This is an optimization exercise on Yosys and OpenROAD, whose aim is small area, a short achievable clock period and few clock cycles, not a production implementation. Where RTL was checked, it was by simulation tests only, not by an equivalence proof against the original. Some runs may be left out. An edit can pass the tests and still lose a function that they never use. Function not checked in runs 1, 2 and 6 to 9: the RTL went through the layout flow alone.

--- flow/design.v ---
module seq_multi #(
    parameter WIDTH = 32
)
(
    input wire logic clk,
    input wire logic rst,
    input wire logic start,
    input wire logic [WIDTH - 1:0] multiplier,
    input wire logic [WIDTH - 1:0] multiplicand,
    output logic busy,
    output logic [(WIDTH * 2) - 1:0] product
);
    logic [63:0] s, c;         
    logic [31:0] m;            
    logic [31:17] q;           
    logic n8;                  
    logic bm, bq, bx, bd;
    wire accept = start & ~busy;
    assign product = s + c;
    wire [31:0] ms = bm ? m : multiplicand;
    wire [32:0] qa = {multiplier, 1'b0};     
    wire ng0 = ~bq & (qa[2]);
    wire on0 = ~bq & (qa[1] ^ qa[0]);
    wire tw0 = ~bq & ((qa[2] & ~qa[1] & ~qa[0]) | (~qa[2] & qa[1] & qa[0]));
    wire ng1 = bq ? (q[19]) : (qa[4]);
    wire on1 = bq ? (q[18] ^ q[17]) : (qa[3] ^ qa[2]);
    wire tw1 = bq ? ((q[19] & ~q[18] & ~q[17]) | (~q[19] & q[18] & q[17])) : ((qa[4] & ~qa[3] & ~qa[2]) | (~qa[4] & qa[3] & qa[2]));
    wire ng2 = bq ? (q[21]) : (qa[6]);
    wire on2 = bq ? (q[20] ^ q[19]) : (qa[5] ^ qa[4]);
    wire tw2 = bq ? ((q[21] & ~q[20] & ~q[19]) | (~q[21] & q[20] & q[19])) : ((qa[6] & ~qa[5] & ~qa[4]) | (~qa[6] & qa[5] & qa[4]));
    wire ng3 = bq ? (q[23]) : (qa[8]);
    wire on3 = bq ? (q[22] ^ q[21]) : (qa[7] ^ qa[6]);
    wire tw3 = bq ? ((q[23] & ~q[22] & ~q[21]) | (~q[23] & q[22] & q[21])) : ((qa[8] & ~qa[7] & ~qa[6]) | (~qa[8] & qa[7] & qa[6]));
    wire ng4 = bq ? (q[25]) : (qa[10]);
    wire on4 = bq ? (q[24] ^ q[23]) : (qa[9] ^ qa[8]);
    wire tw4 = bq ? ((q[25] & ~q[24] & ~q[23]) | (~q[25] & q[24] & q[23])) : ((qa[10] & ~qa[9] & ~qa[8]) | (~qa[10] & qa[9] & qa[8]));
    wire ng5 = bq ? (q[27]) : (qa[12]);
    wire on5 = bq ? (q[26] ^ q[25]) : (qa[11] ^ qa[10]);
    wire tw5 = bq ? ((q[27] & ~q[26] & ~q[25]) | (~q[27] & q[26] & q[25])) : ((qa[12] & ~qa[11] & ~qa[10]) | (~qa[12] & qa[11] & qa[10]));
    wire ng6 = bq ? (q[29]) : (qa[14]);
    wire on6 = bq ? (q[28] ^ q[27]) : (qa[13] ^ qa[12]);
    wire tw6 = bq ? ((q[29] & ~q[28] & ~q[27]) | (~q[29] & q[28] & q[27])) : ((qa[14] & ~qa[13] & ~qa[12]) | (~qa[14] & qa[13] & qa[12]));
    wire ng7 = bq ? (q[31]) : (qa[16]);
    wire on7 = bq ? (q[30] ^ q[29]) : (qa[15] ^ qa[14]);
    wire tw7 = bq ? ((q[31] & ~q[30] & ~q[29]) | (~q[31] & q[30] & q[29])) : ((qa[16] & ~qa[15] & ~qa[14]) | (~qa[16] & qa[15] & qa[14]));
    wire ng8 = ~bq & (qa[18]);
    wire on8 = ~bq & (qa[17] ^ qa[16]);
    wire tw8 = ~bq & ((qa[18] & ~qa[17] & ~qa[16]) | (~qa[18] & qa[17] & qa[16]));
    wire [8:0] ng = {ng8, ng7, ng6, ng5, ng4, ng3, ng2, ng1, ng0};
    wire [8:0] on = {on8, on7, on6, on5, on4, on3, on2, on1, on0};
    wire [8:0] tw = {tw8, tw7, tw6, tw5, tw4, tw3, tw2, tw1, tw0};
    wire [33:0] ms2 = {1'b0, ms, 1'b0};    
    wire [32:0] pp0 = (({33{on[0]}} & ms2[33:1]) | ({33{tw[0]}} & ms2[32:0])) ^ {33{ng[0]}};
    wire [32:0] pp1 = (({33{on[1]}} & ms2[33:1]) | ({33{tw[1]}} & ms2[32:0])) ^ {33{ng[1]}};
    wire [32:0] pp2 = (({33{on[2]}} & ms2[33:1]) | ({33{tw[2]}} & ms2[32:0])) ^ {33{ng[2]}};
    wire [32:0] pp3 = (({33{on[3]}} & ms2[33:1]) | ({33{tw[3]}} & ms2[32:0])) ^ {33{ng[3]}};
    wire [32:0] pp4 = (({33{on[4]}} & ms2[33:1]) | ({33{tw[4]}} & ms2[32:0])) ^ {33{ng[4]}};
    wire [32:0] pp5 = (({33{on[5]}} & ms2[33:1]) | ({33{tw[5]}} & ms2[32:0])) ^ {33{ng[5]}};
    wire [32:0] pp6 = (({33{on[6]}} & ms2[33:1]) | ({33{tw[6]}} & ms2[32:0])) ^ {33{ng[6]}};
    wire [32:0] pp7 = (({33{on[7]}} & ms2[33:1]) | ({33{tw[7]}} & ms2[32:0])) ^ {33{ng[7]}};
    wire [32:0] pp8 = (({33{on[8]}} & ms2[33:1]) | ({33{tw[8]}} & ms2[32:0])) ^ {33{ng[8]}};
    wire [47:0] corr = {q[31] ? m : 32'd0, 16'd0};
    wire [47:0] xr = s[63:16] ^ c[63:16] ^ corr;
    wire [48:0] yr = {(s[63:16] & c[63:16]) | (s[63:16] & corr) | (c[63:16] & corr), 1'b0};
    wire [47:0] xb = {48{bx}} & xr;
    wire [48:0] yb = {49{bx}} & yr;
    wire [16:0] lo = s[15:0] + c[15:0];
    wire cy = lo[16];
    wire hs0, hc0;
    wire hs1, hc1;
    wire hs2, hc2;
    wire hs3, hc3;
    wire hs4, hc4;
    wire hs5, hc5;
    wire hs6, hc6;
    wire hs7, hc7;
    wire hs8, hc8;
    wire hs9, hc9;
    wire hs10, hc10;
    wire hs11, hc11;
    wire hs12, hc12;
    wire hs13, hc13;
    wire hs14, hc14;
    wire hs15, hc15;
    wire hs16, hc16;
    wire hs17, hc17;
    wire hs18, hc18;
    wire hs19, hc19;
    wire hs20, hc20;
    wire fs0, fc0;
    wire hs21, hc21;
    wire hs22, hc22;
    wire hs23, hc23;
    wire fs1, fc1;
    wire hs24, hc24;
    wire fs2, fc2;
    wire hs25, hc25;
    wire fs3, fc3;
    wire fs4, fc4;
    wire hs26, hc26;
    wire fs5, fc5;
    wire fs6, fc6;
    wire hs27, hc27;
    wire fs7, fc7;
    wire fs8, fc8;
    wire fs9, fc9;
    wire fs10, fc10;
    wire fs11, fc11;
    wire fs12, fc12;
    wire fs13, fc13;
    wire fs14, fc14;
    wire fs15, fc15;
    wire fs16, fc16;
    wire fs17, fc17;
    wire fs18, fc18;
    wire fs19, fc19;
    wire fs20, fc20;
    wire fs21, fc21;
    wire fs22, fc22;
    wire fs23, fc23;
    wire fs24, fc24;
    wire fs25, fc25;
    wire fs26, fc26;
    wire fs27, fc27;
    wire fs28, fc28;
    wire fs29, fc29;
    wire fs30, fc30;
    wire fs31, fc31;
    wire fs32, fc32;
    wire fs33, fc33;
    wire fs34, fc34;
    wire fs35, fc35;
    wire fs36, fc36;
    wire fs37, fc37;
    wire fs38, fc38;
    wire fs39, fc39;
    wire fs40, fc40;
    wire fs41, fc41;
    wire fs42, fc42;
    wire fs43, fc43;
    wire fs44, fc44;
    wire fs45, fc45;
    wire fs46, fc46;
    wire fs47, fc47;
    wire fs48, fc48;
    wire fs49, fc49;
    wire fs50, fc50;
    wire fs51, fc51;
    wire fs52, fc52;
    wire fs53, fc53;
    wire fs54, fc54;
    wire fs55, fc55;
    wire fs56, fc56;
    wire fs57, fc57;
    wire fs58, fc58;
    wire fs59, fc59;
    wire fs60, fc60;
    wire fs61, fc61;
    wire fs62, fc62;
    wire fs63, fc63;
    wire fs64, fc64;
    wire fs65, fc65;
    wire fs66, fc66;
    wire fs67, fc67;
    wire fs68, fc68;
    wire fs69, fc69;
    wire fs70, fc70;
    wire fs71, fc71;
    wire fs72, fc72;
    wire fs73, fc73;
    wire fs74, fc74;
    wire fs75, fc75;
    wire fs76, fc76;
    wire fs77, fc77;
    wire fs78, fc78;
    wire fs79, fc79;
    wire fs80, fc80;
    wire hs28, hc28;
    wire fs81, fc81;
    wire fs82, fc82;
    wire fs83, fc83;
    wire hs29, hc29;
    wire fs84, fc84;
    wire hs30, hc30;
    wire hs31, hc31;
    wire hs32, hc32;
    wire fs85, fc85;
    wire hs33, hc33;
    wire fs86, fc86;
    wire hs34, hc34;
    wire fs87, fc87;
    wire fs88, fc88;
    wire fs89, fc89;
    wire fs90, fc90;
    wire fs91, fc91;
    wire fs92, fc92;
    wire fs93, fc93;
    wire fs94, fc94;
    wire fs95, fc95;
    wire fs96, fc96;
    wire fs97, fc97;
    wire fs98, fc98;
    wire fs99, fc99;
    wire fs100, fc100;
    wire fs101, fc101;
    wire fs102, fc102;
    wire fs103, fc103;
    wire fs104, fc104;
    wire fs105, fc105;
    wire fs106, fc106;
    wire fs107, fc107;
    wire fs108, fc108;
    wire fs109, fc109;
    wire fs110, fc110;
    wire fs111, fc111;
    wire fs112, fc112;
    wire fs113, fc113;
    wire fs114, fc114;
    wire fs115, fc115;
    wire fs116, fc116;
    wire fs117, fc117;
    wire fs118, fc118;
    wire fs119, fc119;
    wire fs120, fc120;
    wire fs121, fc121;
    wire fs122, fc122;
    wire fs123, fc123;
    wire fs124, fc124;
    wire fs125, fc125;
    wire fs126, fc126;
    wire fs127, fc127;
    wire fs128, fc128;
    wire fs129, fc129;
    wire fs130, fc130;
    wire fs131, fc131;
    wire fs132, fc132;
    wire fs133, fc133;
    wire fs134, fc134;
    wire fs135, fc135;
    wire fs136, fc136;
    wire fs137, fc137;
    wire fs138, fc138;
    wire fs139, fc139;
    wire fs140, fc140;
    wire fs141, fc141;
    wire fs142, fc142;
    wire fs143, fc143;
    wire fs144, fc144;
    wire fs145, fc145;
    wire fs146, fc146;
    wire fs147, fc147;
    wire fs148, fc148;
    wire fs149, fc149;
    wire fs150, fc150;
    wire fs151, fc151;
    wire fs152, fc152;
    wire fs153, fc153;
    wire fs154, fc154;
    wire fs155, fc155;
    wire fs156, fc156;
    wire fs157, fc157;
    wire fs158, fc158;
    wire fs159, fc159;
    wire hs35, hc35;
    wire fs160, fc160;
    wire hs36, hc36;
    wire hs37, hc37;
    wire hs38, hc38;
    wire hs39, hc39;
    wire fs161, fc161;
    wire fs162, fc162;
    wire fs163, fc163;
    wire fs164, fc164;
    wire fs165, fc165;
    wire fs166, fc166;
    wire fs167, fc167;
    wire fs168, fc168;
    wire fs169, fc169;
    wire fs170, fc170;
    wire fs171, fc171;
    wire fs172, fc172;
    wire fs173, fc173;
    wire fs174, fc174;
    wire fs175, fc175;
    wire fs176, fc176;
    wire fs177, fc177;
    wire fs178, fc178;
    wire fs179, fc179;
    wire fs180, fc180;
    wire fs181, fc181;
    wire fs182, fc182;
    wire fs183, fc183;
    wire fs184, fc184;
    wire fs185, fc185;
    wire fs186, fc186;
    wire fs187, fc187;
    wire fs188, fc188;
    wire fs189, fc189;
    wire fs190, fc190;
    wire fs191, fc191;
    wire fs192, fc192;
    wire fs193, fc193;
    wire fs194, fc194;
    wire fs195, fc195;
    wire fs196, fc196;
    wire fs197, fc197;
    wire fs198, fc198;
    wire fs199, fc199;
    wire fs200, fc200;
    wire fs201, fc201;
    wire fs202, fc202;
    wire fs203, fc203;
    wire fs204, fc204;
    wire hs40, hc40;
    wire fs205, fc205;
    wire fs206, fc206;
    wire fs207, fc207;
    wire fs208, fc208;
    wire fs209, fc209;
    wire fs210, fc210;
    wire fs211, fc211;
    wire fs212, fc212;
    wire fs213, fc213;
    wire fs214, fc214;
    wire fs215, fc215;
    wire fs216, fc216;
    wire fs217, fc217;
    wire fs218, fc218;
    wire fs219, fc219;
    wire fs220, fc220;
    wire fs221, fc221;
    wire fs222, fc222;
    wire fs223, fc223;
    wire fs224, fc224;
    wire fs225, fc225;
    wire fs226, fc226;
    wire fs227, fc227;
    wire fs228, fc228;
    wire fs229, fc229;
    wire fs230, fc230;
    wire fs231, fc231;
    wire fs232, fc232;
    wire fs233, fc233;
    wire fs234, fc234;
    wire fs235, fc235;
    wire fs236, fc236;
    wire fs237, fc237;
    wire fs238, fc238;
    wire fs239, fc239;
    wire fs240, fc240;
    wire fs241, fc241;
    wire fs242, fc242;
    wire fs243, fc243;
    wire fs244, fc244;
    wire fs245, fc245;
    wire fs246, fc246;
    wire fs247, fc247;
    wire fs248, fc248;
    wire fs249, fc249;
    wire fs250, fc250;
    wire fs251, fc251;
    wire fs252, fc252;
    assign hs0 = (yb[14]) ^ (ng[7]);
    assign hc0 = (yb[14]) & (ng[7]);
    assign hs1 = (yb[15]) ^ (pp1[13]);
    assign hc1 = (yb[15]) & (pp1[13]);
    assign hs2 = (pp1[14]) ^ (pp2[12]);
    assign hc2 = (pp1[14]) & (pp2[12]);
    assign hs3 = (pp1[15]) ^ (pp2[13]);
    assign hc3 = (pp1[15]) & (pp2[13]);
    assign hs4 = (pp1[16]) ^ (pp2[14]);
    assign hc4 = (pp1[16]) & (pp2[14]);
    assign hs5 = (pp1[17]) ^ (pp2[15]);
    assign hc5 = (pp1[17]) & (pp2[15]);
    assign hs6 = (pp1[18]) ^ (pp2[16]);
    assign hc6 = (pp1[18]) & (pp2[16]);
    assign hs7 = (pp1[19]) ^ (pp2[17]);
    assign hc7 = (pp1[19]) & (pp2[17]);
    assign hs8 = (pp1[20]) ^ (pp2[18]);
    assign hc8 = (pp1[20]) & (pp2[18]);
    assign hs9 = (pp1[21]) ^ (pp2[19]);
    assign hc9 = (pp1[21]) & (pp2[19]);
    assign hs10 = (pp1[22]) ^ (pp2[20]);
    assign hc10 = (pp1[22]) & (pp2[20]);
    assign hs11 = (pp1[23]) ^ (pp2[21]);
    assign hc11 = (pp1[23]) & (pp2[21]);
    assign hs12 = (pp1[24]) ^ (pp2[22]);
    assign hc12 = (pp1[24]) & (pp2[22]);
    assign hs13 = (pp1[25]) ^ (pp2[23]);
    assign hc13 = (pp1[25]) & (pp2[23]);
    assign hs14 = (pp1[26]) ^ (pp2[24]);
    assign hc14 = (pp1[26]) & (pp2[24]);
    assign hs15 = (pp1[27]) ^ (pp2[25]);
    assign hc15 = (pp1[27]) & (pp2[25]);
    assign hs16 = (pp1[28]) ^ (pp2[26]);
    assign hc16 = (pp1[28]) & (pp2[26]);
    assign hs17 = (pp1[29]) ^ (pp2[27]);
    assign hc17 = (pp1[29]) & (pp2[27]);
    assign hs18 = (pp1[30]) ^ (pp2[28]);
    assign hc18 = (pp1[30]) & (pp2[28]);
    assign hs19 = (ng[0] | xb[33]) ^ (pp1[31]);
    assign hc19 = (ng[0] | xb[33]) & (pp1[31]);
    assign hs20 = (ng[0] | xb[34]) ^ (pp1[32]);
    assign hc20 = (ng[0] | xb[34]) & (pp1[32]);
    assign fs0 = (xb[35]) ^ (~ng[0]) ^ (~ng[1]);
    assign fc0 = ((xb[35]) ^ (~ng[0])) ? (~ng[1]) : (xb[35]);
    assign hs21 = (1'b1) ^ (xb[36]);
    assign hc21 = (1'b1) & (xb[36]);
    assign hs22 = (yb[8]) ^ (ng[4]);
    assign hc22 = (yb[8]) & (ng[4]);
    assign hs23 = (yb[9]) ^ (pp1[7]);
    assign hc23 = (yb[9]) & (pp1[7]);
    assign fs1 = (yb[10]) ^ (ng[5]) ^ (pp1[8]);
    assign fc1 = ((yb[10]) ^ (ng[5])) ? (pp1[8]) : (yb[10]);
    assign hs24 = (pp2[6]) ^ (pp3[4]);
    assign hc24 = (pp2[6]) & (pp3[4]);
    assign fs2 = (yb[11]) ^ (pp1[9]) ^ (pp2[7]);
    assign fc2 = ((yb[11]) ^ (pp1[9])) ? (pp2[7]) : (yb[11]);
    assign hs25 = (pp3[5]) ^ (pp4[3]);
    assign hc25 = (pp3[5]) & (pp4[3]);
    assign fs3 = (yb[12]) ^ (ng[6]) ^ (pp1[10]);
    assign fc3 = ((yb[12]) ^ (ng[6])) ? (pp1[10]) : (yb[12]);
    assign fs4 = (pp2[8]) ^ (pp3[6]) ^ (pp4[4]);
    assign fc4 = ((pp2[8]) ^ (pp3[6])) ? (pp4[4]) : (pp2[8]);
    assign hs26 = (pp5[2]) ^ (pp6[0]);
    assign hc26 = (pp5[2]) & (pp6[0]);
    assign fs5 = (yb[13]) ^ (pp1[11]) ^ (pp2[9]);
    assign fc5 = ((yb[13]) ^ (pp1[11])) ? (pp2[9]) : (yb[13]);
    assign fs6 = (pp3[7]) ^ (pp4[5]) ^ (pp5[3]);
    assign fc6 = ((pp3[7]) ^ (pp4[5])) ? (pp5[3]) : (pp3[7]);
    assign hs27 = (pp6[1]) ^ (pp0[13] | xb[13]);
    assign hc27 = (pp6[1]) & (pp0[13] | xb[13]);
    assign fs7 = (hs0) ^ (pp1[12]) ^ (pp2[10]);
    assign fc7 = ((hs0) ^ (pp1[12])) ? (pp2[10]) : (hs0);
    assign fs8 = (pp3[8]) ^ (pp4[6]) ^ (pp5[4]);
    assign fc8 = ((pp3[8]) ^ (pp4[6])) ? (pp5[4]) : (pp3[8]);
    assign fs9 = (pp6[2]) ^ (pp7[0]) ^ (pp0[14] | xb[14]);
    assign fc9 = ((pp6[2]) ^ (pp7[0])) ? (pp0[14] | xb[14]) : (pp6[2]);
    assign fs10 = (hc0) ^ (pp2[11]) ^ (pp3[9]);
    assign fc10 = ((hc0) ^ (pp2[11])) ? (pp3[9]) : (hc0);
    assign fs11 = (pp4[7]) ^ (pp5[5]) ^ (pp6[3]);
    assign fc11 = ((pp4[7]) ^ (pp5[5])) ? (pp6[3]) : (pp4[7]);
    assign fs12 = (pp7[1]) ^ (pp0[15] | xb[15]) ^ (hs1);
    assign fc12 = ((pp7[1]) ^ (pp0[15] | xb[15])) ? (hs1) : (pp7[1]);
    assign fs13 = (pp3[10]) ^ (pp4[8]) ^ (pp5[6]);
    assign fc13 = ((pp3[10]) ^ (pp4[8])) ? (pp5[6]) : (pp3[10]);
    assign fs14 = (pp6[4]) ^ (pp7[2]) ^ (pp0[16] | xb[16]);
    assign fc14 = ((pp6[4]) ^ (pp7[2])) ? (pp0[16] | xb[16]) : (pp6[4]);
    assign fs15 = (pp8[0] | yb[16]) ^ (hc1) ^ (hs2);
    assign fc15 = ((pp8[0] | yb[16]) ^ (hc1)) ? (hs2) : (pp8[0] | yb[16]);
    assign fs16 = (pp3[11]) ^ (pp4[9]) ^ (pp5[7]);
    assign fc16 = ((pp3[11]) ^ (pp4[9])) ? (pp5[7]) : (pp3[11]);
    assign fs17 = (pp6[5]) ^ (pp7[3]) ^ (pp0[17] | xb[17]);
    assign fc17 = ((pp6[5]) ^ (pp7[3])) ? (pp0[17] | xb[17]) : (pp6[5]);
    assign fs18 = (pp8[1] | yb[17]) ^ (hc2) ^ (hs3);
    assign fc18 = ((pp8[1] | yb[17]) ^ (hc2)) ? (hs3) : (pp8[1] | yb[17]);
    assign fs19 = (pp3[12]) ^ (pp4[10]) ^ (pp5[8]);
    assign fc19 = ((pp3[12]) ^ (pp4[10])) ? (pp5[8]) : (pp3[12]);
    assign fs20 = (pp6[6]) ^ (pp7[4]) ^ (pp0[18] | xb[18]);
    assign fc20 = ((pp6[6]) ^ (pp7[4])) ? (pp0[18] | xb[18]) : (pp6[6]);
    assign fs21 = (pp8[2] | yb[18]) ^ (hc3) ^ (hs4);
    assign fc21 = ((pp8[2] | yb[18]) ^ (hc3)) ? (hs4) : (pp8[2] | yb[18]);
    assign fs22 = (pp3[13]) ^ (pp4[11]) ^ (pp5[9]);
    assign fc22 = ((pp3[13]) ^ (pp4[11])) ? (pp5[9]) : (pp3[13]);
    assign fs23 = (pp6[7]) ^ (pp7[5]) ^ (pp0[19] | xb[19]);
    assign fc23 = ((pp6[7]) ^ (pp7[5])) ? (pp0[19] | xb[19]) : (pp6[7]);
    assign fs24 = (pp8[3] | yb[19]) ^ (hc4) ^ (hs5);
    assign fc24 = ((pp8[3] | yb[19]) ^ (hc4)) ? (hs5) : (pp8[3] | yb[19]);
    assign fs25 = (pp3[14]) ^ (pp4[12]) ^ (pp5[10]);
    assign fc25 = ((pp3[14]) ^ (pp4[12])) ? (pp5[10]) : (pp3[14]);
    assign fs26 = (pp6[8]) ^ (pp7[6]) ^ (pp0[20] | xb[20]);
    assign fc26 = ((pp6[8]) ^ (pp7[6])) ? (pp0[20] | xb[20]) : (pp6[8]);
    assign fs27 = (pp8[4] | yb[20]) ^ (hc5) ^ (hs6);
    assign fc27 = ((pp8[4] | yb[20]) ^ (hc5)) ? (hs6) : (pp8[4] | yb[20]);
    assign fs28 = (pp3[15]) ^ (pp4[13]) ^ (pp5[11]);
    assign fc28 = ((pp3[15]) ^ (pp4[13])) ? (pp5[11]) : (pp3[15]);
    assign fs29 = (pp6[9]) ^ (pp7[7]) ^ (pp0[21] | xb[21]);
    assign fc29 = ((pp6[9]) ^ (pp7[7])) ? (pp0[21] | xb[21]) : (pp6[9]);
    assign fs30 = (pp8[5] | yb[21]) ^ (hc6) ^ (hs7);
    assign fc30 = ((pp8[5] | yb[21]) ^ (hc6)) ? (hs7) : (pp8[5] | yb[21]);
    assign fs31 = (pp3[16]) ^ (pp4[14]) ^ (pp5[12]);
    assign fc31 = ((pp3[16]) ^ (pp4[14])) ? (pp5[12]) : (pp3[16]);
    assign fs32 = (pp6[10]) ^ (pp7[8]) ^ (pp0[22] | xb[22]);
    assign fc32 = ((pp6[10]) ^ (pp7[8])) ? (pp0[22] | xb[22]) : (pp6[10]);
    assign fs33 = (pp8[6] | yb[22]) ^ (hc7) ^ (hs8);
    assign fc33 = ((pp8[6] | yb[22]) ^ (hc7)) ? (hs8) : (pp8[6] | yb[22]);
    assign fs34 = (pp3[17]) ^ (pp4[15]) ^ (pp5[13]);
    assign fc34 = ((pp3[17]) ^ (pp4[15])) ? (pp5[13]) : (pp3[17]);
    assign fs35 = (pp6[11]) ^ (pp7[9]) ^ (pp0[23] | xb[23]);
    assign fc35 = ((pp6[11]) ^ (pp7[9])) ? (pp0[23] | xb[23]) : (pp6[11]);
    assign fs36 = (pp8[7] | yb[23]) ^ (hc8) ^ (hs9);
    assign fc36 = ((pp8[7] | yb[23]) ^ (hc8)) ? (hs9) : (pp8[7] | yb[23]);
    assign fs37 = (pp3[18]) ^ (pp4[16]) ^ (pp5[14]);
    assign fc37 = ((pp3[18]) ^ (pp4[16])) ? (pp5[14]) : (pp3[18]);
    assign fs38 = (pp6[12]) ^ (pp7[10]) ^ (pp0[24] | xb[24]);
    assign fc38 = ((pp6[12]) ^ (pp7[10])) ? (pp0[24] | xb[24]) : (pp6[12]);
    assign fs39 = (pp8[8] | yb[24]) ^ (hc9) ^ (hs10);
    assign fc39 = ((pp8[8] | yb[24]) ^ (hc9)) ? (hs10) : (pp8[8] | yb[24]);
    assign fs40 = (pp3[19]) ^ (pp4[17]) ^ (pp5[15]);
    assign fc40 = ((pp3[19]) ^ (pp4[17])) ? (pp5[15]) : (pp3[19]);
    assign fs41 = (pp6[13]) ^ (pp7[11]) ^ (pp0[25] | xb[25]);
    assign fc41 = ((pp6[13]) ^ (pp7[11])) ? (pp0[25] | xb[25]) : (pp6[13]);
    assign fs42 = (pp8[9] | yb[25]) ^ (hc10) ^ (hs11);
    assign fc42 = ((pp8[9] | yb[25]) ^ (hc10)) ? (hs11) : (pp8[9] | yb[25]);
    assign fs43 = (pp3[20]) ^ (pp4[18]) ^ (pp5[16]);
    assign fc43 = ((pp3[20]) ^ (pp4[18])) ? (pp5[16]) : (pp3[20]);
    assign fs44 = (pp6[14]) ^ (pp7[12]) ^ (pp0[26] | xb[26]);
    assign fc44 = ((pp6[14]) ^ (pp7[12])) ? (pp0[26] | xb[26]) : (pp6[14]);
    assign fs45 = (pp8[10] | yb[26]) ^ (hc11) ^ (hs12);
    assign fc45 = ((pp8[10] | yb[26]) ^ (hc11)) ? (hs12) : (pp8[10] | yb[26]);
    assign fs46 = (pp3[21]) ^ (pp4[19]) ^ (pp5[17]);
    assign fc46 = ((pp3[21]) ^ (pp4[19])) ? (pp5[17]) : (pp3[21]);
    assign fs47 = (pp6[15]) ^ (pp7[13]) ^ (pp0[27] | xb[27]);
    assign fc47 = ((pp6[15]) ^ (pp7[13])) ? (pp0[27] | xb[27]) : (pp6[15]);
    assign fs48 = (pp8[11] | yb[27]) ^ (hc12) ^ (hs13);
    assign fc48 = ((pp8[11] | yb[27]) ^ (hc12)) ? (hs13) : (pp8[11] | yb[27]);
    assign fs49 = (pp3[22]) ^ (pp4[20]) ^ (pp5[18]);
    assign fc49 = ((pp3[22]) ^ (pp4[20])) ? (pp5[18]) : (pp3[22]);
    assign fs50 = (pp6[16]) ^ (pp7[14]) ^ (pp0[28] | xb[28]);
    assign fc50 = ((pp6[16]) ^ (pp7[14])) ? (pp0[28] | xb[28]) : (pp6[16]);
    assign fs51 = (pp8[12] | yb[28]) ^ (hc13) ^ (hs14);
    assign fc51 = ((pp8[12] | yb[28]) ^ (hc13)) ? (hs14) : (pp8[12] | yb[28]);
    assign fs52 = (pp3[23]) ^ (pp4[21]) ^ (pp5[19]);
    assign fc52 = ((pp3[23]) ^ (pp4[21])) ? (pp5[19]) : (pp3[23]);
    assign fs53 = (pp6[17]) ^ (pp7[15]) ^ (pp0[29] | xb[29]);
    assign fc53 = ((pp6[17]) ^ (pp7[15])) ? (pp0[29] | xb[29]) : (pp6[17]);
    assign fs54 = (pp8[13] | yb[29]) ^ (hc14) ^ (hs15);
    assign fc54 = ((pp8[13] | yb[29]) ^ (hc14)) ? (hs15) : (pp8[13] | yb[29]);
    assign fs55 = (pp3[24]) ^ (pp4[22]) ^ (pp5[20]);
    assign fc55 = ((pp3[24]) ^ (pp4[22])) ? (pp5[20]) : (pp3[24]);
    assign fs56 = (pp6[18]) ^ (pp7[16]) ^ (pp0[30] | xb[30]);
    assign fc56 = ((pp6[18]) ^ (pp7[16])) ? (pp0[30] | xb[30]) : (pp6[18]);
    assign fs57 = (pp8[14] | yb[30]) ^ (hc15) ^ (hs16);
    assign fc57 = ((pp8[14] | yb[30]) ^ (hc15)) ? (hs16) : (pp8[14] | yb[30]);
    assign fs58 = (pp3[25]) ^ (pp4[23]) ^ (pp5[21]);
    assign fc58 = ((pp3[25]) ^ (pp4[23])) ? (pp5[21]) : (pp3[25]);
    assign fs59 = (pp6[19]) ^ (pp7[17]) ^ (pp0[31] | xb[31]);
    assign fc59 = ((pp6[19]) ^ (pp7[17])) ? (pp0[31] | xb[31]) : (pp6[19]);
    assign fs60 = (pp8[15] | yb[31]) ^ (hc16) ^ (hs17);
    assign fc60 = ((pp8[15] | yb[31]) ^ (hc16)) ? (hs17) : (pp8[15] | yb[31]);
    assign fs61 = (pp3[26]) ^ (pp4[24]) ^ (pp5[22]);
    assign fc61 = ((pp3[26]) ^ (pp4[24])) ? (pp5[22]) : (pp3[26]);
    assign fs62 = (pp6[20]) ^ (pp7[18]) ^ (pp0[32] | xb[32]);
    assign fc62 = ((pp6[20]) ^ (pp7[18])) ? (pp0[32] | xb[32]) : (pp6[20]);
    assign fs63 = (pp8[16] | yb[32]) ^ (hc17) ^ (hs18);
    assign fc63 = ((pp8[16] | yb[32]) ^ (hc17)) ? (hs18) : (pp8[16] | yb[32]);
    assign fs64 = (pp2[29]) ^ (pp3[27]) ^ (pp4[25]);
    assign fc64 = ((pp2[29]) ^ (pp3[27])) ? (pp4[25]) : (pp2[29]);
    assign fs65 = (pp5[23]) ^ (pp6[21]) ^ (pp7[19]);
    assign fc65 = ((pp5[23]) ^ (pp6[21])) ? (pp7[19]) : (pp5[23]);
    assign fs66 = (pp8[17] | yb[33]) ^ (hc18) ^ (hs19);
    assign fc66 = ((pp8[17] | yb[33]) ^ (hc18)) ? (hs19) : (pp8[17] | yb[33]);
    assign fs67 = (pp2[30]) ^ (pp3[28]) ^ (pp4[26]);
    assign fc67 = ((pp2[30]) ^ (pp3[28])) ? (pp4[26]) : (pp2[30]);
    assign fs68 = (pp5[24]) ^ (pp6[22]) ^ (pp7[20]);
    assign fc68 = ((pp5[24]) ^ (pp6[22])) ? (pp7[20]) : (pp5[24]);
    assign fs69 = (pp8[18] | yb[34]) ^ (hc19) ^ (hs20);
    assign fc69 = ((pp8[18] | yb[34]) ^ (hc19)) ? (hs20) : (pp8[18] | yb[34]);
    assign fs70 = (pp2[31]) ^ (pp3[29]) ^ (pp4[27]);
    assign fc70 = ((pp2[31]) ^ (pp3[29])) ? (pp4[27]) : (pp2[31]);
    assign fs71 = (pp5[25]) ^ (pp6[23]) ^ (pp7[21]);
    assign fc71 = ((pp5[25]) ^ (pp6[23])) ? (pp7[21]) : (pp5[25]);
    assign fs72 = (pp8[19] | yb[35]) ^ (fs0) ^ (hc20);
    assign fc72 = ((pp8[19] | yb[35]) ^ (fs0)) ? (hc20) : (pp8[19] | yb[35]);
    assign fs73 = (hs21) ^ (pp2[32]) ^ (pp3[30]);
    assign fc73 = ((hs21) ^ (pp2[32])) ? (pp3[30]) : (hs21);
    assign fs74 = (pp4[28]) ^ (pp5[26]) ^ (pp6[24]);
    assign fc74 = ((pp4[28]) ^ (pp5[26])) ? (pp6[24]) : (pp4[28]);
    assign fs75 = (pp7[22]) ^ (pp8[20] | yb[36]) ^ (fc0);
    assign fc75 = ((pp7[22]) ^ (pp8[20] | yb[36])) ? (fc0) : (pp7[22]);
    assign fs76 = (xb[37]) ^ (hc21) ^ (~ng[2]);
    assign fc76 = ((xb[37]) ^ (hc21)) ? (~ng[2]) : (xb[37]);
    assign fs77 = (pp3[31]) ^ (pp4[29]) ^ (pp5[27]);
    assign fc77 = ((pp3[31]) ^ (pp4[29])) ? (pp5[27]) : (pp3[31]);
    assign fs78 = (pp6[25]) ^ (pp7[23]) ^ (pp8[21] | yb[37]);
    assign fc78 = ((pp6[25]) ^ (pp7[23])) ? (pp8[21] | yb[37]) : (pp6[25]);
    assign fs79 = (1'b1) ^ (xb[38]) ^ (pp3[32]);
    assign fc79 = ((1'b1) ^ (xb[38])) ? (pp3[32]) : (1'b1);
    assign fs80 = (pp4[30]) ^ (pp5[28]) ^ (pp6[26]);
    assign fc80 = ((pp4[30]) ^ (pp5[28])) ? (pp6[26]) : (pp4[30]);
    assign hs28 = (pp7[24]) ^ (pp8[22] | yb[38]);
    assign hc28 = (pp7[24]) & (pp8[22] | yb[38]);
    assign fs81 = (xb[39]) ^ (~ng[3]) ^ (pp4[31]);
    assign fc81 = ((xb[39]) ^ (~ng[3])) ? (pp4[31]) : (xb[39]);
    assign fs82 = (pp5[29]) ^ (pp6[27]) ^ (pp7[25]);
    assign fc82 = ((pp5[29]) ^ (pp6[27])) ? (pp7[25]) : (pp5[29]);
    assign fs83 = (1'b1) ^ (xb[40]) ^ (pp4[32]);
    assign fc83 = ((1'b1) ^ (xb[40])) ? (pp4[32]) : (1'b1);
    assign hs29 = (pp5[30]) ^ (pp6[28]);
    assign hc29 = (pp5[30]) & (pp6[28]);
    assign fs84 = (xb[41]) ^ (~ng[4]) ^ (pp5[31]);
    assign fc84 = ((xb[41]) ^ (~ng[4])) ? (pp5[31]) : (xb[41]);
    assign hs30 = (1'b1) ^ (xb[42]);
    assign hc30 = (1'b1) & (xb[42]);
    assign hs31 = (yb[4]) ^ (ng[2]);
    assign hc31 = (yb[4]) & (ng[2]);
    assign hs32 = (yb[5]) ^ (pp1[3]);
    assign hc32 = (yb[5]) & (pp1[3]);
    assign fs85 = (yb[6]) ^ (ng[3]) ^ (pp1[4]);
    assign fc85 = ((yb[6]) ^ (ng[3])) ? (pp1[4]) : (yb[6]);
    assign hs33 = (pp2[2]) ^ (pp3[0]);
    assign hc33 = (pp2[2]) & (pp3[0]);
    assign fs86 = (yb[7]) ^ (pp1[5]) ^ (pp2[3]);
    assign fc86 = ((yb[7]) ^ (pp1[5])) ? (pp2[3]) : (yb[7]);
    assign hs34 = (pp3[1]) ^ (pp0[7] | xb[7]);
    assign hc34 = (pp3[1]) & (pp0[7] | xb[7]);
    assign fs87 = (hs22) ^ (pp1[6]) ^ (pp2[4]);
    assign fc87 = ((hs22) ^ (pp1[6])) ? (pp2[4]) : (hs22);
    assign fs88 = (pp3[2]) ^ (pp4[0]) ^ (pp0[8] | xb[8]);
    assign fc88 = ((pp3[2]) ^ (pp4[0])) ? (pp0[8] | xb[8]) : (pp3[2]);
    assign fs89 = (hc22) ^ (pp2[5]) ^ (pp3[3]);
    assign fc89 = ((hc22) ^ (pp2[5])) ? (pp3[3]) : (hc22);
    assign fs90 = (pp4[1]) ^ (pp0[9] | xb[9]) ^ (hs23);
    assign fc90 = ((pp4[1]) ^ (pp0[9] | xb[9])) ? (hs23) : (pp4[1]);
    assign fs91 = (pp4[2]) ^ (pp5[0]) ^ (pp0[10] | xb[10]);
    assign fc91 = ((pp4[2]) ^ (pp5[0])) ? (pp0[10] | xb[10]) : (pp4[2]);
    assign fs92 = (hc23) ^ (hs24) ^ (fs1);
    assign fc92 = ((hc23) ^ (hs24)) ? (fs1) : (hc23);
    assign fs93 = (pp5[1]) ^ (pp0[11] | xb[11]) ^ (hc24);
    assign fc93 = ((pp5[1]) ^ (pp0[11] | xb[11])) ? (hc24) : (pp5[1]);
    assign fs94 = (hs25) ^ (fc1) ^ (fs2);
    assign fc94 = ((hs25) ^ (fc1)) ? (fs2) : (hs25);
    assign fs95 = (pp0[12] | xb[12]) ^ (hc25) ^ (hs26);
    assign fc95 = ((pp0[12] | xb[12]) ^ (hc25)) ? (hs26) : (pp0[12] | xb[12]);
    assign fs96 = (fc2) ^ (fs3) ^ (fs4);
    assign fc96 = ((fc2) ^ (fs3)) ? (fs4) : (fc2);
    assign fs97 = (hc26) ^ (hs27) ^ (fc3);
    assign fc97 = ((hc26) ^ (hs27)) ? (fc3) : (hc26);
    assign fs98 = (fc4) ^ (fs5) ^ (fs6);
    assign fc98 = ((fc4) ^ (fs5)) ? (fs6) : (fc4);
    assign fs99 = (hc27) ^ (fc5) ^ (fc6);
    assign fc99 = ((hc27) ^ (fc5)) ? (fc6) : (hc27);
    assign fs100 = (fs7) ^ (fs8) ^ (fs9);
    assign fc100 = ((fs7) ^ (fs8)) ? (fs9) : (fs7);
    assign fs101 = (fc7) ^ (fc8) ^ (fs10);
    assign fc101 = ((fc7) ^ (fc8)) ? (fs10) : (fc7);
    assign fs102 = (fs11) ^ (fc9) ^ (fs12);
    assign fc102 = ((fs11) ^ (fc9)) ? (fs12) : (fs11);
    assign fs103 = (fc10) ^ (fc11) ^ (fs13);
    assign fc103 = ((fc10) ^ (fc11)) ? (fs13) : (fc10);
    assign fs104 = (fs14) ^ (fc12) ^ (fs15);
    assign fc104 = ((fs14) ^ (fc12)) ? (fs15) : (fs14);
    assign fs105 = (fc13) ^ (fs16) ^ (fc14);
    assign fc105 = ((fc13) ^ (fs16)) ? (fc14) : (fc13);
    assign fs106 = (fs17) ^ (fc15) ^ (fs18);
    assign fc106 = ((fs17) ^ (fc15)) ? (fs18) : (fs17);
    assign fs107 = (fc16) ^ (fs19) ^ (fc17);
    assign fc107 = ((fc16) ^ (fs19)) ? (fc17) : (fc16);
    assign fs108 = (fs20) ^ (fc18) ^ (fs21);
    assign fc108 = ((fs20) ^ (fc18)) ? (fs21) : (fs20);
    assign fs109 = (fc19) ^ (fs22) ^ (fc20);
    assign fc109 = ((fc19) ^ (fs22)) ? (fc20) : (fc19);
    assign fs110 = (fs23) ^ (fc21) ^ (fs24);
    assign fc110 = ((fs23) ^ (fc21)) ? (fs24) : (fs23);
    assign fs111 = (fc22) ^ (fs25) ^ (fc23);
    assign fc111 = ((fc22) ^ (fs25)) ? (fc23) : (fc22);
    assign fs112 = (fs26) ^ (fc24) ^ (fs27);
    assign fc112 = ((fs26) ^ (fc24)) ? (fs27) : (fs26);
    assign fs113 = (fc25) ^ (fs28) ^ (fc26);
    assign fc113 = ((fc25) ^ (fs28)) ? (fc26) : (fc25);
    assign fs114 = (fs29) ^ (fc27) ^ (fs30);
    assign fc114 = ((fs29) ^ (fc27)) ? (fs30) : (fs29);
    assign fs115 = (fc28) ^ (fs31) ^ (fc29);
    assign fc115 = ((fc28) ^ (fs31)) ? (fc29) : (fc28);
    assign fs116 = (fs32) ^ (fc30) ^ (fs33);
    assign fc116 = ((fs32) ^ (fc30)) ? (fs33) : (fs32);
    assign fs117 = (fc31) ^ (fs34) ^ (fc32);
    assign fc117 = ((fc31) ^ (fs34)) ? (fc32) : (fc31);
    assign fs118 = (fs35) ^ (fc33) ^ (fs36);
    assign fc118 = ((fs35) ^ (fc33)) ? (fs36) : (fs35);
    assign fs119 = (fc34) ^ (fs37) ^ (fc35);
    assign fc119 = ((fc34) ^ (fs37)) ? (fc35) : (fc34);
    assign fs120 = (fs38) ^ (fc36) ^ (fs39);
    assign fc120 = ((fs38) ^ (fc36)) ? (fs39) : (fs38);
    assign fs121 = (fc37) ^ (fs40) ^ (fc38);
    assign fc121 = ((fc37) ^ (fs40)) ? (fc38) : (fc37);
    assign fs122 = (fs41) ^ (fc39) ^ (fs42);
    assign fc122 = ((fs41) ^ (fc39)) ? (fs42) : (fs41);
    assign fs123 = (fc40) ^ (fs43) ^ (fc41);
    assign fc123 = ((fc40) ^ (fs43)) ? (fc41) : (fc40);
    assign fs124 = (fs44) ^ (fc42) ^ (fs45);
    assign fc124 = ((fs44) ^ (fc42)) ? (fs45) : (fs44);
    assign fs125 = (fc43) ^ (fs46) ^ (fc44);
    assign fc125 = ((fc43) ^ (fs46)) ? (fc44) : (fc43);
    assign fs126 = (fs47) ^ (fc45) ^ (fs48);
    assign fc126 = ((fs47) ^ (fc45)) ? (fs48) : (fs47);
    assign fs127 = (fc46) ^ (fs49) ^ (fc47);
    assign fc127 = ((fc46) ^ (fs49)) ? (fc47) : (fc46);
    assign fs128 = (fs50) ^ (fc48) ^ (fs51);
    assign fc128 = ((fs50) ^ (fc48)) ? (fs51) : (fs50);
    assign fs129 = (fc49) ^ (fs52) ^ (fc50);
    assign fc129 = ((fc49) ^ (fs52)) ? (fc50) : (fc49);
    assign fs130 = (fs53) ^ (fc51) ^ (fs54);
    assign fc130 = ((fs53) ^ (fc51)) ? (fs54) : (fs53);
    assign fs131 = (fc52) ^ (fs55) ^ (fc53);
    assign fc131 = ((fc52) ^ (fs55)) ? (fc53) : (fc52);
    assign fs132 = (fs56) ^ (fc54) ^ (fs57);
    assign fc132 = ((fs56) ^ (fc54)) ? (fs57) : (fs56);
    assign fs133 = (fc55) ^ (fs58) ^ (fc56);
    assign fc133 = ((fc55) ^ (fs58)) ? (fc56) : (fc55);
    assign fs134 = (fs59) ^ (fc57) ^ (fs60);
    assign fc134 = ((fs59) ^ (fc57)) ? (fs60) : (fs59);
    assign fs135 = (fc58) ^ (fs61) ^ (fc59);
    assign fc135 = ((fc58) ^ (fs61)) ? (fc59) : (fc58);
    assign fs136 = (fs62) ^ (fc60) ^ (fs63);
    assign fc136 = ((fs62) ^ (fc60)) ? (fs63) : (fs62);
    assign fs137 = (fc61) ^ (fs64) ^ (fs65);
    assign fc137 = ((fc61) ^ (fs64)) ? (fs65) : (fc61);
    assign fs138 = (fc62) ^ (fc63) ^ (fs66);
    assign fc138 = ((fc62) ^ (fc63)) ? (fs66) : (fc62);
    assign fs139 = (fc64) ^ (fc65) ^ (fs67);
    assign fc139 = ((fc64) ^ (fc65)) ? (fs67) : (fc64);
    assign fs140 = (fs68) ^ (fc66) ^ (fs69);
    assign fc140 = ((fs68) ^ (fc66)) ? (fs69) : (fs68);
    assign fs141 = (fc67) ^ (fc68) ^ (fs70);
    assign fc141 = ((fc67) ^ (fc68)) ? (fs70) : (fc67);
    assign fs142 = (fs71) ^ (fc69) ^ (fs72);
    assign fc142 = ((fs71) ^ (fc69)) ? (fs72) : (fs71);
    assign fs143 = (fc70) ^ (fc71) ^ (fs73);
    assign fc143 = ((fc70) ^ (fc71)) ? (fs73) : (fc70);
    assign fs144 = (fs74) ^ (fs75) ^ (fc72);
    assign fc144 = ((fs74) ^ (fs75)) ? (fc72) : (fs74);
    assign fs145 = (fs76) ^ (fc73) ^ (fc74);
    assign fc145 = ((fs76) ^ (fc73)) ? (fc74) : (fs76);
    assign fs146 = (fs77) ^ (fc75) ^ (fs78);
    assign fc146 = ((fs77) ^ (fc75)) ? (fs78) : (fs77);
    assign fs147 = (fc76) ^ (hs28) ^ (fc77);
    assign fc147 = ((fc76) ^ (hs28)) ? (fc77) : (fc76);
    assign fs148 = (fs79) ^ (fs80) ^ (fc78);
    assign fc148 = ((fs79) ^ (fs80)) ? (fc78) : (fs79);
    assign fs149 = (pp8[23] | yb[39]) ^ (hc28) ^ (fc79);
    assign fc149 = ((pp8[23] | yb[39]) ^ (hc28)) ? (fc79) : (pp8[23] | yb[39]);
    assign fs150 = (fc80) ^ (fs81) ^ (fs82);
    assign fc150 = ((fc80) ^ (fs81)) ? (fs82) : (fc80);
    assign fs151 = (pp7[26]) ^ (pp8[24] | yb[40]) ^ (hs29);
    assign fc151 = ((pp7[26]) ^ (pp8[24] | yb[40])) ? (hs29) : (pp7[26]);
    assign fs152 = (fc81) ^ (fc82) ^ (fs83);
    assign fc152 = ((fc81) ^ (fc82)) ? (fs83) : (fc81);
    assign fs153 = (pp6[29]) ^ (pp7[27]) ^ (pp8[25] | yb[41]);
    assign fc153 = ((pp6[29]) ^ (pp7[27])) ? (pp8[25] | yb[41]) : (pp6[29]);
    assign fs154 = (hc29) ^ (fc83) ^ (fs84);
    assign fc154 = ((hc29) ^ (fc83)) ? (fs84) : (hc29);
    assign fs155 = (hs30) ^ (pp5[32]) ^ (pp6[30]);
    assign fc155 = ((hs30) ^ (pp5[32])) ? (pp6[30]) : (hs30);
    assign fs156 = (pp7[28]) ^ (pp8[26] | yb[42]) ^ (fc84);
    assign fc156 = ((pp7[28]) ^ (pp8[26] | yb[42])) ? (fc84) : (pp7[28]);
    assign fs157 = (xb[43]) ^ (hc30) ^ (~ng[5]);
    assign fc157 = ((xb[43]) ^ (hc30)) ? (~ng[5]) : (xb[43]);
    assign fs158 = (pp6[31]) ^ (pp7[29]) ^ (pp8[27] | yb[43]);
    assign fc158 = ((pp6[31]) ^ (pp7[29])) ? (pp8[27] | yb[43]) : (pp6[31]);
    assign fs159 = (1'b1) ^ (xb[44]) ^ (pp6[32]);
    assign fc159 = ((1'b1) ^ (xb[44])) ? (pp6[32]) : (1'b1);
    assign hs35 = (pp7[30]) ^ (pp8[28] | yb[44]);
    assign hc35 = (pp7[30]) & (pp8[28] | yb[44]);
    assign fs160 = (xb[45]) ^ (~ng[6]) ^ (pp7[31]);
    assign fc160 = ((xb[45]) ^ (~ng[6])) ? (pp7[31]) : (xb[45]);
    assign hs36 = (1'b1) ^ (xb[46]);
    assign hc36 = (1'b1) & (xb[46]);
    assign hs37 = ((bx & n8)) ^ (ng[0]);
    assign hc37 = ((bx & n8)) & (ng[0]);
    assign hs38 = (yb[2]) ^ (ng[1]);
    assign hc38 = (yb[2]) & (ng[1]);
    assign hs39 = (yb[3]) ^ (pp1[1]);
    assign hc39 = (yb[3]) & (pp1[1]);
    assign fs161 = (hs31) ^ (pp1[2]) ^ (pp2[0]);
    assign fc161 = ((hs31) ^ (pp1[2])) ? (pp2[0]) : (hs31);
    assign fs162 = (hc31) ^ (pp2[1]) ^ (pp0[5] | xb[5]);
    assign fc162 = ((hc31) ^ (pp2[1])) ? (pp0[5] | xb[5]) : (hc31);
    assign fs163 = (pp0[6] | xb[6]) ^ (hc32) ^ (hs33);
    assign fc163 = ((pp0[6] | xb[6]) ^ (hc32)) ? (hs33) : (pp0[6] | xb[6]);
    assign fs164 = (hc33) ^ (hs34) ^ (fc85);
    assign fc164 = ((hc33) ^ (hs34)) ? (fc85) : (hc33);
    assign fs165 = (hc34) ^ (fc86) ^ (fs87);
    assign fc165 = ((hc34) ^ (fc86)) ? (fs87) : (hc34);
    assign fs166 = (fc87) ^ (fs89) ^ (fc88);
    assign fc166 = ((fc87) ^ (fs89)) ? (fc88) : (fc87);
    assign fs167 = (fc89) ^ (fs91) ^ (fc90);
    assign fc167 = ((fc89) ^ (fs91)) ? (fc90) : (fc89);
    assign fs168 = (fc91) ^ (fs93) ^ (fc92);
    assign fc168 = ((fc91) ^ (fs93)) ? (fc92) : (fc91);
    assign fs169 = (fc93) ^ (fs95) ^ (fc94);
    assign fc169 = ((fc93) ^ (fs95)) ? (fc94) : (fc93);
    assign fs170 = (fc95) ^ (fc96) ^ (fs97);
    assign fc170 = ((fc95) ^ (fc96)) ? (fs97) : (fc95);
    assign fs171 = (fc97) ^ (fc98) ^ (fs99);
    assign fc171 = ((fc97) ^ (fc98)) ? (fs99) : (fc97);
    assign fs172 = (fc99) ^ (fs101) ^ (fc100);
    assign fc172 = ((fc99) ^ (fs101)) ? (fc100) : (fc99);
    assign fs173 = (fc101) ^ (fs103) ^ (fc102);
    assign fc173 = ((fc101) ^ (fs103)) ? (fc102) : (fc101);
    assign fs174 = (fc103) ^ (fs105) ^ (fc104);
    assign fc174 = ((fc103) ^ (fs105)) ? (fc104) : (fc103);
    assign fs175 = (fc105) ^ (fs107) ^ (fc106);
    assign fc175 = ((fc105) ^ (fs107)) ? (fc106) : (fc105);
    assign fs176 = (fc107) ^ (fs109) ^ (fc108);
    assign fc176 = ((fc107) ^ (fs109)) ? (fc108) : (fc107);
    assign fs177 = (fc109) ^ (fs111) ^ (fc110);
    assign fc177 = ((fc109) ^ (fs111)) ? (fc110) : (fc109);
    assign fs178 = (fc111) ^ (fs113) ^ (fc112);
    assign fc178 = ((fc111) ^ (fs113)) ? (fc112) : (fc111);
    assign fs179 = (fc113) ^ (fs115) ^ (fc114);
    assign fc179 = ((fc113) ^ (fs115)) ? (fc114) : (fc113);
    assign fs180 = (fc115) ^ (fs117) ^ (fc116);
    assign fc180 = ((fc115) ^ (fs117)) ? (fc116) : (fc115);
    assign fs181 = (fc117) ^ (fs119) ^ (fc118);
    assign fc181 = ((fc117) ^ (fs119)) ? (fc118) : (fc117);
    assign fs182 = (fc119) ^ (fs121) ^ (fc120);
    assign fc182 = ((fc119) ^ (fs121)) ? (fc120) : (fc119);
    assign fs183 = (fc121) ^ (fs123) ^ (fc122);
    assign fc183 = ((fc121) ^ (fs123)) ? (fc122) : (fc121);
    assign fs184 = (fc123) ^ (fs125) ^ (fc124);
    assign fc184 = ((fc123) ^ (fs125)) ? (fc124) : (fc123);
    assign fs185 = (fc125) ^ (fs127) ^ (fc126);
    assign fc185 = ((fc125) ^ (fs127)) ? (fc126) : (fc125);
    assign fs186 = (fc127) ^ (fs129) ^ (fc128);
    assign fc186 = ((fc127) ^ (fs129)) ? (fc128) : (fc127);
    assign fs187 = (fc129) ^ (fs131) ^ (fc130);
    assign fc187 = ((fc129) ^ (fs131)) ? (fc130) : (fc129);
    assign fs188 = (fc131) ^ (fs133) ^ (fc132);
    assign fc188 = ((fc131) ^ (fs133)) ? (fc132) : (fc131);
    assign fs189 = (fc133) ^ (fs135) ^ (fc134);
    assign fc189 = ((fc133) ^ (fs135)) ? (fc134) : (fc133);
    assign fs190 = (fc135) ^ (fs137) ^ (fc136);
    assign fc190 = ((fc135) ^ (fs137)) ? (fc136) : (fc135);
    assign fs191 = (fc137) ^ (fs139) ^ (fc138);
    assign fc191 = ((fc137) ^ (fs139)) ? (fc138) : (fc137);
    assign fs192 = (fc139) ^ (fs141) ^ (fc140);
    assign fc192 = ((fc139) ^ (fs141)) ? (fc140) : (fc139);
    assign fs193 = (fc141) ^ (fs143) ^ (fc142);
    assign fc193 = ((fc141) ^ (fs143)) ? (fc142) : (fc141);
    assign fs194 = (fc143) ^ (fs145) ^ (fs146);
    assign fc194 = ((fc143) ^ (fs145)) ? (fs146) : (fc143);
    assign fs195 = (fc145) ^ (fs147) ^ (fs148);
    assign fc195 = ((fc145) ^ (fs147)) ? (fs148) : (fc145);
    assign fs196 = (fc147) ^ (fs149) ^ (fc148);
    assign fc196 = ((fc147) ^ (fs149)) ? (fc148) : (fc147);
    assign fs197 = (fs151) ^ (fc149) ^ (fc150);
    assign fc197 = ((fs151) ^ (fc149)) ? (fc150) : (fs151);
    assign fs198 = (fs153) ^ (fc151) ^ (fc152);
    assign fc198 = ((fs153) ^ (fc151)) ? (fc152) : (fs153);
    assign fs199 = (fs155) ^ (fc153) ^ (fc154);
    assign fc199 = ((fs155) ^ (fc153)) ? (fc154) : (fs155);
    assign fs200 = (fs157) ^ (fc155) ^ (fs158);
    assign fc200 = ((fs157) ^ (fc155)) ? (fs158) : (fs157);
    assign fs201 = (fc157) ^ (hs35) ^ (fs159);
    assign fc201 = ((fc157) ^ (hs35)) ? (fs159) : (fc157);
    assign fs202 = (pp8[29] | yb[45]) ^ (hc35) ^ (fc159);
    assign fc202 = ((pp8[29] | yb[45]) ^ (hc35)) ? (fc159) : (pp8[29] | yb[45]);
    assign fs203 = (hs36) ^ (pp7[32]) ^ (pp8[30] | yb[46]);
    assign fc203 = ((hs36) ^ (pp7[32])) ? (pp8[30] | yb[46]) : (hs36);
    assign fs204 = (xb[47]) ^ (hc36) ^ (~ng[7]);
    assign fc204 = ((xb[47]) ^ (hc36)) ? (~ng[7]) : (xb[47]);
    assign hs40 = ((bx & cy)) ^ (hs37);
    assign hc40 = ((bx & cy)) & (hs37);
    assign fs205 = (yb[1]) ^ (hc37) ^ (pp0[1] | xb[1]);
    assign fc205 = ((yb[1]) ^ (hc37)) ? (pp0[1] | xb[1]) : (yb[1]);
    assign fs206 = (hs38) ^ (pp1[0]) ^ (pp0[2] | xb[2]);
    assign fc206 = ((hs38) ^ (pp1[0])) ? (pp0[2] | xb[2]) : (hs38);
    assign fs207 = (hc38) ^ (pp0[3] | xb[3]) ^ (hs39);
    assign fc207 = ((hc38) ^ (pp0[3] | xb[3])) ? (hs39) : (hc38);
    assign fs208 = (pp0[4] | xb[4]) ^ (hc39) ^ (fs161);
    assign fc208 = ((pp0[4] | xb[4]) ^ (hc39)) ? (fs161) : (pp0[4] | xb[4]);
    assign fs209 = (hs32) ^ (fc161) ^ (fs162);
    assign fc209 = ((hs32) ^ (fc161)) ? (fs162) : (hs32);
    assign fs210 = (fs85) ^ (fc162) ^ (fs163);
    assign fc210 = ((fs85) ^ (fc162)) ? (fs163) : (fs85);
    assign fs211 = (fs86) ^ (fc163) ^ (fs164);
    assign fc211 = ((fs86) ^ (fc163)) ? (fs164) : (fs86);
    assign fs212 = (fs88) ^ (fc164) ^ (fs165);
    assign fc212 = ((fs88) ^ (fc164)) ? (fs165) : (fs88);
    assign fs213 = (fs90) ^ (fc165) ^ (fs166);
    assign fc213 = ((fs90) ^ (fc165)) ? (fs166) : (fs90);
    assign fs214 = (fc166) ^ (fs92) ^ (fs167);
    assign fc214 = ((fc166) ^ (fs92)) ? (fs167) : (fc166);
    assign fs215 = (fs94) ^ (fc167) ^ (fs168);
    assign fc215 = ((fs94) ^ (fc167)) ? (fs168) : (fs94);
    assign fs216 = (fs96) ^ (fc168) ^ (fs169);
    assign fc216 = ((fs96) ^ (fc168)) ? (fs169) : (fs96);
    assign fs217 = (fs98) ^ (fc169) ^ (fs170);
    assign fc217 = ((fs98) ^ (fc169)) ? (fs170) : (fs98);
    assign fs218 = (fs100) ^ (fc170) ^ (fs171);
    assign fc218 = ((fs100) ^ (fc170)) ? (fs171) : (fs100);
    assign fs219 = (fs102) ^ (fc171) ^ (fs172);
    assign fc219 = ((fs102) ^ (fc171)) ? (fs172) : (fs102);
    assign fs220 = (fs104) ^ (fc172) ^ (fs173);
    assign fc220 = ((fs104) ^ (fc172)) ? (fs173) : (fs104);
    assign fs221 = (fs106) ^ (fc173) ^ (fs174);
    assign fc221 = ((fs106) ^ (fc173)) ? (fs174) : (fs106);
    assign fs222 = (fs108) ^ (fc174) ^ (fs175);
    assign fc222 = ((fs108) ^ (fc174)) ? (fs175) : (fs108);
    assign fs223 = (fs110) ^ (fc175) ^ (fs176);
    assign fc223 = ((fs110) ^ (fc175)) ? (fs176) : (fs110);
    assign fs224 = (fs112) ^ (fc176) ^ (fs177);
    assign fc224 = ((fs112) ^ (fc176)) ? (fs177) : (fs112);
    assign fs225 = (fs114) ^ (fc177) ^ (fs178);
    assign fc225 = ((fs114) ^ (fc177)) ? (fs178) : (fs114);
    assign fs226 = (fs116) ^ (fc178) ^ (fs179);
    assign fc226 = ((fs116) ^ (fc178)) ? (fs179) : (fs116);
    assign fs227 = (fs118) ^ (fc179) ^ (fs180);
    assign fc227 = ((fs118) ^ (fc179)) ? (fs180) : (fs118);
    assign fs228 = (fs120) ^ (fc180) ^ (fs181);
    assign fc228 = ((fs120) ^ (fc180)) ? (fs181) : (fs120);
    assign fs229 = (fs122) ^ (fc181) ^ (fs182);
    assign fc229 = ((fs122) ^ (fc181)) ? (fs182) : (fs122);
    assign fs230 = (fs124) ^ (fc182) ^ (fs183);
    assign fc230 = ((fs124) ^ (fc182)) ? (fs183) : (fs124);
    assign fs231 = (fs126) ^ (fc183) ^ (fs184);
    assign fc231 = ((fs126) ^ (fc183)) ? (fs184) : (fs126);
    assign fs232 = (fs128) ^ (fc184) ^ (fs185);
    assign fc232 = ((fs128) ^ (fc184)) ? (fs185) : (fs128);
    assign fs233 = (fs130) ^ (fc185) ^ (fs186);
    assign fc233 = ((fs130) ^ (fc185)) ? (fs186) : (fs130);
    assign fs234 = (fs132) ^ (fc186) ^ (fs187);
    assign fc234 = ((fs132) ^ (fc186)) ? (fs187) : (fs132);
    assign fs235 = (fs134) ^ (fc187) ^ (fs188);
    assign fc235 = ((fs134) ^ (fc187)) ? (fs188) : (fs134);
    assign fs236 = (fs136) ^ (fc188) ^ (fs189);
    assign fc236 = ((fs136) ^ (fc188)) ? (fs189) : (fs136);
    assign fs237 = (fs138) ^ (fc189) ^ (fs190);
    assign fc237 = ((fs138) ^ (fc189)) ? (fs190) : (fs138);
    assign fs238 = (fs140) ^ (fc190) ^ (fs191);
    assign fc238 = ((fs140) ^ (fc190)) ? (fs191) : (fs140);
    assign fs239 = (fs142) ^ (fc191) ^ (fs192);
    assign fc239 = ((fs142) ^ (fc191)) ? (fs192) : (fs142);
    assign fs240 = (fs144) ^ (fc192) ^ (fs193);
    assign fc240 = ((fs144) ^ (fc192)) ? (fs193) : (fs144);
    assign fs241 = (fc144) ^ (fs194) ^ (fc193);
    assign fc241 = ((fc144) ^ (fs194)) ? (fc193) : (fc144);
    assign fs242 = (fc146) ^ (fs195) ^ (fc194);
    assign fc242 = ((fc146) ^ (fs195)) ? (fc194) : (fc146);
    assign fs243 = (fs150) ^ (fc195) ^ (fs196);
    assign fc243 = ((fs150) ^ (fc195)) ? (fs196) : (fs150);
    assign fs244 = (fs152) ^ (fc196) ^ (fs197);
    assign fc244 = ((fs152) ^ (fc196)) ? (fs197) : (fs152);
    assign fs245 = (fs154) ^ (fc197) ^ (fs198);
    assign fc245 = ((fs154) ^ (fc197)) ? (fs198) : (fs154);
    assign fs246 = (fs156) ^ (fc198) ^ (fs199);
    assign fc246 = ((fs156) ^ (fc198)) ? (fs199) : (fs156);
    assign fs247 = (fc156) ^ (fs200) ^ (fc199);
    assign fc247 = ((fc156) ^ (fs200)) ? (fc199) : (fc156);
    assign fs248 = (fc158) ^ (fs201) ^ (fc200);
    assign fc248 = ((fc158) ^ (fs201)) ? (fc200) : (fc158);
    assign fs249 = (fs160) ^ (fc201) ^ (fs202);
    assign fc249 = ((fs160) ^ (fc201)) ? (fs202) : (fs160);
    assign fs250 = (fc160) ^ (fs203) ^ (fc202);
    assign fc250 = ((fc160) ^ (fs203)) ? (fc202) : (fc160);
    assign fs251 = (pp8[31] | yb[47]) ^ (fs204) ^ (fc203);
    assign fc251 = ((pp8[31] | yb[47]) ^ (fs204)) ? (fc203) : (pp8[31] | yb[47]);
    assign fs252 = (1'b1) ^ (pp8[32] | yb[48]) ^ (fc204);
    assign fc252 = ((1'b1) ^ (pp8[32] | yb[48])) ? (fc204) : (1'b1);
    wire [63:0] ts = {1'b1, 1'b1, 1'b1, 1'b1, 1'b1, 1'b1, 1'b1, 1'b1, 1'b1, 1'b1, 1'b1, 1'b1, 1'b1, 1'b1, ~ng[8], fs252, fs251, fc249, fs249, fs248, fs247, fc245, fc244, fc243, fs243, fs242, fc240, fc239, fc238, fc237, fc236, fc235, fc234, fc233, fc232, fc231, fc230, fc229, fc228, fc227, fc226, fc225, fc224, fc223, fc222, fc221, fc220, fc219, fc218, fc217, fc216, fc215, fc214, fc213, fc212, fc211, fc210, fc209, fc208, fc207, fc206, fc205, hc40, pp0[0] | xb[0]};
    wire [63:0] tc = {1'b0, 1'b0, 1'b0, 1'b0, 1'b0, 1'b0, 1'b0, 1'b0, 1'b0, 1'b0, 1'b0, 1'b0, 1'b0, 1'b0, fc252, fc251, fc250, fs250, fc248, fc247, fc246, fs246, fs245, fs244, fc242, fc241, fs241, fs240, fs239, fs238, fs237, fs236, fs235, fs234, fs233, fs232, fs231, fs230, fs229, fs228, fs227, fs226, fs225, fs224, fs223, fs222, fs221, fs220, fs219, fs218, fs217, fs216, fs215, fs214, fs213, fs212, fs211, fs210, fs209, fs208, fs207, fs206, fs205, hs40};
    always_ff @(posedge clk) begin
        busy <= ~rst & accept;
        bm <= ~rst & start & ~bm;
        bq <= ~rst & start & ~bq;
        bx <= ~rst & start & ~bx;
        bd <= ~rst & start & ~bd;
        if (~bm) begin
            m <= multiplicand;
            q <= multiplier[31:17];
            n8 <= multiplier[17];
        end
        if (start & ~bd) begin
            s <= ts;
            c <= tc;
        end else if (bd) begin
            s <= {ts[47:0], lo[15:0]};
            c <= {tc[47:0], 16'd0};
        end else begin
            s <= product;
            c <= 64'd0;
        end
    end
endmodule
--- flow/flow/run.sh ---
#!/bin/bash
# The standard layout, with the port buffers made of buf_4 cells instead of the
# delay-buffer cells buffer_ports picks by default.
set -euo pipefail
export BUFFER_PORTS_ARGS="-buffer_cell sky130_fd_sc_hd__buf_4"
bash standard.sh finish > standard.log 2>&1
--- flow/standard.sh ---
#!/bin/bash
# synth_recipe.tcl (not shown) runs the flow's synth.tcl, then flattens the netlist and writes it again
# the make line also repeats each setting of config.mk as NAME=value (left out here)
make -C /OpenROAD-flow-scripts/flow DESIGN_CONFIG=/design/flow/config.mk WORK_HOME=/design/flow/orfs CLKGATE_MAP_FILE= SYNTH_SCRIPT=/design/flow/synth_recipe.tcl "${@:-finish}"
--- flow/config.mk ---
export PLATFORM = sky130hd
export DESIGN_NAME = seq_multi
export DESIGN_NICKNAME = seq_multi
export VERILOG_FILES = /design/flow/design.v
export SDC_FILE = /design/flow/constraint.sdc
export NUM_CORES = 4
export LEC_CHECK = 0
export CAP_MARGIN = 20
export CORE_MARGIN = 2
export CORE_UTILIZATION = 40
export SETUP_SLACK_MARGIN = 0.5
export SLEW_MARGIN = 20
--- flow/constraint.sdc ---
create_clock -name core_clock -period 5.0 [get_ports {clk}]
set_input_delay 1.0000 -clock core_clock [delete_from_list [all_inputs] [get_ports {clk}]]
set_output_delay 1.0000 -clock core_clock [all_outputs]
set_load 0.01 [all_outputs]
**Run 1: the clock network**

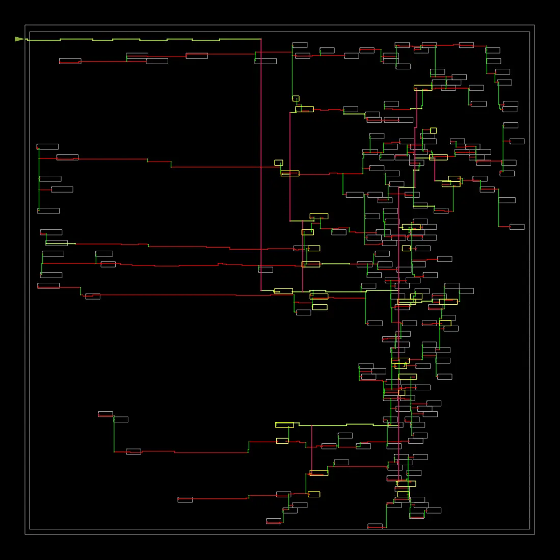
sequential cells: 180
Inserted Clock Buffers: 17
Worst-Skew Late Latency: 0.50 ns
clkbuf count: 17

**Run 1: full-chip view from the flow's report step**

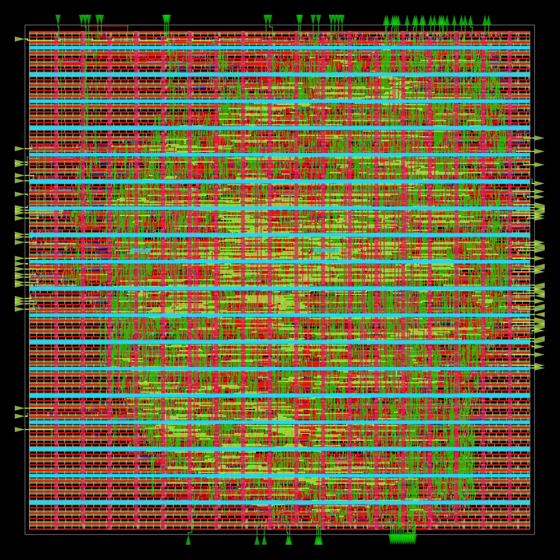
Final Core Density: 0.474
Core Rows: 93
I/O pins: 132
total wire length: 105000 um

**Run 1: ports around the boundary**

(2 px per um) Pins as bars across the die edge, other pins in gray.
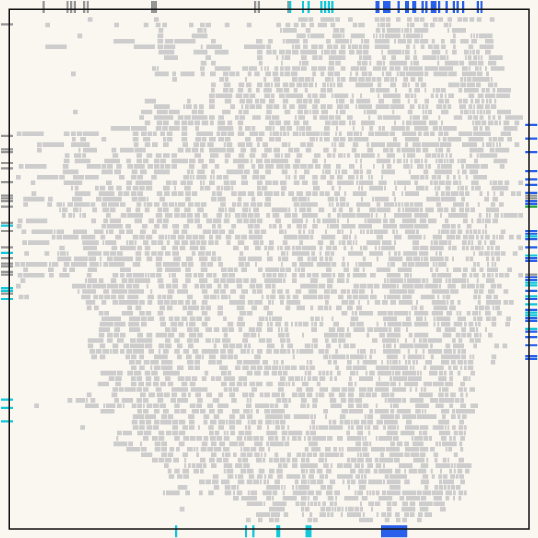
[multiplicand] cyan | pins: 32 | direction: input | edge: 9 right, 8 left, 8 bottom, 7 top
[product] blue | pins: 64 | direction: output | edge: 27 right, 23 top, 14 bottom
[busy] green | pins: 1 | direction: output | edge: right
all pins by edge: 42 top, 40 right, 28 left, 22 bottom

==> impl_metrics.tcl, run 1 <==
set metrics [dict create \
    cp-end-kind "output pin" \
    tightest_slew_ns 0.984 \
    clkCellAreaFrac 0.0210 \
    hold_path.class "flop to flop" \
    crit_path_top_delay_cell "o311a_1" \
    min_period_over_period 0.958 \
    grt_pass1_wl_um 151000 \
    finalSetupViolCount 0 \
    synthesis.nets 3293 \
    drive_above_1_share 0.191 \
    yosysSeqAreaShare 0.144 \
    die_area_mm2 0.0671 \
    path_cells "ha_4 -> inv_2 -> fa_2 -> nor2b_1 -> o21a_1 -> o21ai_4 -> a211oi_2 -> o311a_1 -> o211ai_1 -> o211ai_1 -> a311oi_1 -> buf_4 -> o211ai_1 -> o211a_1 -> xor2_2 -> buf_4" \
    max_freq_mhz 209 \
    nNetsFinal 3440 \
    start_util 0.404 \
    yosysTopAreaCellShare 0.218 \
    tns_ns 0 \
    yosys-top-cells-area "xnor2_1 (22%), dfxtp_1 (13%), maj3_1 (6.6%)" \
    firstDrtPassIters 6 \
    placed_cells 4027 \
    worst_setup_path_startpoint "s[0]$_DFF_P_" \
    fin_crit_ns 4.79 \
    synthesis.area_mm2 0.0260 \
    nonClockInverterCount 159 \
    grt.busiest_layer "met1" \
    placed_area_mm2 0.0289 \
    path_clk_slew_ns 0.10 \
    use_met1 0.442 \
    drc 0 \
    final.setup_skew_ns 0.0311 \
    outcome "timing/DRC/antenna clean" \
    antenna_left 0 \
    multi_input_area_mm2 0.0215 \
    ctsLongestPathBuffers 2 \
    cp.arrival_ns 3.79 \
    synth_xor_area_frac 0.300 \
]
-- run 1: what timing repair did --
| item | in CTS | in global routing |
|---|---|---|
| pin swaps | 31 | 22 |
| resized for setup | 75 | 42 |
| setup endpoints to repair | 30 | 51 |
| buffers inserted | 15 | 24 |
-- run 1: logic make-up after synthesis --
kind of cell    after synthesis
compound gates              724
flops                       180
xor+xnor                    826
buf+inv                     376
fa+ha+maj                   344
simple gates                560
mux                          73
-- run 1: cell usage in the layout, fill, tap and decap left out, drive strengths merged, types with 122 or more instances in the layout --
master / synthesis / layout
nor2: 131 / 131
maj3: 201 / 201
xor2: 135 / 135
inv: 158 / 167
nand2: 236 / 236
o22ai: 130 / 130
buf: 108 / 345
o21ai: 122 / 122
dfxtp: 165 / 165
o32ai: 126 / 126
xnor2: 654 / 654
-- run 1: path summary, 6_finish.rpt --
check,to,slack [ns],cells after the start
max,product[60],0.21,16
min,busy$_DFF_P_,0.42,1
max reg2reg,c[37]$_DFF_P_,0.62,11
min reg2reg,busy$_DFF_P_,0.42,1
-- run 1: flip-flops by register name, summed over array words and instances, names as in the netlist --
signal  flops
bd          1
c          64
bm          1
bx          1
m          32
q          15
bq          1
busy        1
s          64
**Run 1: metal 1**

(2 px per um) Supply wires on this layer in gray.
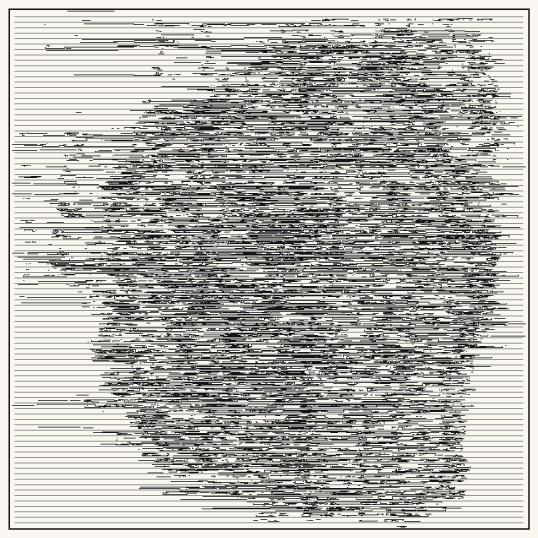

## Run 2: files that changed since run 1, shown whole
==> flow/design.v <==
module seq_multi #(
    parameter WIDTH = 32
)
(
    input wire logic clk,
    input wire logic rst,
    input wire logic start,
    input wire logic [WIDTH - 1:0] multiplier,
    input wire logic [WIDTH - 1:0] multiplicand,
    output logic busy,
    output logic [(WIDTH * 2) - 1:0] product
);
    logic [63:0] s, c;         
    logic [31:0] m;            
    logic [31:17] q;           
    logic n8;                  
    logic bm, bq, bx, bd;
    wire accept = start & ~busy;
    assign product = {s[63:16] + c[63:16], s[15:0]};
    wire [31:0] ms = bm ? m : multiplicand;
    wire [32:0] qa = {multiplier, 1'b0};     
    wire ng0 = ~bq & (qa[2]);
    wire on0 = ~bq & (qa[1] ^ qa[0]);
    wire tw0 = ~bq & ((qa[2] & ~qa[1] & ~qa[0]) | (~qa[2] & qa[1] & qa[0]));
    wire ng1 = bq ? (q[19]) : (qa[4]);
    wire on1 = bq ? (q[18] ^ q[17]) : (qa[3] ^ qa[2]);
    wire tw1 = bq ? ((q[19] & ~q[18] & ~q[17]) | (~q[19] & q[18] & q[17])) : ((qa[4] & ~qa[3] & ~qa[2]) | (~qa[4] & qa[3] & qa[2]));
    wire ng2 = bq ? (q[21]) : (qa[6]);
    wire on2 = bq ? (q[20] ^ q[19]) : (qa[5] ^ qa[4]);
    wire tw2 = bq ? ((q[21] & ~q[20] & ~q[19]) | (~q[21] & q[20] & q[19])) : ((qa[6] & ~qa[5] & ~qa[4]) | (~qa[6] & qa[5] & qa[4]));
    wire ng3 = bq ? (q[23]) : (qa[8]);
    wire on3 = bq ? (q[22] ^ q[21]) : (qa[7] ^ qa[6]);
    wire tw3 = bq ? ((q[23] & ~q[22] & ~q[21]) | (~q[23] & q[22] & q[21])) : ((qa[8] & ~qa[7] & ~qa[6]) | (~qa[8] & qa[7] & qa[6]));
    wire ng4 = bq ? (q[25]) : (qa[10]);
    wire on4 = bq ? (q[24] ^ q[23]) : (qa[9] ^ qa[8]);
    wire tw4 = bq ? ((q[25] & ~q[24] & ~q[23]) | (~q[25] & q[24] & q[23])) : ((qa[10] & ~qa[9] & ~qa[8]) | (~qa[10] & qa[9] & qa[8]));
    wire ng5 = bq ? (q[27]) : (qa[12]);
    wire on5 = bq ? (q[26] ^ q[25]) : (qa[11] ^ qa[10]);
    wire tw5 = bq ? ((q[27] & ~q[26] & ~q[25]) | (~q[27] & q[26] & q[25])) : ((qa[12] & ~qa[11] & ~qa[10]) | (~qa[12] & qa[11] & qa[10]));
    wire ng6 = bq ? (q[29]) : (qa[14]);
    wire on6 = bq ? (q[28] ^ q[27]) : (qa[13] ^ qa[12]);
    wire tw6 = bq ? ((q[29] & ~q[28] & ~q[27]) | (~q[29] & q[28] & q[27])) : ((qa[14] & ~qa[13] & ~qa[12]) | (~qa[14] & qa[13] & qa[12]));
    wire ng7 = bq ? (q[31]) : (qa[16]);
    wire on7 = bq ? (q[30] ^ q[29]) : (qa[15] ^ qa[14]);
    wire tw7 = bq ? ((q[31] & ~q[30] & ~q[29]) | (~q[31] & q[30] & q[29])) : ((qa[16] & ~qa[15] & ~qa[14]) | (~qa[16] & qa[15] & qa[14]));
    wire ng8 = ~bq & (qa[18]);
    wire on8 = ~bq & (qa[17] ^ qa[16]);
    wire tw8 = ~bq & ((qa[18] & ~qa[17] & ~qa[16]) | (~qa[18] & qa[17] & qa[16]));
    wire [8:0] ng = {ng8, ng7, ng6, ng5, ng4, ng3, ng2, ng1, ng0};
    wire [8:0] on = {on8, on7, on6, on5, on4, on3, on2, on1, on0};
    wire [8:0] tw = {tw8, tw7, tw6, tw5, tw4, tw3, tw2, tw1, tw0};
    wire [33:0] ms2 = {1'b0, ms, 1'b0};    
    wire [32:0] pp0 = (({33{on[0]}} & ms2[33:1]) | ({33{tw[0]}} & ms2[32:0])) ^ {33{ng[0]}};
    wire [32:0] pp1 = (({33{on[1]}} & ms2[33:1]) | ({33{tw[1]}} & ms2[32:0])) ^ {33{ng[1]}};
    wire [32:0] pp2 = (({33{on[2]}} & ms2[33:1]) | ({33{tw[2]}} & ms2[32:0])) ^ {33{ng[2]}};
    wire [32:0] pp3 = (({33{on[3]}} & ms2[33:1]) | ({33{tw[3]}} & ms2[32:0])) ^ {33{ng[3]}};
    wire [32:0] pp4 = (({33{on[4]}} & ms2[33:1]) | ({33{tw[4]}} & ms2[32:0])) ^ {33{ng[4]}};
    wire [32:0] pp5 = (({33{on[5]}} & ms2[33:1]) | ({33{tw[5]}} & ms2[32:0])) ^ {33{ng[5]}};
    wire [32:0] pp6 = (({33{on[6]}} & ms2[33:1]) | ({33{tw[6]}} & ms2[32:0])) ^ {33{ng[6]}};
    wire [32:0] pp7 = (({33{on[7]}} & ms2[33:1]) | ({33{tw[7]}} & ms2[32:0])) ^ {33{ng[7]}};
    wire [32:0] pp8 = (({33{on[8]}} & ms2[33:1]) | ({33{tw[8]}} & ms2[32:0])) ^ {33{ng[8]}};
    wire [31:0] lo = s[30:0] + c[30:0];
    wire cy = lo[31];
    wire [47:0] corr = {q[31] ? m : 32'd0, 16'd0};
    wire [47:0] sh = {s[63:31], 15'd0};
    wire [47:0] ch = {c[63:31], 15'd0};
    wire [47:0] xr = {sh[47:15] ^ ch[47:15] ^ corr[47:15], lo[30:16]};
    wire [48:0] yr = {(sh & ch) | (sh & corr) | (ch & corr), 1'b0};
    wire [47:0] xb = {48{bx}} & xr;
    wire [48:0] yb = {49{bx}} & yr;
    wire hs0, hc0;
    wire hs1, hc1;
    wire hs2, hc2;
    wire hs3, hc3;
    wire fs0, fc0;
    wire hs4, hc4;
    wire fs1, fc1;
    wire hs5, hc5;
    wire fs2, fc2;
    wire fs3, fc3;
    wire hs6, hc6;
    wire fs4, fc4;
    wire fs5, fc5;
    wire fs6, fc6;
    wire fs7, fc7;
    wire fs8, fc8;
    wire fs9, fc9;
    wire fs10, fc10;
    wire fs11, fc11;
    wire fs12, fc12;
    wire fs13, fc13;
    wire fs14, fc14;
    wire fs15, fc15;
    wire fs16, fc16;
    wire fs17, fc17;
    wire fs18, fc18;
    wire fs19, fc19;
    wire fs20, fc20;
    wire fs21, fc21;
    wire fs22, fc22;
    wire fs23, fc23;
    wire fs24, fc24;
    wire fs25, fc25;
    wire fs26, fc26;
    wire fs27, fc27;
    wire fs28, fc28;
    wire fs29, fc29;
    wire fs30, fc30;
    wire fs31, fc31;
    wire fs32, fc32;
    wire fs33, fc33;
    wire fs34, fc34;
    wire fs35, fc35;
    wire fs36, fc36;
    wire fs37, fc37;
    wire fs38, fc38;
    wire fs39, fc39;
    wire fs40, fc40;
    wire fs41, fc41;
    wire fs42, fc42;
    wire fs43, fc43;
    wire fs44, fc44;
    wire fs45, fc45;
    wire fs46, fc46;
    wire fs47, fc47;
    wire fs48, fc48;
    wire fs49, fc49;
    wire fs50, fc50;
    wire fs51, fc51;
    wire fs52, fc52;
    wire fs53, fc53;
    wire fs54, fc54;
    wire fs55, fc55;
    wire fs56, fc56;
    wire fs57, fc57;
    wire fs58, fc58;
    wire fs59, fc59;
    wire fs60, fc60;
    wire fs61, fc61;
    wire fs62, fc62;
    wire fs63, fc63;
    wire fs64, fc64;
    wire fs65, fc65;
    wire fs66, fc66;
    wire fs67, fc67;
    wire fs68, fc68;
    wire fs69, fc69;
    wire fs70, fc70;
    wire fs71, fc71;
    wire fs72, fc72;
    wire fs73, fc73;
    wire fs74, fc74;
    wire hs7, hc7;
    wire fs75, fc75;
    wire fs76, fc76;
    wire fs77, fc77;
    wire hs8, hc8;
    wire fs78, fc78;
    wire hs9, hc9;
    wire hs10, hc10;
    wire hs11, hc11;
    wire fs79, fc79;
    wire hs12, hc12;
    wire fs80, fc80;
    wire hs13, hc13;
    wire fs81, fc81;
    wire fs82, fc82;
    wire fs83, fc83;
    wire fs84, fc84;
    wire fs85, fc85;
    wire fs86, fc86;
    wire fs87, fc87;
    wire fs88, fc88;
    wire fs89, fc89;
    wire fs90, fc90;
    wire fs91, fc91;
    wire fs92, fc92;
    wire fs93, fc93;
    wire fs94, fc94;
    wire fs95, fc95;
    wire fs96, fc96;
    wire fs97, fc97;
    wire fs98, fc98;
    wire fs99, fc99;
    wire fs100, fc100;
    wire fs101, fc101;
    wire fs102, fc102;
    wire fs103, fc103;
    wire fs104, fc104;
    wire fs105, fc105;
    wire fs106, fc106;
    wire fs107, fc107;
    wire fs108, fc108;
    wire fs109, fc109;
    wire fs110, fc110;
    wire fs111, fc111;
    wire fs112, fc112;
    wire fs113, fc113;
    wire fs114, fc114;
    wire fs115, fc115;
    wire fs116, fc116;
    wire fs117, fc117;
    wire fs118, fc118;
    wire fs119, fc119;
    wire fs120, fc120;
    wire fs121, fc121;
    wire fs122, fc122;
    wire fs123, fc123;
    wire fs124, fc124;
    wire fs125, fc125;
    wire fs126, fc126;
    wire fs127, fc127;
    wire fs128, fc128;
    wire fs129, fc129;
    wire fs130, fc130;
    wire fs131, fc131;
    wire fs132, fc132;
    wire fs133, fc133;
    wire fs134, fc134;
    wire fs135, fc135;
    wire fs136, fc136;
    wire fs137, fc137;
    wire fs138, fc138;
    wire fs139, fc139;
    wire fs140, fc140;
    wire fs141, fc141;
    wire fs142, fc142;
    wire fs143, fc143;
    wire fs144, fc144;
    wire fs145, fc145;
    wire fs146, fc146;
    wire fs147, fc147;
    wire fs148, fc148;
    wire fs149, fc149;
    wire hs14, hc14;
    wire fs150, fc150;
    wire hs15, hc15;
    wire hs16, hc16;
    wire hs17, hc17;
    wire fs151, fc151;
    wire fs152, fc152;
    wire fs153, fc153;
    wire fs154, fc154;
    wire fs155, fc155;
    wire fs156, fc156;
    wire fs157, fc157;
    wire fs158, fc158;
    wire fs159, fc159;
    wire fs160, fc160;
    wire fs161, fc161;
    wire fs162, fc162;
    wire fs163, fc163;
    wire fs164, fc164;
    wire fs165, fc165;
    wire fs166, fc166;
    wire fs167, fc167;
    wire fs168, fc168;
    wire fs169, fc169;
    wire fs170, fc170;
    wire fs171, fc171;
    wire fs172, fc172;
    wire fs173, fc173;
    wire fs174, fc174;
    wire fs175, fc175;
    wire fs176, fc176;
    wire fs177, fc177;
    wire fs178, fc178;
    wire fs179, fc179;
    wire fs180, fc180;
    wire fs181, fc181;
    wire fs182, fc182;
    wire fs183, fc183;
    wire fs184, fc184;
    wire fs185, fc185;
    wire fs186, fc186;
    wire fs187, fc187;
    wire fs188, fc188;
    wire fs189, fc189;
    wire fs190, fc190;
    wire fs191, fc191;
    wire fs192, fc192;
    wire hs18, hc18;
    wire hs19, hc19;
    wire hs20, hc20;
    wire fs193, fc193;
    wire fs194, fc194;
    wire fs195, fc195;
    wire fs196, fc196;
    wire fs197, fc197;
    wire fs198, fc198;
    wire fs199, fc199;
    wire fs200, fc200;
    wire fs201, fc201;
    wire fs202, fc202;
    wire fs203, fc203;
    wire fs204, fc204;
    wire fs205, fc205;
    wire fs206, fc206;
    wire fs207, fc207;
    wire fs208, fc208;
    wire fs209, fc209;
    wire fs210, fc210;
    wire fs211, fc211;
    wire fs212, fc212;
    wire fs213, fc213;
    wire fs214, fc214;
    wire fs215, fc215;
    wire fs216, fc216;
    wire fs217, fc217;
    wire fs218, fc218;
    wire fs219, fc219;
    wire fs220, fc220;
    wire fs221, fc221;
    wire fs222, fc222;
    wire fs223, fc223;
    wire fs224, fc224;
    wire fs225, fc225;
    wire fs226, fc226;
    wire fs227, fc227;
    wire fs228, fc228;
    wire fs229, fc229;
    wire fs230, fc230;
    wire fs231, fc231;
    wire fs232, fc232;
    wire fs233, fc233;
    wire fs234, fc234;
    wire fs235, fc235;
    wire fs236, fc236;
    wire fs237, fc237;
    assign hs0 = (xb[35]) ^ (~ng[0]);
    assign hc0 = (xb[35]) & (~ng[0]);
    assign hs1 = (1'b1) ^ (xb[36]);
    assign hc1 = (1'b1) & (xb[36]);
    assign hs2 = (ng[5]) ^ (pp1[8]);
    assign hc2 = (ng[5]) & (pp1[8]);
    assign hs3 = (pp1[9]) ^ (pp2[7]);
    assign hc3 = (pp1[9]) & (pp2[7]);
    assign fs0 = (ng[6]) ^ (pp1[10]) ^ (pp2[8]);
    assign fc0 = ((ng[6]) & (pp1[10])) | ((pp2[8]) & ((ng[6]) ^ (pp1[10])));
    assign hs4 = (pp3[6]) ^ (pp4[4]);
    assign hc4 = (pp3[6]) & (pp4[4]);
    assign fs1 = (pp1[11]) ^ (pp2[9]) ^ (pp3[7]);
    assign fc1 = ((pp1[11]) & (pp2[9])) | ((pp3[7]) & ((pp1[11]) ^ (pp2[9])));
    assign hs5 = (pp4[5]) ^ (pp5[3]);
    assign hc5 = (pp4[5]) & (pp5[3]);
    assign fs2 = (ng[7]) ^ (pp1[12]) ^ (pp2[10]);
    assign fc2 = ((ng[7]) & (pp1[12])) | ((pp2[10]) & ((ng[7]) ^ (pp1[12])));
    assign fs3 = (pp3[8]) ^ (pp4[6]) ^ (pp5[4]);
    assign fc3 = ((pp3[8]) & (pp4[6])) | ((pp5[4]) & ((pp3[8]) ^ (pp4[6])));
    assign hs6 = (pp6[2]) ^ (pp7[0]);
    assign hc6 = (pp6[2]) & (pp7[0]);
    assign fs4 = ((bx & cy)) ^ (pp1[13]) ^ (pp2[11]);
    assign fc4 = (((bx & cy)) & (pp1[13])) | ((pp2[11]) & (((bx & cy)) ^ (pp1[13])));
    assign fs5 = (pp3[9]) ^ (pp4[7]) ^ (pp5[5]);
    assign fc5 = ((pp3[9]) & (pp4[7])) | ((pp5[5]) & ((pp3[9]) ^ (pp4[7])));
    assign fs6 = (pp6[3]) ^ (pp7[1]) ^ (pp0[15] | xb[15]);
    assign fc6 = ((pp6[3]) & (pp7[1])) | ((pp0[15] | xb[15]) & ((pp6[3]) ^ (pp7[1])));
    assign fs7 = (pp1[14]) ^ (pp2[12]) ^ (pp3[10]);
    assign fc7 = ((pp1[14]) & (pp2[12])) | ((pp3[10]) & ((pp1[14]) ^ (pp2[12])));
    assign fs8 = (pp4[8]) ^ (pp5[6]) ^ (pp6[4]);
    assign fc8 = ((pp4[8]) & (pp5[6])) | ((pp6[4]) & ((pp4[8]) ^ (pp5[6])));
    assign fs9 = (pp7[2]) ^ (pp0[16] | xb[16]) ^ (pp8[0] | yb[16]);
    assign fc9 = ((pp7[2]) & (pp0[16] | xb[16])) | ((pp8[0] | yb[16]) & ((pp7[2]) ^ (pp0[16] | xb[16])));
    assign fs10 = (pp1[15]) ^ (pp2[13]) ^ (pp3[11]);
    assign fc10 = ((pp1[15]) & (pp2[13])) | ((pp3[11]) & ((pp1[15]) ^ (pp2[13])));
    assign fs11 = (pp4[9]) ^ (pp5[7]) ^ (pp6[5]);
    assign fc11 = ((pp4[9]) & (pp5[7])) | ((pp6[5]) & ((pp4[9]) ^ (pp5[7])));
    assign fs12 = (pp7[3]) ^ (pp0[17] | xb[17]) ^ (pp8[1] | yb[17]);
    assign fc12 = ((pp7[3]) & (pp0[17] | xb[17])) | ((pp8[1] | yb[17]) & ((pp7[3]) ^ (pp0[17] | xb[17])));
    assign fs13 = (pp1[16]) ^ (pp2[14]) ^ (pp3[12]);
    assign fc13 = ((pp1[16]) & (pp2[14])) | ((pp3[12]) & ((pp1[16]) ^ (pp2[14])));
    assign fs14 = (pp4[10]) ^ (pp5[8]) ^ (pp6[6]);
    assign fc14 = ((pp4[10]) & (pp5[8])) | ((pp6[6]) & ((pp4[10]) ^ (pp5[8])));
    assign fs15 = (pp7[4]) ^ (pp0[18] | xb[18]) ^ (pp8[2] | yb[18]);
    assign fc15 = ((pp7[4]) & (pp0[18] | xb[18])) | ((pp8[2] | yb[18]) & ((pp7[4]) ^ (pp0[18] | xb[18])));
    assign fs16 = (pp1[17]) ^ (pp2[15]) ^ (pp3[13]);
    assign fc16 = ((pp1[17]) & (pp2[15])) | ((pp3[13]) & ((pp1[17]) ^ (pp2[15])));
    assign fs17 = (pp4[11]) ^ (pp5[9]) ^ (pp6[7]);
    assign fc17 = ((pp4[11]) & (pp5[9])) | ((pp6[7]) & ((pp4[11]) ^ (pp5[9])));
    assign fs18 = (pp7[5]) ^ (pp0[19] | xb[19]) ^ (pp8[3] | yb[19]);
    assign fc18 = ((pp7[5]) & (pp0[19] | xb[19])) | ((pp8[3] | yb[19]) & ((pp7[5]) ^ (pp0[19] | xb[19])));
    assign fs19 = (pp1[18]) ^ (pp2[16]) ^ (pp3[14]);
    assign fc19 = ((pp1[18]) & (pp2[16])) | ((pp3[14]) & ((pp1[18]) ^ (pp2[16])));
    assign fs20 = (pp4[12]) ^ (pp5[10]) ^ (pp6[8]);
    assign fc20 = ((pp4[12]) & (pp5[10])) | ((pp6[8]) & ((pp4[12]) ^ (pp5[10])));
    assign fs21 = (pp7[6]) ^ (pp0[20] | xb[20]) ^ (pp8[4] | yb[20]);
    assign fc21 = ((pp7[6]) & (pp0[20] | xb[20])) | ((pp8[4] | yb[20]) & ((pp7[6]) ^ (pp0[20] | xb[20])));
    assign fs22 = (pp1[19]) ^ (pp2[17]) ^ (pp3[15]);
    assign fc22 = ((pp1[19]) & (pp2[17])) | ((pp3[15]) & ((pp1[19]) ^ (pp2[17])));
    assign fs23 = (pp4[13]) ^ (pp5[11]) ^ (pp6[9]);
    assign fc23 = ((pp4[13]) & (pp5[11])) | ((pp6[9]) & ((pp4[13]) ^ (pp5[11])));
    assign fs24 = (pp7[7]) ^ (pp0[21] | xb[21]) ^ (pp8[5] | yb[21]);
    assign fc24 = ((pp7[7]) & (pp0[21] | xb[21])) | ((pp8[5] | yb[21]) & ((pp7[7]) ^ (pp0[21] | xb[21])));
    assign fs25 = (pp1[20]) ^ (pp2[18]) ^ (pp3[16]);
    assign fc25 = ((pp1[20]) & (pp2[18])) | ((pp3[16]) & ((pp1[20]) ^ (pp2[18])));
    assign fs26 = (pp4[14]) ^ (pp5[12]) ^ (pp6[10]);
    assign fc26 = ((pp4[14]) & (pp5[12])) | ((pp6[10]) & ((pp4[14]) ^ (pp5[12])));
    assign fs27 = (pp7[8]) ^ (pp0[22] | xb[22]) ^ (pp8[6] | yb[22]);
    assign fc27 = ((pp7[8]) & (pp0[22] | xb[22])) | ((pp8[6] | yb[22]) & ((pp7[8]) ^ (pp0[22] | xb[22])));
    assign fs28 = (pp1[21]) ^ (pp2[19]) ^ (pp3[17]);
    assign fc28 = ((pp1[21]) & (pp2[19])) | ((pp3[17]) & ((pp1[21]) ^ (pp2[19])));
    assign fs29 = (pp4[15]) ^ (pp5[13]) ^ (pp6[11]);
    assign fc29 = ((pp4[15]) & (pp5[13])) | ((pp6[11]) & ((pp4[15]) ^ (pp5[13])));
    assign fs30 = (pp7[9]) ^ (pp0[23] | xb[23]) ^ (pp8[7] | yb[23]);
    assign fc30 = ((pp7[9]) & (pp0[23] | xb[23])) | ((pp8[7] | yb[23]) & ((pp7[9]) ^ (pp0[23] | xb[23])));
    assign fs31 = (pp1[22]) ^ (pp2[20]) ^ (pp3[18]);
    assign fc31 = ((pp1[22]) & (pp2[20])) | ((pp3[18]) & ((pp1[22]) ^ (pp2[20])));
    assign fs32 = (pp4[16]) ^ (pp5[14]) ^ (pp6[12]);
    assign fc32 = ((pp4[16]) & (pp5[14])) | ((pp6[12]) & ((pp4[16]) ^ (pp5[14])));
    assign fs33 = (pp7[10]) ^ (pp0[24] | xb[24]) ^ (pp8[8] | yb[24]);
    assign fc33 = ((pp7[10]) & (pp0[24] | xb[24])) | ((pp8[8] | yb[24]) & ((pp7[10]) ^ (pp0[24] | xb[24])));
    assign fs34 = (pp1[23]) ^ (pp2[21]) ^ (pp3[19]);
    assign fc34 = ((pp1[23]) & (pp2[21])) | ((pp3[19]) & ((pp1[23]) ^ (pp2[21])));
    assign fs35 = (pp4[17]) ^ (pp5[15]) ^ (pp6[13]);
    assign fc35 = ((pp4[17]) & (pp5[15])) | ((pp6[13]) & ((pp4[17]) ^ (pp5[15])));
    assign fs36 = (pp7[11]) ^ (pp0[25] | xb[25]) ^ (pp8[9] | yb[25]);
    assign fc36 = ((pp7[11]) & (pp0[25] | xb[25])) | ((pp8[9] | yb[25]) & ((pp7[11]) ^ (pp0[25] | xb[25])));
    assign fs37 = (pp1[24]) ^ (pp2[22]) ^ (pp3[20]);
    assign fc37 = ((pp1[24]) & (pp2[22])) | ((pp3[20]) & ((pp1[24]) ^ (pp2[22])));
    assign fs38 = (pp4[18]) ^ (pp5[16]) ^ (pp6[14]);
    assign fc38 = ((pp4[18]) & (pp5[16])) | ((pp6[14]) & ((pp4[18]) ^ (pp5[16])));
    assign fs39 = (pp7[12]) ^ (pp0[26] | xb[26]) ^ (pp8[10] | yb[26]);
    assign fc39 = ((pp7[12]) & (pp0[26] | xb[26])) | ((pp8[10] | yb[26]) & ((pp7[12]) ^ (pp0[26] | xb[26])));
    assign fs40 = (pp1[25]) ^ (pp2[23]) ^ (pp3[21]);
    assign fc40 = ((pp1[25]) & (pp2[23])) | ((pp3[21]) & ((pp1[25]) ^ (pp2[23])));
    assign fs41 = (pp4[19]) ^ (pp5[17]) ^ (pp6[15]);
    assign fc41 = ((pp4[19]) & (pp5[17])) | ((pp6[15]) & ((pp4[19]) ^ (pp5[17])));
    assign fs42 = (pp7[13]) ^ (pp0[27] | xb[27]) ^ (pp8[11] | yb[27]);
    assign fc42 = ((pp7[13]) & (pp0[27] | xb[27])) | ((pp8[11] | yb[27]) & ((pp7[13]) ^ (pp0[27] | xb[27])));
    assign fs43 = (pp1[26]) ^ (pp2[24]) ^ (pp3[22]);
    assign fc43 = ((pp1[26]) & (pp2[24])) | ((pp3[22]) & ((pp1[26]) ^ (pp2[24])));
    assign fs44 = (pp4[20]) ^ (pp5[18]) ^ (pp6[16]);
    assign fc44 = ((pp4[20]) & (pp5[18])) | ((pp6[16]) & ((pp4[20]) ^ (pp5[18])));
    assign fs45 = (pp7[14]) ^ (pp0[28] | xb[28]) ^ (pp8[12] | yb[28]);
    assign fc45 = ((pp7[14]) & (pp0[28] | xb[28])) | ((pp8[12] | yb[28]) & ((pp7[14]) ^ (pp0[28] | xb[28])));
    assign fs46 = (pp1[27]) ^ (pp2[25]) ^ (pp3[23]);
    assign fc46 = ((pp1[27]) & (pp2[25])) | ((pp3[23]) & ((pp1[27]) ^ (pp2[25])));
    assign fs47 = (pp4[21]) ^ (pp5[19]) ^ (pp6[17]);
    assign fc47 = ((pp4[21]) & (pp5[19])) | ((pp6[17]) & ((pp4[21]) ^ (pp5[19])));
    assign fs48 = (pp7[15]) ^ (pp0[29] | xb[29]) ^ (pp8[13] | yb[29]);
    assign fc48 = ((pp7[15]) & (pp0[29] | xb[29])) | ((pp8[13] | yb[29]) & ((pp7[15]) ^ (pp0[29] | xb[29])));
    assign fs49 = (pp1[28]) ^ (pp2[26]) ^ (pp3[24]);
    assign fc49 = ((pp1[28]) & (pp2[26])) | ((pp3[24]) & ((pp1[28]) ^ (pp2[26])));
    assign fs50 = (pp4[22]) ^ (pp5[20]) ^ (pp6[18]);
    assign fc50 = ((pp4[22]) & (pp5[20])) | ((pp6[18]) & ((pp4[22]) ^ (pp5[20])));
    assign fs51 = (pp7[16]) ^ (pp0[30] | xb[30]) ^ (pp8[14] | yb[30]);
    assign fc51 = ((pp7[16]) & (pp0[30] | xb[30])) | ((pp8[14] | yb[30]) & ((pp7[16]) ^ (pp0[30] | xb[30])));
    assign fs52 = (pp1[29]) ^ (pp2[27]) ^ (pp3[25]);
    assign fc52 = ((pp1[29]) & (pp2[27])) | ((pp3[25]) & ((pp1[29]) ^ (pp2[27])));
    assign fs53 = (pp4[23]) ^ (pp5[21]) ^ (pp6[19]);
    assign fc53 = ((pp4[23]) & (pp5[21])) | ((pp6[19]) & ((pp4[23]) ^ (pp5[21])));
    assign fs54 = (pp7[17]) ^ (pp0[31] | xb[31]) ^ (pp8[15] | yb[31]);
    assign fc54 = ((pp7[17]) & (pp0[31] | xb[31])) | ((pp8[15] | yb[31]) & ((pp7[17]) ^ (pp0[31] | xb[31])));
    assign fs55 = (pp1[30]) ^ (pp2[28]) ^ (pp3[26]);
    assign fc55 = ((pp1[30]) & (pp2[28])) | ((pp3[26]) & ((pp1[30]) ^ (pp2[28])));
    assign fs56 = (pp4[24]) ^ (pp5[22]) ^ (pp6[20]);
    assign fc56 = ((pp4[24]) & (pp5[22])) | ((pp6[20]) & ((pp4[24]) ^ (pp5[22])));
    assign fs57 = (pp7[18]) ^ (pp0[32] | xb[32]) ^ (pp8[16] | yb[32]);
    assign fc57 = ((pp7[18]) & (pp0[32] | xb[32])) | ((pp8[16] | yb[32]) & ((pp7[18]) ^ (pp0[32] | xb[32])));
    assign fs58 = (ng[0] | xb[33]) ^ (pp1[31]) ^ (pp2[29]);
    assign fc58 = ((ng[0] | xb[33]) & (pp1[31])) | ((pp2[29]) & ((ng[0] | xb[33]) ^ (pp1[31])));
    assign fs59 = (pp3[27]) ^ (pp4[25]) ^ (pp5[23]);
    assign fc59 = ((pp3[27]) & (pp4[25])) | ((pp5[23]) & ((pp3[27]) ^ (pp4[25])));
    assign fs60 = (pp6[21]) ^ (pp7[19]) ^ (pp8[17] | yb[33]);
    assign fc60 = ((pp6[21]) & (pp7[19])) | ((pp8[17] | yb[33]) & ((pp6[21]) ^ (pp7[19])));
    assign fs61 = (ng[0] | xb[34]) ^ (pp1[32]) ^ (pp2[30]);
    assign fc61 = ((ng[0] | xb[34]) & (pp1[32])) | ((pp2[30]) & ((ng[0] | xb[34]) ^ (pp1[32])));
    assign fs62 = (pp3[28]) ^ (pp4[26]) ^ (pp5[24]);
    assign fc62 = ((pp3[28]) & (pp4[26])) | ((pp5[24]) & ((pp3[28]) ^ (pp4[26])));
    assign fs63 = (pp6[22]) ^ (pp7[20]) ^ (pp8[18] | yb[34]);
    assign fc63 = ((pp6[22]) & (pp7[20])) | ((pp8[18] | yb[34]) & ((pp6[22]) ^ (pp7[20])));
    assign fs64 = (~ng[1]) ^ (hs0) ^ (pp2[31]);
    assign fc64 = ((~ng[1]) & (hs0)) | ((pp2[31]) & ((~ng[1]) ^ (hs0)));
    assign fs65 = (pp3[29]) ^ (pp4[27]) ^ (pp5[25]);
    assign fc65 = ((pp3[29]) & (pp4[27])) | ((pp5[25]) & ((pp3[29]) ^ (pp4[27])));
    assign fs66 = (pp6[23]) ^ (pp7[21]) ^ (pp8[19] | yb[35]);
    assign fc66 = ((pp6[23]) & (pp7[21])) | ((pp8[19] | yb[35]) & ((pp6[23]) ^ (pp7[21])));
    assign fs67 = (hs1) ^ (hc0) ^ (pp2[32]);
    assign fc67 = ((hs1) & (hc0)) | ((pp2[32]) & ((hs1) ^ (hc0)));
    assign fs68 = (pp3[30]) ^ (pp4[28]) ^ (pp5[26]);
    assign fc68 = ((pp3[30]) & (pp4[28])) | ((pp5[26]) & ((pp3[30]) ^ (pp4[28])));
    assign fs69 = (pp6[24]) ^ (pp7[22]) ^ (pp8[20] | yb[36]);
    assign fc69 = ((pp6[24]) & (pp7[22])) | ((pp8[20] | yb[36]) & ((pp6[24]) ^ (pp7[22])));
    assign fs70 = (xb[37]) ^ (hc1) ^ (~ng[2]);
    assign fc70 = ((xb[37]) & (hc1)) | ((~ng[2]) & ((xb[37]) ^ (hc1)));
    assign fs71 = (pp3[31]) ^ (pp4[29]) ^ (pp5[27]);
    assign fc71 = ((pp3[31]) & (pp4[29])) | ((pp5[27]) & ((pp3[31]) ^ (pp4[29])));
    assign fs72 = (pp6[25]) ^ (pp7[23]) ^ (pp8[21] | yb[37]);
    assign fc72 = ((pp6[25]) & (pp7[23])) | ((pp8[21] | yb[37]) & ((pp6[25]) ^ (pp7[23])));
    assign fs73 = (1'b1) ^ (xb[38]) ^ (pp3[32]);
    assign fc73 = ((1'b1) & (xb[38])) | ((pp3[32]) & ((1'b1) ^ (xb[38])));
    assign fs74 = (pp4[30]) ^ (pp5[28]) ^ (pp6[26]);
    assign fc74 = ((pp4[30]) & (pp5[28])) | ((pp6[26]) & ((pp4[30]) ^ (pp5[28])));
    assign hs7 = (pp7[24]) ^ (pp8[22] | yb[38]);
    assign hc7 = (pp7[24]) & (pp8[22] | yb[38]);
    assign fs75 = (xb[39]) ^ (~ng[3]) ^ (pp4[31]);
    assign fc75 = ((xb[39]) & (~ng[3])) | ((pp4[31]) & ((xb[39]) ^ (~ng[3])));
    assign fs76 = (pp5[29]) ^ (pp6[27]) ^ (pp7[25]);
    assign fc76 = ((pp5[29]) & (pp6[27])) | ((pp7[25]) & ((pp5[29]) ^ (pp6[27])));
    assign fs77 = (1'b1) ^ (xb[40]) ^ (pp4[32]);
    assign fc77 = ((1'b1) & (xb[40])) | ((pp4[32]) & ((1'b1) ^ (xb[40])));
    assign hs8 = (pp5[30]) ^ (pp6[28]);
    assign hc8 = (pp5[30]) & (pp6[28]);
    assign fs78 = (xb[41]) ^ (~ng[4]) ^ (pp5[31]);
    assign fc78 = ((xb[41]) & (~ng[4])) | ((pp5[31]) & ((xb[41]) ^ (~ng[4])));
    assign hs9 = (1'b1) ^ (xb[42]);
    assign hc9 = (1'b1) & (xb[42]);
    assign hs10 = (ng[3]) ^ (pp1[4]);
    assign hc10 = (ng[3]) & (pp1[4]);
    assign hs11 = (pp1[5]) ^ (pp2[3]);
    assign hc11 = (pp1[5]) & (pp2[3]);
    assign fs79 = (ng[4]) ^ (pp1[6]) ^ (pp2[4]);
    assign fc79 = ((ng[4]) & (pp1[6])) | ((pp2[4]) & ((ng[4]) ^ (pp1[6])));
    assign hs12 = (pp3[2]) ^ (pp4[0]);
    assign hc12 = (pp3[2]) & (pp4[0]);
    assign fs80 = (pp1[7]) ^ (pp2[5]) ^ (pp3[3]);
    assign fc80 = ((pp1[7]) & (pp2[5])) | ((pp3[3]) & ((pp1[7]) ^ (pp2[5])));
    assign hs13 = (pp4[1]) ^ (pp0[9] | xb[9]);
    assign hc13 = (pp4[1]) & (pp0[9] | xb[9]);
    assign fs81 = (pp2[6]) ^ (pp3[4]) ^ (pp4[2]);
    assign fc81 = ((pp2[6]) & (pp3[4])) | ((pp4[2]) & ((pp2[6]) ^ (pp3[4])));
    assign fs82 = (pp5[0]) ^ (pp0[10] | xb[10]) ^ (hs2);
    assign fc82 = ((pp5[0]) & (pp0[10] | xb[10])) | ((hs2) & ((pp5[0]) ^ (pp0[10] | xb[10])));
    assign fs83 = (pp3[5]) ^ (pp4[3]) ^ (pp5[1]);
    assign fc83 = ((pp3[5]) & (pp4[3])) | ((pp5[1]) & ((pp3[5]) ^ (pp4[3])));
    assign fs84 = (pp0[11] | xb[11]) ^ (hc2) ^ (hs3);
    assign fc84 = ((pp0[11] | xb[11]) & (hc2)) | ((hs3) & ((pp0[11] | xb[11]) ^ (hc2)));
    assign fs85 = (pp5[2]) ^ (pp6[0]) ^ (pp0[12] | xb[12]);
    assign fc85 = ((pp5[2]) & (pp6[0])) | ((pp0[12] | xb[12]) & ((pp5[2]) ^ (pp6[0])));
    assign fs86 = (hc3) ^ (hs4) ^ (fs0);
    assign fc86 = ((hc3) & (hs4)) | ((fs0) & ((hc3) ^ (hs4)));
    assign fs87 = (pp6[1]) ^ (pp0[13] | xb[13]) ^ (hc4);
    assign fc87 = ((pp6[1]) & (pp0[13] | xb[13])) | ((hc4) & ((pp6[1]) ^ (pp0[13] | xb[13])));
    assign fs88 = (hs5) ^ (fc0) ^ (fs1);
    assign fc88 = ((hs5) & (fc0)) | ((fs1) & ((hs5) ^ (fc0)));
    assign fs89 = (pp0[14] | xb[14]) ^ (hc5) ^ (hs6);
    assign fc89 = ((pp0[14] | xb[14]) & (hc5)) | ((hs6) & ((pp0[14] | xb[14]) ^ (hc5)));
    assign fs90 = (fc1) ^ (fs2) ^ (fs3);
    assign fc90 = ((fc1) & (fs2)) | ((fs3) & ((fc1) ^ (fs2)));
    assign fs91 = (hc6) ^ (fc2) ^ (fc3);
    assign fc91 = ((hc6) & (fc2)) | ((fc3) & ((hc6) ^ (fc2)));
    assign fs92 = (fs4) ^ (fs5) ^ (fs6);
    assign fc92 = ((fs4) & (fs5)) | ((fs6) & ((fs4) ^ (fs5)));
    assign fs93 = (fc4) ^ (fc5) ^ (fs7);
    assign fc93 = ((fc4) & (fc5)) | ((fs7) & ((fc4) ^ (fc5)));
    assign fs94 = (fs8) ^ (fc6) ^ (fs9);
    assign fc94 = ((fs8) & (fc6)) | ((fs9) & ((fs8) ^ (fc6)));
    assign fs95 = (fc7) ^ (fc8) ^ (fs10);
    assign fc95 = ((fc7) & (fc8)) | ((fs10) & ((fc7) ^ (fc8)));
    assign fs96 = (fs11) ^ (fc9) ^ (fs12);
    assign fc96 = ((fs11) & (fc9)) | ((fs12) & ((fs11) ^ (fc9)));
    assign fs97 = (fc10) ^ (fc11) ^ (fs13);
    assign fc97 = ((fc10) & (fc11)) | ((fs13) & ((fc10) ^ (fc11)));
    assign fs98 = (fs14) ^ (fc12) ^ (fs15);
    assign fc98 = ((fs14) & (fc12)) | ((fs15) & ((fs14) ^ (fc12)));
    assign fs99 = (fc13) ^ (fc14) ^ (fs16);
    assign fc99 = ((fc13) & (fc14)) | ((fs16) & ((fc13) ^ (fc14)));
    assign fs100 = (fs17) ^ (fc15) ^ (fs18);
    assign fc100 = ((fs17) & (fc15)) | ((fs18) & ((fs17) ^ (fc15)));
    assign fs101 = (fc16) ^ (fc17) ^ (fs19);
    assign fc101 = ((fc16) & (fc17)) | ((fs19) & ((fc16) ^ (fc17)));
    assign fs102 = (fs20) ^ (fc18) ^ (fs21);
    assign fc102 = ((fs20) & (fc18)) | ((fs21) & ((fs20) ^ (fc18)));
    assign fs103 = (fc19) ^ (fc20) ^ (fs22);
    assign fc103 = ((fc19) & (fc20)) | ((fs22) & ((fc19) ^ (fc20)));
    assign fs104 = (fs23) ^ (fc21) ^ (fs24);
    assign fc104 = ((fs23) & (fc21)) | ((fs24) & ((fs23) ^ (fc21)));
    assign fs105 = (fc22) ^ (fc23) ^ (fs25);
    assign fc105 = ((fc22) & (fc23)) | ((fs25) & ((fc22) ^ (fc23)));
    assign fs106 = (fs26) ^ (fc24) ^ (fs27);
    assign fc106 = ((fs26) & (fc24)) | ((fs27) & ((fs26) ^ (fc24)));
    assign fs107 = (fc25) ^ (fc26) ^ (fs28);
    assign fc107 = ((fc25) & (fc26)) | ((fs28) & ((fc25) ^ (fc26)));
    assign fs108 = (fs29) ^ (fc27) ^ (fs30);
    assign fc108 = ((fs29) & (fc27)) | ((fs30) & ((fs29) ^ (fc27)));
    assign fs109 = (fc28) ^ (fc29) ^ (fs31);
    assign fc109 = ((fc28) & (fc29)) | ((fs31) & ((fc28) ^ (fc29)));
    assign fs110 = (fs32) ^ (fc30) ^ (fs33);
    assign fc110 = ((fs32) & (fc30)) | ((fs33) & ((fs32) ^ (fc30)));
    assign fs111 = (fc31) ^ (fc32) ^ (fs34);
    assign fc111 = ((fc31) & (fc32)) | ((fs34) & ((fc31) ^ (fc32)));
    assign fs112 = (fs35) ^ (fc33) ^ (fs36);
    assign fc112 = ((fs35) & (fc33)) | ((fs36) & ((fs35) ^ (fc33)));
    assign fs113 = (fc34) ^ (fc35) ^ (fs37);
    assign fc113 = ((fc34) & (fc35)) | ((fs37) & ((fc34) ^ (fc35)));
    assign fs114 = (fs38) ^ (fc36) ^ (fs39);
    assign fc114 = ((fs38) & (fc36)) | ((fs39) & ((fs38) ^ (fc36)));
    assign fs115 = (fc37) ^ (fc38) ^ (fs40);
    assign fc115 = ((fc37) & (fc38)) | ((fs40) & ((fc37) ^ (fc38)));
    assign fs116 = (fs41) ^ (fc39) ^ (fs42);
    assign fc116 = ((fs41) & (fc39)) | ((fs42) & ((fs41) ^ (fc39)));
    assign fs117 = (fc40) ^ (fc41) ^ (fs43);
    assign fc117 = ((fc40) & (fc41)) | ((fs43) & ((fc40) ^ (fc41)));
    assign fs118 = (fs44) ^ (fc42) ^ (fs45);
    assign fc118 = ((fs44) & (fc42)) | ((fs45) & ((fs44) ^ (fc42)));
    assign fs119 = (fc43) ^ (fc44) ^ (fs46);
    assign fc119 = ((fc43) & (fc44)) | ((fs46) & ((fc43) ^ (fc44)));
    assign fs120 = (fs47) ^ (fc45) ^ (fs48);
    assign fc120 = ((fs47) & (fc45)) | ((fs48) & ((fs47) ^ (fc45)));
    assign fs121 = (fc46) ^ (fc47) ^ (fs49);
    assign fc121 = ((fc46) & (fc47)) | ((fs49) & ((fc46) ^ (fc47)));
    assign fs122 = (fs50) ^ (fc48) ^ (fs51);
    assign fc122 = ((fs50) & (fc48)) | ((fs51) & ((fs50) ^ (fc48)));
    assign fs123 = (fc49) ^ (fc50) ^ (fs52);
    assign fc123 = ((fc49) & (fc50)) | ((fs52) & ((fc49) ^ (fc50)));
    assign fs124 = (fs53) ^ (fc51) ^ (fs54);
    assign fc124 = ((fs53) & (fc51)) | ((fs54) & ((fs53) ^ (fc51)));
    assign fs125 = (fc52) ^ (fc53) ^ (fs55);
    assign fc125 = ((fc52) & (fc53)) | ((fs55) & ((fc52) ^ (fc53)));
    assign fs126 = (fs56) ^ (fc54) ^ (fs57);
    assign fc126 = ((fs56) & (fc54)) | ((fs57) & ((fs56) ^ (fc54)));
    assign fs127 = (fc55) ^ (fc56) ^ (fs58);
    assign fc127 = ((fc55) & (fc56)) | ((fs58) & ((fc55) ^ (fc56)));
    assign fs128 = (fs59) ^ (fc57) ^ (fs60);
    assign fc128 = ((fs59) & (fc57)) | ((fs60) & ((fs59) ^ (fc57)));
    assign fs129 = (fc58) ^ (fc59) ^ (fs61);
    assign fc129 = ((fc58) & (fc59)) | ((fs61) & ((fc58) ^ (fc59)));
    assign fs130 = (fs62) ^ (fc60) ^ (fs63);
    assign fc130 = ((fs62) & (fc60)) | ((fs63) & ((fs62) ^ (fc60)));
    assign fs131 = (fc61) ^ (fc62) ^ (fs64);
    assign fc131 = ((fc61) & (fc62)) | ((fs64) & ((fc61) ^ (fc62)));
    assign fs132 = (fs65) ^ (fc63) ^ (fs66);
    assign fc132 = ((fs65) & (fc63)) | ((fs66) & ((fs65) ^ (fc63)));
    assign fs133 = (fc64) ^ (fc65) ^ (fs67);
    assign fc133 = ((fc64) & (fc65)) | ((fs67) & ((fc64) ^ (fc65)));
    assign fs134 = (fs68) ^ (fc66) ^ (fs69);
    assign fc134 = ((fs68) & (fc66)) | ((fs69) & ((fs68) ^ (fc66)));
    assign fs135 = (fs70) ^ (fc67) ^ (fc68);
    assign fc135 = ((fs70) & (fc67)) | ((fc68) & ((fs70) ^ (fc67)));
    assign fs136 = (fs71) ^ (fc69) ^ (fs72);
    assign fc136 = ((fs71) & (fc69)) | ((fs72) & ((fs71) ^ (fc69)));
    assign fs137 = (fc70) ^ (hs7) ^ (fc71);
    assign fc137 = ((fc70) & (hs7)) | ((fc71) & ((fc70) ^ (hs7)));
    assign fs138 = (fs73) ^ (fs74) ^ (fc72);
    assign fc138 = ((fs73) & (fs74)) | ((fc72) & ((fs73) ^ (fs74)));
    assign fs139 = (pp8[23] | yb[39]) ^ (hc7) ^ (fc73);
    assign fc139 = ((pp8[23] | yb[39]) & (hc7)) | ((fc73) & ((pp8[23] | yb[39]) ^ (hc7)));
    assign fs140 = (fc74) ^ (fs75) ^ (fs76);
    assign fc140 = ((fc74) & (fs75)) | ((fs76) & ((fc74) ^ (fs75)));
    assign fs141 = (pp7[26]) ^ (pp8[24] | yb[40]) ^ (hs8);
    assign fc141 = ((pp7[26]) & (pp8[24] | yb[40])) | ((hs8) & ((pp7[26]) ^ (pp8[24] | yb[40])));
    assign fs142 = (fc75) ^ (fc76) ^ (fs77);
    assign fc142 = ((fc75) & (fc76)) | ((fs77) & ((fc75) ^ (fc76)));
    assign fs143 = (pp6[29]) ^ (pp7[27]) ^ (pp8[25] | yb[41]);
    assign fc143 = ((pp6[29]) & (pp7[27])) | ((pp8[25] | yb[41]) & ((pp6[29]) ^ (pp7[27])));
    assign fs144 = (hc8) ^ (fc77) ^ (fs78);
    assign fc144 = ((hc8) & (fc77)) | ((fs78) & ((hc8) ^ (fc77)));
    assign fs145 = (hs9) ^ (pp5[32]) ^ (pp6[30]);
    assign fc145 = ((hs9) & (pp5[32])) | ((pp6[30]) & ((hs9) ^ (pp5[32])));
    assign fs146 = (pp7[28]) ^ (pp8[26] | yb[42]) ^ (fc78);
    assign fc146 = ((pp7[28]) & (pp8[26] | yb[42])) | ((fc78) & ((pp7[28]) ^ (pp8[26] | yb[42])));
    assign fs147 = (xb[43]) ^ (hc9) ^ (~ng[5]);
    assign fc147 = ((xb[43]) & (hc9)) | ((~ng[5]) & ((xb[43]) ^ (hc9)));
    assign fs148 = (pp6[31]) ^ (pp7[29]) ^ (pp8[27] | yb[43]);
    assign fc148 = ((pp6[31]) & (pp7[29])) | ((pp8[27] | yb[43]) & ((pp6[31]) ^ (pp7[29])));
    assign fs149 = (1'b1) ^ (xb[44]) ^ (pp6[32]);
    assign fc149 = ((1'b1) & (xb[44])) | ((pp6[32]) & ((1'b1) ^ (xb[44])));
    assign hs14 = (pp7[30]) ^ (pp8[28] | yb[44]);
    assign hc14 = (pp7[30]) & (pp8[28] | yb[44]);
    assign fs150 = (xb[45]) ^ (~ng[6]) ^ (pp7[31]);
    assign fc150 = ((xb[45]) & (~ng[6])) | ((pp7[31]) & ((xb[45]) ^ (~ng[6])));
    assign hs15 = (1'b1) ^ (xb[46]);
    assign hc15 = (1'b1) & (xb[46]);
    assign hs16 = (ng[2]) ^ (pp1[2]);
    assign hc16 = (ng[2]) & (pp1[2]);
    assign hs17 = (pp1[3]) ^ (pp2[1]);
    assign hc17 = (pp1[3]) & (pp2[1]);
    assign fs151 = (pp2[2]) ^ (pp3[0]) ^ (pp0[6] | xb[6]);
    assign fc151 = ((pp2[2]) & (pp3[0])) | ((pp0[6] | xb[6]) & ((pp2[2]) ^ (pp3[0])));
    assign fs152 = (pp3[1]) ^ (pp0[7] | xb[7]) ^ (hc10);
    assign fc152 = ((pp3[1]) & (pp0[7] | xb[7])) | ((hc10) & ((pp3[1]) ^ (pp0[7] | xb[7])));
    assign fs153 = (pp0[8] | xb[8]) ^ (hc11) ^ (hs12);
    assign fc153 = ((pp0[8] | xb[8]) & (hc11)) | ((hs12) & ((pp0[8] | xb[8]) ^ (hc11)));
    assign fs154 = (hc12) ^ (hs13) ^ (fc79);
    assign fc154 = ((hc12) & (hs13)) | ((fc79) & ((hc12) ^ (hs13)));
    assign fs155 = (hc13) ^ (fc80) ^ (fs81);
    assign fc155 = ((hc13) & (fc80)) | ((fs81) & ((hc13) ^ (fc80)));
    assign fs156 = (fc81) ^ (fs83) ^ (fc82);
    assign fc156 = ((fc81) & (fs83)) | ((fc82) & ((fc81) ^ (fs83)));
    assign fs157 = (fc83) ^ (fs85) ^ (fc84);
    assign fc157 = ((fc83) & (fs85)) | ((fc84) & ((fc83) ^ (fs85)));
    assign fs158 = (fc85) ^ (fs87) ^ (fc86);
    assign fc158 = ((fc85) & (fs87)) | ((fc86) & ((fc85) ^ (fs87)));
    assign fs159 = (fc87) ^ (fs89) ^ (fc88);
    assign fc159 = ((fc87) & (fs89)) | ((fc88) & ((fc87) ^ (fs89)));
    assign fs160 = (fc89) ^ (fc90) ^ (fs91);
    assign fc160 = ((fc89) & (fc90)) | ((fs91) & ((fc89) ^ (fc90)));
    assign fs161 = (fc91) ^ (fs93) ^ (fc92);
    assign fc161 = ((fc91) & (fs93)) | ((fc92) & ((fc91) ^ (fs93)));
    assign fs162 = (fc93) ^ (fs95) ^ (fc94);
    assign fc162 = ((fc93) & (fs95)) | ((fc94) & ((fc93) ^ (fs95)));
    assign fs163 = (fc95) ^ (fs97) ^ (fc96);
    assign fc163 = ((fc95) & (fs97)) | ((fc96) & ((fc95) ^ (fs97)));
    assign fs164 = (fc97) ^ (fs99) ^ (fc98);
    assign fc164 = ((fc97) & (fs99)) | ((fc98) & ((fc97) ^ (fs99)));
    assign fs165 = (fc99) ^ (fs101) ^ (fc100);
    assign fc165 = ((fc99) & (fs101)) | ((fc100) & ((fc99) ^ (fs101)));
    assign fs166 = (fc101) ^ (fs103) ^ (fc102);
    assign fc166 = ((fc101) & (fs103)) | ((fc102) & ((fc101) ^ (fs103)));
    assign fs167 = (fc103) ^ (fs105) ^ (fc104);
    assign fc167 = ((fc103) & (fs105)) | ((fc104) & ((fc103) ^ (fs105)));
    assign fs168 = (fc105) ^ (fs107) ^ (fc106);
    assign fc168 = ((fc105) & (fs107)) | ((fc106) & ((fc105) ^ (fs107)));
    assign fs169 = (fc107) ^ (fs109) ^ (fc108);
    assign fc169 = ((fc107) & (fs109)) | ((fc108) & ((fc107) ^ (fs109)));
    assign fs170 = (fc109) ^ (fs111) ^ (fc110);
    assign fc170 = ((fc109) & (fs111)) | ((fc110) & ((fc109) ^ (fs111)));
    assign fs171 = (fc111) ^ (fs113) ^ (fc112);
    assign fc171 = ((fc111) & (fs113)) | ((fc112) & ((fc111) ^ (fs113)));
    assign fs172 = (fc113) ^ (fs115) ^ (fc114);
    assign fc172 = ((fc113) & (fs115)) | ((fc114) & ((fc113) ^ (fs115)));
    assign fs173 = (fc115) ^ (fs117) ^ (fc116);
    assign fc173 = ((fc115) & (fs117)) | ((fc116) & ((fc115) ^ (fs117)));
    assign fs174 = (fc117) ^ (fs119) ^ (fc118);
    assign fc174 = ((fc117) & (fs119)) | ((fc118) & ((fc117) ^ (fs119)));
    assign fs175 = (fc119) ^ (fs121) ^ (fc120);
    assign fc175 = ((fc119) & (fs121)) | ((fc120) & ((fc119) ^ (fs121)));
    assign fs176 = (fc121) ^ (fs123) ^ (fc122);
    assign fc176 = ((fc121) & (fs123)) | ((fc122) & ((fc121) ^ (fs123)));
    assign fs177 = (fc123) ^ (fs125) ^ (fc124);
    assign fc177 = ((fc123) & (fs125)) | ((fc124) & ((fc123) ^ (fs125)));
    assign fs178 = (fc125) ^ (fs127) ^ (fc126);
    assign fc178 = ((fc125) & (fs127)) | ((fc126) & ((fc125) ^ (fs127)));
    assign fs179 = (fc127) ^ (fs129) ^ (fc128);
    assign fc179 = ((fc127) & (fs129)) | ((fc128) & ((fc127) ^ (fs129)));
    assign fs180 = (fc129) ^ (fs131) ^ (fc130);
    assign fc180 = ((fc129) & (fs131)) | ((fc130) & ((fc129) ^ (fs131)));
    assign fs181 = (fc131) ^ (fs133) ^ (fc132);
    assign fc181 = ((fc131) & (fs133)) | ((fc132) & ((fc131) ^ (fs133)));
    assign fs182 = (fc133) ^ (fs135) ^ (fc134);
    assign fc182 = ((fc133) & (fs135)) | ((fc134) & ((fc133) ^ (fs135)));
    assign fs183 = (fc135) ^ (fs137) ^ (fs138);
    assign fc183 = ((fc135) & (fs137)) | ((fs138) & ((fc135) ^ (fs137)));
    assign fs184 = (fc137) ^ (fs139) ^ (fc138);
    assign fc184 = ((fc137) & (fs139)) | ((fc138) & ((fc137) ^ (fs139)));
    assign fs185 = (fs141) ^ (fc139) ^ (fc140);
    assign fc185 = ((fs141) & (fc139)) | ((fc140) & ((fs141) ^ (fc139)));
    assign fs186 = (fs143) ^ (fc141) ^ (fc142);
    assign fc186 = ((fs143) & (fc141)) | ((fc142) & ((fs143) ^ (fc141)));
    assign fs187 = (fs145) ^ (fc143) ^ (fc144);
    assign fc187 = ((fs145) & (fc143)) | ((fc144) & ((fs145) ^ (fc143)));
    assign fs188 = (fs147) ^ (fc145) ^ (fs148);
    assign fc188 = ((fs147) & (fc145)) | ((fs148) & ((fs147) ^ (fc145)));
    assign fs189 = (fc147) ^ (hs14) ^ (fs149);
    assign fc189 = ((fc147) & (hs14)) | ((fs149) & ((fc147) ^ (hs14)));
    assign fs190 = (pp8[29] | yb[45]) ^ (hc14) ^ (fc149);
    assign fc190 = ((pp8[29] | yb[45]) & (hc14)) | ((fc149) & ((pp8[29] | yb[45]) ^ (hc14)));
    assign fs191 = (hs15) ^ (pp7[32]) ^ (pp8[30] | yb[46]);
    assign fc191 = ((hs15) & (pp7[32])) | ((pp8[30] | yb[46]) & ((hs15) ^ (pp7[32])));
    assign fs192 = (xb[47]) ^ (hc15) ^ (~ng[7]);
    assign fc192 = ((xb[47]) & (hc15)) | ((~ng[7]) & ((xb[47]) ^ (hc15)));
    assign hs18 = ((bx & n8)) ^ (ng[0]);
    assign hc18 = ((bx & n8)) & (ng[0]);
    assign hs19 = (ng[1]) ^ (pp1[0]);
    assign hc19 = (ng[1]) & (pp1[0]);
    assign hs20 = (pp1[1]) ^ (pp0[3] | xb[3]);
    assign hc20 = (pp1[1]) & (pp0[3] | xb[3]);
    assign fs193 = (pp2[0]) ^ (pp0[4] | xb[4]) ^ (hs16);
    assign fc193 = ((pp2[0]) & (pp0[4] | xb[4])) | ((hs16) & ((pp2[0]) ^ (pp0[4] | xb[4])));
    assign fs194 = (pp0[5] | xb[5]) ^ (hc16) ^ (hs17);
    assign fc194 = ((pp0[5] | xb[5]) & (hc16)) | ((hs17) & ((pp0[5] | xb[5]) ^ (hc16)));
    assign fs195 = (hc17) ^ (hs10) ^ (fs151);
    assign fc195 = ((hc17) & (hs10)) | ((fs151) & ((hc17) ^ (hs10)));
    assign fs196 = (hs11) ^ (fc151) ^ (fs152);
    assign fc196 = ((hs11) & (fc151)) | ((fs152) & ((hs11) ^ (fc151)));
    assign fs197 = (fs79) ^ (fc152) ^ (fs153);
    assign fc197 = ((fs79) & (fc152)) | ((fs153) & ((fs79) ^ (fc152)));
    assign fs198 = (fs80) ^ (fc153) ^ (fs154);
    assign fc198 = ((fs80) & (fc153)) | ((fs154) & ((fs80) ^ (fc153)));
    assign fs199 = (fs82) ^ (fc154) ^ (fs155);
    assign fc199 = ((fs82) & (fc154)) | ((fs155) & ((fs82) ^ (fc154)));
    assign fs200 = (fs84) ^ (fc155) ^ (fs156);
    assign fc200 = ((fs84) & (fc155)) | ((fs156) & ((fs84) ^ (fc155)));
    assign fs201 = (fs86) ^ (fc156) ^ (fs157);
    assign fc201 = ((fs86) & (fc156)) | ((fs157) & ((fs86) ^ (fc156)));
    assign fs202 = (fs88) ^ (fc157) ^ (fs158);
    assign fc202 = ((fs88) & (fc157)) | ((fs158) & ((fs88) ^ (fc157)));
    assign fs203 = (fs90) ^ (fc158) ^ (fs159);
    assign fc203 = ((fs90) & (fc158)) | ((fs159) & ((fs90) ^ (fc158)));
    assign fs204 = (fs92) ^ (fc159) ^ (fs160);
    assign fc204 = ((fs92) & (fc159)) | ((fs160) & ((fs92) ^ (fc159)));
    assign fs205 = (fs94) ^ (fc160) ^ (fs161);
    assign fc205 = ((fs94) & (fc160)) | ((fs161) & ((fs94) ^ (fc160)));
    assign fs206 = (fs96) ^ (fc161) ^ (fs162);
    assign fc206 = ((fs96) & (fc161)) | ((fs162) & ((fs96) ^ (fc161)));
    assign fs207 = (fs98) ^ (fc162) ^ (fs163);
    assign fc207 = ((fs98) & (fc162)) | ((fs163) & ((fs98) ^ (fc162)));
    assign fs208 = (fs100) ^ (fc163) ^ (fs164);
    assign fc208 = ((fs100) & (fc163)) | ((fs164) & ((fs100) ^ (fc163)));
    assign fs209 = (fs102) ^ (fc164) ^ (fs165);
    assign fc209 = ((fs102) & (fc164)) | ((fs165) & ((fs102) ^ (fc164)));
    assign fs210 = (fs104) ^ (fc165) ^ (fs166);
    assign fc210 = ((fs104) & (fc165)) | ((fs166) & ((fs104) ^ (fc165)));
    assign fs211 = (fs106) ^ (fc166) ^ (fs167);
    assign fc211 = ((fs106) & (fc166)) | ((fs167) & ((fs106) ^ (fc166)));
    assign fs212 = (fs108) ^ (fc167) ^ (fs168);
    assign fc212 = ((fs108) & (fc167)) | ((fs168) & ((fs108) ^ (fc167)));
    assign fs213 = (fs110) ^ (fc168) ^ (fs169);
    assign fc213 = ((fs110) & (fc168)) | ((fs169) & ((fs110) ^ (fc168)));
    assign fs214 = (fs112) ^ (fc169) ^ (fs170);
    assign fc214 = ((fs112) & (fc169)) | ((fs170) & ((fs112) ^ (fc169)));
    assign fs215 = (fs114) ^ (fc170) ^ (fs171);
    assign fc215 = ((fs114) & (fc170)) | ((fs171) & ((fs114) ^ (fc170)));
    assign fs216 = (fs116) ^ (fc171) ^ (fs172);
    assign fc216 = ((fs116) & (fc171)) | ((fs172) & ((fs116) ^ (fc171)));
    assign fs217 = (fs118) ^ (fc172) ^ (fs173);
    assign fc217 = ((fs118) & (fc172)) | ((fs173) & ((fs118) ^ (fc172)));
    assign fs218 = (fs120) ^ (fc173) ^ (fs174);
    assign fc218 = ((fs120) & (fc173)) | ((fs174) & ((fs120) ^ (fc173)));
    assign fs219 = (fs122) ^ (fc174) ^ (fs175);
    assign fc219 = ((fs122) & (fc174)) | ((fs175) & ((fs122) ^ (fc174)));
    assign fs220 = (fs124) ^ (fc175) ^ (fs176);
    assign fc220 = ((fs124) & (fc175)) | ((fs176) & ((fs124) ^ (fc175)));
    assign fs221 = (fs126) ^ (fc176) ^ (fs177);
    assign fc221 = ((fs126) & (fc176)) | ((fs177) & ((fs126) ^ (fc176)));
    assign fs222 = (fs128) ^ (fc177) ^ (fs178);
    assign fc222 = ((fs128) & (fc177)) | ((fs178) & ((fs128) ^ (fc177)));
    assign fs223 = (fs130) ^ (fc178) ^ (fs179);
    assign fc223 = ((fs130) & (fc178)) | ((fs179) & ((fs130) ^ (fc178)));
    assign fs224 = (fs132) ^ (fc179) ^ (fs180);
    assign fc224 = ((fs132) & (fc179)) | ((fs180) & ((fs132) ^ (fc179)));
    assign fs225 = (fs134) ^ (fc180) ^ (fs181);
    assign fc225 = ((fs134) & (fc180)) | ((fs181) & ((fs134) ^ (fc180)));
    assign fs226 = (fs136) ^ (fc181) ^ (fs182);
    assign fc226 = ((fs136) & (fc181)) | ((fs182) & ((fs136) ^ (fc181)));
    assign fs227 = (fc136) ^ (fc182) ^ (fs183);
    assign fc227 = ((fc136) & (fc182)) | ((fs183) & ((fc136) ^ (fc182)));
    assign fs228 = (fs140) ^ (fc183) ^ (fs184);
    assign fc228 = ((fs140) & (fc183)) | ((fs184) & ((fs140) ^ (fc183)));
    assign fs229 = (fs142) ^ (fc184) ^ (fs185);
    assign fc229 = ((fs142) & (fc184)) | ((fs185) & ((fs142) ^ (fc184)));
    assign fs230 = (fs144) ^ (fc185) ^ (fs186);
    assign fc230 = ((fs144) & (fc185)) | ((fs186) & ((fs144) ^ (fc185)));
    assign fs231 = (fs146) ^ (fc186) ^ (fs187);
    assign fc231 = ((fs146) & (fc186)) | ((fs187) & ((fs146) ^ (fc186)));
    assign fs232 = (fc146) ^ (fs188) ^ (fc187);
    assign fc232 = ((fc146) & (fs188)) | ((fc187) & ((fc146) ^ (fs188)));
    assign fs233 = (fc148) ^ (fs189) ^ (fc188);
    assign fc233 = ((fc148) & (fs189)) | ((fc188) & ((fc148) ^ (fs189)));
    assign fs234 = (fs150) ^ (fc189) ^ (fs190);
    assign fc234 = ((fs150) & (fc189)) | ((fs190) & ((fs150) ^ (fc189)));
    assign fs235 = (fc150) ^ (fs191) ^ (fc190);
    assign fc235 = ((fc150) & (fs191)) | ((fc190) & ((fc150) ^ (fs191)));
    assign fs236 = (pp8[31] | yb[47]) ^ (fs192) ^ (fc191);
    assign fc236 = ((pp8[31] | yb[47]) & (fs192)) | ((fc191) & ((pp8[31] | yb[47]) ^ (fs192)));
    assign fs237 = (1'b1) ^ (pp8[32] | yb[48]) ^ (fc192);
    assign fc237 = ((1'b1) & (pp8[32] | yb[48])) | ((fc192) & ((1'b1) ^ (pp8[32] | yb[48])));
    wire [63:0] ts = {1'b1, 1'b1, 1'b1, 1'b1, 1'b1, 1'b1, 1'b1, 1'b1, 1'b1, 1'b1, 1'b1, 1'b1, 1'b1, 1'b1, ~ng[8], fs237, fs236, fc234, fs234, fs233, fs232, fc230, fc229, fc228, fc227, fc226, fc225, fc224, fc223, fc222, fc221, fc220, fc219, fc218, fc217, fc216, fc215, fc214, fc213, fc212, fc211, fc210, fc209, fc208, fc207, fc206, fc205, fc204, fc203, fc202, fc201, fc200, fc199, fc198, fc197, fc196, fc195, fc194, fc193, hc20, hc19, pp0[2] | xb[2], hc18, hs18};
    wire [63:0] tc = {1'b0, 1'b0, 1'b0, 1'b0, 1'b0, 1'b0, 1'b0, 1'b0, 1'b0, 1'b0, 1'b0, 1'b0, 1'b0, 1'b0, fc237, fc236, fc235, fs235, fc233, fc232, fc231, fs231, fs230, fs229, fs228, fs227, fs226, fs225, fs224, fs223, fs222, fs221, fs220, fs219, fs218, fs217, fs216, fs215, fs214, fs213, fs212, fs211, fs210, fs209, fs208, fs207, fs206, fs205, fs204, fs203, fs202, fs201, fs200, fs199, fs198, fs197, fs196, fs195, fs194, fs193, hs20, hs19, pp0[1] | xb[1], pp0[0] | xb[0]};
    always_ff @(posedge clk) begin
        busy <= ~rst & accept;
        bm <= ~rst & start & ~bm;
        bq <= ~rst & start & ~bq;
        bx <= ~rst & start & ~bx;
        bd <= ~rst & start & ~bd;
        if (~bm) begin
            m <= multiplicand;
            q <= multiplier[31:17];
            n8 <= multiplier[17];
        end
        if (start & ~bd) begin
            s <= ts;
            c <= tc;
        end else if (bd) begin
            s <= {ts[47:0], lo[15:0]};
            c <= {tc[47:0], 16'd0};
        end else begin
            s[63:16] <= product[63:16];
            c <= 64'd0;
        end
    end
endmodule
**Run 2: metal 1**

(2 px per um) Supply wires on this layer in gray.
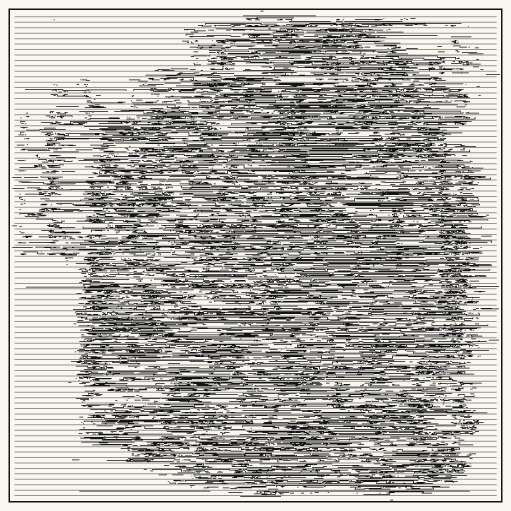
main direction: horizontal
longest straight run: 98.0 um
grt met1 use: 0.490
total wire length: 99400 um
vias post-DR: 22400

**Run 2: the clock network**

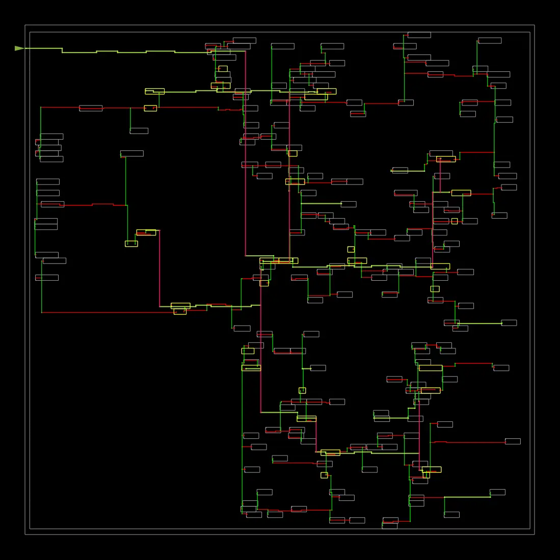
Worst-Skew Late Latency: 0.51 ns
Clock Skew: 0.0291 ns

**Run 2: register map, names as in the netlist**

(3 px per um) Other sequential cells in the stronger gray, the rest of the logic in the fainter gray.
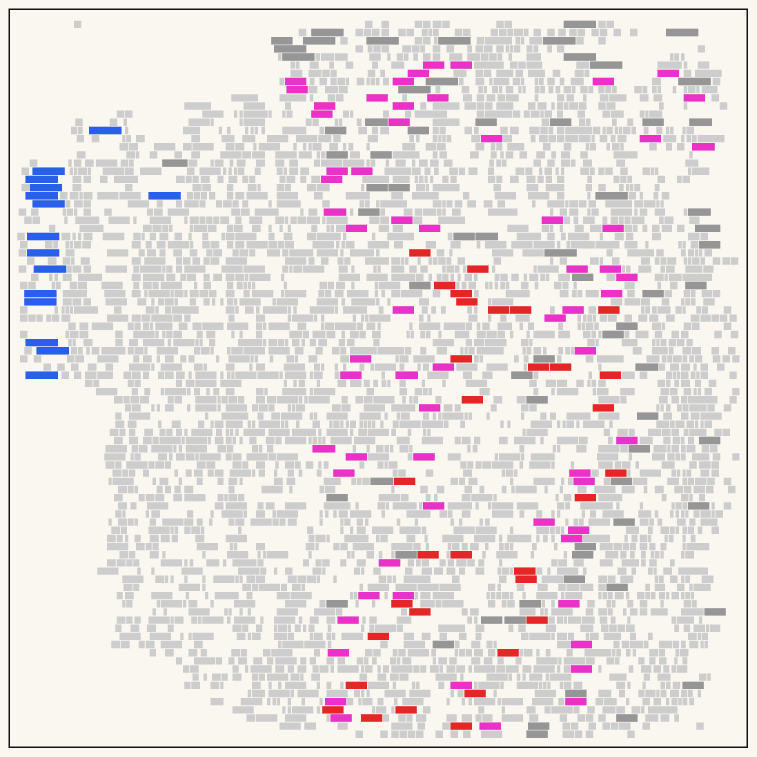
[c] magenta | placed flops: 64
[m] red | placed flops: 32
[q] blue | placed flops: 15
not colored: 69
Final Core Density: 0.492
sequential share of cell area: 0.138
sequential cell area: 0.00393 mm^2

==> impl_metrics.tcl, run 2 <==
set metrics [dict create \
    outcome "timing/DRC/antenna clean" \
    min_period_over_period 0.920 \
    io_pins 132 \
    cp.arrival_ns 4.98 \
    finalSetupViolCount 0 \
    grt_pass1_wl_um 145000 \
    die_area_mm2 0.0603 \
    max_freq_mhz 217 \
    start_util 0.404 \
    vias_per_cell 5.98 \
    holdPathStages 1 \
    slew_headroom 0.388 \
    cp-endpoint "c[16]$_DFF_P_" \
    nNetsFinal 3381 \
    path_clk_slew_ns 0.10 \
    rrSetupSlack_ns 0.40 \
    ctsLongestPathBuffers 2 \
    mostFrequentLayoutCell "buf_4" \
    synthesis.area_mm2 0.0233 \
    drive_above_1_share 0.213 \
    synthesis.nets 3206 \
    fin_crit_ns 4.60 \
    worst_setup_path_startpoint "s[1]$_DFFE_PP_" \
    drc 0 \
    hold_path_end "busy$_DFF_P_" \
    tightest_slew_ns 0.919 \
    placed_area_mm2 0.0265 \
    yosysTopAreaCellShare 0.230 \
    yosys-top-cells-area "fa_1 (23%), dfxtp_1 (13%), xnor2_1 (9.9%)" \
    antenna_left 0 \
    worst-path-stages 21 \
    path_cells "buf_6 -> ha_4 -> a21o_1 -> nand4_1 -> a21oi_2 -> o21ai_1 -> nand2_2 -> a21oi_4 -> o21ai_1 -> buf_4 -> a21oi_2 -> a211oi_2 -> buf_4 -> fa_2 -> inv_2 -> fa_2 -> inv_2 -> fa_2 -> inv_2 -> fa_2 -> o22ai_2" \
    hold_path.class "flop to flop" \
    place_ws_ns -0.243 \
    reg2regPathDepth 21 \
    tns_ns 0 \
    core.rowCount 88 \
    cts-buffers-inserted 17 \
    reg_top3 "c: 64 flops, s: 64 flops, m: 32 flops" \
    firstDrtPassIters 6 \
    cts_resized 113 \
    cts_root_buf "clkbuf_16" \
]
[run 2: changes by cell type after synthesis, moves of 71 or more]
cell and delta:
fa_1 +232, inv_1 +179, o22ai_1 +130, maj3_1 -171, xnor2_1 -383, clkbuf_1 +71, o32ai_1 -95
[run 2: routing by layer]
layer | up-vias | part of all wire | GRT usage
met3 | 187 | 0.12 | 0.0800
met1 | 11100 | 0.44 | 0.490
li1 | 9674 | - | -
met5 | - | 0 | 0
met4 | 0 | 0.034 | 0.104
met2 | 1420 | 0.41 | 0.460
[run 2: cells by family (layout without fill, tap and decap cells)]
kind of cell,after synthesis,in the layout,share of synthesized area
flip-flops,180,180,0.168
multiplexers,58,58,0.0249
adder cells (fa/ha/maj),353,353,0.276
AND/OR/NAND/NOR,561,561,0.111
buffers and inverters,568,756,0.0951
other,0,1,0
XOR/XNOR,343,343,0.129
AO/OA/AOI/OAI,723,723,0.197
[run 2: layout make-up]
cell class,instances,area [um^2]
Clock inverter,15,213
Antenna cell,1,2.50
Multi-Input combinational cell,2038,18200
Clock buffer,17,425
Inverter,340,1280
Tap cell,765,957
Fill cell,5622,29300
Timing Repair Buffer,384,3450
Sequential cell,180,3930
**Run 2: ports around the boundary**

(2 px per um) Pins as bars across the die edge, other pins in gray.
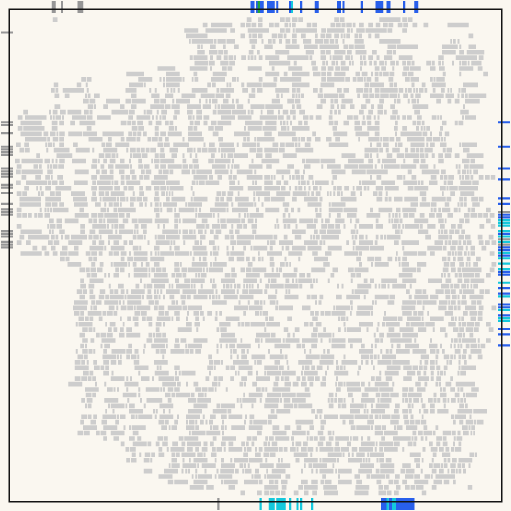

==> run 3: a larger rewrite; changed files in full <==
==> flow/design.v <==
module seq_multi #(
    parameter WIDTH = 32
)
(
    input wire logic clk,
    input wire logic rst,
    input wire logic start,
    input wire logic [WIDTH - 1:0] multiplier,
    input wire logic [WIDTH - 1:0] multiplicand,
    output logic busy,
    output logic [(WIDTH * 2) - 1:0] product
);
    logic [63:0] s, c;         
    logic [31:0] m;            
    logic [31:17] q;           
    logic n8;                  
    logic bm, bq, bx, bd;
    wire accept = start & ~busy;
    assign product = {s[63:16] + c[63:16], s[15:0]};
    wire [31:0] ms = bm ? m : multiplicand;
    wire [32:0] qa = {multiplier, 1'b0};     
    wire ng0 = ~bq & (qa[2]);
    wire on0 = ~bq & (qa[1] ^ qa[0]);
    wire tw0 = ~bq & ((qa[2] & ~qa[1] & ~qa[0]) | (~qa[2] & qa[1] & qa[0]));
    wire ng1 = bq ? (q[19]) : (qa[4]);
    wire on1 = bq ? (q[18] ^ q[17]) : (qa[3] ^ qa[2]);
    wire tw1 = bq ? ((q[19] & ~q[18] & ~q[17]) | (~q[19] & q[18] & q[17])) : ((qa[4] & ~qa[3] & ~qa[2]) | (~qa[4] & qa[3] & qa[2]));
    wire ng2 = bq ? (q[21]) : (qa[6]);
    wire on2 = bq ? (q[20] ^ q[19]) : (qa[5] ^ qa[4]);
    wire tw2 = bq ? ((q[21] & ~q[20] & ~q[19]) | (~q[21] & q[20] & q[19])) : ((qa[6] & ~qa[5] & ~qa[4]) | (~qa[6] & qa[5] & qa[4]));
    wire ng3 = bq ? (q[23]) : (qa[8]);
    wire on3 = bq ? (q[22] ^ q[21]) : (qa[7] ^ qa[6]);
    wire tw3 = bq ? ((q[23] & ~q[22] & ~q[21]) | (~q[23] & q[22] & q[21])) : ((qa[8] & ~qa[7] & ~qa[6]) | (~qa[8] & qa[7] & qa[6]));
    wire ng4 = bq ? (q[25]) : (qa[10]);
    wire on4 = bq ? (q[24] ^ q[23]) : (qa[9] ^ qa[8]);
    wire tw4 = bq ? ((q[25] & ~q[24] & ~q[23]) | (~q[25] & q[24] & q[23])) : ((qa[10] & ~qa[9] & ~qa[8]) | (~qa[10] & qa[9] & qa[8]));
    wire ng5 = bq ? (q[27]) : (qa[12]);
    wire on5 = bq ? (q[26] ^ q[25]) : (qa[11] ^ qa[10]);
    wire tw5 = bq ? ((q[27] & ~q[26] & ~q[25]) | (~q[27] & q[26] & q[25])) : ((qa[12] & ~qa[11] & ~qa[10]) | (~qa[12] & qa[11] & qa[10]));
    wire ng6 = bq ? (q[29]) : (qa[14]);
    wire on6 = bq ? (q[28] ^ q[27]) : (qa[13] ^ qa[12]);
    wire tw6 = bq ? ((q[29] & ~q[28] & ~q[27]) | (~q[29] & q[28] & q[27])) : ((qa[14] & ~qa[13] & ~qa[12]) | (~qa[14] & qa[13] & qa[12]));
    wire ng7 = bq ? (q[31]) : (qa[16]);
    wire on7 = bq ? (q[30] ^ q[29]) : (qa[15] ^ qa[14]);
    wire tw7 = bq ? ((q[31] & ~q[30] & ~q[29]) | (~q[31] & q[30] & q[29])) : ((qa[16] & ~qa[15] & ~qa[14]) | (~qa[16] & qa[15] & qa[14]));
    wire ng8 = ~bq & (qa[18]);
    wire on8 = ~bq & (qa[17] ^ qa[16]);
    wire tw8 = ~bq & ((qa[18] & ~qa[17] & ~qa[16]) | (~qa[18] & qa[17] & qa[16]));
    wire [8:0] ng = {ng8, ng7, ng6, ng5, ng4, ng3, ng2, ng1, ng0};
    wire [8:0] on = {on8, on7, on6, on5, on4, on3, on2, on1, on0};
    wire [8:0] tw = {tw8, tw7, tw6, tw5, tw4, tw3, tw2, tw1, tw0};
    wire [33:0] ms2 = {1'b0, ms, 1'b0};    
    wire [32:0] pp0 = (({33{on[0]}} & ms2[33:1]) | ({33{tw[0]}} & ms2[32:0])) ^ {33{ng[0]}};
    wire [32:0] pp1 = (({33{on[1]}} & ms2[33:1]) | ({33{tw[1]}} & ms2[32:0])) ^ {33{ng[1]}};
    wire [32:0] pp2 = (({33{on[2]}} & ms2[33:1]) | ({33{tw[2]}} & ms2[32:0])) ^ {33{ng[2]}};
    wire [32:0] pp3 = (({33{on[3]}} & ms2[33:1]) | ({33{tw[3]}} & ms2[32:0])) ^ {33{ng[3]}};
    wire [32:0] pp4 = (({33{on[4]}} & ms2[33:1]) | ({33{tw[4]}} & ms2[32:0])) ^ {33{ng[4]}};
    wire [32:0] pp5 = (({33{on[5]}} & ms2[33:1]) | ({33{tw[5]}} & ms2[32:0])) ^ {33{ng[5]}};
    wire [32:0] pp6 = (({33{on[6]}} & ms2[33:1]) | ({33{tw[6]}} & ms2[32:0])) ^ {33{ng[6]}};
    wire [32:0] pp7 = (({33{on[7]}} & ms2[33:1]) | ({33{tw[7]}} & ms2[32:0])) ^ {33{ng[7]}};
    wire [32:0] pp8 = (({33{on[8]}} & ms2[33:1]) | ({33{tw[8]}} & ms2[32:0])) ^ {33{ng[8]}};
    wire [47:0] corr = {q[31] ? m : 32'd0, 1'b0, q[31], 14'd0};
    wire [47:0] xr = s[63:16] ^ c[63:16] ^ corr;
    wire [48:0] yr = {(s[63:16] & c[63:16]) | (s[63:16] & corr) | (c[63:16] & corr), 1'b0};
    wire [47:0] xb = {48{bx}} & xr;
    wire [48:0] yb = {49{bx}} & yr;
    wire [16:0] lo = s[15:0] + c[15:0];
    wire cy = lo[16];
    wire hs0, hc0;
    wire hs1, hc1;
    wire hs2, hc2;
    wire hs3, hc3;
    wire fs0, fc0;
    wire hs4, hc4;
    wire fs1, fc1;
    wire hs5, hc5;
    wire fs2, fc2;
    wire fs3, fc3;
    wire hs6, hc6;
    wire fs4, fc4;
    wire fs5, fc5;
    wire hs7, hc7;
    wire fs6, fc6;
    wire fs7, fc7;
    wire fs8, fc8;
    wire fs9, fc9;
    wire fs10, fc10;
    wire fs11, fc11;
    wire fs12, fc12;
    wire fs13, fc13;
    wire fs14, fc14;
    wire fs15, fc15;
    wire fs16, fc16;
    wire fs17, fc17;
    wire fs18, fc18;
    wire fs19, fc19;
    wire fs20, fc20;
    wire fs21, fc21;
    wire fs22, fc22;
    wire fs23, fc23;
    wire fs24, fc24;
    wire fs25, fc25;
    wire fs26, fc26;
    wire fs27, fc27;
    wire fs28, fc28;
    wire fs29, fc29;
    wire fs30, fc30;
    wire fs31, fc31;
    wire fs32, fc32;
    wire fs33, fc33;
    wire fs34, fc34;
    wire fs35, fc35;
    wire fs36, fc36;
    wire fs37, fc37;
    wire fs38, fc38;
    wire fs39, fc39;
    wire fs40, fc40;
    wire fs41, fc41;
    wire fs42, fc42;
    wire fs43, fc43;
    wire fs44, fc44;
    wire fs45, fc45;
    wire fs46, fc46;
    wire fs47, fc47;
    wire fs48, fc48;
    wire fs49, fc49;
    wire fs50, fc50;
    wire fs51, fc51;
    wire fs52, fc52;
    wire fs53, fc53;
    wire fs54, fc54;
    wire fs55, fc55;
    wire fs56, fc56;
    wire fs57, fc57;
    wire fs58, fc58;
    wire fs59, fc59;
    wire fs60, fc60;
    wire fs61, fc61;
    wire fs62, fc62;
    wire fs63, fc63;
    wire fs64, fc64;
    wire fs65, fc65;
    wire fs66, fc66;
    wire fs67, fc67;
    wire fs68, fc68;
    wire fs69, fc69;
    wire fs70, fc70;
    wire fs71, fc71;
    wire fs72, fc72;
    wire fs73, fc73;
    wire fs74, fc74;
    wire fs75, fc75;
    wire fs76, fc76;
    wire fs77, fc77;
    wire fs78, fc78;
    wire fs79, fc79;
    wire hs8, hc8;
    wire fs80, fc80;
    wire fs81, fc81;
    wire fs82, fc82;
    wire hs9, hc9;
    wire fs83, fc83;
    wire hs10, hc10;
    wire hs11, hc11;
    wire hs12, hc12;
    wire fs84, fc84;
    wire hs13, hc13;
    wire fs85, fc85;
    wire hs14, hc14;
    wire fs86, fc86;
    wire fs87, fc87;
    wire fs88, fc88;
    wire fs89, fc89;
    wire fs90, fc90;
    wire fs91, fc91;
    wire fs92, fc92;
    wire fs93, fc93;
    wire fs94, fc94;
    wire fs95, fc95;
    wire fs96, fc96;
    wire fs97, fc97;
    wire fs98, fc98;
    wire fs99, fc99;
    wire fs100, fc100;
    wire fs101, fc101;
    wire fs102, fc102;
    wire fs103, fc103;
    wire fs104, fc104;
    wire fs105, fc105;
    wire fs106, fc106;
    wire fs107, fc107;
    wire fs108, fc108;
    wire fs109, fc109;
    wire fs110, fc110;
    wire fs111, fc111;
    wire fs112, fc112;
    wire fs113, fc113;
    wire fs114, fc114;
    wire fs115, fc115;
    wire fs116, fc116;
    wire fs117, fc117;
    wire fs118, fc118;
    wire fs119, fc119;
    wire fs120, fc120;
    wire fs121, fc121;
    wire fs122, fc122;
    wire fs123, fc123;
    wire fs124, fc124;
    wire fs125, fc125;
    wire fs126, fc126;
    wire fs127, fc127;
    wire fs128, fc128;
    wire fs129, fc129;
    wire fs130, fc130;
    wire fs131, fc131;
    wire fs132, fc132;
    wire fs133, fc133;
    wire fs134, fc134;
    wire fs135, fc135;
    wire fs136, fc136;
    wire fs137, fc137;
    wire fs138, fc138;
    wire fs139, fc139;
    wire fs140, fc140;
    wire fs141, fc141;
    wire fs142, fc142;
    wire fs143, fc143;
    wire fs144, fc144;
    wire fs145, fc145;
    wire fs146, fc146;
    wire fs147, fc147;
    wire fs148, fc148;
    wire fs149, fc149;
    wire fs150, fc150;
    wire fs151, fc151;
    wire fs152, fc152;
    wire fs153, fc153;
    wire fs154, fc154;
    wire fs155, fc155;
    wire fs156, fc156;
    wire fs157, fc157;
    wire fs158, fc158;
    wire hs15, hc15;
    wire fs159, fc159;
    wire hs16, hc16;
    wire hs17, hc17;
    wire hs18, hc18;
    wire hs19, hc19;
    wire fs160, fc160;
    wire fs161, fc161;
    wire fs162, fc162;
    wire fs163, fc163;
    wire fs164, fc164;
    wire fs165, fc165;
    wire fs166, fc166;
    wire fs167, fc167;
    wire fs168, fc168;
    wire fs169, fc169;
    wire fs170, fc170;
    wire fs171, fc171;
    wire fs172, fc172;
    wire fs173, fc173;
    wire fs174, fc174;
    wire fs175, fc175;
    wire fs176, fc176;
    wire fs177, fc177;
    wire fs178, fc178;
    wire fs179, fc179;
    wire fs180, fc180;
    wire fs181, fc181;
    wire fs182, fc182;
    wire fs183, fc183;
    wire fs184, fc184;
    wire fs185, fc185;
    wire fs186, fc186;
    wire fs187, fc187;
    wire fs188, fc188;
    wire fs189, fc189;
    wire fs190, fc190;
    wire fs191, fc191;
    wire fs192, fc192;
    wire fs193, fc193;
    wire fs194, fc194;
    wire fs195, fc195;
    wire fs196, fc196;
    wire fs197, fc197;
    wire fs198, fc198;
    wire fs199, fc199;
    wire fs200, fc200;
    wire fs201, fc201;
    wire fs202, fc202;
    wire fs203, fc203;
    wire hs20, hc20;
    wire fs204, fc204;
    wire fs205, fc205;
    wire fs206, fc206;
    wire fs207, fc207;
    wire fs208, fc208;
    wire fs209, fc209;
    wire fs210, fc210;
    wire fs211, fc211;
    wire fs212, fc212;
    wire fs213, fc213;
    wire fs214, fc214;
    wire fs215, fc215;
    wire fs216, fc216;
    wire fs217, fc217;
    wire fs218, fc218;
    wire fs219, fc219;
    wire fs220, fc220;
    wire fs221, fc221;
    wire fs222, fc222;
    wire fs223, fc223;
    wire fs224, fc224;
    wire fs225, fc225;
    wire fs226, fc226;
    wire fs227, fc227;
    wire fs228, fc228;
    wire fs229, fc229;
    wire fs230, fc230;
    wire fs231, fc231;
    wire fs232, fc232;
    wire fs233, fc233;
    wire fs234, fc234;
    wire fs235, fc235;
    wire fs236, fc236;
    wire fs237, fc237;
    wire fs238, fc238;
    wire fs239, fc239;
    wire fs240, fc240;
    wire fs241, fc241;
    wire fs242, fc242;
    wire fs243, fc243;
    wire fs244, fc244;
    wire fs245, fc245;
    wire fs246, fc246;
    wire fs247, fc247;
    wire fs248, fc248;
    wire fs249, fc249;
    wire fs250, fc250;
    wire fs251, fc251;
    assign hs0 = (xb[35]) ^ (~ng[0]);
    assign hc0 = (xb[35]) & (~ng[0]);
    assign hs1 = (1'b1) ^ (xb[36]);
    assign hc1 = (1'b1) & (xb[36]);
    assign hs2 = (yb[8]) ^ (ng[4]);
    assign hc2 = (yb[8]) & (ng[4]);
    assign hs3 = (yb[9]) ^ (pp1[7]);
    assign hc3 = (yb[9]) & (pp1[7]);
    assign fs0 = (yb[10]) ^ (ng[5]) ^ (pp1[8]);
    assign fc0 = ((yb[10]) & (ng[5])) | ((pp1[8]) & ((yb[10]) ^ (ng[5])));
    assign hs4 = (pp2[6]) ^ (pp3[4]);
    assign hc4 = (pp2[6]) & (pp3[4]);
    assign fs1 = (yb[11]) ^ (pp1[9]) ^ (pp2[7]);
    assign fc1 = ((yb[11]) & (pp1[9])) | ((pp2[7]) & ((yb[11]) ^ (pp1[9])));
    assign hs5 = (pp3[5]) ^ (pp4[3]);
    assign hc5 = (pp3[5]) & (pp4[3]);
    assign fs2 = (yb[12]) ^ (ng[6]) ^ (pp1[10]);
    assign fc2 = ((yb[12]) & (ng[6])) | ((pp1[10]) & ((yb[12]) ^ (ng[6])));
    assign fs3 = (pp2[8]) ^ (pp3[6]) ^ (pp4[4]);
    assign fc3 = ((pp2[8]) & (pp3[6])) | ((pp4[4]) & ((pp2[8]) ^ (pp3[6])));
    assign hs6 = (pp5[2]) ^ (pp6[0]);
    assign hc6 = (pp5[2]) & (pp6[0]);
    assign fs4 = (yb[13]) ^ (pp1[11]) ^ (pp2[9]);
    assign fc4 = ((yb[13]) & (pp1[11])) | ((pp2[9]) & ((yb[13]) ^ (pp1[11])));
    assign fs5 = (pp3[7]) ^ (pp4[5]) ^ (pp5[3]);
    assign fc5 = ((pp3[7]) & (pp4[5])) | ((pp5[3]) & ((pp3[7]) ^ (pp4[5])));
    assign hs7 = (pp6[1]) ^ (pp0[13] | xb[13]);
    assign hc7 = (pp6[1]) & (pp0[13] | xb[13]);
    assign fs6 = ((~bq & ng[7]) | yb[14]) ^ (pp1[12]) ^ (pp2[10]);
    assign fc6 = (((~bq & ng[7]) | yb[14]) & (pp1[12])) | ((pp2[10]) & (((~bq & ng[7]) | yb[14]) ^ (pp1[12])));
    assign fs7 = (pp3[8]) ^ (pp4[6]) ^ (pp5[4]);
    assign fc7 = ((pp3[8]) & (pp4[6])) | ((pp5[4]) & ((pp3[8]) ^ (pp4[6])));
    assign fs8 = (pp6[2]) ^ (pp7[0]) ^ (pp0[14] | xb[14]);
    assign fc8 = ((pp6[2]) & (pp7[0])) | ((pp0[14] | xb[14]) & ((pp6[2]) ^ (pp7[0])));
    assign fs9 = (yb[15]) ^ (pp1[13]) ^ (pp2[11]);
    assign fc9 = ((yb[15]) & (pp1[13])) | ((pp2[11]) & ((yb[15]) ^ (pp1[13])));
    assign fs10 = (pp3[9]) ^ (pp4[7]) ^ (pp5[5]);
    assign fc10 = ((pp3[9]) & (pp4[7])) | ((pp5[5]) & ((pp3[9]) ^ (pp4[7])));
    assign fs11 = (pp6[3]) ^ (pp7[1]) ^ (pp0[15] | xb[15]);
    assign fc11 = ((pp6[3]) & (pp7[1])) | ((pp0[15] | xb[15]) & ((pp6[3]) ^ (pp7[1])));
    assign fs12 = (pp1[14]) ^ (pp2[12]) ^ (pp3[10]);
    assign fc12 = ((pp1[14]) & (pp2[12])) | ((pp3[10]) & ((pp1[14]) ^ (pp2[12])));
    assign fs13 = (pp4[8]) ^ (pp5[6]) ^ (pp6[4]);
    assign fc13 = ((pp4[8]) & (pp5[6])) | ((pp6[4]) & ((pp4[8]) ^ (pp5[6])));
    assign fs14 = (pp7[2]) ^ (pp0[16] | xb[16]) ^ (pp8[0] | yb[16]);
    assign fc14 = ((pp7[2]) & (pp0[16] | xb[16])) | ((pp8[0] | yb[16]) & ((pp7[2]) ^ (pp0[16] | xb[16])));
    assign fs15 = (pp1[15]) ^ (pp2[13]) ^ (pp3[11]);
    assign fc15 = ((pp1[15]) & (pp2[13])) | ((pp3[11]) & ((pp1[15]) ^ (pp2[13])));
    assign fs16 = (pp4[9]) ^ (pp5[7]) ^ (pp6[5]);
    assign fc16 = ((pp4[9]) & (pp5[7])) | ((pp6[5]) & ((pp4[9]) ^ (pp5[7])));
    assign fs17 = (pp7[3]) ^ (pp0[17] | xb[17]) ^ (pp8[1] | yb[17]);
    assign fc17 = ((pp7[3]) & (pp0[17] | xb[17])) | ((pp8[1] | yb[17]) & ((pp7[3]) ^ (pp0[17] | xb[17])));
    assign fs18 = (pp1[16]) ^ (pp2[14]) ^ (pp3[12]);
    assign fc18 = ((pp1[16]) & (pp2[14])) | ((pp3[12]) & ((pp1[16]) ^ (pp2[14])));
    assign fs19 = (pp4[10]) ^ (pp5[8]) ^ (pp6[6]);
    assign fc19 = ((pp4[10]) & (pp5[8])) | ((pp6[6]) & ((pp4[10]) ^ (pp5[8])));
    assign fs20 = (pp7[4]) ^ (pp0[18] | xb[18]) ^ (pp8[2] | yb[18]);
    assign fc20 = ((pp7[4]) & (pp0[18] | xb[18])) | ((pp8[2] | yb[18]) & ((pp7[4]) ^ (pp0[18] | xb[18])));
    assign fs21 = (pp1[17]) ^ (pp2[15]) ^ (pp3[13]);
    assign fc21 = ((pp1[17]) & (pp2[15])) | ((pp3[13]) & ((pp1[17]) ^ (pp2[15])));
    assign fs22 = (pp4[11]) ^ (pp5[9]) ^ (pp6[7]);
    assign fc22 = ((pp4[11]) & (pp5[9])) | ((pp6[7]) & ((pp4[11]) ^ (pp5[9])));
    assign fs23 = (pp7[5]) ^ (pp0[19] | xb[19]) ^ (pp8[3] | yb[19]);
    assign fc23 = ((pp7[5]) & (pp0[19] | xb[19])) | ((pp8[3] | yb[19]) & ((pp7[5]) ^ (pp0[19] | xb[19])));
    assign fs24 = (pp1[18]) ^ (pp2[16]) ^ (pp3[14]);
    assign fc24 = ((pp1[18]) & (pp2[16])) | ((pp3[14]) & ((pp1[18]) ^ (pp2[16])));
    assign fs25 = (pp4[12]) ^ (pp5[10]) ^ (pp6[8]);
    assign fc25 = ((pp4[12]) & (pp5[10])) | ((pp6[8]) & ((pp4[12]) ^ (pp5[10])));
    assign fs26 = (pp7[6]) ^ (pp0[20] | xb[20]) ^ (pp8[4] | yb[20]);
    assign fc26 = ((pp7[6]) & (pp0[20] | xb[20])) | ((pp8[4] | yb[20]) & ((pp7[6]) ^ (pp0[20] | xb[20])));
    assign fs27 = (pp1[19]) ^ (pp2[17]) ^ (pp3[15]);
    assign fc27 = ((pp1[19]) & (pp2[17])) | ((pp3[15]) & ((pp1[19]) ^ (pp2[17])));
    assign fs28 = (pp4[13]) ^ (pp5[11]) ^ (pp6[9]);
    assign fc28 = ((pp4[13]) & (pp5[11])) | ((pp6[9]) & ((pp4[13]) ^ (pp5[11])));
    assign fs29 = (pp7[7]) ^ (pp0[21] | xb[21]) ^ (pp8[5] | yb[21]);
    assign fc29 = ((pp7[7]) & (pp0[21] | xb[21])) | ((pp8[5] | yb[21]) & ((pp7[7]) ^ (pp0[21] | xb[21])));
    assign fs30 = (pp1[20]) ^ (pp2[18]) ^ (pp3[16]);
    assign fc30 = ((pp1[20]) & (pp2[18])) | ((pp3[16]) & ((pp1[20]) ^ (pp2[18])));
    assign fs31 = (pp4[14]) ^ (pp5[12]) ^ (pp6[10]);
    assign fc31 = ((pp4[14]) & (pp5[12])) | ((pp6[10]) & ((pp4[14]) ^ (pp5[12])));
    assign fs32 = (pp7[8]) ^ (pp0[22] | xb[22]) ^ (pp8[6] | yb[22]);
    assign fc32 = ((pp7[8]) & (pp0[22] | xb[22])) | ((pp8[6] | yb[22]) & ((pp7[8]) ^ (pp0[22] | xb[22])));
    assign fs33 = (pp1[21]) ^ (pp2[19]) ^ (pp3[17]);
    assign fc33 = ((pp1[21]) & (pp2[19])) | ((pp3[17]) & ((pp1[21]) ^ (pp2[19])));
    assign fs34 = (pp4[15]) ^ (pp5[13]) ^ (pp6[11]);
    assign fc34 = ((pp4[15]) & (pp5[13])) | ((pp6[11]) & ((pp4[15]) ^ (pp5[13])));
    assign fs35 = (pp7[9]) ^ (pp0[23] | xb[23]) ^ (pp8[7] | yb[23]);
    assign fc35 = ((pp7[9]) & (pp0[23] | xb[23])) | ((pp8[7] | yb[23]) & ((pp7[9]) ^ (pp0[23] | xb[23])));
    assign fs36 = (pp1[22]) ^ (pp2[20]) ^ (pp3[18]);
    assign fc36 = ((pp1[22]) & (pp2[20])) | ((pp3[18]) & ((pp1[22]) ^ (pp2[20])));
    assign fs37 = (pp4[16]) ^ (pp5[14]) ^ (pp6[12]);
    assign fc37 = ((pp4[16]) & (pp5[14])) | ((pp6[12]) & ((pp4[16]) ^ (pp5[14])));
    assign fs38 = (pp7[10]) ^ (pp0[24] | xb[24]) ^ (pp8[8] | yb[24]);
    assign fc38 = ((pp7[10]) & (pp0[24] | xb[24])) | ((pp8[8] | yb[24]) & ((pp7[10]) ^ (pp0[24] | xb[24])));
    assign fs39 = (pp1[23]) ^ (pp2[21]) ^ (pp3[19]);
    assign fc39 = ((pp1[23]) & (pp2[21])) | ((pp3[19]) & ((pp1[23]) ^ (pp2[21])));
    assign fs40 = (pp4[17]) ^ (pp5[15]) ^ (pp6[13]);
    assign fc40 = ((pp4[17]) & (pp5[15])) | ((pp6[13]) & ((pp4[17]) ^ (pp5[15])));
    assign fs41 = (pp7[11]) ^ (pp0[25] | xb[25]) ^ (pp8[9] | yb[25]);
    assign fc41 = ((pp7[11]) & (pp0[25] | xb[25])) | ((pp8[9] | yb[25]) & ((pp7[11]) ^ (pp0[25] | xb[25])));
    assign fs42 = (pp1[24]) ^ (pp2[22]) ^ (pp3[20]);
    assign fc42 = ((pp1[24]) & (pp2[22])) | ((pp3[20]) & ((pp1[24]) ^ (pp2[22])));
    assign fs43 = (pp4[18]) ^ (pp5[16]) ^ (pp6[14]);
    assign fc43 = ((pp4[18]) & (pp5[16])) | ((pp6[14]) & ((pp4[18]) ^ (pp5[16])));
    assign fs44 = (pp7[12]) ^ (pp0[26] | xb[26]) ^ (pp8[10] | yb[26]);
    assign fc44 = ((pp7[12]) & (pp0[26] | xb[26])) | ((pp8[10] | yb[26]) & ((pp7[12]) ^ (pp0[26] | xb[26])));
    assign fs45 = (pp1[25]) ^ (pp2[23]) ^ (pp3[21]);
    assign fc45 = ((pp1[25]) & (pp2[23])) | ((pp3[21]) & ((pp1[25]) ^ (pp2[23])));
    assign fs46 = (pp4[19]) ^ (pp5[17]) ^ (pp6[15]);
    assign fc46 = ((pp4[19]) & (pp5[17])) | ((pp6[15]) & ((pp4[19]) ^ (pp5[17])));
    assign fs47 = (pp7[13]) ^ (pp0[27] | xb[27]) ^ (pp8[11] | yb[27]);
    assign fc47 = ((pp7[13]) & (pp0[27] | xb[27])) | ((pp8[11] | yb[27]) & ((pp7[13]) ^ (pp0[27] | xb[27])));
    assign fs48 = (pp1[26]) ^ (pp2[24]) ^ (pp3[22]);
    assign fc48 = ((pp1[26]) & (pp2[24])) | ((pp3[22]) & ((pp1[26]) ^ (pp2[24])));
    assign fs49 = (pp4[20]) ^ (pp5[18]) ^ (pp6[16]);
    assign fc49 = ((pp4[20]) & (pp5[18])) | ((pp6[16]) & ((pp4[20]) ^ (pp5[18])));
    assign fs50 = (pp7[14]) ^ (pp0[28] | xb[28]) ^ (pp8[12] | yb[28]);
    assign fc50 = ((pp7[14]) & (pp0[28] | xb[28])) | ((pp8[12] | yb[28]) & ((pp7[14]) ^ (pp0[28] | xb[28])));
    assign fs51 = (pp1[27]) ^ (pp2[25]) ^ (pp3[23]);
    assign fc51 = ((pp1[27]) & (pp2[25])) | ((pp3[23]) & ((pp1[27]) ^ (pp2[25])));
    assign fs52 = (pp4[21]) ^ (pp5[19]) ^ (pp6[17]);
    assign fc52 = ((pp4[21]) & (pp5[19])) | ((pp6[17]) & ((pp4[21]) ^ (pp5[19])));
    assign fs53 = (pp7[15]) ^ (pp0[29] | xb[29]) ^ (pp8[13] | yb[29]);
    assign fc53 = ((pp7[15]) & (pp0[29] | xb[29])) | ((pp8[13] | yb[29]) & ((pp7[15]) ^ (pp0[29] | xb[29])));
    assign fs54 = (pp1[28]) ^ (pp2[26]) ^ (pp3[24]);
    assign fc54 = ((pp1[28]) & (pp2[26])) | ((pp3[24]) & ((pp1[28]) ^ (pp2[26])));
    assign fs55 = (pp4[22]) ^ (pp5[20]) ^ (pp6[18]);
    assign fc55 = ((pp4[22]) & (pp5[20])) | ((pp6[18]) & ((pp4[22]) ^ (pp5[20])));
    assign fs56 = (pp7[16]) ^ (pp0[30] | xb[30]) ^ (pp8[14] | yb[30]);
    assign fc56 = ((pp7[16]) & (pp0[30] | xb[30])) | ((pp8[14] | yb[30]) & ((pp7[16]) ^ (pp0[30] | xb[30])));
    assign fs57 = (pp1[29]) ^ (pp2[27]) ^ (pp3[25]);
    assign fc57 = ((pp1[29]) & (pp2[27])) | ((pp3[25]) & ((pp1[29]) ^ (pp2[27])));
    assign fs58 = (pp4[23]) ^ (pp5[21]) ^ (pp6[19]);
    assign fc58 = ((pp4[23]) & (pp5[21])) | ((pp6[19]) & ((pp4[23]) ^ (pp5[21])));
    assign fs59 = (pp7[17]) ^ (pp0[31] | xb[31]) ^ (pp8[15] | yb[31]);
    assign fc59 = ((pp7[17]) & (pp0[31] | xb[31])) | ((pp8[15] | yb[31]) & ((pp7[17]) ^ (pp0[31] | xb[31])));
    assign fs60 = (pp1[30]) ^ (pp2[28]) ^ (pp3[26]);
    assign fc60 = ((pp1[30]) & (pp2[28])) | ((pp3[26]) & ((pp1[30]) ^ (pp2[28])));
    assign fs61 = (pp4[24]) ^ (pp5[22]) ^ (pp6[20]);
    assign fc61 = ((pp4[24]) & (pp5[22])) | ((pp6[20]) & ((pp4[24]) ^ (pp5[22])));
    assign fs62 = (pp7[18]) ^ (pp0[32] | xb[32]) ^ (pp8[16] | yb[32]);
    assign fc62 = ((pp7[18]) & (pp0[32] | xb[32])) | ((pp8[16] | yb[32]) & ((pp7[18]) ^ (pp0[32] | xb[32])));
    assign fs63 = (ng[0] | xb[33]) ^ (pp1[31]) ^ (pp2[29]);
    assign fc63 = ((ng[0] | xb[33]) & (pp1[31])) | ((pp2[29]) & ((ng[0] | xb[33]) ^ (pp1[31])));
    assign fs64 = (pp3[27]) ^ (pp4[25]) ^ (pp5[23]);
    assign fc64 = ((pp3[27]) & (pp4[25])) | ((pp5[23]) & ((pp3[27]) ^ (pp4[25])));
    assign fs65 = (pp6[21]) ^ (pp7[19]) ^ (pp8[17] | yb[33]);
    assign fc65 = ((pp6[21]) & (pp7[19])) | ((pp8[17] | yb[33]) & ((pp6[21]) ^ (pp7[19])));
    assign fs66 = (ng[0] | xb[34]) ^ (pp1[32]) ^ (pp2[30]);
    assign fc66 = ((ng[0] | xb[34]) & (pp1[32])) | ((pp2[30]) & ((ng[0] | xb[34]) ^ (pp1[32])));
    assign fs67 = (pp3[28]) ^ (pp4[26]) ^ (pp5[24]);
    assign fc67 = ((pp3[28]) & (pp4[26])) | ((pp5[24]) & ((pp3[28]) ^ (pp4[26])));
    assign fs68 = (pp6[22]) ^ (pp7[20]) ^ (pp8[18] | yb[34]);
    assign fc68 = ((pp6[22]) & (pp7[20])) | ((pp8[18] | yb[34]) & ((pp6[22]) ^ (pp7[20])));
    assign fs69 = (~ng[1]) ^ (hs0) ^ (pp2[31]);
    assign fc69 = ((~ng[1]) & (hs0)) | ((pp2[31]) & ((~ng[1]) ^ (hs0)));
    assign fs70 = (pp3[29]) ^ (pp4[27]) ^ (pp5[25]);
    assign fc70 = ((pp3[29]) & (pp4[27])) | ((pp5[25]) & ((pp3[29]) ^ (pp4[27])));
    assign fs71 = (pp6[23]) ^ (pp7[21]) ^ (pp8[19] | yb[35]);
    assign fc71 = ((pp6[23]) & (pp7[21])) | ((pp8[19] | yb[35]) & ((pp6[23]) ^ (pp7[21])));
    assign fs72 = (hs1) ^ (hc0) ^ (pp2[32]);
    assign fc72 = ((hs1) & (hc0)) | ((pp2[32]) & ((hs1) ^ (hc0)));
    assign fs73 = (pp3[30]) ^ (pp4[28]) ^ (pp5[26]);
    assign fc73 = ((pp3[30]) & (pp4[28])) | ((pp5[26]) & ((pp3[30]) ^ (pp4[28])));
    assign fs74 = (pp6[24]) ^ (pp7[22]) ^ (pp8[20] | yb[36]);
    assign fc74 = ((pp6[24]) & (pp7[22])) | ((pp8[20] | yb[36]) & ((pp6[24]) ^ (pp7[22])));
    assign fs75 = (xb[37]) ^ (hc1) ^ (~ng[2]);
    assign fc75 = ((xb[37]) & (hc1)) | ((~ng[2]) & ((xb[37]) ^ (hc1)));
    assign fs76 = (pp3[31]) ^ (pp4[29]) ^ (pp5[27]);
    assign fc76 = ((pp3[31]) & (pp4[29])) | ((pp5[27]) & ((pp3[31]) ^ (pp4[29])));
    assign fs77 = (pp6[25]) ^ (pp7[23]) ^ (pp8[21] | yb[37]);
    assign fc77 = ((pp6[25]) & (pp7[23])) | ((pp8[21] | yb[37]) & ((pp6[25]) ^ (pp7[23])));
    assign fs78 = (1'b1) ^ (xb[38]) ^ (pp3[32]);
    assign fc78 = ((1'b1) & (xb[38])) | ((pp3[32]) & ((1'b1) ^ (xb[38])));
    assign fs79 = (pp4[30]) ^ (pp5[28]) ^ (pp6[26]);
    assign fc79 = ((pp4[30]) & (pp5[28])) | ((pp6[26]) & ((pp4[30]) ^ (pp5[28])));
    assign hs8 = (pp7[24]) ^ (pp8[22] | yb[38]);
    assign hc8 = (pp7[24]) & (pp8[22] | yb[38]);
    assign fs80 = (xb[39]) ^ (~ng[3]) ^ (pp4[31]);
    assign fc80 = ((xb[39]) & (~ng[3])) | ((pp4[31]) & ((xb[39]) ^ (~ng[3])));
    assign fs81 = (pp5[29]) ^ (pp6[27]) ^ (pp7[25]);
    assign fc81 = ((pp5[29]) & (pp6[27])) | ((pp7[25]) & ((pp5[29]) ^ (pp6[27])));
    assign fs82 = (1'b1) ^ (xb[40]) ^ (pp4[32]);
    assign fc82 = ((1'b1) & (xb[40])) | ((pp4[32]) & ((1'b1) ^ (xb[40])));
    assign hs9 = (pp5[30]) ^ (pp6[28]);
    assign hc9 = (pp5[30]) & (pp6[28]);
    assign fs83 = (xb[41]) ^ (~ng[4]) ^ (pp5[31]);
    assign fc83 = ((xb[41]) & (~ng[4])) | ((pp5[31]) & ((xb[41]) ^ (~ng[4])));
    assign hs10 = (1'b1) ^ (xb[42]);
    assign hc10 = (1'b1) & (xb[42]);
    assign hs11 = (yb[4]) ^ (ng[2]);
    assign hc11 = (yb[4]) & (ng[2]);
    assign hs12 = (yb[5]) ^ (pp1[3]);
    assign hc12 = (yb[5]) & (pp1[3]);
    assign fs84 = (yb[6]) ^ (ng[3]) ^ (pp1[4]);
    assign fc84 = ((yb[6]) & (ng[3])) | ((pp1[4]) & ((yb[6]) ^ (ng[3])));
    assign hs13 = (pp2[2]) ^ (pp3[0]);
    assign hc13 = (pp2[2]) & (pp3[0]);
    assign fs85 = (yb[7]) ^ (pp1[5]) ^ (pp2[3]);
    assign fc85 = ((yb[7]) & (pp1[5])) | ((pp2[3]) & ((yb[7]) ^ (pp1[5])));
    assign hs14 = (pp3[1]) ^ (pp0[7] | xb[7]);
    assign hc14 = (pp3[1]) & (pp0[7] | xb[7]);
    assign fs86 = (hs2) ^ (pp1[6]) ^ (pp2[4]);
    assign fc86 = ((hs2) & (pp1[6])) | ((pp2[4]) & ((hs2) ^ (pp1[6])));
    assign fs87 = (pp3[2]) ^ (pp4[0]) ^ (pp0[8] | xb[8]);
    assign fc87 = ((pp3[2]) & (pp4[0])) | ((pp0[8] | xb[8]) & ((pp3[2]) ^ (pp4[0])));
    assign fs88 = (hc2) ^ (pp2[5]) ^ (pp3[3]);
    assign fc88 = ((hc2) & (pp2[5])) | ((pp3[3]) & ((hc2) ^ (pp2[5])));
    assign fs89 = (pp4[1]) ^ (pp0[9] | xb[9]) ^ (hs3);
    assign fc89 = ((pp4[1]) & (pp0[9] | xb[9])) | ((hs3) & ((pp4[1]) ^ (pp0[9] | xb[9])));
    assign fs90 = (pp4[2]) ^ (pp5[0]) ^ (pp0[10] | xb[10]);
    assign fc90 = ((pp4[2]) & (pp5[0])) | ((pp0[10] | xb[10]) & ((pp4[2]) ^ (pp5[0])));
    assign fs91 = (hc3) ^ (hs4) ^ (fs0);
    assign fc91 = ((hc3) & (hs4)) | ((fs0) & ((hc3) ^ (hs4)));
    assign fs92 = (pp5[1]) ^ (pp0[11] | xb[11]) ^ (hc4);
    assign fc92 = ((pp5[1]) & (pp0[11] | xb[11])) | ((hc4) & ((pp5[1]) ^ (pp0[11] | xb[11])));
    assign fs93 = (hs5) ^ (fc0) ^ (fs1);
    assign fc93 = ((hs5) & (fc0)) | ((fs1) & ((hs5) ^ (fc0)));
    assign fs94 = (pp0[12] | xb[12]) ^ (hc5) ^ (hs6);
    assign fc94 = ((pp0[12] | xb[12]) & (hc5)) | ((hs6) & ((pp0[12] | xb[12]) ^ (hc5)));
    assign fs95 = (fc1) ^ (fs2) ^ (fs3);
    assign fc95 = ((fc1) & (fs2)) | ((fs3) & ((fc1) ^ (fs2)));
    assign fs96 = (hc6) ^ (hs7) ^ (fc2);
    assign fc96 = ((hc6) & (hs7)) | ((fc2) & ((hc6) ^ (hs7)));
    assign fs97 = (fc3) ^ (fs4) ^ (fs5);
    assign fc97 = ((fc3) & (fs4)) | ((fs5) & ((fc3) ^ (fs4)));
    assign fs98 = (hc7) ^ (fc4) ^ (fc5);
    assign fc98 = ((hc7) & (fc4)) | ((fc5) & ((hc7) ^ (fc4)));
    assign fs99 = (fs6) ^ (fs7) ^ (fs8);
    assign fc99 = ((fs6) & (fs7)) | ((fs8) & ((fs6) ^ (fs7)));
    assign fs100 = (fc6) ^ (fc7) ^ (fs9);
    assign fc100 = ((fc6) & (fc7)) | ((fs9) & ((fc6) ^ (fc7)));
    assign fs101 = (fs10) ^ (fc8) ^ (fs11);
    assign fc101 = ((fs10) & (fc8)) | ((fs11) & ((fs10) ^ (fc8)));
    assign fs102 = (fc9) ^ (fc10) ^ (fs12);
    assign fc102 = ((fc9) & (fc10)) | ((fs12) & ((fc9) ^ (fc10)));
    assign fs103 = (fs13) ^ (fc11) ^ (fs14);
    assign fc103 = ((fs13) & (fc11)) | ((fs14) & ((fs13) ^ (fc11)));
    assign fs104 = (fc12) ^ (fc13) ^ (fs15);
    assign fc104 = ((fc12) & (fc13)) | ((fs15) & ((fc12) ^ (fc13)));
    assign fs105 = (fs16) ^ (fc14) ^ (fs17);
    assign fc105 = ((fs16) & (fc14)) | ((fs17) & ((fs16) ^ (fc14)));
    assign fs106 = (fc15) ^ (fc16) ^ (fs18);
    assign fc106 = ((fc15) & (fc16)) | ((fs18) & ((fc15) ^ (fc16)));
    assign fs107 = (fs19) ^ (fc17) ^ (fs20);
    assign fc107 = ((fs19) & (fc17)) | ((fs20) & ((fs19) ^ (fc17)));
    assign fs108 = (fc18) ^ (fc19) ^ (fs21);
    assign fc108 = ((fc18) & (fc19)) | ((fs21) & ((fc18) ^ (fc19)));
    assign fs109 = (fs22) ^ (fc20) ^ (fs23);
    assign fc109 = ((fs22) & (fc20)) | ((fs23) & ((fs22) ^ (fc20)));
    assign fs110 = (fc21) ^ (fc22) ^ (fs24);
    assign fc110 = ((fc21) & (fc22)) | ((fs24) & ((fc21) ^ (fc22)));
    assign fs111 = (fs25) ^ (fc23) ^ (fs26);
    assign fc111 = ((fs25) & (fc23)) | ((fs26) & ((fs25) ^ (fc23)));
    assign fs112 = (fc24) ^ (fc25) ^ (fs27);
    assign fc112 = ((fc24) & (fc25)) | ((fs27) & ((fc24) ^ (fc25)));
    assign fs113 = (fs28) ^ (fc26) ^ (fs29);
    assign fc113 = ((fs28) & (fc26)) | ((fs29) & ((fs28) ^ (fc26)));
    assign fs114 = (fc27) ^ (fc28) ^ (fs30);
    assign fc114 = ((fc27) & (fc28)) | ((fs30) & ((fc27) ^ (fc28)));
    assign fs115 = (fs31) ^ (fc29) ^ (fs32);
    assign fc115 = ((fs31) & (fc29)) | ((fs32) & ((fs31) ^ (fc29)));
    assign fs116 = (fc30) ^ (fc31) ^ (fs33);
    assign fc116 = ((fc30) & (fc31)) | ((fs33) & ((fc30) ^ (fc31)));
    assign fs117 = (fs34) ^ (fc32) ^ (fs35);
    assign fc117 = ((fs34) & (fc32)) | ((fs35) & ((fs34) ^ (fc32)));
    assign fs118 = (fc33) ^ (fc34) ^ (fs36);
    assign fc118 = ((fc33) & (fc34)) | ((fs36) & ((fc33) ^ (fc34)));
    assign fs119 = (fs37) ^ (fc35) ^ (fs38);
    assign fc119 = ((fs37) & (fc35)) | ((fs38) & ((fs37) ^ (fc35)));
    assign fs120 = (fc36) ^ (fc37) ^ (fs39);
    assign fc120 = ((fc36) & (fc37)) | ((fs39) & ((fc36) ^ (fc37)));
    assign fs121 = (fs40) ^ (fc38) ^ (fs41);
    assign fc121 = ((fs40) & (fc38)) | ((fs41) & ((fs40) ^ (fc38)));
    assign fs122 = (fc39) ^ (fc40) ^ (fs42);
    assign fc122 = ((fc39) & (fc40)) | ((fs42) & ((fc39) ^ (fc40)));
    assign fs123 = (fs43) ^ (fc41) ^ (fs44);
    assign fc123 = ((fs43) & (fc41)) | ((fs44) & ((fs43) ^ (fc41)));
    assign fs124 = (fc42) ^ (fc43) ^ (fs45);
    assign fc124 = ((fc42) & (fc43)) | ((fs45) & ((fc42) ^ (fc43)));
    assign fs125 = (fs46) ^ (fc44) ^ (fs47);
    assign fc125 = ((fs46) & (fc44)) | ((fs47) & ((fs46) ^ (fc44)));
    assign fs126 = (fc45) ^ (fc46) ^ (fs48);
    assign fc126 = ((fc45) & (fc46)) | ((fs48) & ((fc45) ^ (fc46)));
    assign fs127 = (fs49) ^ (fc47) ^ (fs50);
    assign fc127 = ((fs49) & (fc47)) | ((fs50) & ((fs49) ^ (fc47)));
    assign fs128 = (fc48) ^ (fc49) ^ (fs51);
    assign fc128 = ((fc48) & (fc49)) | ((fs51) & ((fc48) ^ (fc49)));
    assign fs129 = (fs52) ^ (fc50) ^ (fs53);
    assign fc129 = ((fs52) & (fc50)) | ((fs53) & ((fs52) ^ (fc50)));
    assign fs130 = (fc51) ^ (fc52) ^ (fs54);
    assign fc130 = ((fc51) & (fc52)) | ((fs54) & ((fc51) ^ (fc52)));
    assign fs131 = (fs55) ^ (fc53) ^ (fs56);
    assign fc131 = ((fs55) & (fc53)) | ((fs56) & ((fs55) ^ (fc53)));
    assign fs132 = (fc54) ^ (fc55) ^ (fs57);
    assign fc132 = ((fc54) & (fc55)) | ((fs57) & ((fc54) ^ (fc55)));
    assign fs133 = (fs58) ^ (fc56) ^ (fs59);
    assign fc133 = ((fs58) & (fc56)) | ((fs59) & ((fs58) ^ (fc56)));
    assign fs134 = (fc57) ^ (fc58) ^ (fs60);
    assign fc134 = ((fc57) & (fc58)) | ((fs60) & ((fc57) ^ (fc58)));
    assign fs135 = (fs61) ^ (fc59) ^ (fs62);
    assign fc135 = ((fs61) & (fc59)) | ((fs62) & ((fs61) ^ (fc59)));
    assign fs136 = (fc60) ^ (fc61) ^ (fs63);
    assign fc136 = ((fc60) & (fc61)) | ((fs63) & ((fc60) ^ (fc61)));
    assign fs137 = (fs64) ^ (fc62) ^ (fs65);
    assign fc137 = ((fs64) & (fc62)) | ((fs65) & ((fs64) ^ (fc62)));
    assign fs138 = (fc63) ^ (fc64) ^ (fs66);
    assign fc138 = ((fc63) & (fc64)) | ((fs66) & ((fc63) ^ (fc64)));
    assign fs139 = (fs67) ^ (fc65) ^ (fs68);
    assign fc139 = ((fs67) & (fc65)) | ((fs68) & ((fs67) ^ (fc65)));
    assign fs140 = (fc66) ^ (fc67) ^ (fs69);
    assign fc140 = ((fc66) & (fc67)) | ((fs69) & ((fc66) ^ (fc67)));
    assign fs141 = (fs70) ^ (fc68) ^ (fs71);
    assign fc141 = ((fs70) & (fc68)) | ((fs71) & ((fs70) ^ (fc68)));
    assign fs142 = (fc69) ^ (fc70) ^ (fs72);
    assign fc142 = ((fc69) & (fc70)) | ((fs72) & ((fc69) ^ (fc70)));
    assign fs143 = (fs73) ^ (fc71) ^ (fs74);
    assign fc143 = ((fs73) & (fc71)) | ((fs74) & ((fs73) ^ (fc71)));
    assign fs144 = (fs75) ^ (fc72) ^ (fc73);
    assign fc144 = ((fs75) & (fc72)) | ((fc73) & ((fs75) ^ (fc72)));
    assign fs145 = (fs76) ^ (fc74) ^ (fs77);
    assign fc145 = ((fs76) & (fc74)) | ((fs77) & ((fs76) ^ (fc74)));
    assign fs146 = (fc75) ^ (hs8) ^ (fc76);
    assign fc146 = ((fc75) & (hs8)) | ((fc76) & ((fc75) ^ (hs8)));
    assign fs147 = (fs78) ^ (fs79) ^ (fc77);
    assign fc147 = ((fs78) & (fs79)) | ((fc77) & ((fs78) ^ (fs79)));
    assign fs148 = (pp8[23] | yb[39]) ^ (hc8) ^ (fc78);
    assign fc148 = ((pp8[23] | yb[39]) & (hc8)) | ((fc78) & ((pp8[23] | yb[39]) ^ (hc8)));
    assign fs149 = (fc79) ^ (fs80) ^ (fs81);
    assign fc149 = ((fc79) & (fs80)) | ((fs81) & ((fc79) ^ (fs80)));
    assign fs150 = (pp7[26]) ^ (pp8[24] | yb[40]) ^ (hs9);
    assign fc150 = ((pp7[26]) & (pp8[24] | yb[40])) | ((hs9) & ((pp7[26]) ^ (pp8[24] | yb[40])));
    assign fs151 = (fc80) ^ (fc81) ^ (fs82);
    assign fc151 = ((fc80) & (fc81)) | ((fs82) & ((fc80) ^ (fc81)));
    assign fs152 = (pp6[29]) ^ (pp7[27]) ^ (pp8[25] | yb[41]);
    assign fc152 = ((pp6[29]) & (pp7[27])) | ((pp8[25] | yb[41]) & ((pp6[29]) ^ (pp7[27])));
    assign fs153 = (hc9) ^ (fc82) ^ (fs83);
    assign fc153 = ((hc9) & (fc82)) | ((fs83) & ((hc9) ^ (fc82)));
    assign fs154 = (hs10) ^ (pp5[32]) ^ (pp6[30]);
    assign fc154 = ((hs10) & (pp5[32])) | ((pp6[30]) & ((hs10) ^ (pp5[32])));
    assign fs155 = (pp7[28]) ^ (pp8[26] | yb[42]) ^ (fc83);
    assign fc155 = ((pp7[28]) & (pp8[26] | yb[42])) | ((fc83) & ((pp7[28]) ^ (pp8[26] | yb[42])));
    assign fs156 = (xb[43]) ^ (hc10) ^ (~ng[5]);
    assign fc156 = ((xb[43]) & (hc10)) | ((~ng[5]) & ((xb[43]) ^ (hc10)));
    assign fs157 = (pp6[31]) ^ (pp7[29]) ^ (pp8[27] | yb[43]);
    assign fc157 = ((pp6[31]) & (pp7[29])) | ((pp8[27] | yb[43]) & ((pp6[31]) ^ (pp7[29])));
    assign fs158 = (1'b1) ^ (xb[44]) ^ (pp6[32]);
    assign fc158 = ((1'b1) & (xb[44])) | ((pp6[32]) & ((1'b1) ^ (xb[44])));
    assign hs15 = (pp7[30]) ^ (pp8[28] | yb[44]);
    assign hc15 = (pp7[30]) & (pp8[28] | yb[44]);
    assign fs159 = (xb[45]) ^ (~ng[6]) ^ (pp7[31]);
    assign fc159 = ((xb[45]) & (~ng[6])) | ((pp7[31]) & ((xb[45]) ^ (~ng[6])));
    assign hs16 = (1'b1) ^ (xb[46]);
    assign hc16 = (1'b1) & (xb[46]);
    assign hs17 = ((bx & n8)) ^ (ng[0]);
    assign hc17 = ((bx & n8)) & (ng[0]);
    assign hs18 = (yb[2]) ^ (ng[1]);
    assign hc18 = (yb[2]) & (ng[1]);
    assign hs19 = (yb[3]) ^ (pp1[1]);
    assign hc19 = (yb[3]) & (pp1[1]);
    assign fs160 = (hs11) ^ (pp1[2]) ^ (pp2[0]);
    assign fc160 = ((hs11) & (pp1[2])) | ((pp2[0]) & ((hs11) ^ (pp1[2])));
    assign fs161 = (hc11) ^ (pp2[1]) ^ (pp0[5] | xb[5]);
    assign fc161 = ((hc11) & (pp2[1])) | ((pp0[5] | xb[5]) & ((hc11) ^ (pp2[1])));
    assign fs162 = (pp0[6] | xb[6]) ^ (hc12) ^ (hs13);
    assign fc162 = ((pp0[6] | xb[6]) & (hc12)) | ((hs13) & ((pp0[6] | xb[6]) ^ (hc12)));
    assign fs163 = (hc13) ^ (hs14) ^ (fc84);
    assign fc163 = ((hc13) & (hs14)) | ((fc84) & ((hc13) ^ (hs14)));
    assign fs164 = (hc14) ^ (fc85) ^ (fs86);
    assign fc164 = ((hc14) & (fc85)) | ((fs86) & ((hc14) ^ (fc85)));
    assign fs165 = (fc86) ^ (fs88) ^ (fc87);
    assign fc165 = ((fc86) & (fs88)) | ((fc87) & ((fc86) ^ (fs88)));
    assign fs166 = (fc88) ^ (fs90) ^ (fc89);
    assign fc166 = ((fc88) & (fs90)) | ((fc89) & ((fc88) ^ (fs90)));
    assign fs167 = (fc90) ^ (fs92) ^ (fc91);
    assign fc167 = ((fc90) & (fs92)) | ((fc91) & ((fc90) ^ (fs92)));
    assign fs168 = (fc92) ^ (fs94) ^ (fc93);
    assign fc168 = ((fc92) & (fs94)) | ((fc93) & ((fc92) ^ (fs94)));
    assign fs169 = (fc94) ^ (fc95) ^ (fs96);
    assign fc169 = ((fc94) & (fc95)) | ((fs96) & ((fc94) ^ (fc95)));
    assign fs170 = (fc96) ^ (fc97) ^ (fs98);
    assign fc170 = ((fc96) & (fc97)) | ((fs98) & ((fc96) ^ (fc97)));
    assign fs171 = (fc98) ^ (fs100) ^ (fc99);
    assign fc171 = ((fc98) & (fs100)) | ((fc99) & ((fc98) ^ (fs100)));
    assign fs172 = (fc100) ^ (fs102) ^ (fc101);
    assign fc172 = ((fc100) & (fs102)) | ((fc101) & ((fc100) ^ (fs102)));
    assign fs173 = (fc102) ^ (fs104) ^ (fc103);
    assign fc173 = ((fc102) & (fs104)) | ((fc103) & ((fc102) ^ (fs104)));
    assign fs174 = (fc104) ^ (fs106) ^ (fc105);
    assign fc174 = ((fc104) & (fs106)) | ((fc105) & ((fc104) ^ (fs106)));
    assign fs175 = (fc106) ^ (fs108) ^ (fc107);
    assign fc175 = ((fc106) & (fs108)) | ((fc107) & ((fc106) ^ (fs108)));
    assign fs176 = (fc108) ^ (fs110) ^ (fc109);
    assign fc176 = ((fc108) & (fs110)) | ((fc109) & ((fc108) ^ (fs110)));
    assign fs177 = (fc110) ^ (fs112) ^ (fc111);
    assign fc177 = ((fc110) & (fs112)) | ((fc111) & ((fc110) ^ (fs112)));
    assign fs178 = (fc112) ^ (fs114) ^ (fc113);
    assign fc178 = ((fc112) & (fs114)) | ((fc113) & ((fc112) ^ (fs114)));
    assign fs179 = (fc114) ^ (fs116) ^ (fc115);
    assign fc179 = ((fc114) & (fs116)) | ((fc115) & ((fc114) ^ (fs116)));
    assign fs180 = (fc116) ^ (fs118) ^ (fc117);
    assign fc180 = ((fc116) & (fs118)) | ((fc117) & ((fc116) ^ (fs118)));
    assign fs181 = (fc118) ^ (fs120) ^ (fc119);
    assign fc181 = ((fc118) & (fs120)) | ((fc119) & ((fc118) ^ (fs120)));
    assign fs182 = (fc120) ^ (fs122) ^ (fc121);
    assign fc182 = ((fc120) & (fs122)) | ((fc121) & ((fc120) ^ (fs122)));
    assign fs183 = (fc122) ^ (fs124) ^ (fc123);
    assign fc183 = ((fc122) & (fs124)) | ((fc123) & ((fc122) ^ (fs124)));
    assign fs184 = (fc124) ^ (fs126) ^ (fc125);
    assign fc184 = ((fc124) & (fs126)) | ((fc125) & ((fc124) ^ (fs126)));
    assign fs185 = (fc126) ^ (fs128) ^ (fc127);
    assign fc185 = ((fc126) & (fs128)) | ((fc127) & ((fc126) ^ (fs128)));
    assign fs186 = (fc128) ^ (fs130) ^ (fc129);
    assign fc186 = ((fc128) & (fs130)) | ((fc129) & ((fc128) ^ (fs130)));
    assign fs187 = (fc130) ^ (fs132) ^ (fc131);
    assign fc187 = ((fc130) & (fs132)) | ((fc131) & ((fc130) ^ (fs132)));
    assign fs188 = (fc132) ^ (fs134) ^ (fc133);
    assign fc188 = ((fc132) & (fs134)) | ((fc133) & ((fc132) ^ (fs134)));
    assign fs189 = (fc134) ^ (fs136) ^ (fc135);
    assign fc189 = ((fc134) & (fs136)) | ((fc135) & ((fc134) ^ (fs136)));
    assign fs190 = (fc136) ^ (fs138) ^ (fc137);
    assign fc190 = ((fc136) & (fs138)) | ((fc137) & ((fc136) ^ (fs138)));
    assign fs191 = (fc138) ^ (fs140) ^ (fc139);
    assign fc191 = ((fc138) & (fs140)) | ((fc139) & ((fc138) ^ (fs140)));
    assign fs192 = (fc140) ^ (fs142) ^ (fc141);
    assign fc192 = ((fc140) & (fs142)) | ((fc141) & ((fc140) ^ (fs142)));
    assign fs193 = (fc142) ^ (fs144) ^ (fc143);
    assign fc193 = ((fc142) & (fs144)) | ((fc143) & ((fc142) ^ (fs144)));
    assign fs194 = (fc144) ^ (fs146) ^ (fs147);
    assign fc194 = ((fc144) & (fs146)) | ((fs147) & ((fc144) ^ (fs146)));
    assign fs195 = (fc146) ^ (fs148) ^ (fc147);
    assign fc195 = ((fc146) & (fs148)) | ((fc147) & ((fc146) ^ (fs148)));
    assign fs196 = (fs150) ^ (fc148) ^ (fc149);
    assign fc196 = ((fs150) & (fc148)) | ((fc149) & ((fs150) ^ (fc148)));
    assign fs197 = (fs152) ^ (fc150) ^ (fc151);
    assign fc197 = ((fs152) & (fc150)) | ((fc151) & ((fs152) ^ (fc150)));
    assign fs198 = (fs154) ^ (fc152) ^ (fc153);
    assign fc198 = ((fs154) & (fc152)) | ((fc153) & ((fs154) ^ (fc152)));
    assign fs199 = (fs156) ^ (fc154) ^ (fs157);
    assign fc199 = ((fs156) & (fc154)) | ((fs157) & ((fs156) ^ (fc154)));
    assign fs200 = (fc156) ^ (hs15) ^ (fs158);
    assign fc200 = ((fc156) & (hs15)) | ((fs158) & ((fc156) ^ (hs15)));
    assign fs201 = (pp8[29] | yb[45]) ^ (hc15) ^ (fc158);
    assign fc201 = ((pp8[29] | yb[45]) & (hc15)) | ((fc158) & ((pp8[29] | yb[45]) ^ (hc15)));
    assign fs202 = (hs16) ^ (pp7[32]) ^ (pp8[30] | yb[46]);
    assign fc202 = ((hs16) & (pp7[32])) | ((pp8[30] | yb[46]) & ((hs16) ^ (pp7[32])));
    assign fs203 = (xb[47]) ^ (hc16) ^ (~ng[7]);
    assign fc203 = ((xb[47]) & (hc16)) | ((~ng[7]) & ((xb[47]) ^ (hc16)));
    assign hs20 = ((bx & cy)) ^ (hs17);
    assign hc20 = ((bx & cy)) & (hs17);
    assign fs204 = (yb[1]) ^ (hc17) ^ (pp0[1] | xb[1]);
    assign fc204 = ((yb[1]) & (hc17)) | ((pp0[1] | xb[1]) & ((yb[1]) ^ (hc17)));
    assign fs205 = (hs18) ^ (pp1[0]) ^ (pp0[2] | xb[2]);
    assign fc205 = ((hs18) & (pp1[0])) | ((pp0[2] | xb[2]) & ((hs18) ^ (pp1[0])));
    assign fs206 = (hc18) ^ (pp0[3] | xb[3]) ^ (hs19);
    assign fc206 = ((hc18) & (pp0[3] | xb[3])) | ((hs19) & ((hc18) ^ (pp0[3] | xb[3])));
    assign fs207 = (pp0[4] | xb[4]) ^ (hc19) ^ (fs160);
    assign fc207 = ((pp0[4] | xb[4]) & (hc19)) | ((fs160) & ((pp0[4] | xb[4]) ^ (hc19)));
    assign fs208 = (hs12) ^ (fc160) ^ (fs161);
    assign fc208 = ((hs12) & (fc160)) | ((fs161) & ((hs12) ^ (fc160)));
    assign fs209 = (fs84) ^ (fc161) ^ (fs162);
    assign fc209 = ((fs84) & (fc161)) | ((fs162) & ((fs84) ^ (fc161)));
    assign fs210 = (fs85) ^ (fc162) ^ (fs163);
    assign fc210 = ((fs85) & (fc162)) | ((fs163) & ((fs85) ^ (fc162)));
    assign fs211 = (fs87) ^ (fc163) ^ (fs164);
    assign fc211 = ((fs87) & (fc163)) | ((fs164) & ((fs87) ^ (fc163)));
    assign fs212 = (fs89) ^ (fc164) ^ (fs165);
    assign fc212 = ((fs89) & (fc164)) | ((fs165) & ((fs89) ^ (fc164)));
    assign fs213 = (fc165) ^ (fs91) ^ (fs166);
    assign fc213 = ((fc165) & (fs91)) | ((fs166) & ((fc165) ^ (fs91)));
    assign fs214 = (fs93) ^ (fc166) ^ (fs167);
    assign fc214 = ((fs93) & (fc166)) | ((fs167) & ((fs93) ^ (fc166)));
    assign fs215 = (fs95) ^ (fc167) ^ (fs168);
    assign fc215 = ((fs95) & (fc167)) | ((fs168) & ((fs95) ^ (fc167)));
    assign fs216 = (fs97) ^ (fc168) ^ (fs169);
    assign fc216 = ((fs97) & (fc168)) | ((fs169) & ((fs97) ^ (fc168)));
    assign fs217 = (fs99) ^ (fc169) ^ (fs170);
    assign fc217 = ((fs99) & (fc169)) | ((fs170) & ((fs99) ^ (fc169)));
    assign fs218 = (fs101) ^ (fc170) ^ (fs171);
    assign fc218 = ((fs101) & (fc170)) | ((fs171) & ((fs101) ^ (fc170)));
    assign fs219 = (fs103) ^ (fc171) ^ (fs172);
    assign fc219 = ((fs103) & (fc171)) | ((fs172) & ((fs103) ^ (fc171)));
    assign fs220 = (fs105) ^ (fc172) ^ (fs173);
    assign fc220 = ((fs105) & (fc172)) | ((fs173) & ((fs105) ^ (fc172)));
    assign fs221 = (fs107) ^ (fc173) ^ (fs174);
    assign fc221 = ((fs107) & (fc173)) | ((fs174) & ((fs107) ^ (fc173)));
    assign fs222 = (fs109) ^ (fc174) ^ (fs175);
    assign fc222 = ((fs109) & (fc174)) | ((fs175) & ((fs109) ^ (fc174)));
    assign fs223 = (fs111) ^ (fc175) ^ (fs176);
    assign fc223 = ((fs111) & (fc175)) | ((fs176) & ((fs111) ^ (fc175)));
    assign fs224 = (fs113) ^ (fc176) ^ (fs177);
    assign fc224 = ((fs113) & (fc176)) | ((fs177) & ((fs113) ^ (fc176)));
    assign fs225 = (fs115) ^ (fc177) ^ (fs178);
    assign fc225 = ((fs115) & (fc177)) | ((fs178) & ((fs115) ^ (fc177)));
    assign fs226 = (fs117) ^ (fc178) ^ (fs179);
    assign fc226 = ((fs117) & (fc178)) | ((fs179) & ((fs117) ^ (fc178)));
    assign fs227 = (fs119) ^ (fc179) ^ (fs180);
    assign fc227 = ((fs119) & (fc179)) | ((fs180) & ((fs119) ^ (fc179)));
    assign fs228 = (fs121) ^ (fc180) ^ (fs181);
    assign fc228 = ((fs121) & (fc180)) | ((fs181) & ((fs121) ^ (fc180)));
    assign fs229 = (fs123) ^ (fc181) ^ (fs182);
    assign fc229 = ((fs123) & (fc181)) | ((fs182) & ((fs123) ^ (fc181)));
    assign fs230 = (fs125) ^ (fc182) ^ (fs183);
    assign fc230 = ((fs125) & (fc182)) | ((fs183) & ((fs125) ^ (fc182)));
    assign fs231 = (fs127) ^ (fc183) ^ (fs184);
    assign fc231 = ((fs127) & (fc183)) | ((fs184) & ((fs127) ^ (fc183)));
    assign fs232 = (fs129) ^ (fc184) ^ (fs185);
    assign fc232 = ((fs129) & (fc184)) | ((fs185) & ((fs129) ^ (fc184)));
    assign fs233 = (fs131) ^ (fc185) ^ (fs186);
    assign fc233 = ((fs131) & (fc185)) | ((fs186) & ((fs131) ^ (fc185)));
    assign fs234 = (fs133) ^ (fc186) ^ (fs187);
    assign fc234 = ((fs133) & (fc186)) | ((fs187) & ((fs133) ^ (fc186)));
    assign fs235 = (fs135) ^ (fc187) ^ (fs188);
    assign fc235 = ((fs135) & (fc187)) | ((fs188) & ((fs135) ^ (fc187)));
    assign fs236 = (fs137) ^ (fc188) ^ (fs189);
    assign fc236 = ((fs137) & (fc188)) | ((fs189) & ((fs137) ^ (fc188)));
    assign fs237 = (fs139) ^ (fc189) ^ (fs190);
    assign fc237 = ((fs139) & (fc189)) | ((fs190) & ((fs139) ^ (fc189)));
    assign fs238 = (fs141) ^ (fc190) ^ (fs191);
    assign fc238 = ((fs141) & (fc190)) | ((fs191) & ((fs141) ^ (fc190)));
    assign fs239 = (fs143) ^ (fc191) ^ (fs192);
    assign fc239 = ((fs143) & (fc191)) | ((fs192) & ((fs143) ^ (fc191)));
    assign fs240 = (fs145) ^ (fc192) ^ (fs193);
    assign fc240 = ((fs145) & (fc192)) | ((fs193) & ((fs145) ^ (fc192)));
    assign fs241 = (fc145) ^ (fc193) ^ (fs194);
    assign fc241 = ((fc145) & (fc193)) | ((fs194) & ((fc145) ^ (fc193)));
    assign fs242 = (fs149) ^ (fc194) ^ (fs195);
    assign fc242 = ((fs149) & (fc194)) | ((fs195) & ((fs149) ^ (fc194)));
    assign fs243 = (fs151) ^ (fc195) ^ (fs196);
    assign fc243 = ((fs151) & (fc195)) | ((fs196) & ((fs151) ^ (fc195)));
    assign fs244 = (fs153) ^ (fc196) ^ (fs197);
    assign fc244 = ((fs153) & (fc196)) | ((fs197) & ((fs153) ^ (fc196)));
    assign fs245 = (fs155) ^ (fc197) ^ (fs198);
    assign fc245 = ((fs155) & (fc197)) | ((fs198) & ((fs155) ^ (fc197)));
    assign fs246 = (fc155) ^ (fs199) ^ (fc198);
    assign fc246 = ((fc155) & (fs199)) | ((fc198) & ((fc155) ^ (fs199)));
    assign fs247 = (fc157) ^ (fs200) ^ (fc199);
    assign fc247 = ((fc157) & (fs200)) | ((fc199) & ((fc157) ^ (fs200)));
    assign fs248 = (fs159) ^ (fc200) ^ (fs201);
    assign fc248 = ((fs159) & (fc200)) | ((fs201) & ((fs159) ^ (fc200)));
    assign fs249 = (fc159) ^ (fs202) ^ (fc201);
    assign fc249 = ((fc159) & (fs202)) | ((fc201) & ((fc159) ^ (fs202)));
    assign fs250 = (pp8[31] | yb[47]) ^ (fs203) ^ (fc202);
    assign fc250 = ((pp8[31] | yb[47]) & (fs203)) | ((fc202) & ((pp8[31] | yb[47]) ^ (fs203)));
    assign fs251 = (1'b1) ^ (pp8[32] | yb[48]) ^ (fc203);
    assign fc251 = ((1'b1) & (pp8[32] | yb[48])) | ((fc203) & ((1'b1) ^ (pp8[32] | yb[48])));
    wire [63:0] ts = {1'b1, 1'b1, 1'b1, 1'b1, 1'b1, 1'b1, 1'b1, 1'b1, 1'b1, 1'b1, 1'b1, 1'b1, 1'b1, 1'b1, ~ng[8], fs251, fs250, fc248, fs248, fs247, fs246, fc244, fc243, fc242, fc241, fc240, fc239, fc238, fc237, fc236, fc235, fc234, fc233, fc232, fc231, fc230, fc229, fc228, fc227, fc226, fc225, fc224, fc223, fc222, fc221, fc220, fc219, fc218, fc217, fc216, fc215, fc214, fc213, fc212, fc211, fc210, fc209, fc208, fc207, fc206, fc205, fc204, hc20, pp0[0] | xb[0]};
    wire [63:0] tc = {1'b0, 1'b0, 1'b0, 1'b0, 1'b0, 1'b0, 1'b0, 1'b0, 1'b0, 1'b0, 1'b0, 1'b0, 1'b0, 1'b0, fc251, fc250, fc249, fs249, fc247, fc246, fc245, fs245, fs244, fs243, fs242, fs241, fs240, fs239, fs238, fs237, fs236, fs235, fs234, fs233, fs232, fs231, fs230, fs229, fs228, fs227, fs226, fs225, fs224, fs223, fs222, fs221, fs220, fs219, fs218, fs217, fs216, fs215, fs214, fs213, fs212, fs211, fs210, fs209, fs208, fs207, fs206, fs205, fs204, hs20};
    always_ff @(posedge clk) begin
        busy <= ~rst & accept;
        bm <= ~rst & start & ~bm;
        bq <= ~rst & start & ~bq;
        bx <= ~rst & start & ~bx;
        bd <= ~rst & start & ~bd;
        if (~bm) begin
            m <= multiplicand;
            q <= multiplier[31:17];
            n8 <= multiplier[17];
        end
        if (start & ~bd) begin
            s <= ts;
            c <= tc;
        end else if (bd) begin
            s <= {ts[47:0], lo[15:0]};
            c <= {tc[47:0], 16'd0};
        end else begin
            s[63:16] <= product[63:16];
            c <= 64'd0;
        end
    end
endmodule
**Run 3: ports around the boundary**

(2 px per um) Pins as bars across the die edge, other pins in gray.
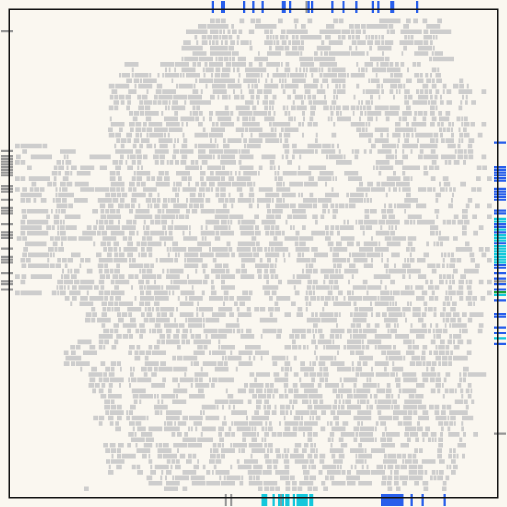
Die Ht: 243 um
die width: 243 um
PortBufs: 131

**Run 3: the clock network**

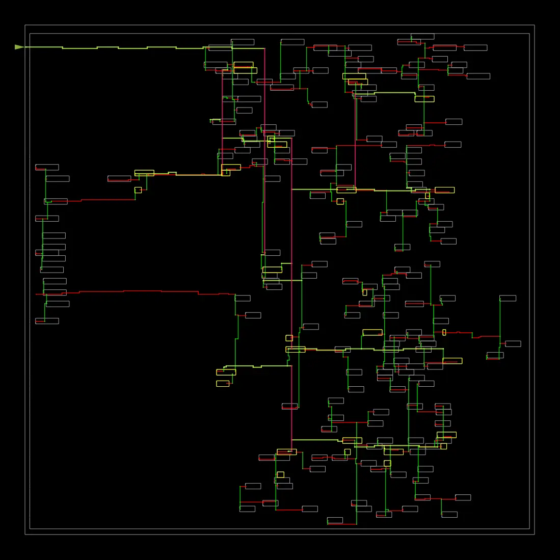
clkbuf count: 18
Clock Skew: 0.0252 ns

**Run 3: metal 1**

(2 px per um) Supply wires on this layer in gray.
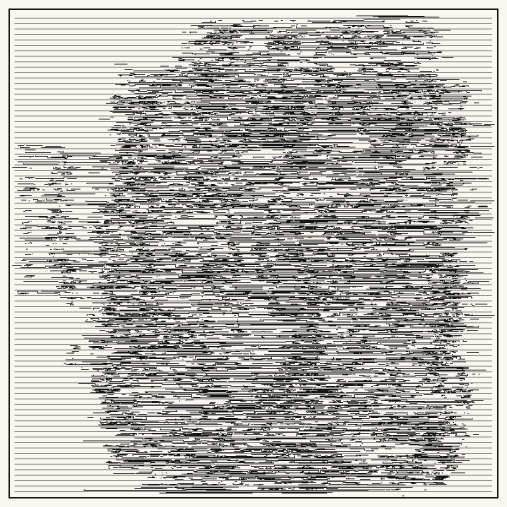
wire length on this layer: 41.6 mm
share of all routed wire: 43%
longest straight run: 83.3 um
main direction: horizontal

==> impl_metrics.tcl, run 3 <==
set metrics [dict create \
    outcome "timing/DRC/antenna clean" \
    bufAreaShareNonClock 0.112 \
    drive_above_1_share 0.172 \
    nNetsFinal 3235 \
    core.rowCount 87 \
    multi_input_area_mm2 0.0173 \
    cts_root_buf "clkbuf_16" \
    grt_pass1_wl_um 142000 \
    drc 0 \
    yosysTopAreaCellShare 0.247 \
    die_area_mm2 0.0593 \
    synth_xor_area_frac 0.128 \
    synthesis.area_mm2 0.0229 \
    synth_mux_area_frac 0.0201 \
    nFillCells 5459 \
    nonClockInverterCount 341 \
    drt-met1-wl_um 41600 \
    placed_cells 3501 \
    ctsLongestPathBuffers 2 \
    multi_input_cells 1923 \
    clkCellAreaFrac 0.0219 \
    grt.busiest_layer "met1" \
    antenna_cells 1 \
    synthesis.nets 3101 \
    synth_top_family_by_area "adder cells" \
    nWellTaps 756 \
    multi_input_area_share 0.639 \
    fin_crit_ns 4.51 \
    yosysSeqAreaShare 0.171 \
    n_all_buffers 336 \
    dominant_cells "multi-input gates" \
    register_area_mm2 0.00393 \
    cts-buffers-inserted 17 \
    cp.arrival_ns 3.51 \
    synthSimpleGateAreaFrac 0.0915 \
    seq_share 0.145 \
    yosys-top-cells-area "fa_1 (25%), dfxtp_1 (13%), xnor2_1 (11%)" \
    hold_path.class "flop to flop" \
    start_util 0.406 \
    wl_met2_um 39600 \
    max_freq_mhz 222 \
    reg_top3 "c: 64 flops, s: 64 flops, m: 32 flops" \
    firstDrtPassIters 6 \
    tns_ns 0 \
    met2_usage 0.462 \
    io_pins 132 \
    mostFrequentLayoutCell "inv_1" \
    place_ws_ns -0.428 \
    tightest_slew_ns 0.957 \
    vias_per_cell 5.98 \
    crit_path_top_delay_cell "fa_2" \
    cp-end-kind "output pin" \
    final_cell_mix "inv_1 (331), buf_4 (295), o22ai_1 (279)" \
    antenna_left 0 \
    path_cells "ha_4 -> inv_4 -> fa_2 -> nor2b_4 -> o2111ai_4 -> a311oi_2 -> buf_4 -> nor4_4 -> o31a_1 -> o31ai_4 -> a31oi_2 -> xnor2_2 -> buf_4" \
]
Testbench counts for the RTL of run 3, summed over its fixed seeds: cycles 1,024.
run 3: cell count changes after synthesis, moves of 9 or more:
cell,previous run,this run
xnor2_1,264,276
xor2_1,78,58
o22ai_1,260,282
fa_1,268,283
clkbuf_1,180,171
mux2i_1,58,45
nand2_1,251,184
a22o_1,13,0
and2_1,52,34
nor2_1,125,106
a21oi_1,122,98
run 3: path summary, 6_finish.rpt:
path / startpoint / endpoint / slack [ns] / depth (start not counted)
max: s[16]$_DFF_P_ / product[62] / 0.49 / 13
min: busy$_DFF_P_ / busy$_DFF_P_ / 0.43 / 1
max reg2reg: bm$_DFF_P_ / s[14]$_DFFE_PP_ / 0.55 / 14
min reg2reg: busy$_DFF_P_ / busy$_DFF_P_ / 0.43 / 1
run 3: repair_timing:
action / in CTS / in global routing
gates resized for setup: 32 / 65
endpoints found under the setup margin: 87 / 74
buffers inserted: 16 / 18
pin swaps: 11 / 27
hold buffers: 0 / 0
cloned: 0 / 1
**Run 3: register map, names as in the netlist**

(3 px per um) Other sequential cells in the stronger gray, the rest of the logic in the fainter gray.
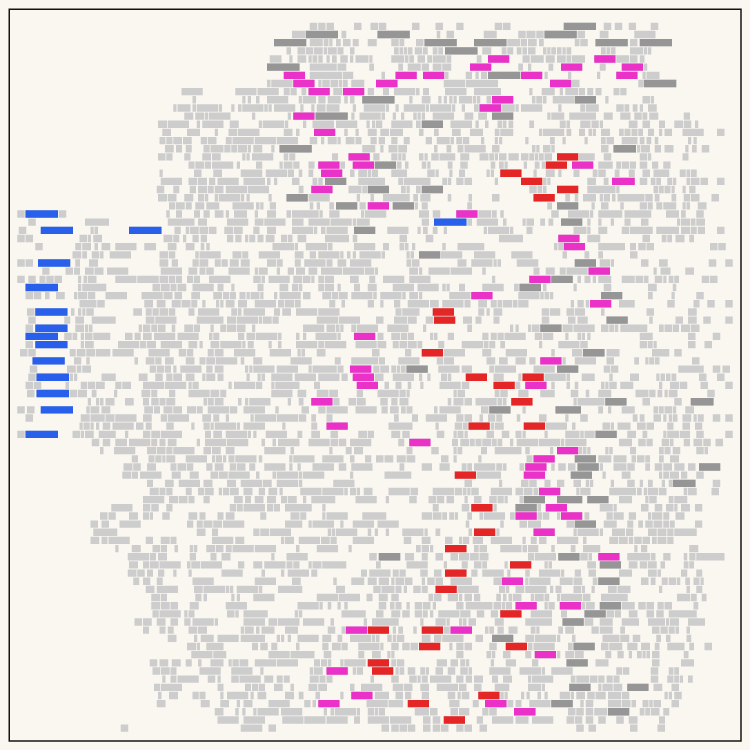

==> run 4: changes to the inputs <==
--- a/flow/config.mk
+++ b/flow/config.mk
@@ -7,6 +7,6 @@
 export LEC_CHECK = 0
 export CAP_MARGIN = 20
 export CORE_MARGIN = 2
-export CORE_UTILIZATION = 40
-export SETUP_SLACK_MARGIN = 0.5
+export CORE_UTILIZATION = 45
+export SETUP_SLACK_MARGIN = 1.0
 export SLEW_MARGIN = 20
**Run 4: register map, names as in the netlist**

(3 px per um) Other sequential cells in the stronger gray, the rest of the logic in the fainter gray.
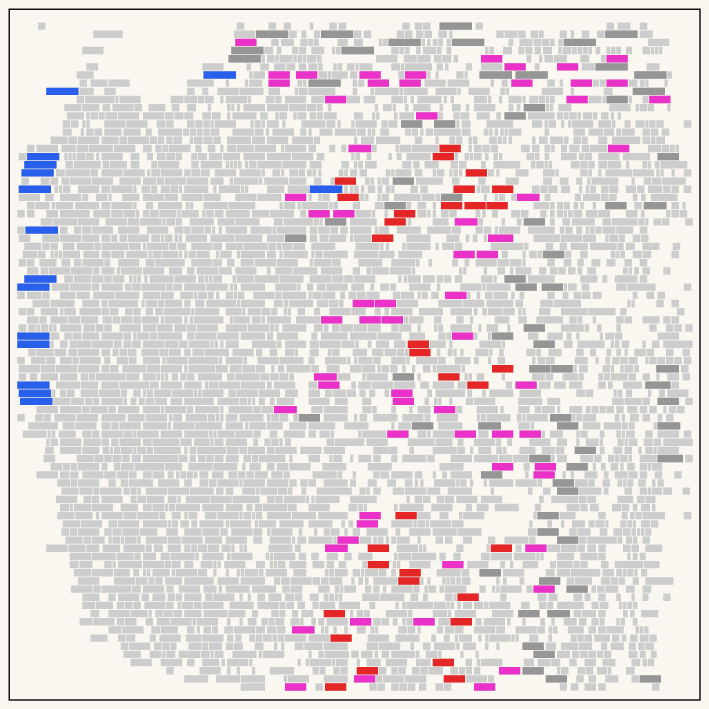
sequential cell area: 0.00394 mm^2
sequential share of cell area: 0.115

**Run 4: full-chip view from the flow's report step**

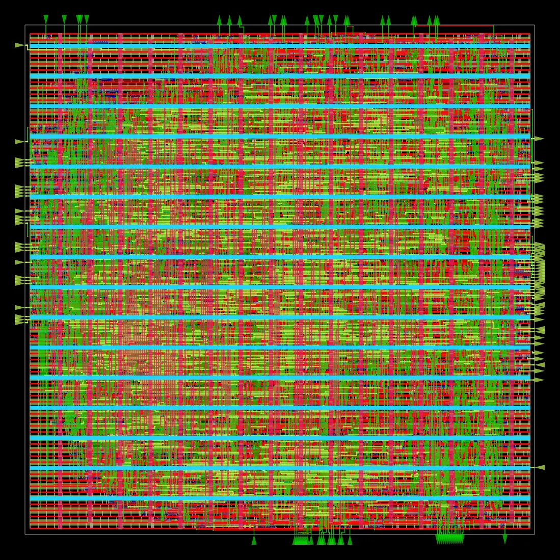
total wire length: 115000 um
Die ar.: 0.0528 mm^2

**Run 4: ports around the boundary**

(2 px per um) Pins as bars across the die edge, other pins in gray.
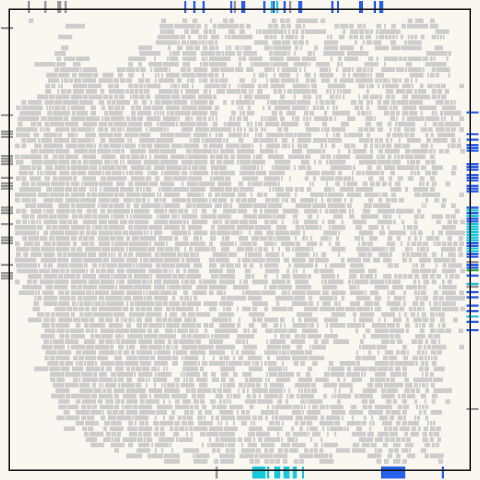
[product] blue | pins: 64 | direction: output | edge: 32 right, 18 top, 14 bottom
[multiplicand] cyan | pins: 32 | direction: input | edge: 17 bottom, 13 right, 2 top
[busy] green | pins: 1 | direction: output | edge: right

==> impl_metrics.tcl, run 4 <==
set metrics [dict create \
    outcome "timing/DRC/antenna clean" \
    cp-end-kind "output pin" \
    r2r_start "q[17]$_DFFE_PN_" \
    start_util 0.456 \
    cp-endpoint "product[54]" \
    die_width_um 230 \
    reg2regPathDepth 14 \
    synth_mux_area_frac 0.0201 \
    final_cell_mix "buf_4 (398), inv_1 (251), nand2_1 (177)" \
    max_freq_mhz 227 \
    utilization 0.683 \
    placed_cells 3366 \
    rrSetupSlack_ns 0.64 \
    hold_start "busy$_DFF_P_" \
    gr-usage-met3 0.102 \
    core.rowCount 82 \
    nNetsFinal 3518 \
    ctsLongestPathBuffers 2 \
    vias_per_cell 6.43 \
    worst-path-stages 12 \
    use_met1 0.551 \
    slew_headroom 0.235 \
    die_h_um 230 \
    synthesis.area_mm2 0.0229 \
    synth_compound_area_frac 0.200 \
    synthAdderAreaFrac 0.294 \
    io_pins 132 \
    final.setup_skew_ns 0.0129 \
    drive_above_1_share 0.436 \
    synth_top_family_by_area "adder cells" \
    worst_setup_path_startpoint "c[29]$_DFF_P_" \
    cp.arrival_ns 3.40 \
    antenna_left 0 \
    synthSimpleGateAreaFrac 0.0915 \
    yosys-top-cells-area "fa_1 (25%), dfxtp_1 (13%), xnor2_1 (11%)" \
    mostFrequentLayoutCell "buf_4" \
    firstDrtPassIters 6 \
    port_buffers 131 \
    min_period_over_period 0.881 \
    cts-buffers-inserted 17 \
    grt_pass1_wl_um 153000 \
    yosysTopAreaCellShare 0.247 \
    crit_path_top_delay_cell "ha_2" \
    top_layer "met4" \
]
-- run 4: changes by cell type in the layout (fill, tap and decap cells not counted), moves of 80 or more --
| cell | delta |
|---|---|
| o22ai_1 | -138 |
| inv_1 | -80 |
| xnor2_1 | -104 |
| fa_2 | +105 |
| buf_4 | +103 |
| buf_6 | +94 |
| fa_1 | -105 |
| xnor2_2 | +100 |
-- run 4: cell type report --
type                            instances  area, um^2
Multi-Input combinational cell       1924       21000
Fill cell                            3673       15900
Timing Repair Buffer                  618        6650
Sequential cell                       180        3940
Inverter                              341        1300
Tap cell                              672         841
Clock buffer                           20         468
Clock inverter                         10         113
Antenna cell                            1        2.50
-- run 4: per-stage QoR --
| step | hold WS, ns | setup WS [ns] |
|---|---|---|
| floorplan | 0.443 | 0.715 |
| CTS | 0.424 | 0.595 |
| finish | 0.421 | 0.595 |
| global placement | 0.404 | 0.0421 |
| global route | 0.449 | 0.490 |
| detailed placement | 0.412 | -0.0816 |
-- run 4: what timing repair did --
action,4_1_cts,5_1_grt
setup endpoints to repair,129,134
pin swaps,203,280
gates cloned,20,11
gates resized for setup,452,472
setup buffers,193,145
**Run 4: zoomed window**

Region (32, 147) to (82, 197) um. Cells in gray, sequential cells in the stronger gray; small squares are vias.
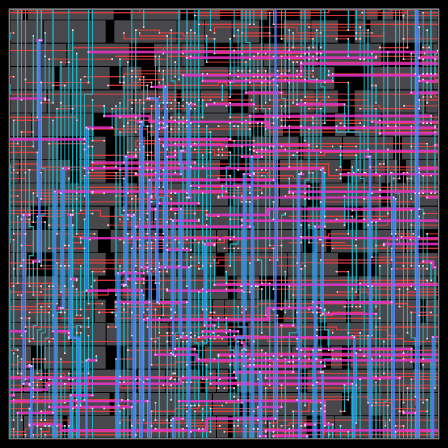

==> run 5: changes to the inputs <==
--- a/flow/config.mk
+++ b/flow/config.mk
@@ -7,6 +7,6 @@
 export LEC_CHECK = 0
 export CAP_MARGIN = 20
 export CORE_MARGIN = 2
-export CORE_UTILIZATION = 45
-export SETUP_SLACK_MARGIN = 1.0
+export CORE_UTILIZATION = 50
+export SETUP_SLACK_MARGIN = 0.5
 export SLEW_MARGIN = 20
**Run 5: zoomed window**

Region (30, 139) to (80, 189) um. Cells in gray, sequential cells in the stronger gray; small squares are vias.
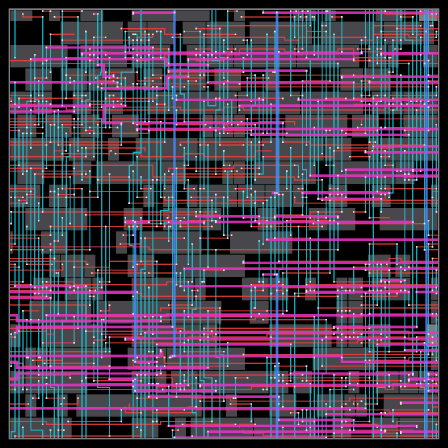
[met2] cyan
[met1] red
[met3] magenta
[met4] blue
cells with their middle in the window: 166
sequential cells in the window: 0
most frequent: fa_1 (34), xnor2_1 (33), o22ai_1 (30)

**Run 5: metal 1**

(2 px per um) Supply wires on this layer in gray.
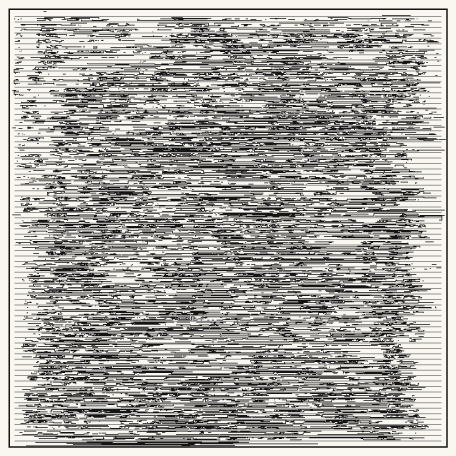
wire length on this layer: 40.2 mm
share of all routed wire: 42%

==> impl_metrics.tcl, run 5 <==
set metrics [dict create \
    core.rowCount 78 \
    final_cell_mix "inv_1 (330), o22ai_1 (280), buf_4 (276)" \
    min_period_over_period 0.888 \
    synthSimpleGateAreaFrac 0.0915 \
    clk_latency_ns 0.51 \
    hold_path.class "flop to flop" \
    yosys-top-cells-area "fa_1 (25%), dfxtp_1 (13%), xnor2_1 (11%)" \
    cp.arrival_ns 3.44 \
    seq_share 0.146 \
    yosysSeqAreaShare 0.171 \
    antenna_cells 0 \
    nonClockInverterCount 341 \
    worst-path-stages 10 \
    multi_input_cells 1923 \
    path_cells "ha_2 -> and3_1 -> and3_1 -> and4_1 -> or3_1 -> a21oi_2 -> o31a_2 -> o21ai_0 -> xor2_1 -> buf_4" \
    nNetsFinal 3221 \
    crit_path_top_delay_cell "or3_1" \
    vias 21300 \
    outcome "timing/DRC/antenna clean" \
    ctsLongestPathBuffers 2 \
    top_layer "met5" \
    port_buffers 131 \
    drc 0 \
    reg_top3 "c: 64 flops, s: 64 flops, m: 32 flops" \
    synthAdderAreaFrac 0.294 \
    finalSetupViolCount 0 \
    r2r_start "bq$_DFF_P_" \
    nFillCells 4145 \
    synthesis.nets 3101 \
    die_area_mm2 0.0476 \
    multi_input_area_mm2 0.0173 \
    utilization 0.592 \
    path_clk_slew_ns 0.08 \
    mostFrequentLayoutCell "inv_1" \
    antenna_left 0 \
    cp-endpoint "product[51]" \
    grt_pass1_wl_um 139000 \
    synthesis.area_mm2 0.0229 \
    drt-met1-wl_um 40200 \
    synth_top_family_by_area "adder cells" \
    cts_root_buf "clkbuf_16" \
    rrSetupSlack_ns 0.60 \
]
**Run 5: ports around the boundary**

(2 px per um) Pins as bars across the die edge, other pins in gray.
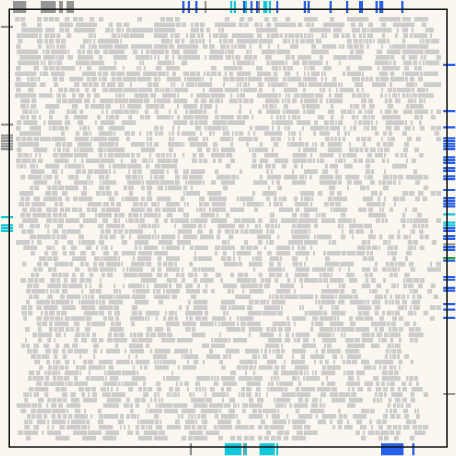
die width: 218 um
Die Ht: 218 um

-- run 5: timing repair --
action                                  in CTS  in global routing
cloned                                       0                  1
setup buffers                               10                 21
endpoints found under the setup margin      48                 71
pin swaps                                    6                 18
resized for setup                           14                 63
-- run 5: metrics by stage --
stage	hold slack (ns)	worst slack, ns	std cells
after global placement	0.405	-0.0989	3334
final	0.413	0.561	3398
after floorplan	0.443	0.437	2665
after global routing	0.448	0.423	3398
after CTS	0.418	0.397	3376
after detailed placement	0.407	-0.0914	3334
-- run 5: worst min path at each step --
stage	start	endpoint	cells past startpoint
floorplan	busy$_DFF_P_	busy$_DFF_P_	1
global placement	busy$_DFF_P_	busy$_DFF_P_	1
detailed placement	busy$_DFF_P_	busy$_DFF_P_	1
CTS	busy$_DFF_P_	busy$_DFF_P_	1
global route	busy$_DFF_P_	busy$_DFF_P_	1
finish	busy$_DFF_P_	busy$_DFF_P_	1
-- run 5: routing by layer --
layer / global-route usage / up-vias
li1: - / 9202
met1: 0.600 / 10500
met2: 0.555 / 1438
met3: 0.123 / 185
met4: 0.132 / 4
met5: 0 / -
**Run 5: register map, names as in the netlist**

(3 px per um) Other sequential cells in the stronger gray, the rest of the logic in the fainter gray.
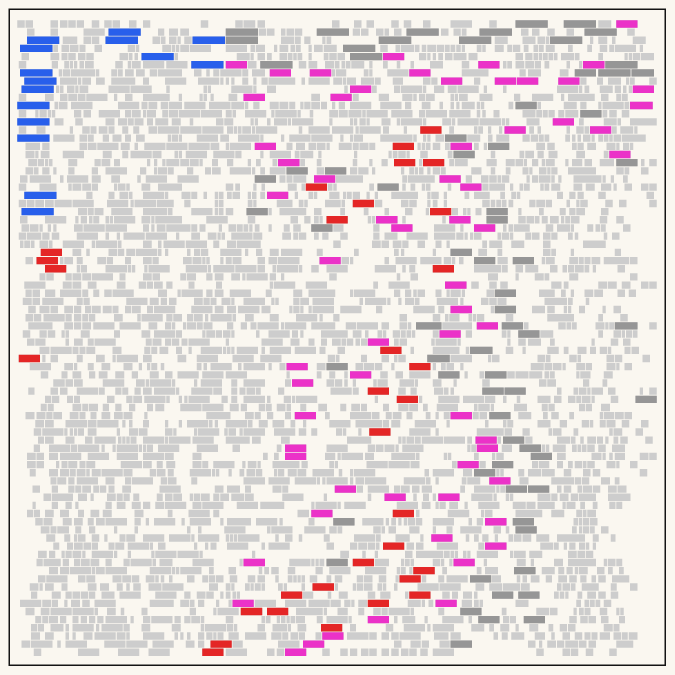

==> run 6: changes to the inputs <==
--- a/flow/design.v
+++ b/flow/design.v
@@ -904,9 +904,6 @@
         end else if (bd) begin
             s <= {ts[47:0], lo[15:0]};
             c <= {tc[47:0], 16'd0};
-        end else begin
-            s[63:16] <= product[63:16];
-            c <= 64'd0;
         end
     end
 endmodule
--- a/flow/config.mk
+++ b/flow/config.mk
@@ -7,6 +7,6 @@
 export LEC_CHECK = 0
 export CAP_MARGIN = 20
 export CORE_MARGIN = 2
-export CORE_UTILIZATION = 50
+export CORE_UTILIZATION = 40
 export SETUP_SLACK_MARGIN = 0.5
 export SLEW_MARGIN = 20
**Run 6: register map, names as in the netlist**

(3 px per um) Other sequential cells in the stronger gray, the rest of the logic in the fainter gray.
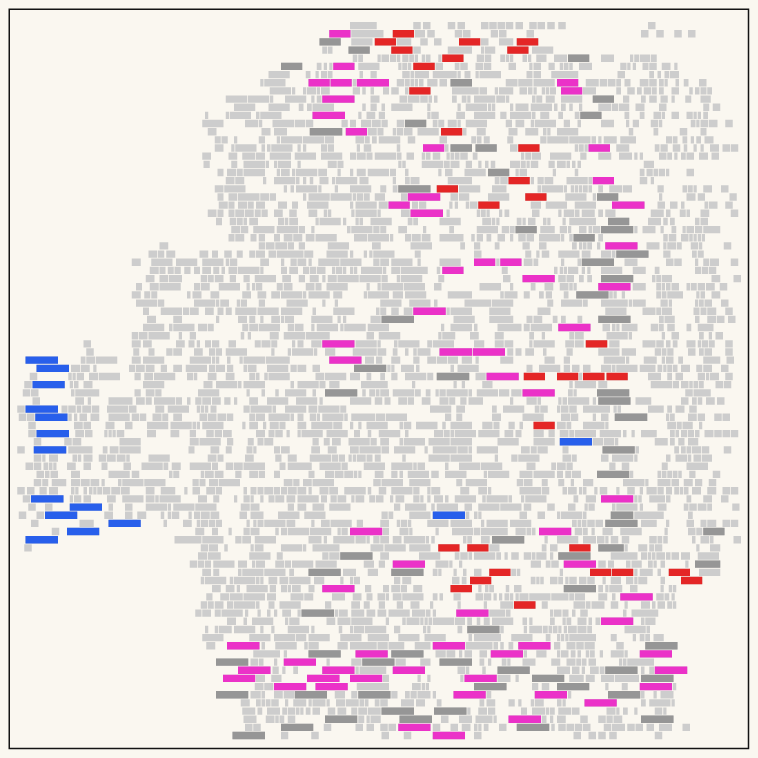
[m] red | placed flops: 32
[c] magenta | placed flops: 64
[q] blue | placed flops: 15
not colored: 69

**Run 6: metal 1**

(2 px per um) Supply wires on this layer in gray.
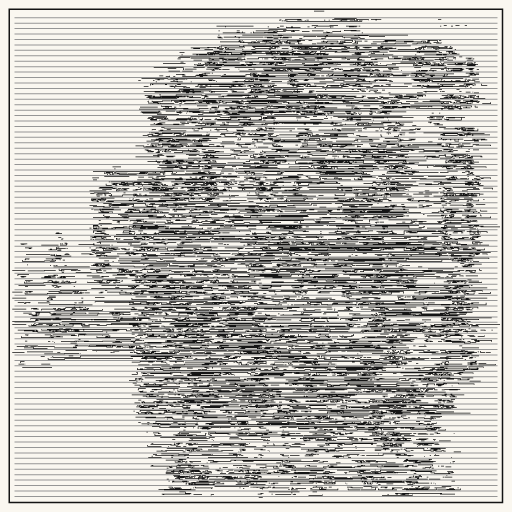
nets with wire on the layer: 2892
share of all routed wire: 41%
total wire length: 90400 um
vias post-DR: 20600
grt met1 use: 0.420

**Run 6: ports around the boundary**

(2 px per um) Pins as bars across the die edge, other pins in gray.
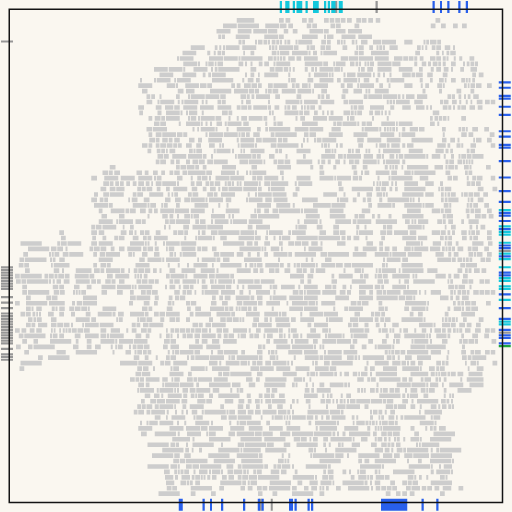
[busy] green | pins: 1 | direction: output | edge: right
[product] blue | pins: 64 | direction: output | edge: 30 right, 29 bottom, 5 top
[multiplicand] cyan | pins: 32 | direction: input | edge: 17 top, 15 right
die width: 246 um
Die Ht: 246 um

==> impl_metrics.tcl, run 6 <==
set metrics [dict create \
    r2r_start "bm$_DFF_P_" \
    layout_setup_ws_ns 0.547 \
    io_pins 132 \
    min_period_over_period 0.891 \
    antenna_left 0 \
    finalSetupViolCount 0 \
    worst-path-stages 12 \
    multi_input_area_mm2 0.0170 \
    path_cells "buf_12 -> mux2i_2 -> buf_4 -> o22ai_1 -> xnor2_1 -> fa_1 -> fa_1 -> inv_1 -> fa_1 -> fa_2 -> buf_4 -> mux2i_1" \
    cp-endpoint "c[27]$_DFFE_PP_" \
    worst_setup_path_startpoint "bm$_DFF_P_" \
    bufAreaShareNonClock 0.103 \
    drive_above_1_share 0.160 \
    rrSetupSlack_ns 0.55 \
    crit_path_top_delay_cell "fa_2" \
    cp.arrival_ns 4.70 \
    fin_crit_ns 4.45 \
    outcome "timing/DRC/antenna clean" \
    nNetsFinal 3150 \
    ctsLongestPathBuffers 2 \
    nonClockInverterCount 334 \
    reg2regPathDepth 12 \
    die_area_mm2 0.0605 \
    firstDrtPassIters 6 \
    synthesis.nets 3037 \
    antenna_cells 0 \
    multi_input_area_share 0.621 \
]
[run 6: changes by cell type after synthesis, sizes merged, moves of 11 or more]
cell,delta
clkbuf,-19
dfxtp,-84
edfxtp,+84
mux2i,+47
nor2,+13
nor3,+11
[run 6: logic make-up after synthesis]
group / share of synthesized area
flip-flops: 0.203
AND/OR/NAND/NOR: 0.0833
multiplexers: 0.0393
XOR/XNOR: 0.123
adder cells (fa/ha/maj): 0.288
buffers and inverters: 0.0889
AO/OA/AOI/OAI: 0.175
[run 6: routing by layer]
metal	global-route usage	vias to the layer above	part of all wire
met2	0.431	1374	0.42
li1	-	9004	-
met1	0.420	10000	0.41
met5	0	-	0
met3	0.0813	207	0.12
met4	0.136	0	0.049
[run 6: through the flow]
stage	hold slack (ns)	util	TNS, ns
finish	0.419	0.474	0
global route	0.447	0.474	0
CTS	0.427	0.467	0
detailed placement	0.416	0.454	-0.333
global placement	0.406	0.454	-0.0769
floorplan	0.443	-	0
[run 6: timing repair]
item	CTS	global route
resized for setup	14	62
setup buffers	8	18
pin swaps	4	22
cloned	0	1
endpoints found under the setup margin	21	51
**Run 6: full-chip view from the flow's report step**

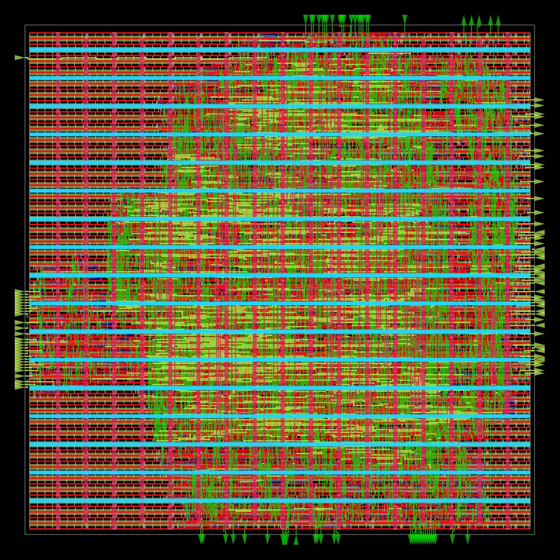

==> run 7: changes to the inputs <==
--- a/flow/design.v
+++ b/flow/design.v
@@ -16,36 +16,40 @@
     logic n8;                  
     logic bm, bq, bx, bd;
     wire accept = start & ~busy;
+    wire pa_m = start & ~bm;
+    wire pa_q = start & ~bq;
+    wire pa_x = start & ~bx;
+    wire pa_d = start & ~bd;
     assign product = {s[63:16] + c[63:16], s[15:0]};
-    wire [31:0] ms = bm ? m : multiplicand;
+    wire [31:0] ms = pa_m ? multiplicand : m;
     wire [32:0] qa = {multiplier, 1'b0};     
-    wire ng0 = ~bq & (qa[2]);
-    wire on0 = ~bq & (qa[1] ^ qa[0]);
-    wire tw0 = ~bq & ((qa[2] & ~qa[1] & ~qa[0]) | (~qa[2] & qa[1] & qa[0]));
-    wire ng1 = bq ? (q[19]) : (qa[4]);
-    wire on1 = bq ? (q[18] ^ q[17]) : (qa[3] ^ qa[2]);
-    wire tw1 = bq ? ((q[19] & ~q[18] & ~q[17]) | (~q[19] & q[18] & q[17])) : ((qa[4] & ~qa[3] & ~qa[2]) | (~qa[4] & qa[3] & qa[2]));
-    wire ng2 = bq ? (q[21]) : (qa[6]);
-    wire on2 = bq ? (q[20] ^ q[19]) : (qa[5] ^ qa[4]);
-    wire tw2 = bq ? ((q[21] & ~q[20] & ~q[19]) | (~q[21] & q[20] & q[19])) : ((qa[6] & ~qa[5] & ~qa[4]) | (~qa[6] & qa[5] & qa[4]));
-    wire ng3 = bq ? (q[23]) : (qa[8]);
-    wire on3 = bq ? (q[22] ^ q[21]) : (qa[7] ^ qa[6]);
-    wire tw3 = bq ? ((q[23] & ~q[22] & ~q[21]) | (~q[23] & q[22] & q[21])) : ((qa[8] & ~qa[7] & ~qa[6]) | (~qa[8] & qa[7] & qa[6]));
-    wire ng4 = bq ? (q[25]) : (qa[10]);
-    wire on4 = bq ? (q[24] ^ q[23]) : (qa[9] ^ qa[8]);
-    wire tw4 = bq ? ((q[25] & ~q[24] & ~q[23]) | (~q[25] & q[24] & q[23])) : ((qa[10] & ~qa[9] & ~qa[8]) | (~qa[10] & qa[9] & qa[8]));
-    wire ng5 = bq ? (q[27]) : (qa[12]);
-    wire on5 = bq ? (q[26] ^ q[25]) : (qa[11] ^ qa[10]);
-    wire tw5 = bq ? ((q[27] & ~q[26] & ~q[25]) | (~q[27] & q[26] & q[25])) : ((qa[12] & ~qa[11] & ~qa[10]) | (~qa[12] & qa[11] & qa[10]));
-    wire ng6 = bq ? (q[29]) : (qa[14]);
-    wire on6 = bq ? (q[28] ^ q[27]) : (qa[13] ^ qa[12]);
-    wire tw6 = bq ? ((q[29] & ~q[28] & ~q[27]) | (~q[29] & q[28] & q[27])) : ((qa[14] & ~qa[13] & ~qa[12]) | (~qa[14] & qa[13] & qa[12]));
-    wire ng7 = bq ? (q[31]) : (qa[16]);
-    wire on7 = bq ? (q[30] ^ q[29]) : (qa[15] ^ qa[14]);
-    wire tw7 = bq ? ((q[31] & ~q[30] & ~q[29]) | (~q[31] & q[30] & q[29])) : ((qa[16] & ~qa[15] & ~qa[14]) | (~qa[16] & qa[15] & qa[14]));
-    wire ng8 = ~bq & (qa[18]);
-    wire on8 = ~bq & (qa[17] ^ qa[16]);
-    wire tw8 = ~bq & ((qa[18] & ~qa[17] & ~qa[16]) | (~qa[18] & qa[17] & qa[16]));
+    wire ng0 = pa_q & (qa[2]);
+    wire on0 = pa_q & (qa[1] ^ qa[0]);
+    wire tw0 = pa_q & ((qa[2] & ~qa[1] & ~qa[0]) | (~qa[2] & qa[1] & qa[0]));
+    wire ng1 = pa_q ? (qa[4]) : (q[19]);
+    wire on1 = pa_q ? (qa[3] ^ qa[2]) : (q[18] ^ q[17]);
+    wire tw1 = pa_q ? ((qa[4] & ~qa[3] & ~qa[2]) | (~qa[4] & qa[3] & qa[2])) : ((q[19] & ~q[18] & ~q[17]) | (~q[19] & q[18] & q[17]));
+    wire ng2 = pa_q ? (qa[6]) : (q[21]);
+    wire on2 = pa_q ? (qa[5] ^ qa[4]) : (q[20] ^ q[19]);
+    wire tw2 = pa_q ? ((qa[6] & ~qa[5] & ~qa[4]) | (~qa[6] & qa[5] & qa[4])) : ((q[21] & ~q[20] & ~q[19]) | (~q[21] & q[20] & q[19]));
+    wire ng3 = pa_q ? (qa[8]) : (q[23]);
+    wire on3 = pa_q ? (qa[7] ^ qa[6]) : (q[22] ^ q[21]);
+    wire tw3 = pa_q ? ((qa[8] & ~qa[7] & ~qa[6]) | (~qa[8] & qa[7] & qa[6])) : ((q[23] & ~q[22] & ~q[21]) | (~q[23] & q[22] & q[21]));
+    wire ng4 = pa_q ? (qa[10]) : (q[25]);
+    wire on4 = pa_q ? (qa[9] ^ qa[8]) : (q[24] ^ q[23]);
+    wire tw4 = pa_q ? ((qa[10] & ~qa[9] & ~qa[8]) | (~qa[10] & qa[9] & qa[8])) : ((q[25] & ~q[24] & ~q[23]) | (~q[25] & q[24] & q[23]));
+    wire ng5 = pa_q ? (qa[12]) : (q[27]);
+    wire on5 = pa_q ? (qa[11] ^ qa[10]) : (q[26] ^ q[25]);
+    wire tw5 = pa_q ? ((qa[12] & ~qa[11] & ~qa[10]) | (~qa[12] & qa[11] & qa[10])) : ((q[27] & ~q[26] & ~q[25]) | (~q[27] & q[26] & q[25]));
+    wire ng6 = pa_q ? (qa[14]) : (q[29]);
+    wire on6 = pa_q ? (qa[13] ^ qa[12]) : (q[28] ^ q[27]);
+    wire tw6 = pa_q ? ((qa[14] & ~qa[13] & ~qa[12]) | (~qa[14] & qa[13] & qa[12])) : ((q[29] & ~q[28] & ~q[27]) | (~q[29] & q[28] & q[27]));
+    wire ng7 = pa_q ? (qa[16]) : (q[31]);
+    wire on7 = pa_q ? (qa[15] ^ qa[14]) : (q[30] ^ q[29]);
+    wire tw7 = pa_q ? ((qa[16] & ~qa[15] & ~qa[14]) | (~qa[16] & qa[15] & qa[14])) : ((q[31] & ~q[30] & ~q[29]) | (~q[31] & q[30] & q[29]));
+    wire ng8 = pa_q & (qa[18]);
+    wire on8 = pa_q & (qa[17] ^ qa[16]);
+    wire tw8 = pa_q & ((qa[18] & ~qa[17] & ~qa[16]) | (~qa[18] & qa[17] & qa[16]));
     wire [8:0] ng = {ng8, ng7, ng6, ng5, ng4, ng3, ng2, ng1, ng0};
     wire [8:0] on = {on8, on7, on6, on5, on4, on3, on2, on1, on0};
     wire [8:0] tw = {tw8, tw7, tw6, tw5, tw4, tw3, tw2, tw1, tw0};
@@ -62,8 +66,8 @@
     wire [47:0] corr = {q[31] ? m : 32'd0, 1'b0, q[31], 14'd0};
     wire [47:0] xr = s[63:16] ^ c[63:16] ^ corr;
     wire [48:0] yr = {(s[63:16] & c[63:16]) | (s[63:16] & corr) | (c[63:16] & corr), 1'b0};
-    wire [47:0] xb = {48{bx}} & xr;
-    wire [48:0] yb = {49{bx}} & yr;
+    wire [47:0] xb = {48{~pa_x}} & xr;
+    wire [48:0] yb = {49{~pa_x}} & yr;
     wire [16:0] lo = s[15:0] + c[15:0];
     wire cy = lo[16];
     wire hs0, hc0;
@@ -367,8 +371,8 @@
     assign fc5 = ((pp3[7]) & (pp4[5])) | ((pp5[3]) & ((pp3[7]) ^ (pp4[5])));
     assign hs7 = (pp6[1]) ^ (pp0[13] | xb[13]);
     assign hc7 = (pp6[1]) & (pp0[13] | xb[13]);
-    assign fs6 = ((~bq & ng[7]) | yb[14]) ^ (pp1[12]) ^ (pp2[10]);
-    assign fc6 = (((~bq & ng[7]) | yb[14]) & (pp1[12])) | ((pp2[10]) & (((~bq & ng[7]) | yb[14]) ^ (pp1[12])));
+    assign fs6 = ((pa_q & ng[7]) | yb[14]) ^ (pp1[12]) ^ (pp2[10]);
+    assign fc6 = (((pa_q & ng[7]) | yb[14]) & (pp1[12])) | ((pp2[10]) & (((pa_q & ng[7]) | yb[14]) ^ (pp1[12])));
     assign fs7 = (pp3[8]) ^ (pp4[6]) ^ (pp5[4]);
     assign fc7 = ((pp3[8]) & (pp4[6])) | ((pp5[4]) & ((pp3[8]) ^ (pp4[6])));
     assign fs8 = (pp6[2]) ^ (pp7[0]) ^ (pp0[14] | xb[14]);
@@ -693,8 +697,8 @@
     assign fc159 = ((xb[45]) & (~ng[6])) | ((pp7[31]) & ((xb[45]) ^ (~ng[6])));
     assign hs16 = (1'b1) ^ (xb[46]);
     assign hc16 = (1'b1) & (xb[46]);
-    assign hs17 = ((bx & n8)) ^ (ng[0]);
-    assign hc17 = ((bx & n8)) & (ng[0]);
+    assign hs17 = (n8) ^ (ng[0]);
+    assign hc17 = (n8) & (ng[0]);
     assign hs18 = (yb[2]) ^ (ng[1]);
     assign hc18 = (yb[2]) & (ng[1]);
     assign hs19 = (yb[3]) ^ (pp1[1]);
@@ -787,8 +791,8 @@
     assign fc202 = ((hs16) & (pp7[32])) | ((pp8[30] | yb[46]) & ((hs16) ^ (pp7[32])));
     assign fs203 = (xb[47]) ^ (hc16) ^ (~ng[7]);
     assign fc203 = ((xb[47]) & (hc16)) | ((~ng[7]) & ((xb[47]) ^ (hc16)));
-    assign hs20 = ((bx & cy)) ^ (hs17);
-    assign hc20 = ((bx & cy)) & (hs17);
+    assign hs20 = ((~pa_x & cy)) ^ (hs17);
+    assign hc20 = ((~pa_x & cy)) & (hs17);
     assign fs204 = (yb[1]) ^ (hc17) ^ (pp0[1] | xb[1]);
     assign fc204 = ((yb[1]) & (hc17)) | ((pp0[1] | xb[1]) & ((yb[1]) ^ (hc17)));
     assign fs205 = (hs18) ^ (pp1[0]) ^ (pp0[2] | xb[2]);
@@ -893,15 +897,14 @@
         bq <= ~rst & start & ~bq;
         bx <= ~rst & start & ~bx;
         bd <= ~rst & start & ~bd;
-        if (~bm) begin
+        if (~bm)
             m <= multiplicand;
-            q <= multiplier[31:17];
-            n8 <= multiplier[17];
-        end
-        if (start & ~bd) begin
+        q <= accept ? multiplier[31:17] : 15'd0;
+        n8 <= accept & multiplier[17];
+        if (pa_d) begin
             s <= ts;
             c <= tc;
-        end else if (bd) begin
+        end else begin
             s <= {ts[47:0], lo[15:0]};
             c <= {tc[47:0], 16'd0};
         end
**Run 7: full-chip view from the flow's report step**

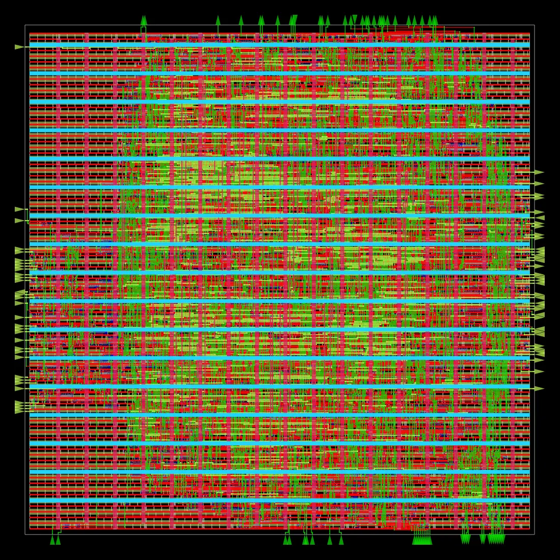
fin cells: 3634
Die Ht: 243 um
Final Instance Area: 0.0285 mm^2
Die ar.: 0.0592 mm^2

**Run 7: the clock network**

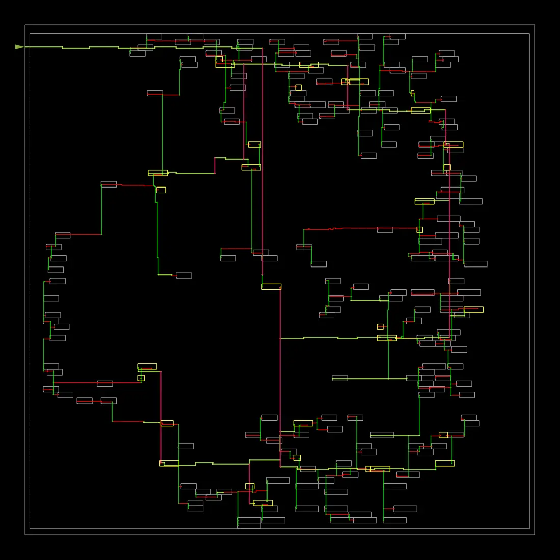
Worst-Skew Late Latency: 0.52 ns
CTS sink cnt: 181

==> impl_metrics.tcl, run 7 <==
set metrics [dict create \
    antenna_cells 0 \
    hold_start "c[0]$_SDFF_PN0_" \
    cts_hold_buf 0 \
    r2r_start "q[31]$_SDFF_PN0_" \
    cp-end-kind "flop" \
    nonClockInverterCount 337 \
    synthesis.nets 3095 \
    cts_root_buf "clkbuf_16" \
    synth_compound_area_frac 0.157 \
    register_area_mm2 0.00394 \
    final.setup_skew_ns 0.0269 \
    yosysTopAreaCellShare 0.247 \
    utilization 0.504 \
    final_cell_mix "inv_1 (319), buf_4 (294), nand2_1 (278)" \
    seq_share 0.138 \
    synthSimpleGateAreaFrac 0.117 \
    min_period_over_period 0.915 \
    place_ws_ns -0.176 \
    hold_slack_ns 0.568 \
    path_clk_slew_ns 0.08 \
    worst_setup_path_startpoint "start" \
    max_freq_mhz 219 \
    yosysSeqAreaShare 0.172 \
    path_cells "buf_6 -> nor2b_4 -> buf_12 -> buf_12 -> buf_4 -> mux2i_4 -> buf_12 -> buf_6 -> o22ai_1 -> xnor2_1 -> fa_1 -> fa_1 -> inv_2 -> fa_1 -> inv_1 -> fa_2 -> nand2_2 -> nand2_2" \
    vias_per_cell 5.66 \
    tns_ns 0 \
    outcome "timing/DRC/antenna clean" \
    core.rowCount 87 \
    seq_cells 181 \
]
**Run 7: ports around the boundary**

(2 px per um) Pins as bars across the die edge, other pins in gray.
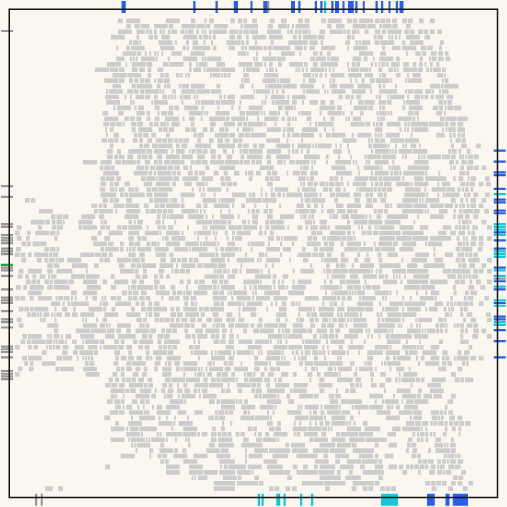
[busy] green | pins: 1 | direction: output | edge: left
[multiplicand] cyan | pins: 32 | direction: input | edge: 16 bottom, 15 right, 1 top
[product] blue | pins: 64 | direction: output | edge: 29 top, 21 right, 14 bottom
all pins by edge: 37 right, 32 left, 32 bottom, 31 top
die width: 243 um

run 7: changes by cell type in the layout (fill, tap and decap cells not counted), sizes merged, moves of 12 or more:
cell	previous run	this run
nand2	185	297
mux2	0	31
and2	28	66
dfxtp	65	149
buf	293	391
xnor2	266	278
o21ai	140	92
edfxtp	115	32
nand2b	15	38
nor3	20	8
a22oi	32	4
mux2i	92	40
run 7: routing by layer:
metal  wire length [um]  GRT usage  vias up
met5                  0          0        -
met2              36500      0.415     1150
met1              39900      0.454    10200
met4               2990      0.101        0
met3              10100     0.0753      145
li1                   -          -     9087
run 7: logic make-up after synthesis:
group                      after synthesis
xor gates and xnor gates               337
DFF                                    181
buffers and inverters                  543
and+or+nand+nor                        588
adders and majority gates              369
muxes                                   71
AOI/OAI and AO/OA                      570
run 7: what timing repair did:
action,CTS,global route
hold endpoints to repair,0,0
gates resized for setup,14,149
gates cloned,0,2
buffers inserted,9,36
setup endpoints to repair,24,94
pin swaps,5,87
**Run 7: register map, names as in the netlist**

(3 px per um) Other sequential cells in the stronger gray, the rest of the logic in the fainter gray.
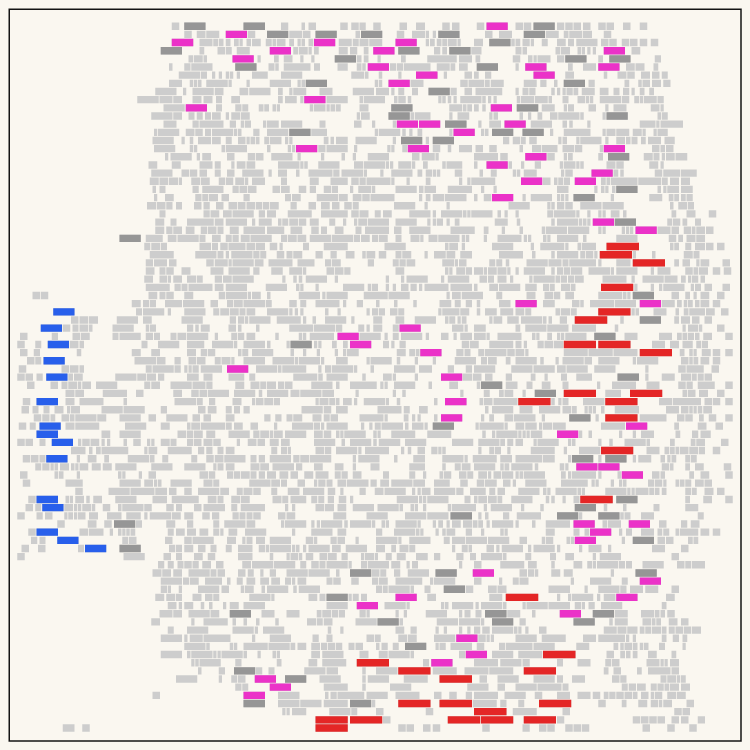

## Run 8: large edit since run 7, in outline
flow/design.v: 912 -> 1085 lines; modules unchanged: 0
  seq_multi: edited, 912 -> 1085 lines
--- a/flow/config.mk
+++ b/flow/config.mk
@@ -8,5 +8,5 @@
 export CAP_MARGIN = 20
 export CORE_MARGIN = 2
-export CORE_UTILIZATION = 40
+export CORE_UTILIZATION = 50
 export SETUP_SLACK_MARGIN = 0.5
 export SLEW_MARGIN = 20
**Run 8: register map, names as in the netlist**

(3 px per um) Other sequential cells in the stronger gray, the rest of the logic in the fainter gray.
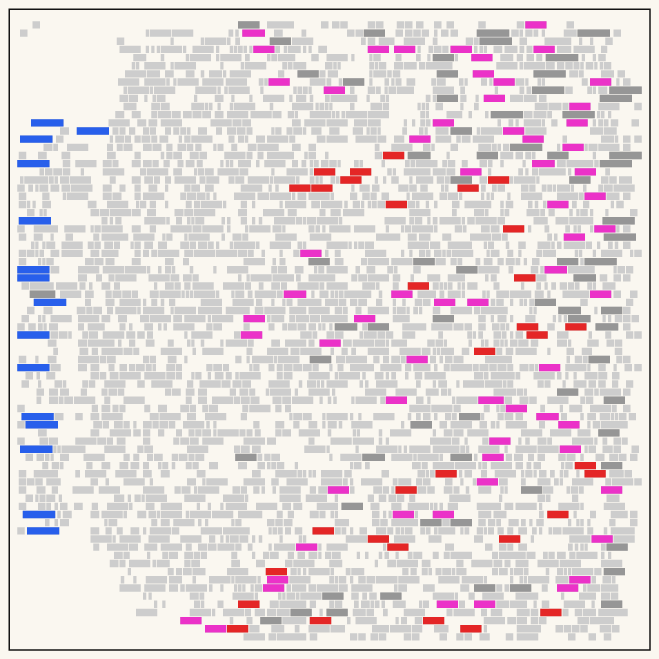
[q] blue | placed flops: 15
[m] red | placed flops: 32
[c] magenta | placed flops: 64

**Run 8: full-chip view from the flow's report step**

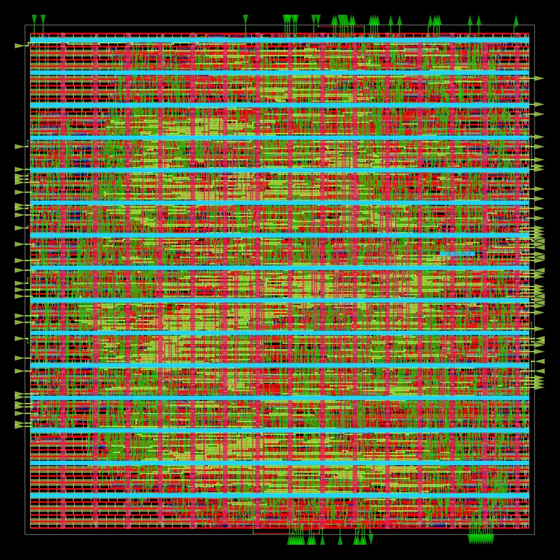
Die ar.: 0.0454 mm^2
Die Ht: 213 um
fin cells: 3133

**Run 8: ports around the boundary**

(2 px per um) Pins as bars across the die edge, other pins in gray.
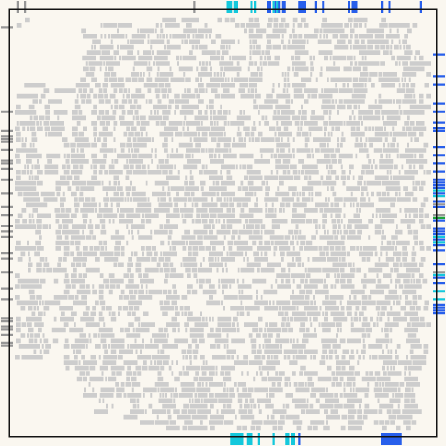
[product] blue | pins: 64 | direction: output | edge: 33 right, 19 top, 12 bottom
[busy] green | pins: 1 | direction: output | edge: right
[multiplicand] cyan | pins: 32 | direction: input | edge: 16 bottom, 9 top, 7 right
all pins by edge: 44 right, 31 top, 29 left, 28 bottom
die width: 213 um

==> impl_metrics.tcl, run 8 <==
set metrics [dict create \
    outcome "timing/DRC/antenna clean" \
    nNetsFinal 2998 \
    cp.arrival_ns 3.71 \
    slew_headroom 0.286 \
    clk_latency_ns 0.52 \
    gr-usage-met3 0.114 \
    finalSetupViolCount 0 \
    cts_hold_buf 0 \
    hold_path.class "flop to flop" \
    tns_ns 0 \
    crit_path_top_delay_cell "fa_2" \
    clkSinkCount 180 \
    synthAdderAreaFrac 0.335 \
    hold_start "busy$_DFF_P_" \
    met2_usage 0.533 \
    final_cell_mix "inv_1 (328), fa_1 (298), o22ai_1 (276)" \
    utilization 0.591 \
    firstDrtPassIters 6 \
    synthesis.area_mm2 0.0219 \
    stdcell_area_mm2 0.0255 \
    place_ws_ns 0.132 \
    layout_setup_ws_ns 0.291 \
    yosysSeqAreaShare 0.179 \
    yosysTopAreaCellShare 0.287 \
    vias 19300 \
    cts-buffers-inserted 17 \
    cp-end-kind "output pin" \
    worst_setup_path_startpoint "c[16]$_DFF_P_" \
    path_cells "ha_4 -> inv_2 -> fa_2 -> nand2b_4 -> a21oi_4 -> nor2_4 -> o21ai_4 -> a31o_4 -> a31oi_4 -> buf_6 -> o21ai_2 -> a21o_1 -> a21o_1 -> fa_2 -> buf_4" \
    reg_top3 "c: 64 flops, s: 64 flops, m: 32 flops" \
    mostFrequentLayoutCell "inv_1" \
    min_period_over_period 0.942 \
    path_clk_slew_ns 0.08 \
    tightest_slew_ns 1.07 \
    max_freq_mhz 212 \
    synth_top_family_by_area "adder cells" \
    core.rowCount 76 \
    route.met3.wl_um 11000 \
    grt.busiest_layer "met1" \
    synth_mux_area_frac 0.0211 \
    wl_um 84500 \
]
run 8: changes by cell type after synthesis, moves of 28 or more:
cell,previous run,this run
mux2_2,31,0
nand2_1,297,191
o21ai_0,78,123
xnor2_1,278,228
fa_1,283,313
and2_1,66,38
a21oi_1,111,75
run 8: layout make-up:
| class | instances | area [um^2] |
|---|---|---|
| tap | 585 | 732 |
| inverter | 336 | 1260 |
| antenna | 1 | 2.50 |
| clock buffer | 18 | 439 |
| fill | 3869 | 17600 |
| clock inverter | 14 | 144 |
| multi-input combinational | 1730 | 16400 |
| sequential | 180 | 3940 |
| timing repair buffer | 269 | 2600 |
run 8: what timing repair did:
action                                  in CTS  in global routing
pin swaps                                   16                 16
buffers inserted                            14                  9
endpoints found under the setup margin      33                 67
gates resized for setup                     41                 58
run 8: final timing paths:
path / slack [ns] / cells past startpoint / endpoint
worst min-delay path: 0.42 / 1 / busy$_DFF_P_
worst max-delay path: 0.29 / 15 / product[54]
worst min register to register: 0.42 / 1 / busy$_DFF_P_
worst max register to register: 0.60 / 14 / s[29]$_DFF_P_
**Run 8: the clock network**

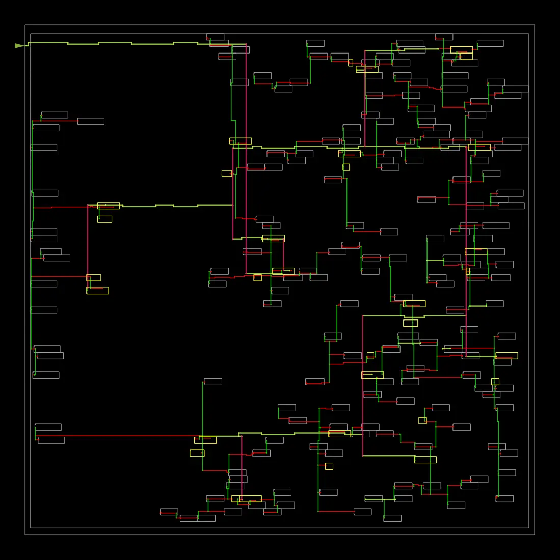

## Run 9: large edit since run 8, in outline
flow/design.v: 1085 -> 1165 lines; modules unchanged: 0
  seq_multi: edited, 1085 -> 1165 lines
**Run 9: the clock network**

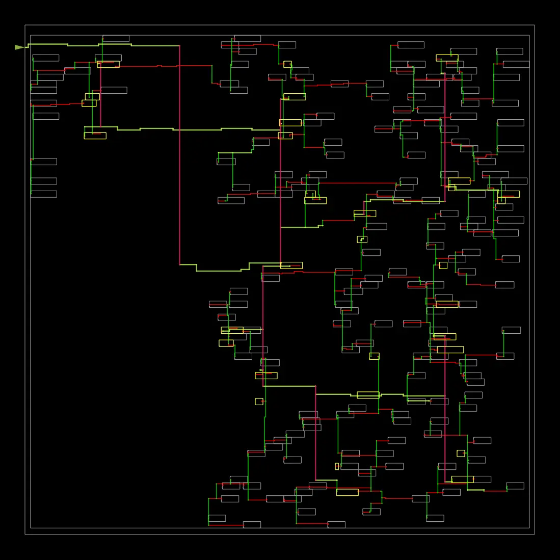
Clock Skew: 0.0239 ns
CTS sink cnt: 180
clkbuf count: 17
Worst-Skew Late Latency: 0.51 ns

**Run 9: full-chip view from the flow's report step**

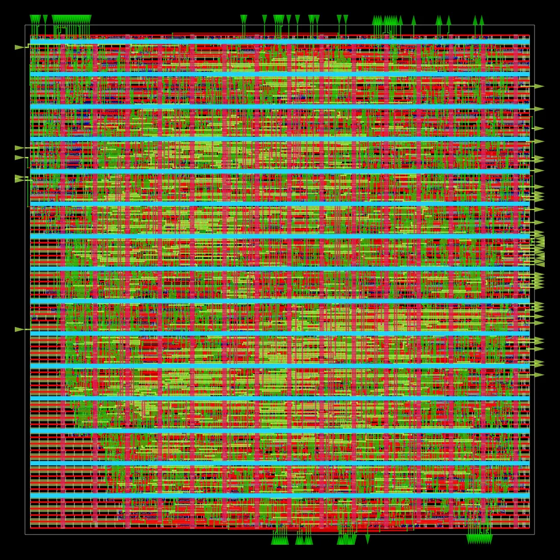
Die ar.: 0.0457 mm^2
die width: 214 um
fin cells: 3196
Final Instance Area: 0.0256 mm^2

**Run 9: zoomed window**

Region (28, 135) to (78, 185) um. Cells in gray, sequential cells in the stronger gray; small squares are vias.
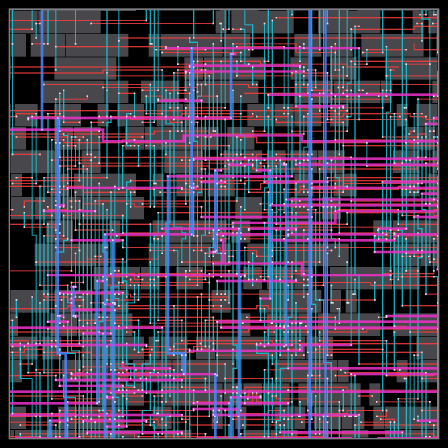
[met2] cyan
[met1] red
[met3] magenta
[met4] blue
sequential cells in the window: 0
most frequent: xnor2_1 (43), o22ai_1 (41)
cells with their middle in the window: 159

==> impl_metrics.tcl, run 9 <==
set metrics [dict create \
    outcome "timing/DRC/antenna clean" \
    r2r_start "bm$_DFF_P_" \
    tightest_slew_ns 0.929 \
    nNetsFinal 3045 \
    cp-end-kind "output pin" \
    firstDrtPassIters 5 \
    start_util 0.508 \
    cp-endpoint "product[40]" \
    rrSetupSlack_ns 0.64 \
    holdPathStages 1 \
    drive_above_1_share 0.164 \
    wl_met2_um 35700 \
    ctsLongestPathBuffers 2 \
    antenna_left 0 \
    worst-path-stages 9 \
    grt.busiest_layer "met1" \
    grt_pass1_wl_um 128000 \
    final_cell_mix "inv_1 (328), fa_1 (284), o22ai_1 (279)" \
    hold_path_end "busy$_DFF_P_" \
    wl_um 86800 \
    vias_per_cell 6.19 \
    synthesis.nets 2938 \
    hold_path.class "flop to flop" \
    cts-buffers-inserted 17 \
    gr-usage-met3 0.126 \
    cp.arrival_ns 3.46 \
    antenna_cells 0 \
    yosysSeqAreaShare 0.178 \
    use_met1 0.552 \
    route.met3.wl_um 11300 \
    max_freq_mhz 224 \
    reg_top3 "c: 64 flops, s: 64 flops, m: 32 flops" \
    slew_headroom 0.378 \
    hold_slack_ns 0.416 \
    worst_setup_path_startpoint "c[23]$_DFF_P_" \
    vias 19800 \
    finalSetupViolCount 0 \
    path_cells "ha_4 -> a21o_1 -> a22o_1 -> a21o_1 -> a221o_2 -> a21boi_4 -> o21ai_4 -> xor2_1 -> buf_4" \
    path_clk_slew_ns 0.08 \
]
## run 9: cell types whose count changed in the layout (fill, tap and decap cells not counted), moves of 6 or more
cell	before	now
buf_4	217	247
a21oi_2	15	9
buf_12	44	30
and3_1	13	22
xnor2_1	225	258
nor3_1	2	12
xor2_1	74	60
fa_1	298	284
## run 9: kinds of logic after synthesis
logic type	synth area share
simple gates	0.0841
compound gates	0.179
fa+ha+maj	0.317
xor+xnor	0.128
mux	0.0196
buf+inv	0.0939
flops	0.178
## run 9: stage by stage
stage          TNS [ns]   util
3_5_place_dp     -0.410  0.562
4_1_cts               0  0.583
3_3_place_gp     -12.85  0.562
5_1_grt               0  0.592
2_1_floorplan         0      -
6_report              0  0.592
## run 9: final cells by class
class,count,area (um^2),share of cell area
Clock buffer,17,425,0.0166
Clock inverter,15,184,0.00718
Inverter,339,1270,0.0497
Multi-Input combinational cell,1778,16500,0.646
Sequential cell,180,3930,0.154
Tap cell,585,732,0.0286
Timing Repair Buffer,282,2510,0.0981
## run 9: timing repair
| item | in CTS | in global routing |
|---|---|---|
| setup buffers | 15 | 15 |
| setup endpoints to repair | 31 | 54 |
| gates resized for setup | 28 | 56 |
| pin swaps | 13 | 15 |
| cloned | 1 | 0 |

==> layout pictures side by side <==
Zoomed window.
shot_01.png
Region (36, 159) to (86, 209) um. Cells in gray, sequential cells in the stronger gray; small squares are vias.
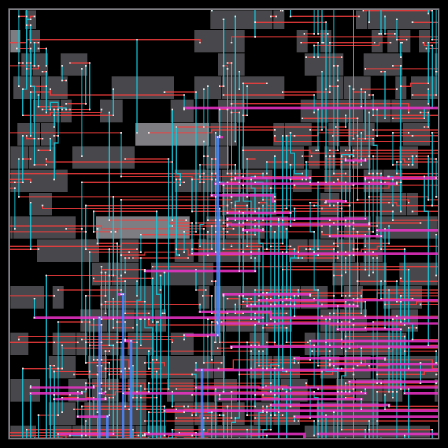
shot_02.png
Region (28, 135) to (78, 185) um. Cells in gray, sequential cells in the stronger gray; small squares are vias.
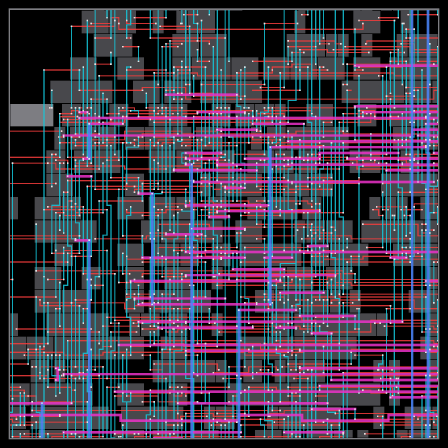
shot_03.png
Region (36, 158) to (86, 208) um. Cells in gray, sequential cells in the stronger gray; small squares are vias.
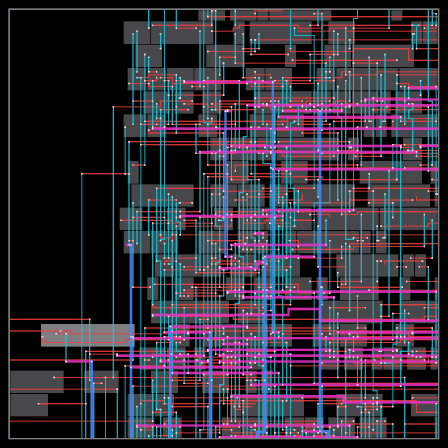
shot_04.png
Region (36, 158) to (86, 208) um. Cells in gray, sequential cells in the stronger gray; small squares are vias.
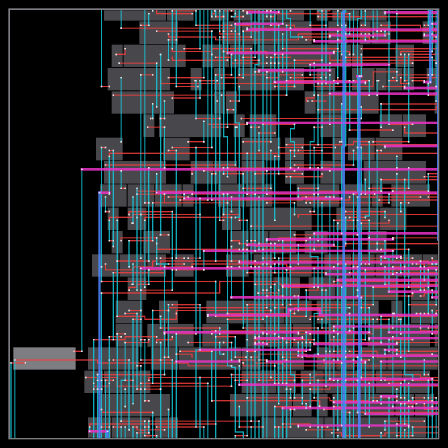
shot_05.png
Region (40, 169) to (90, 219) um. Cells in gray, sequential cells in the stronger gray; small squares are vias.
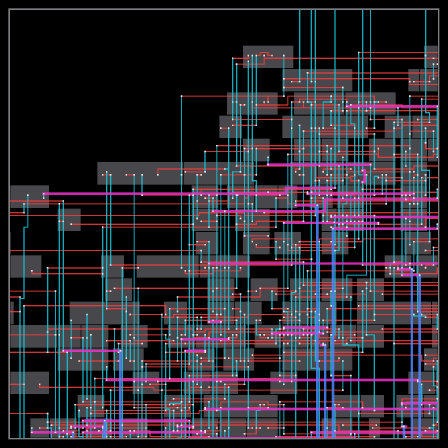
shot_06.png
Region (36, 159) to (86, 209) um. Cells in gray, sequential cells in the stronger gray; small squares are vias.
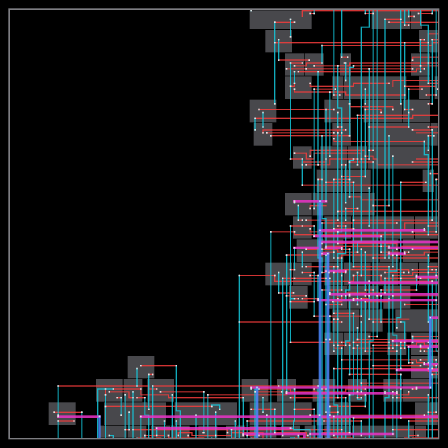
For run 3, see shot_03.png.
For run 2, see shot_01.png.
For run 6, see shot_06.png.
For run 1, see shot_05.png.
For run 7, see shot_04.png.
For run 8, see shot_02.png.

Key to shot_01.png:
[met2] cyan
[met3] magenta
[met4] blue
[met1] red
cells with their middle in the window: 159
sequential cells in the window: 2
most frequent: o22ai_1 (40), xnor2_1 (37), inv_1 (17)
netlist names of flops here include: bq (1), q (1)


==> screenshots <==
Metal 1.
(2 px per um) Supply wires on this layer in gray.
image #1
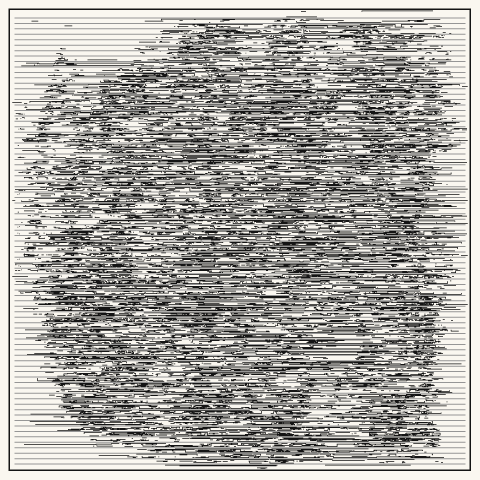
image #2
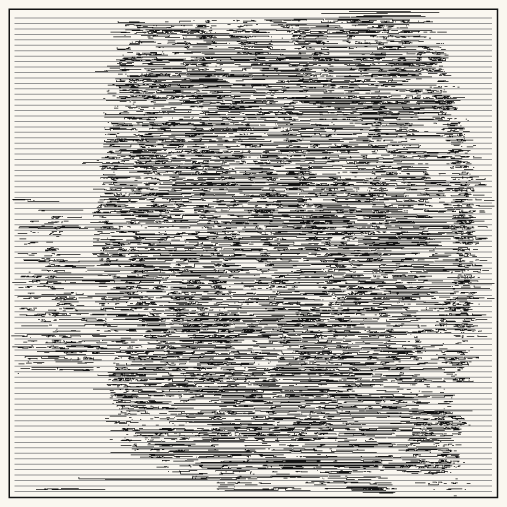
image #3
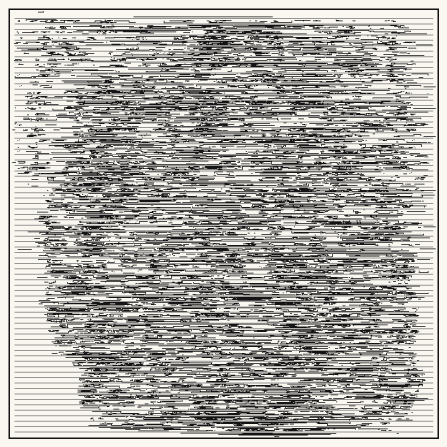
Image #3 is run 9.
Image #1 is run 4.
Image #2 is run 7.
The one with the smallest die is image #3.

Key to image #3:
wire length on this layer: 35.6 mm
nets with wire on the layer: 2817
longest straight run: 79.6 um
share of all routed wire: 41%

static timing again, ports no longer ideal:
In the flow no input, the clock included, has a driving cell. The finished layouts below were timed again as built, in two steps. Step 1: set_driving_cell puts a clkbuf_16 on clk and a buf_2 on each other input, an assumption about the parent block. Step 2 adds t to the input delays and takes it off the output delays; t is the mean of the earliest and latest rising clock arrival at the registers after step 1. Input paths then give back, and output paths get back, about the clock's delay inside the block. a / b / c = ideal ports / drivers / drivers and shift; a / b = the first two.
run	t, ns	slack for setup (ns)	hold slack, ns	worst setup path after step 2	pins driven straight from the clock port
run 1	0.548	0.211 / 0.147 / 0.143	0.418 / 0.418 / 0.418	input to register	1
run 2	0.557	0.400 / 0.348 / 0.021	0.425 / 0.425 / 0.425	input to register	1
run 3	0.553	0.486 / 0.426 / 0.092	0.428 / 0.428 / 0.428	input to register	1
run 4	0.558	0.595 / 0.535 / 0.087	0.421 / 0.421 / 0.421	input to register	1
run 5	0.557	0.561 / 0.499 / 0.090	0.413 / 0.413 / 0.413	input to register	1
run 6	0.564	0.547 / 0.531 / 0.026	0.419 / 0.419 / 0.419	input to register	1
run 7	0.575	0.427 / 0.453 / -0.122	0.568 / 0.568 / 0.568	input to register	1
run 8	0.567	0.291 / 0.233 / 0.119	0.423 / 0.423 / 0.423	input to register	1
run 9	0.555	0.540 / 0.479 / 0.137	0.416 / 0.416 / 0.416	input to register	1
With both steps, setup timing fails in run 7, where it was met with ideal ports. For run 7, which loses most, drivers alone change the setup slack by +0.026 ns; drivers and shift together by -0.549 ns.
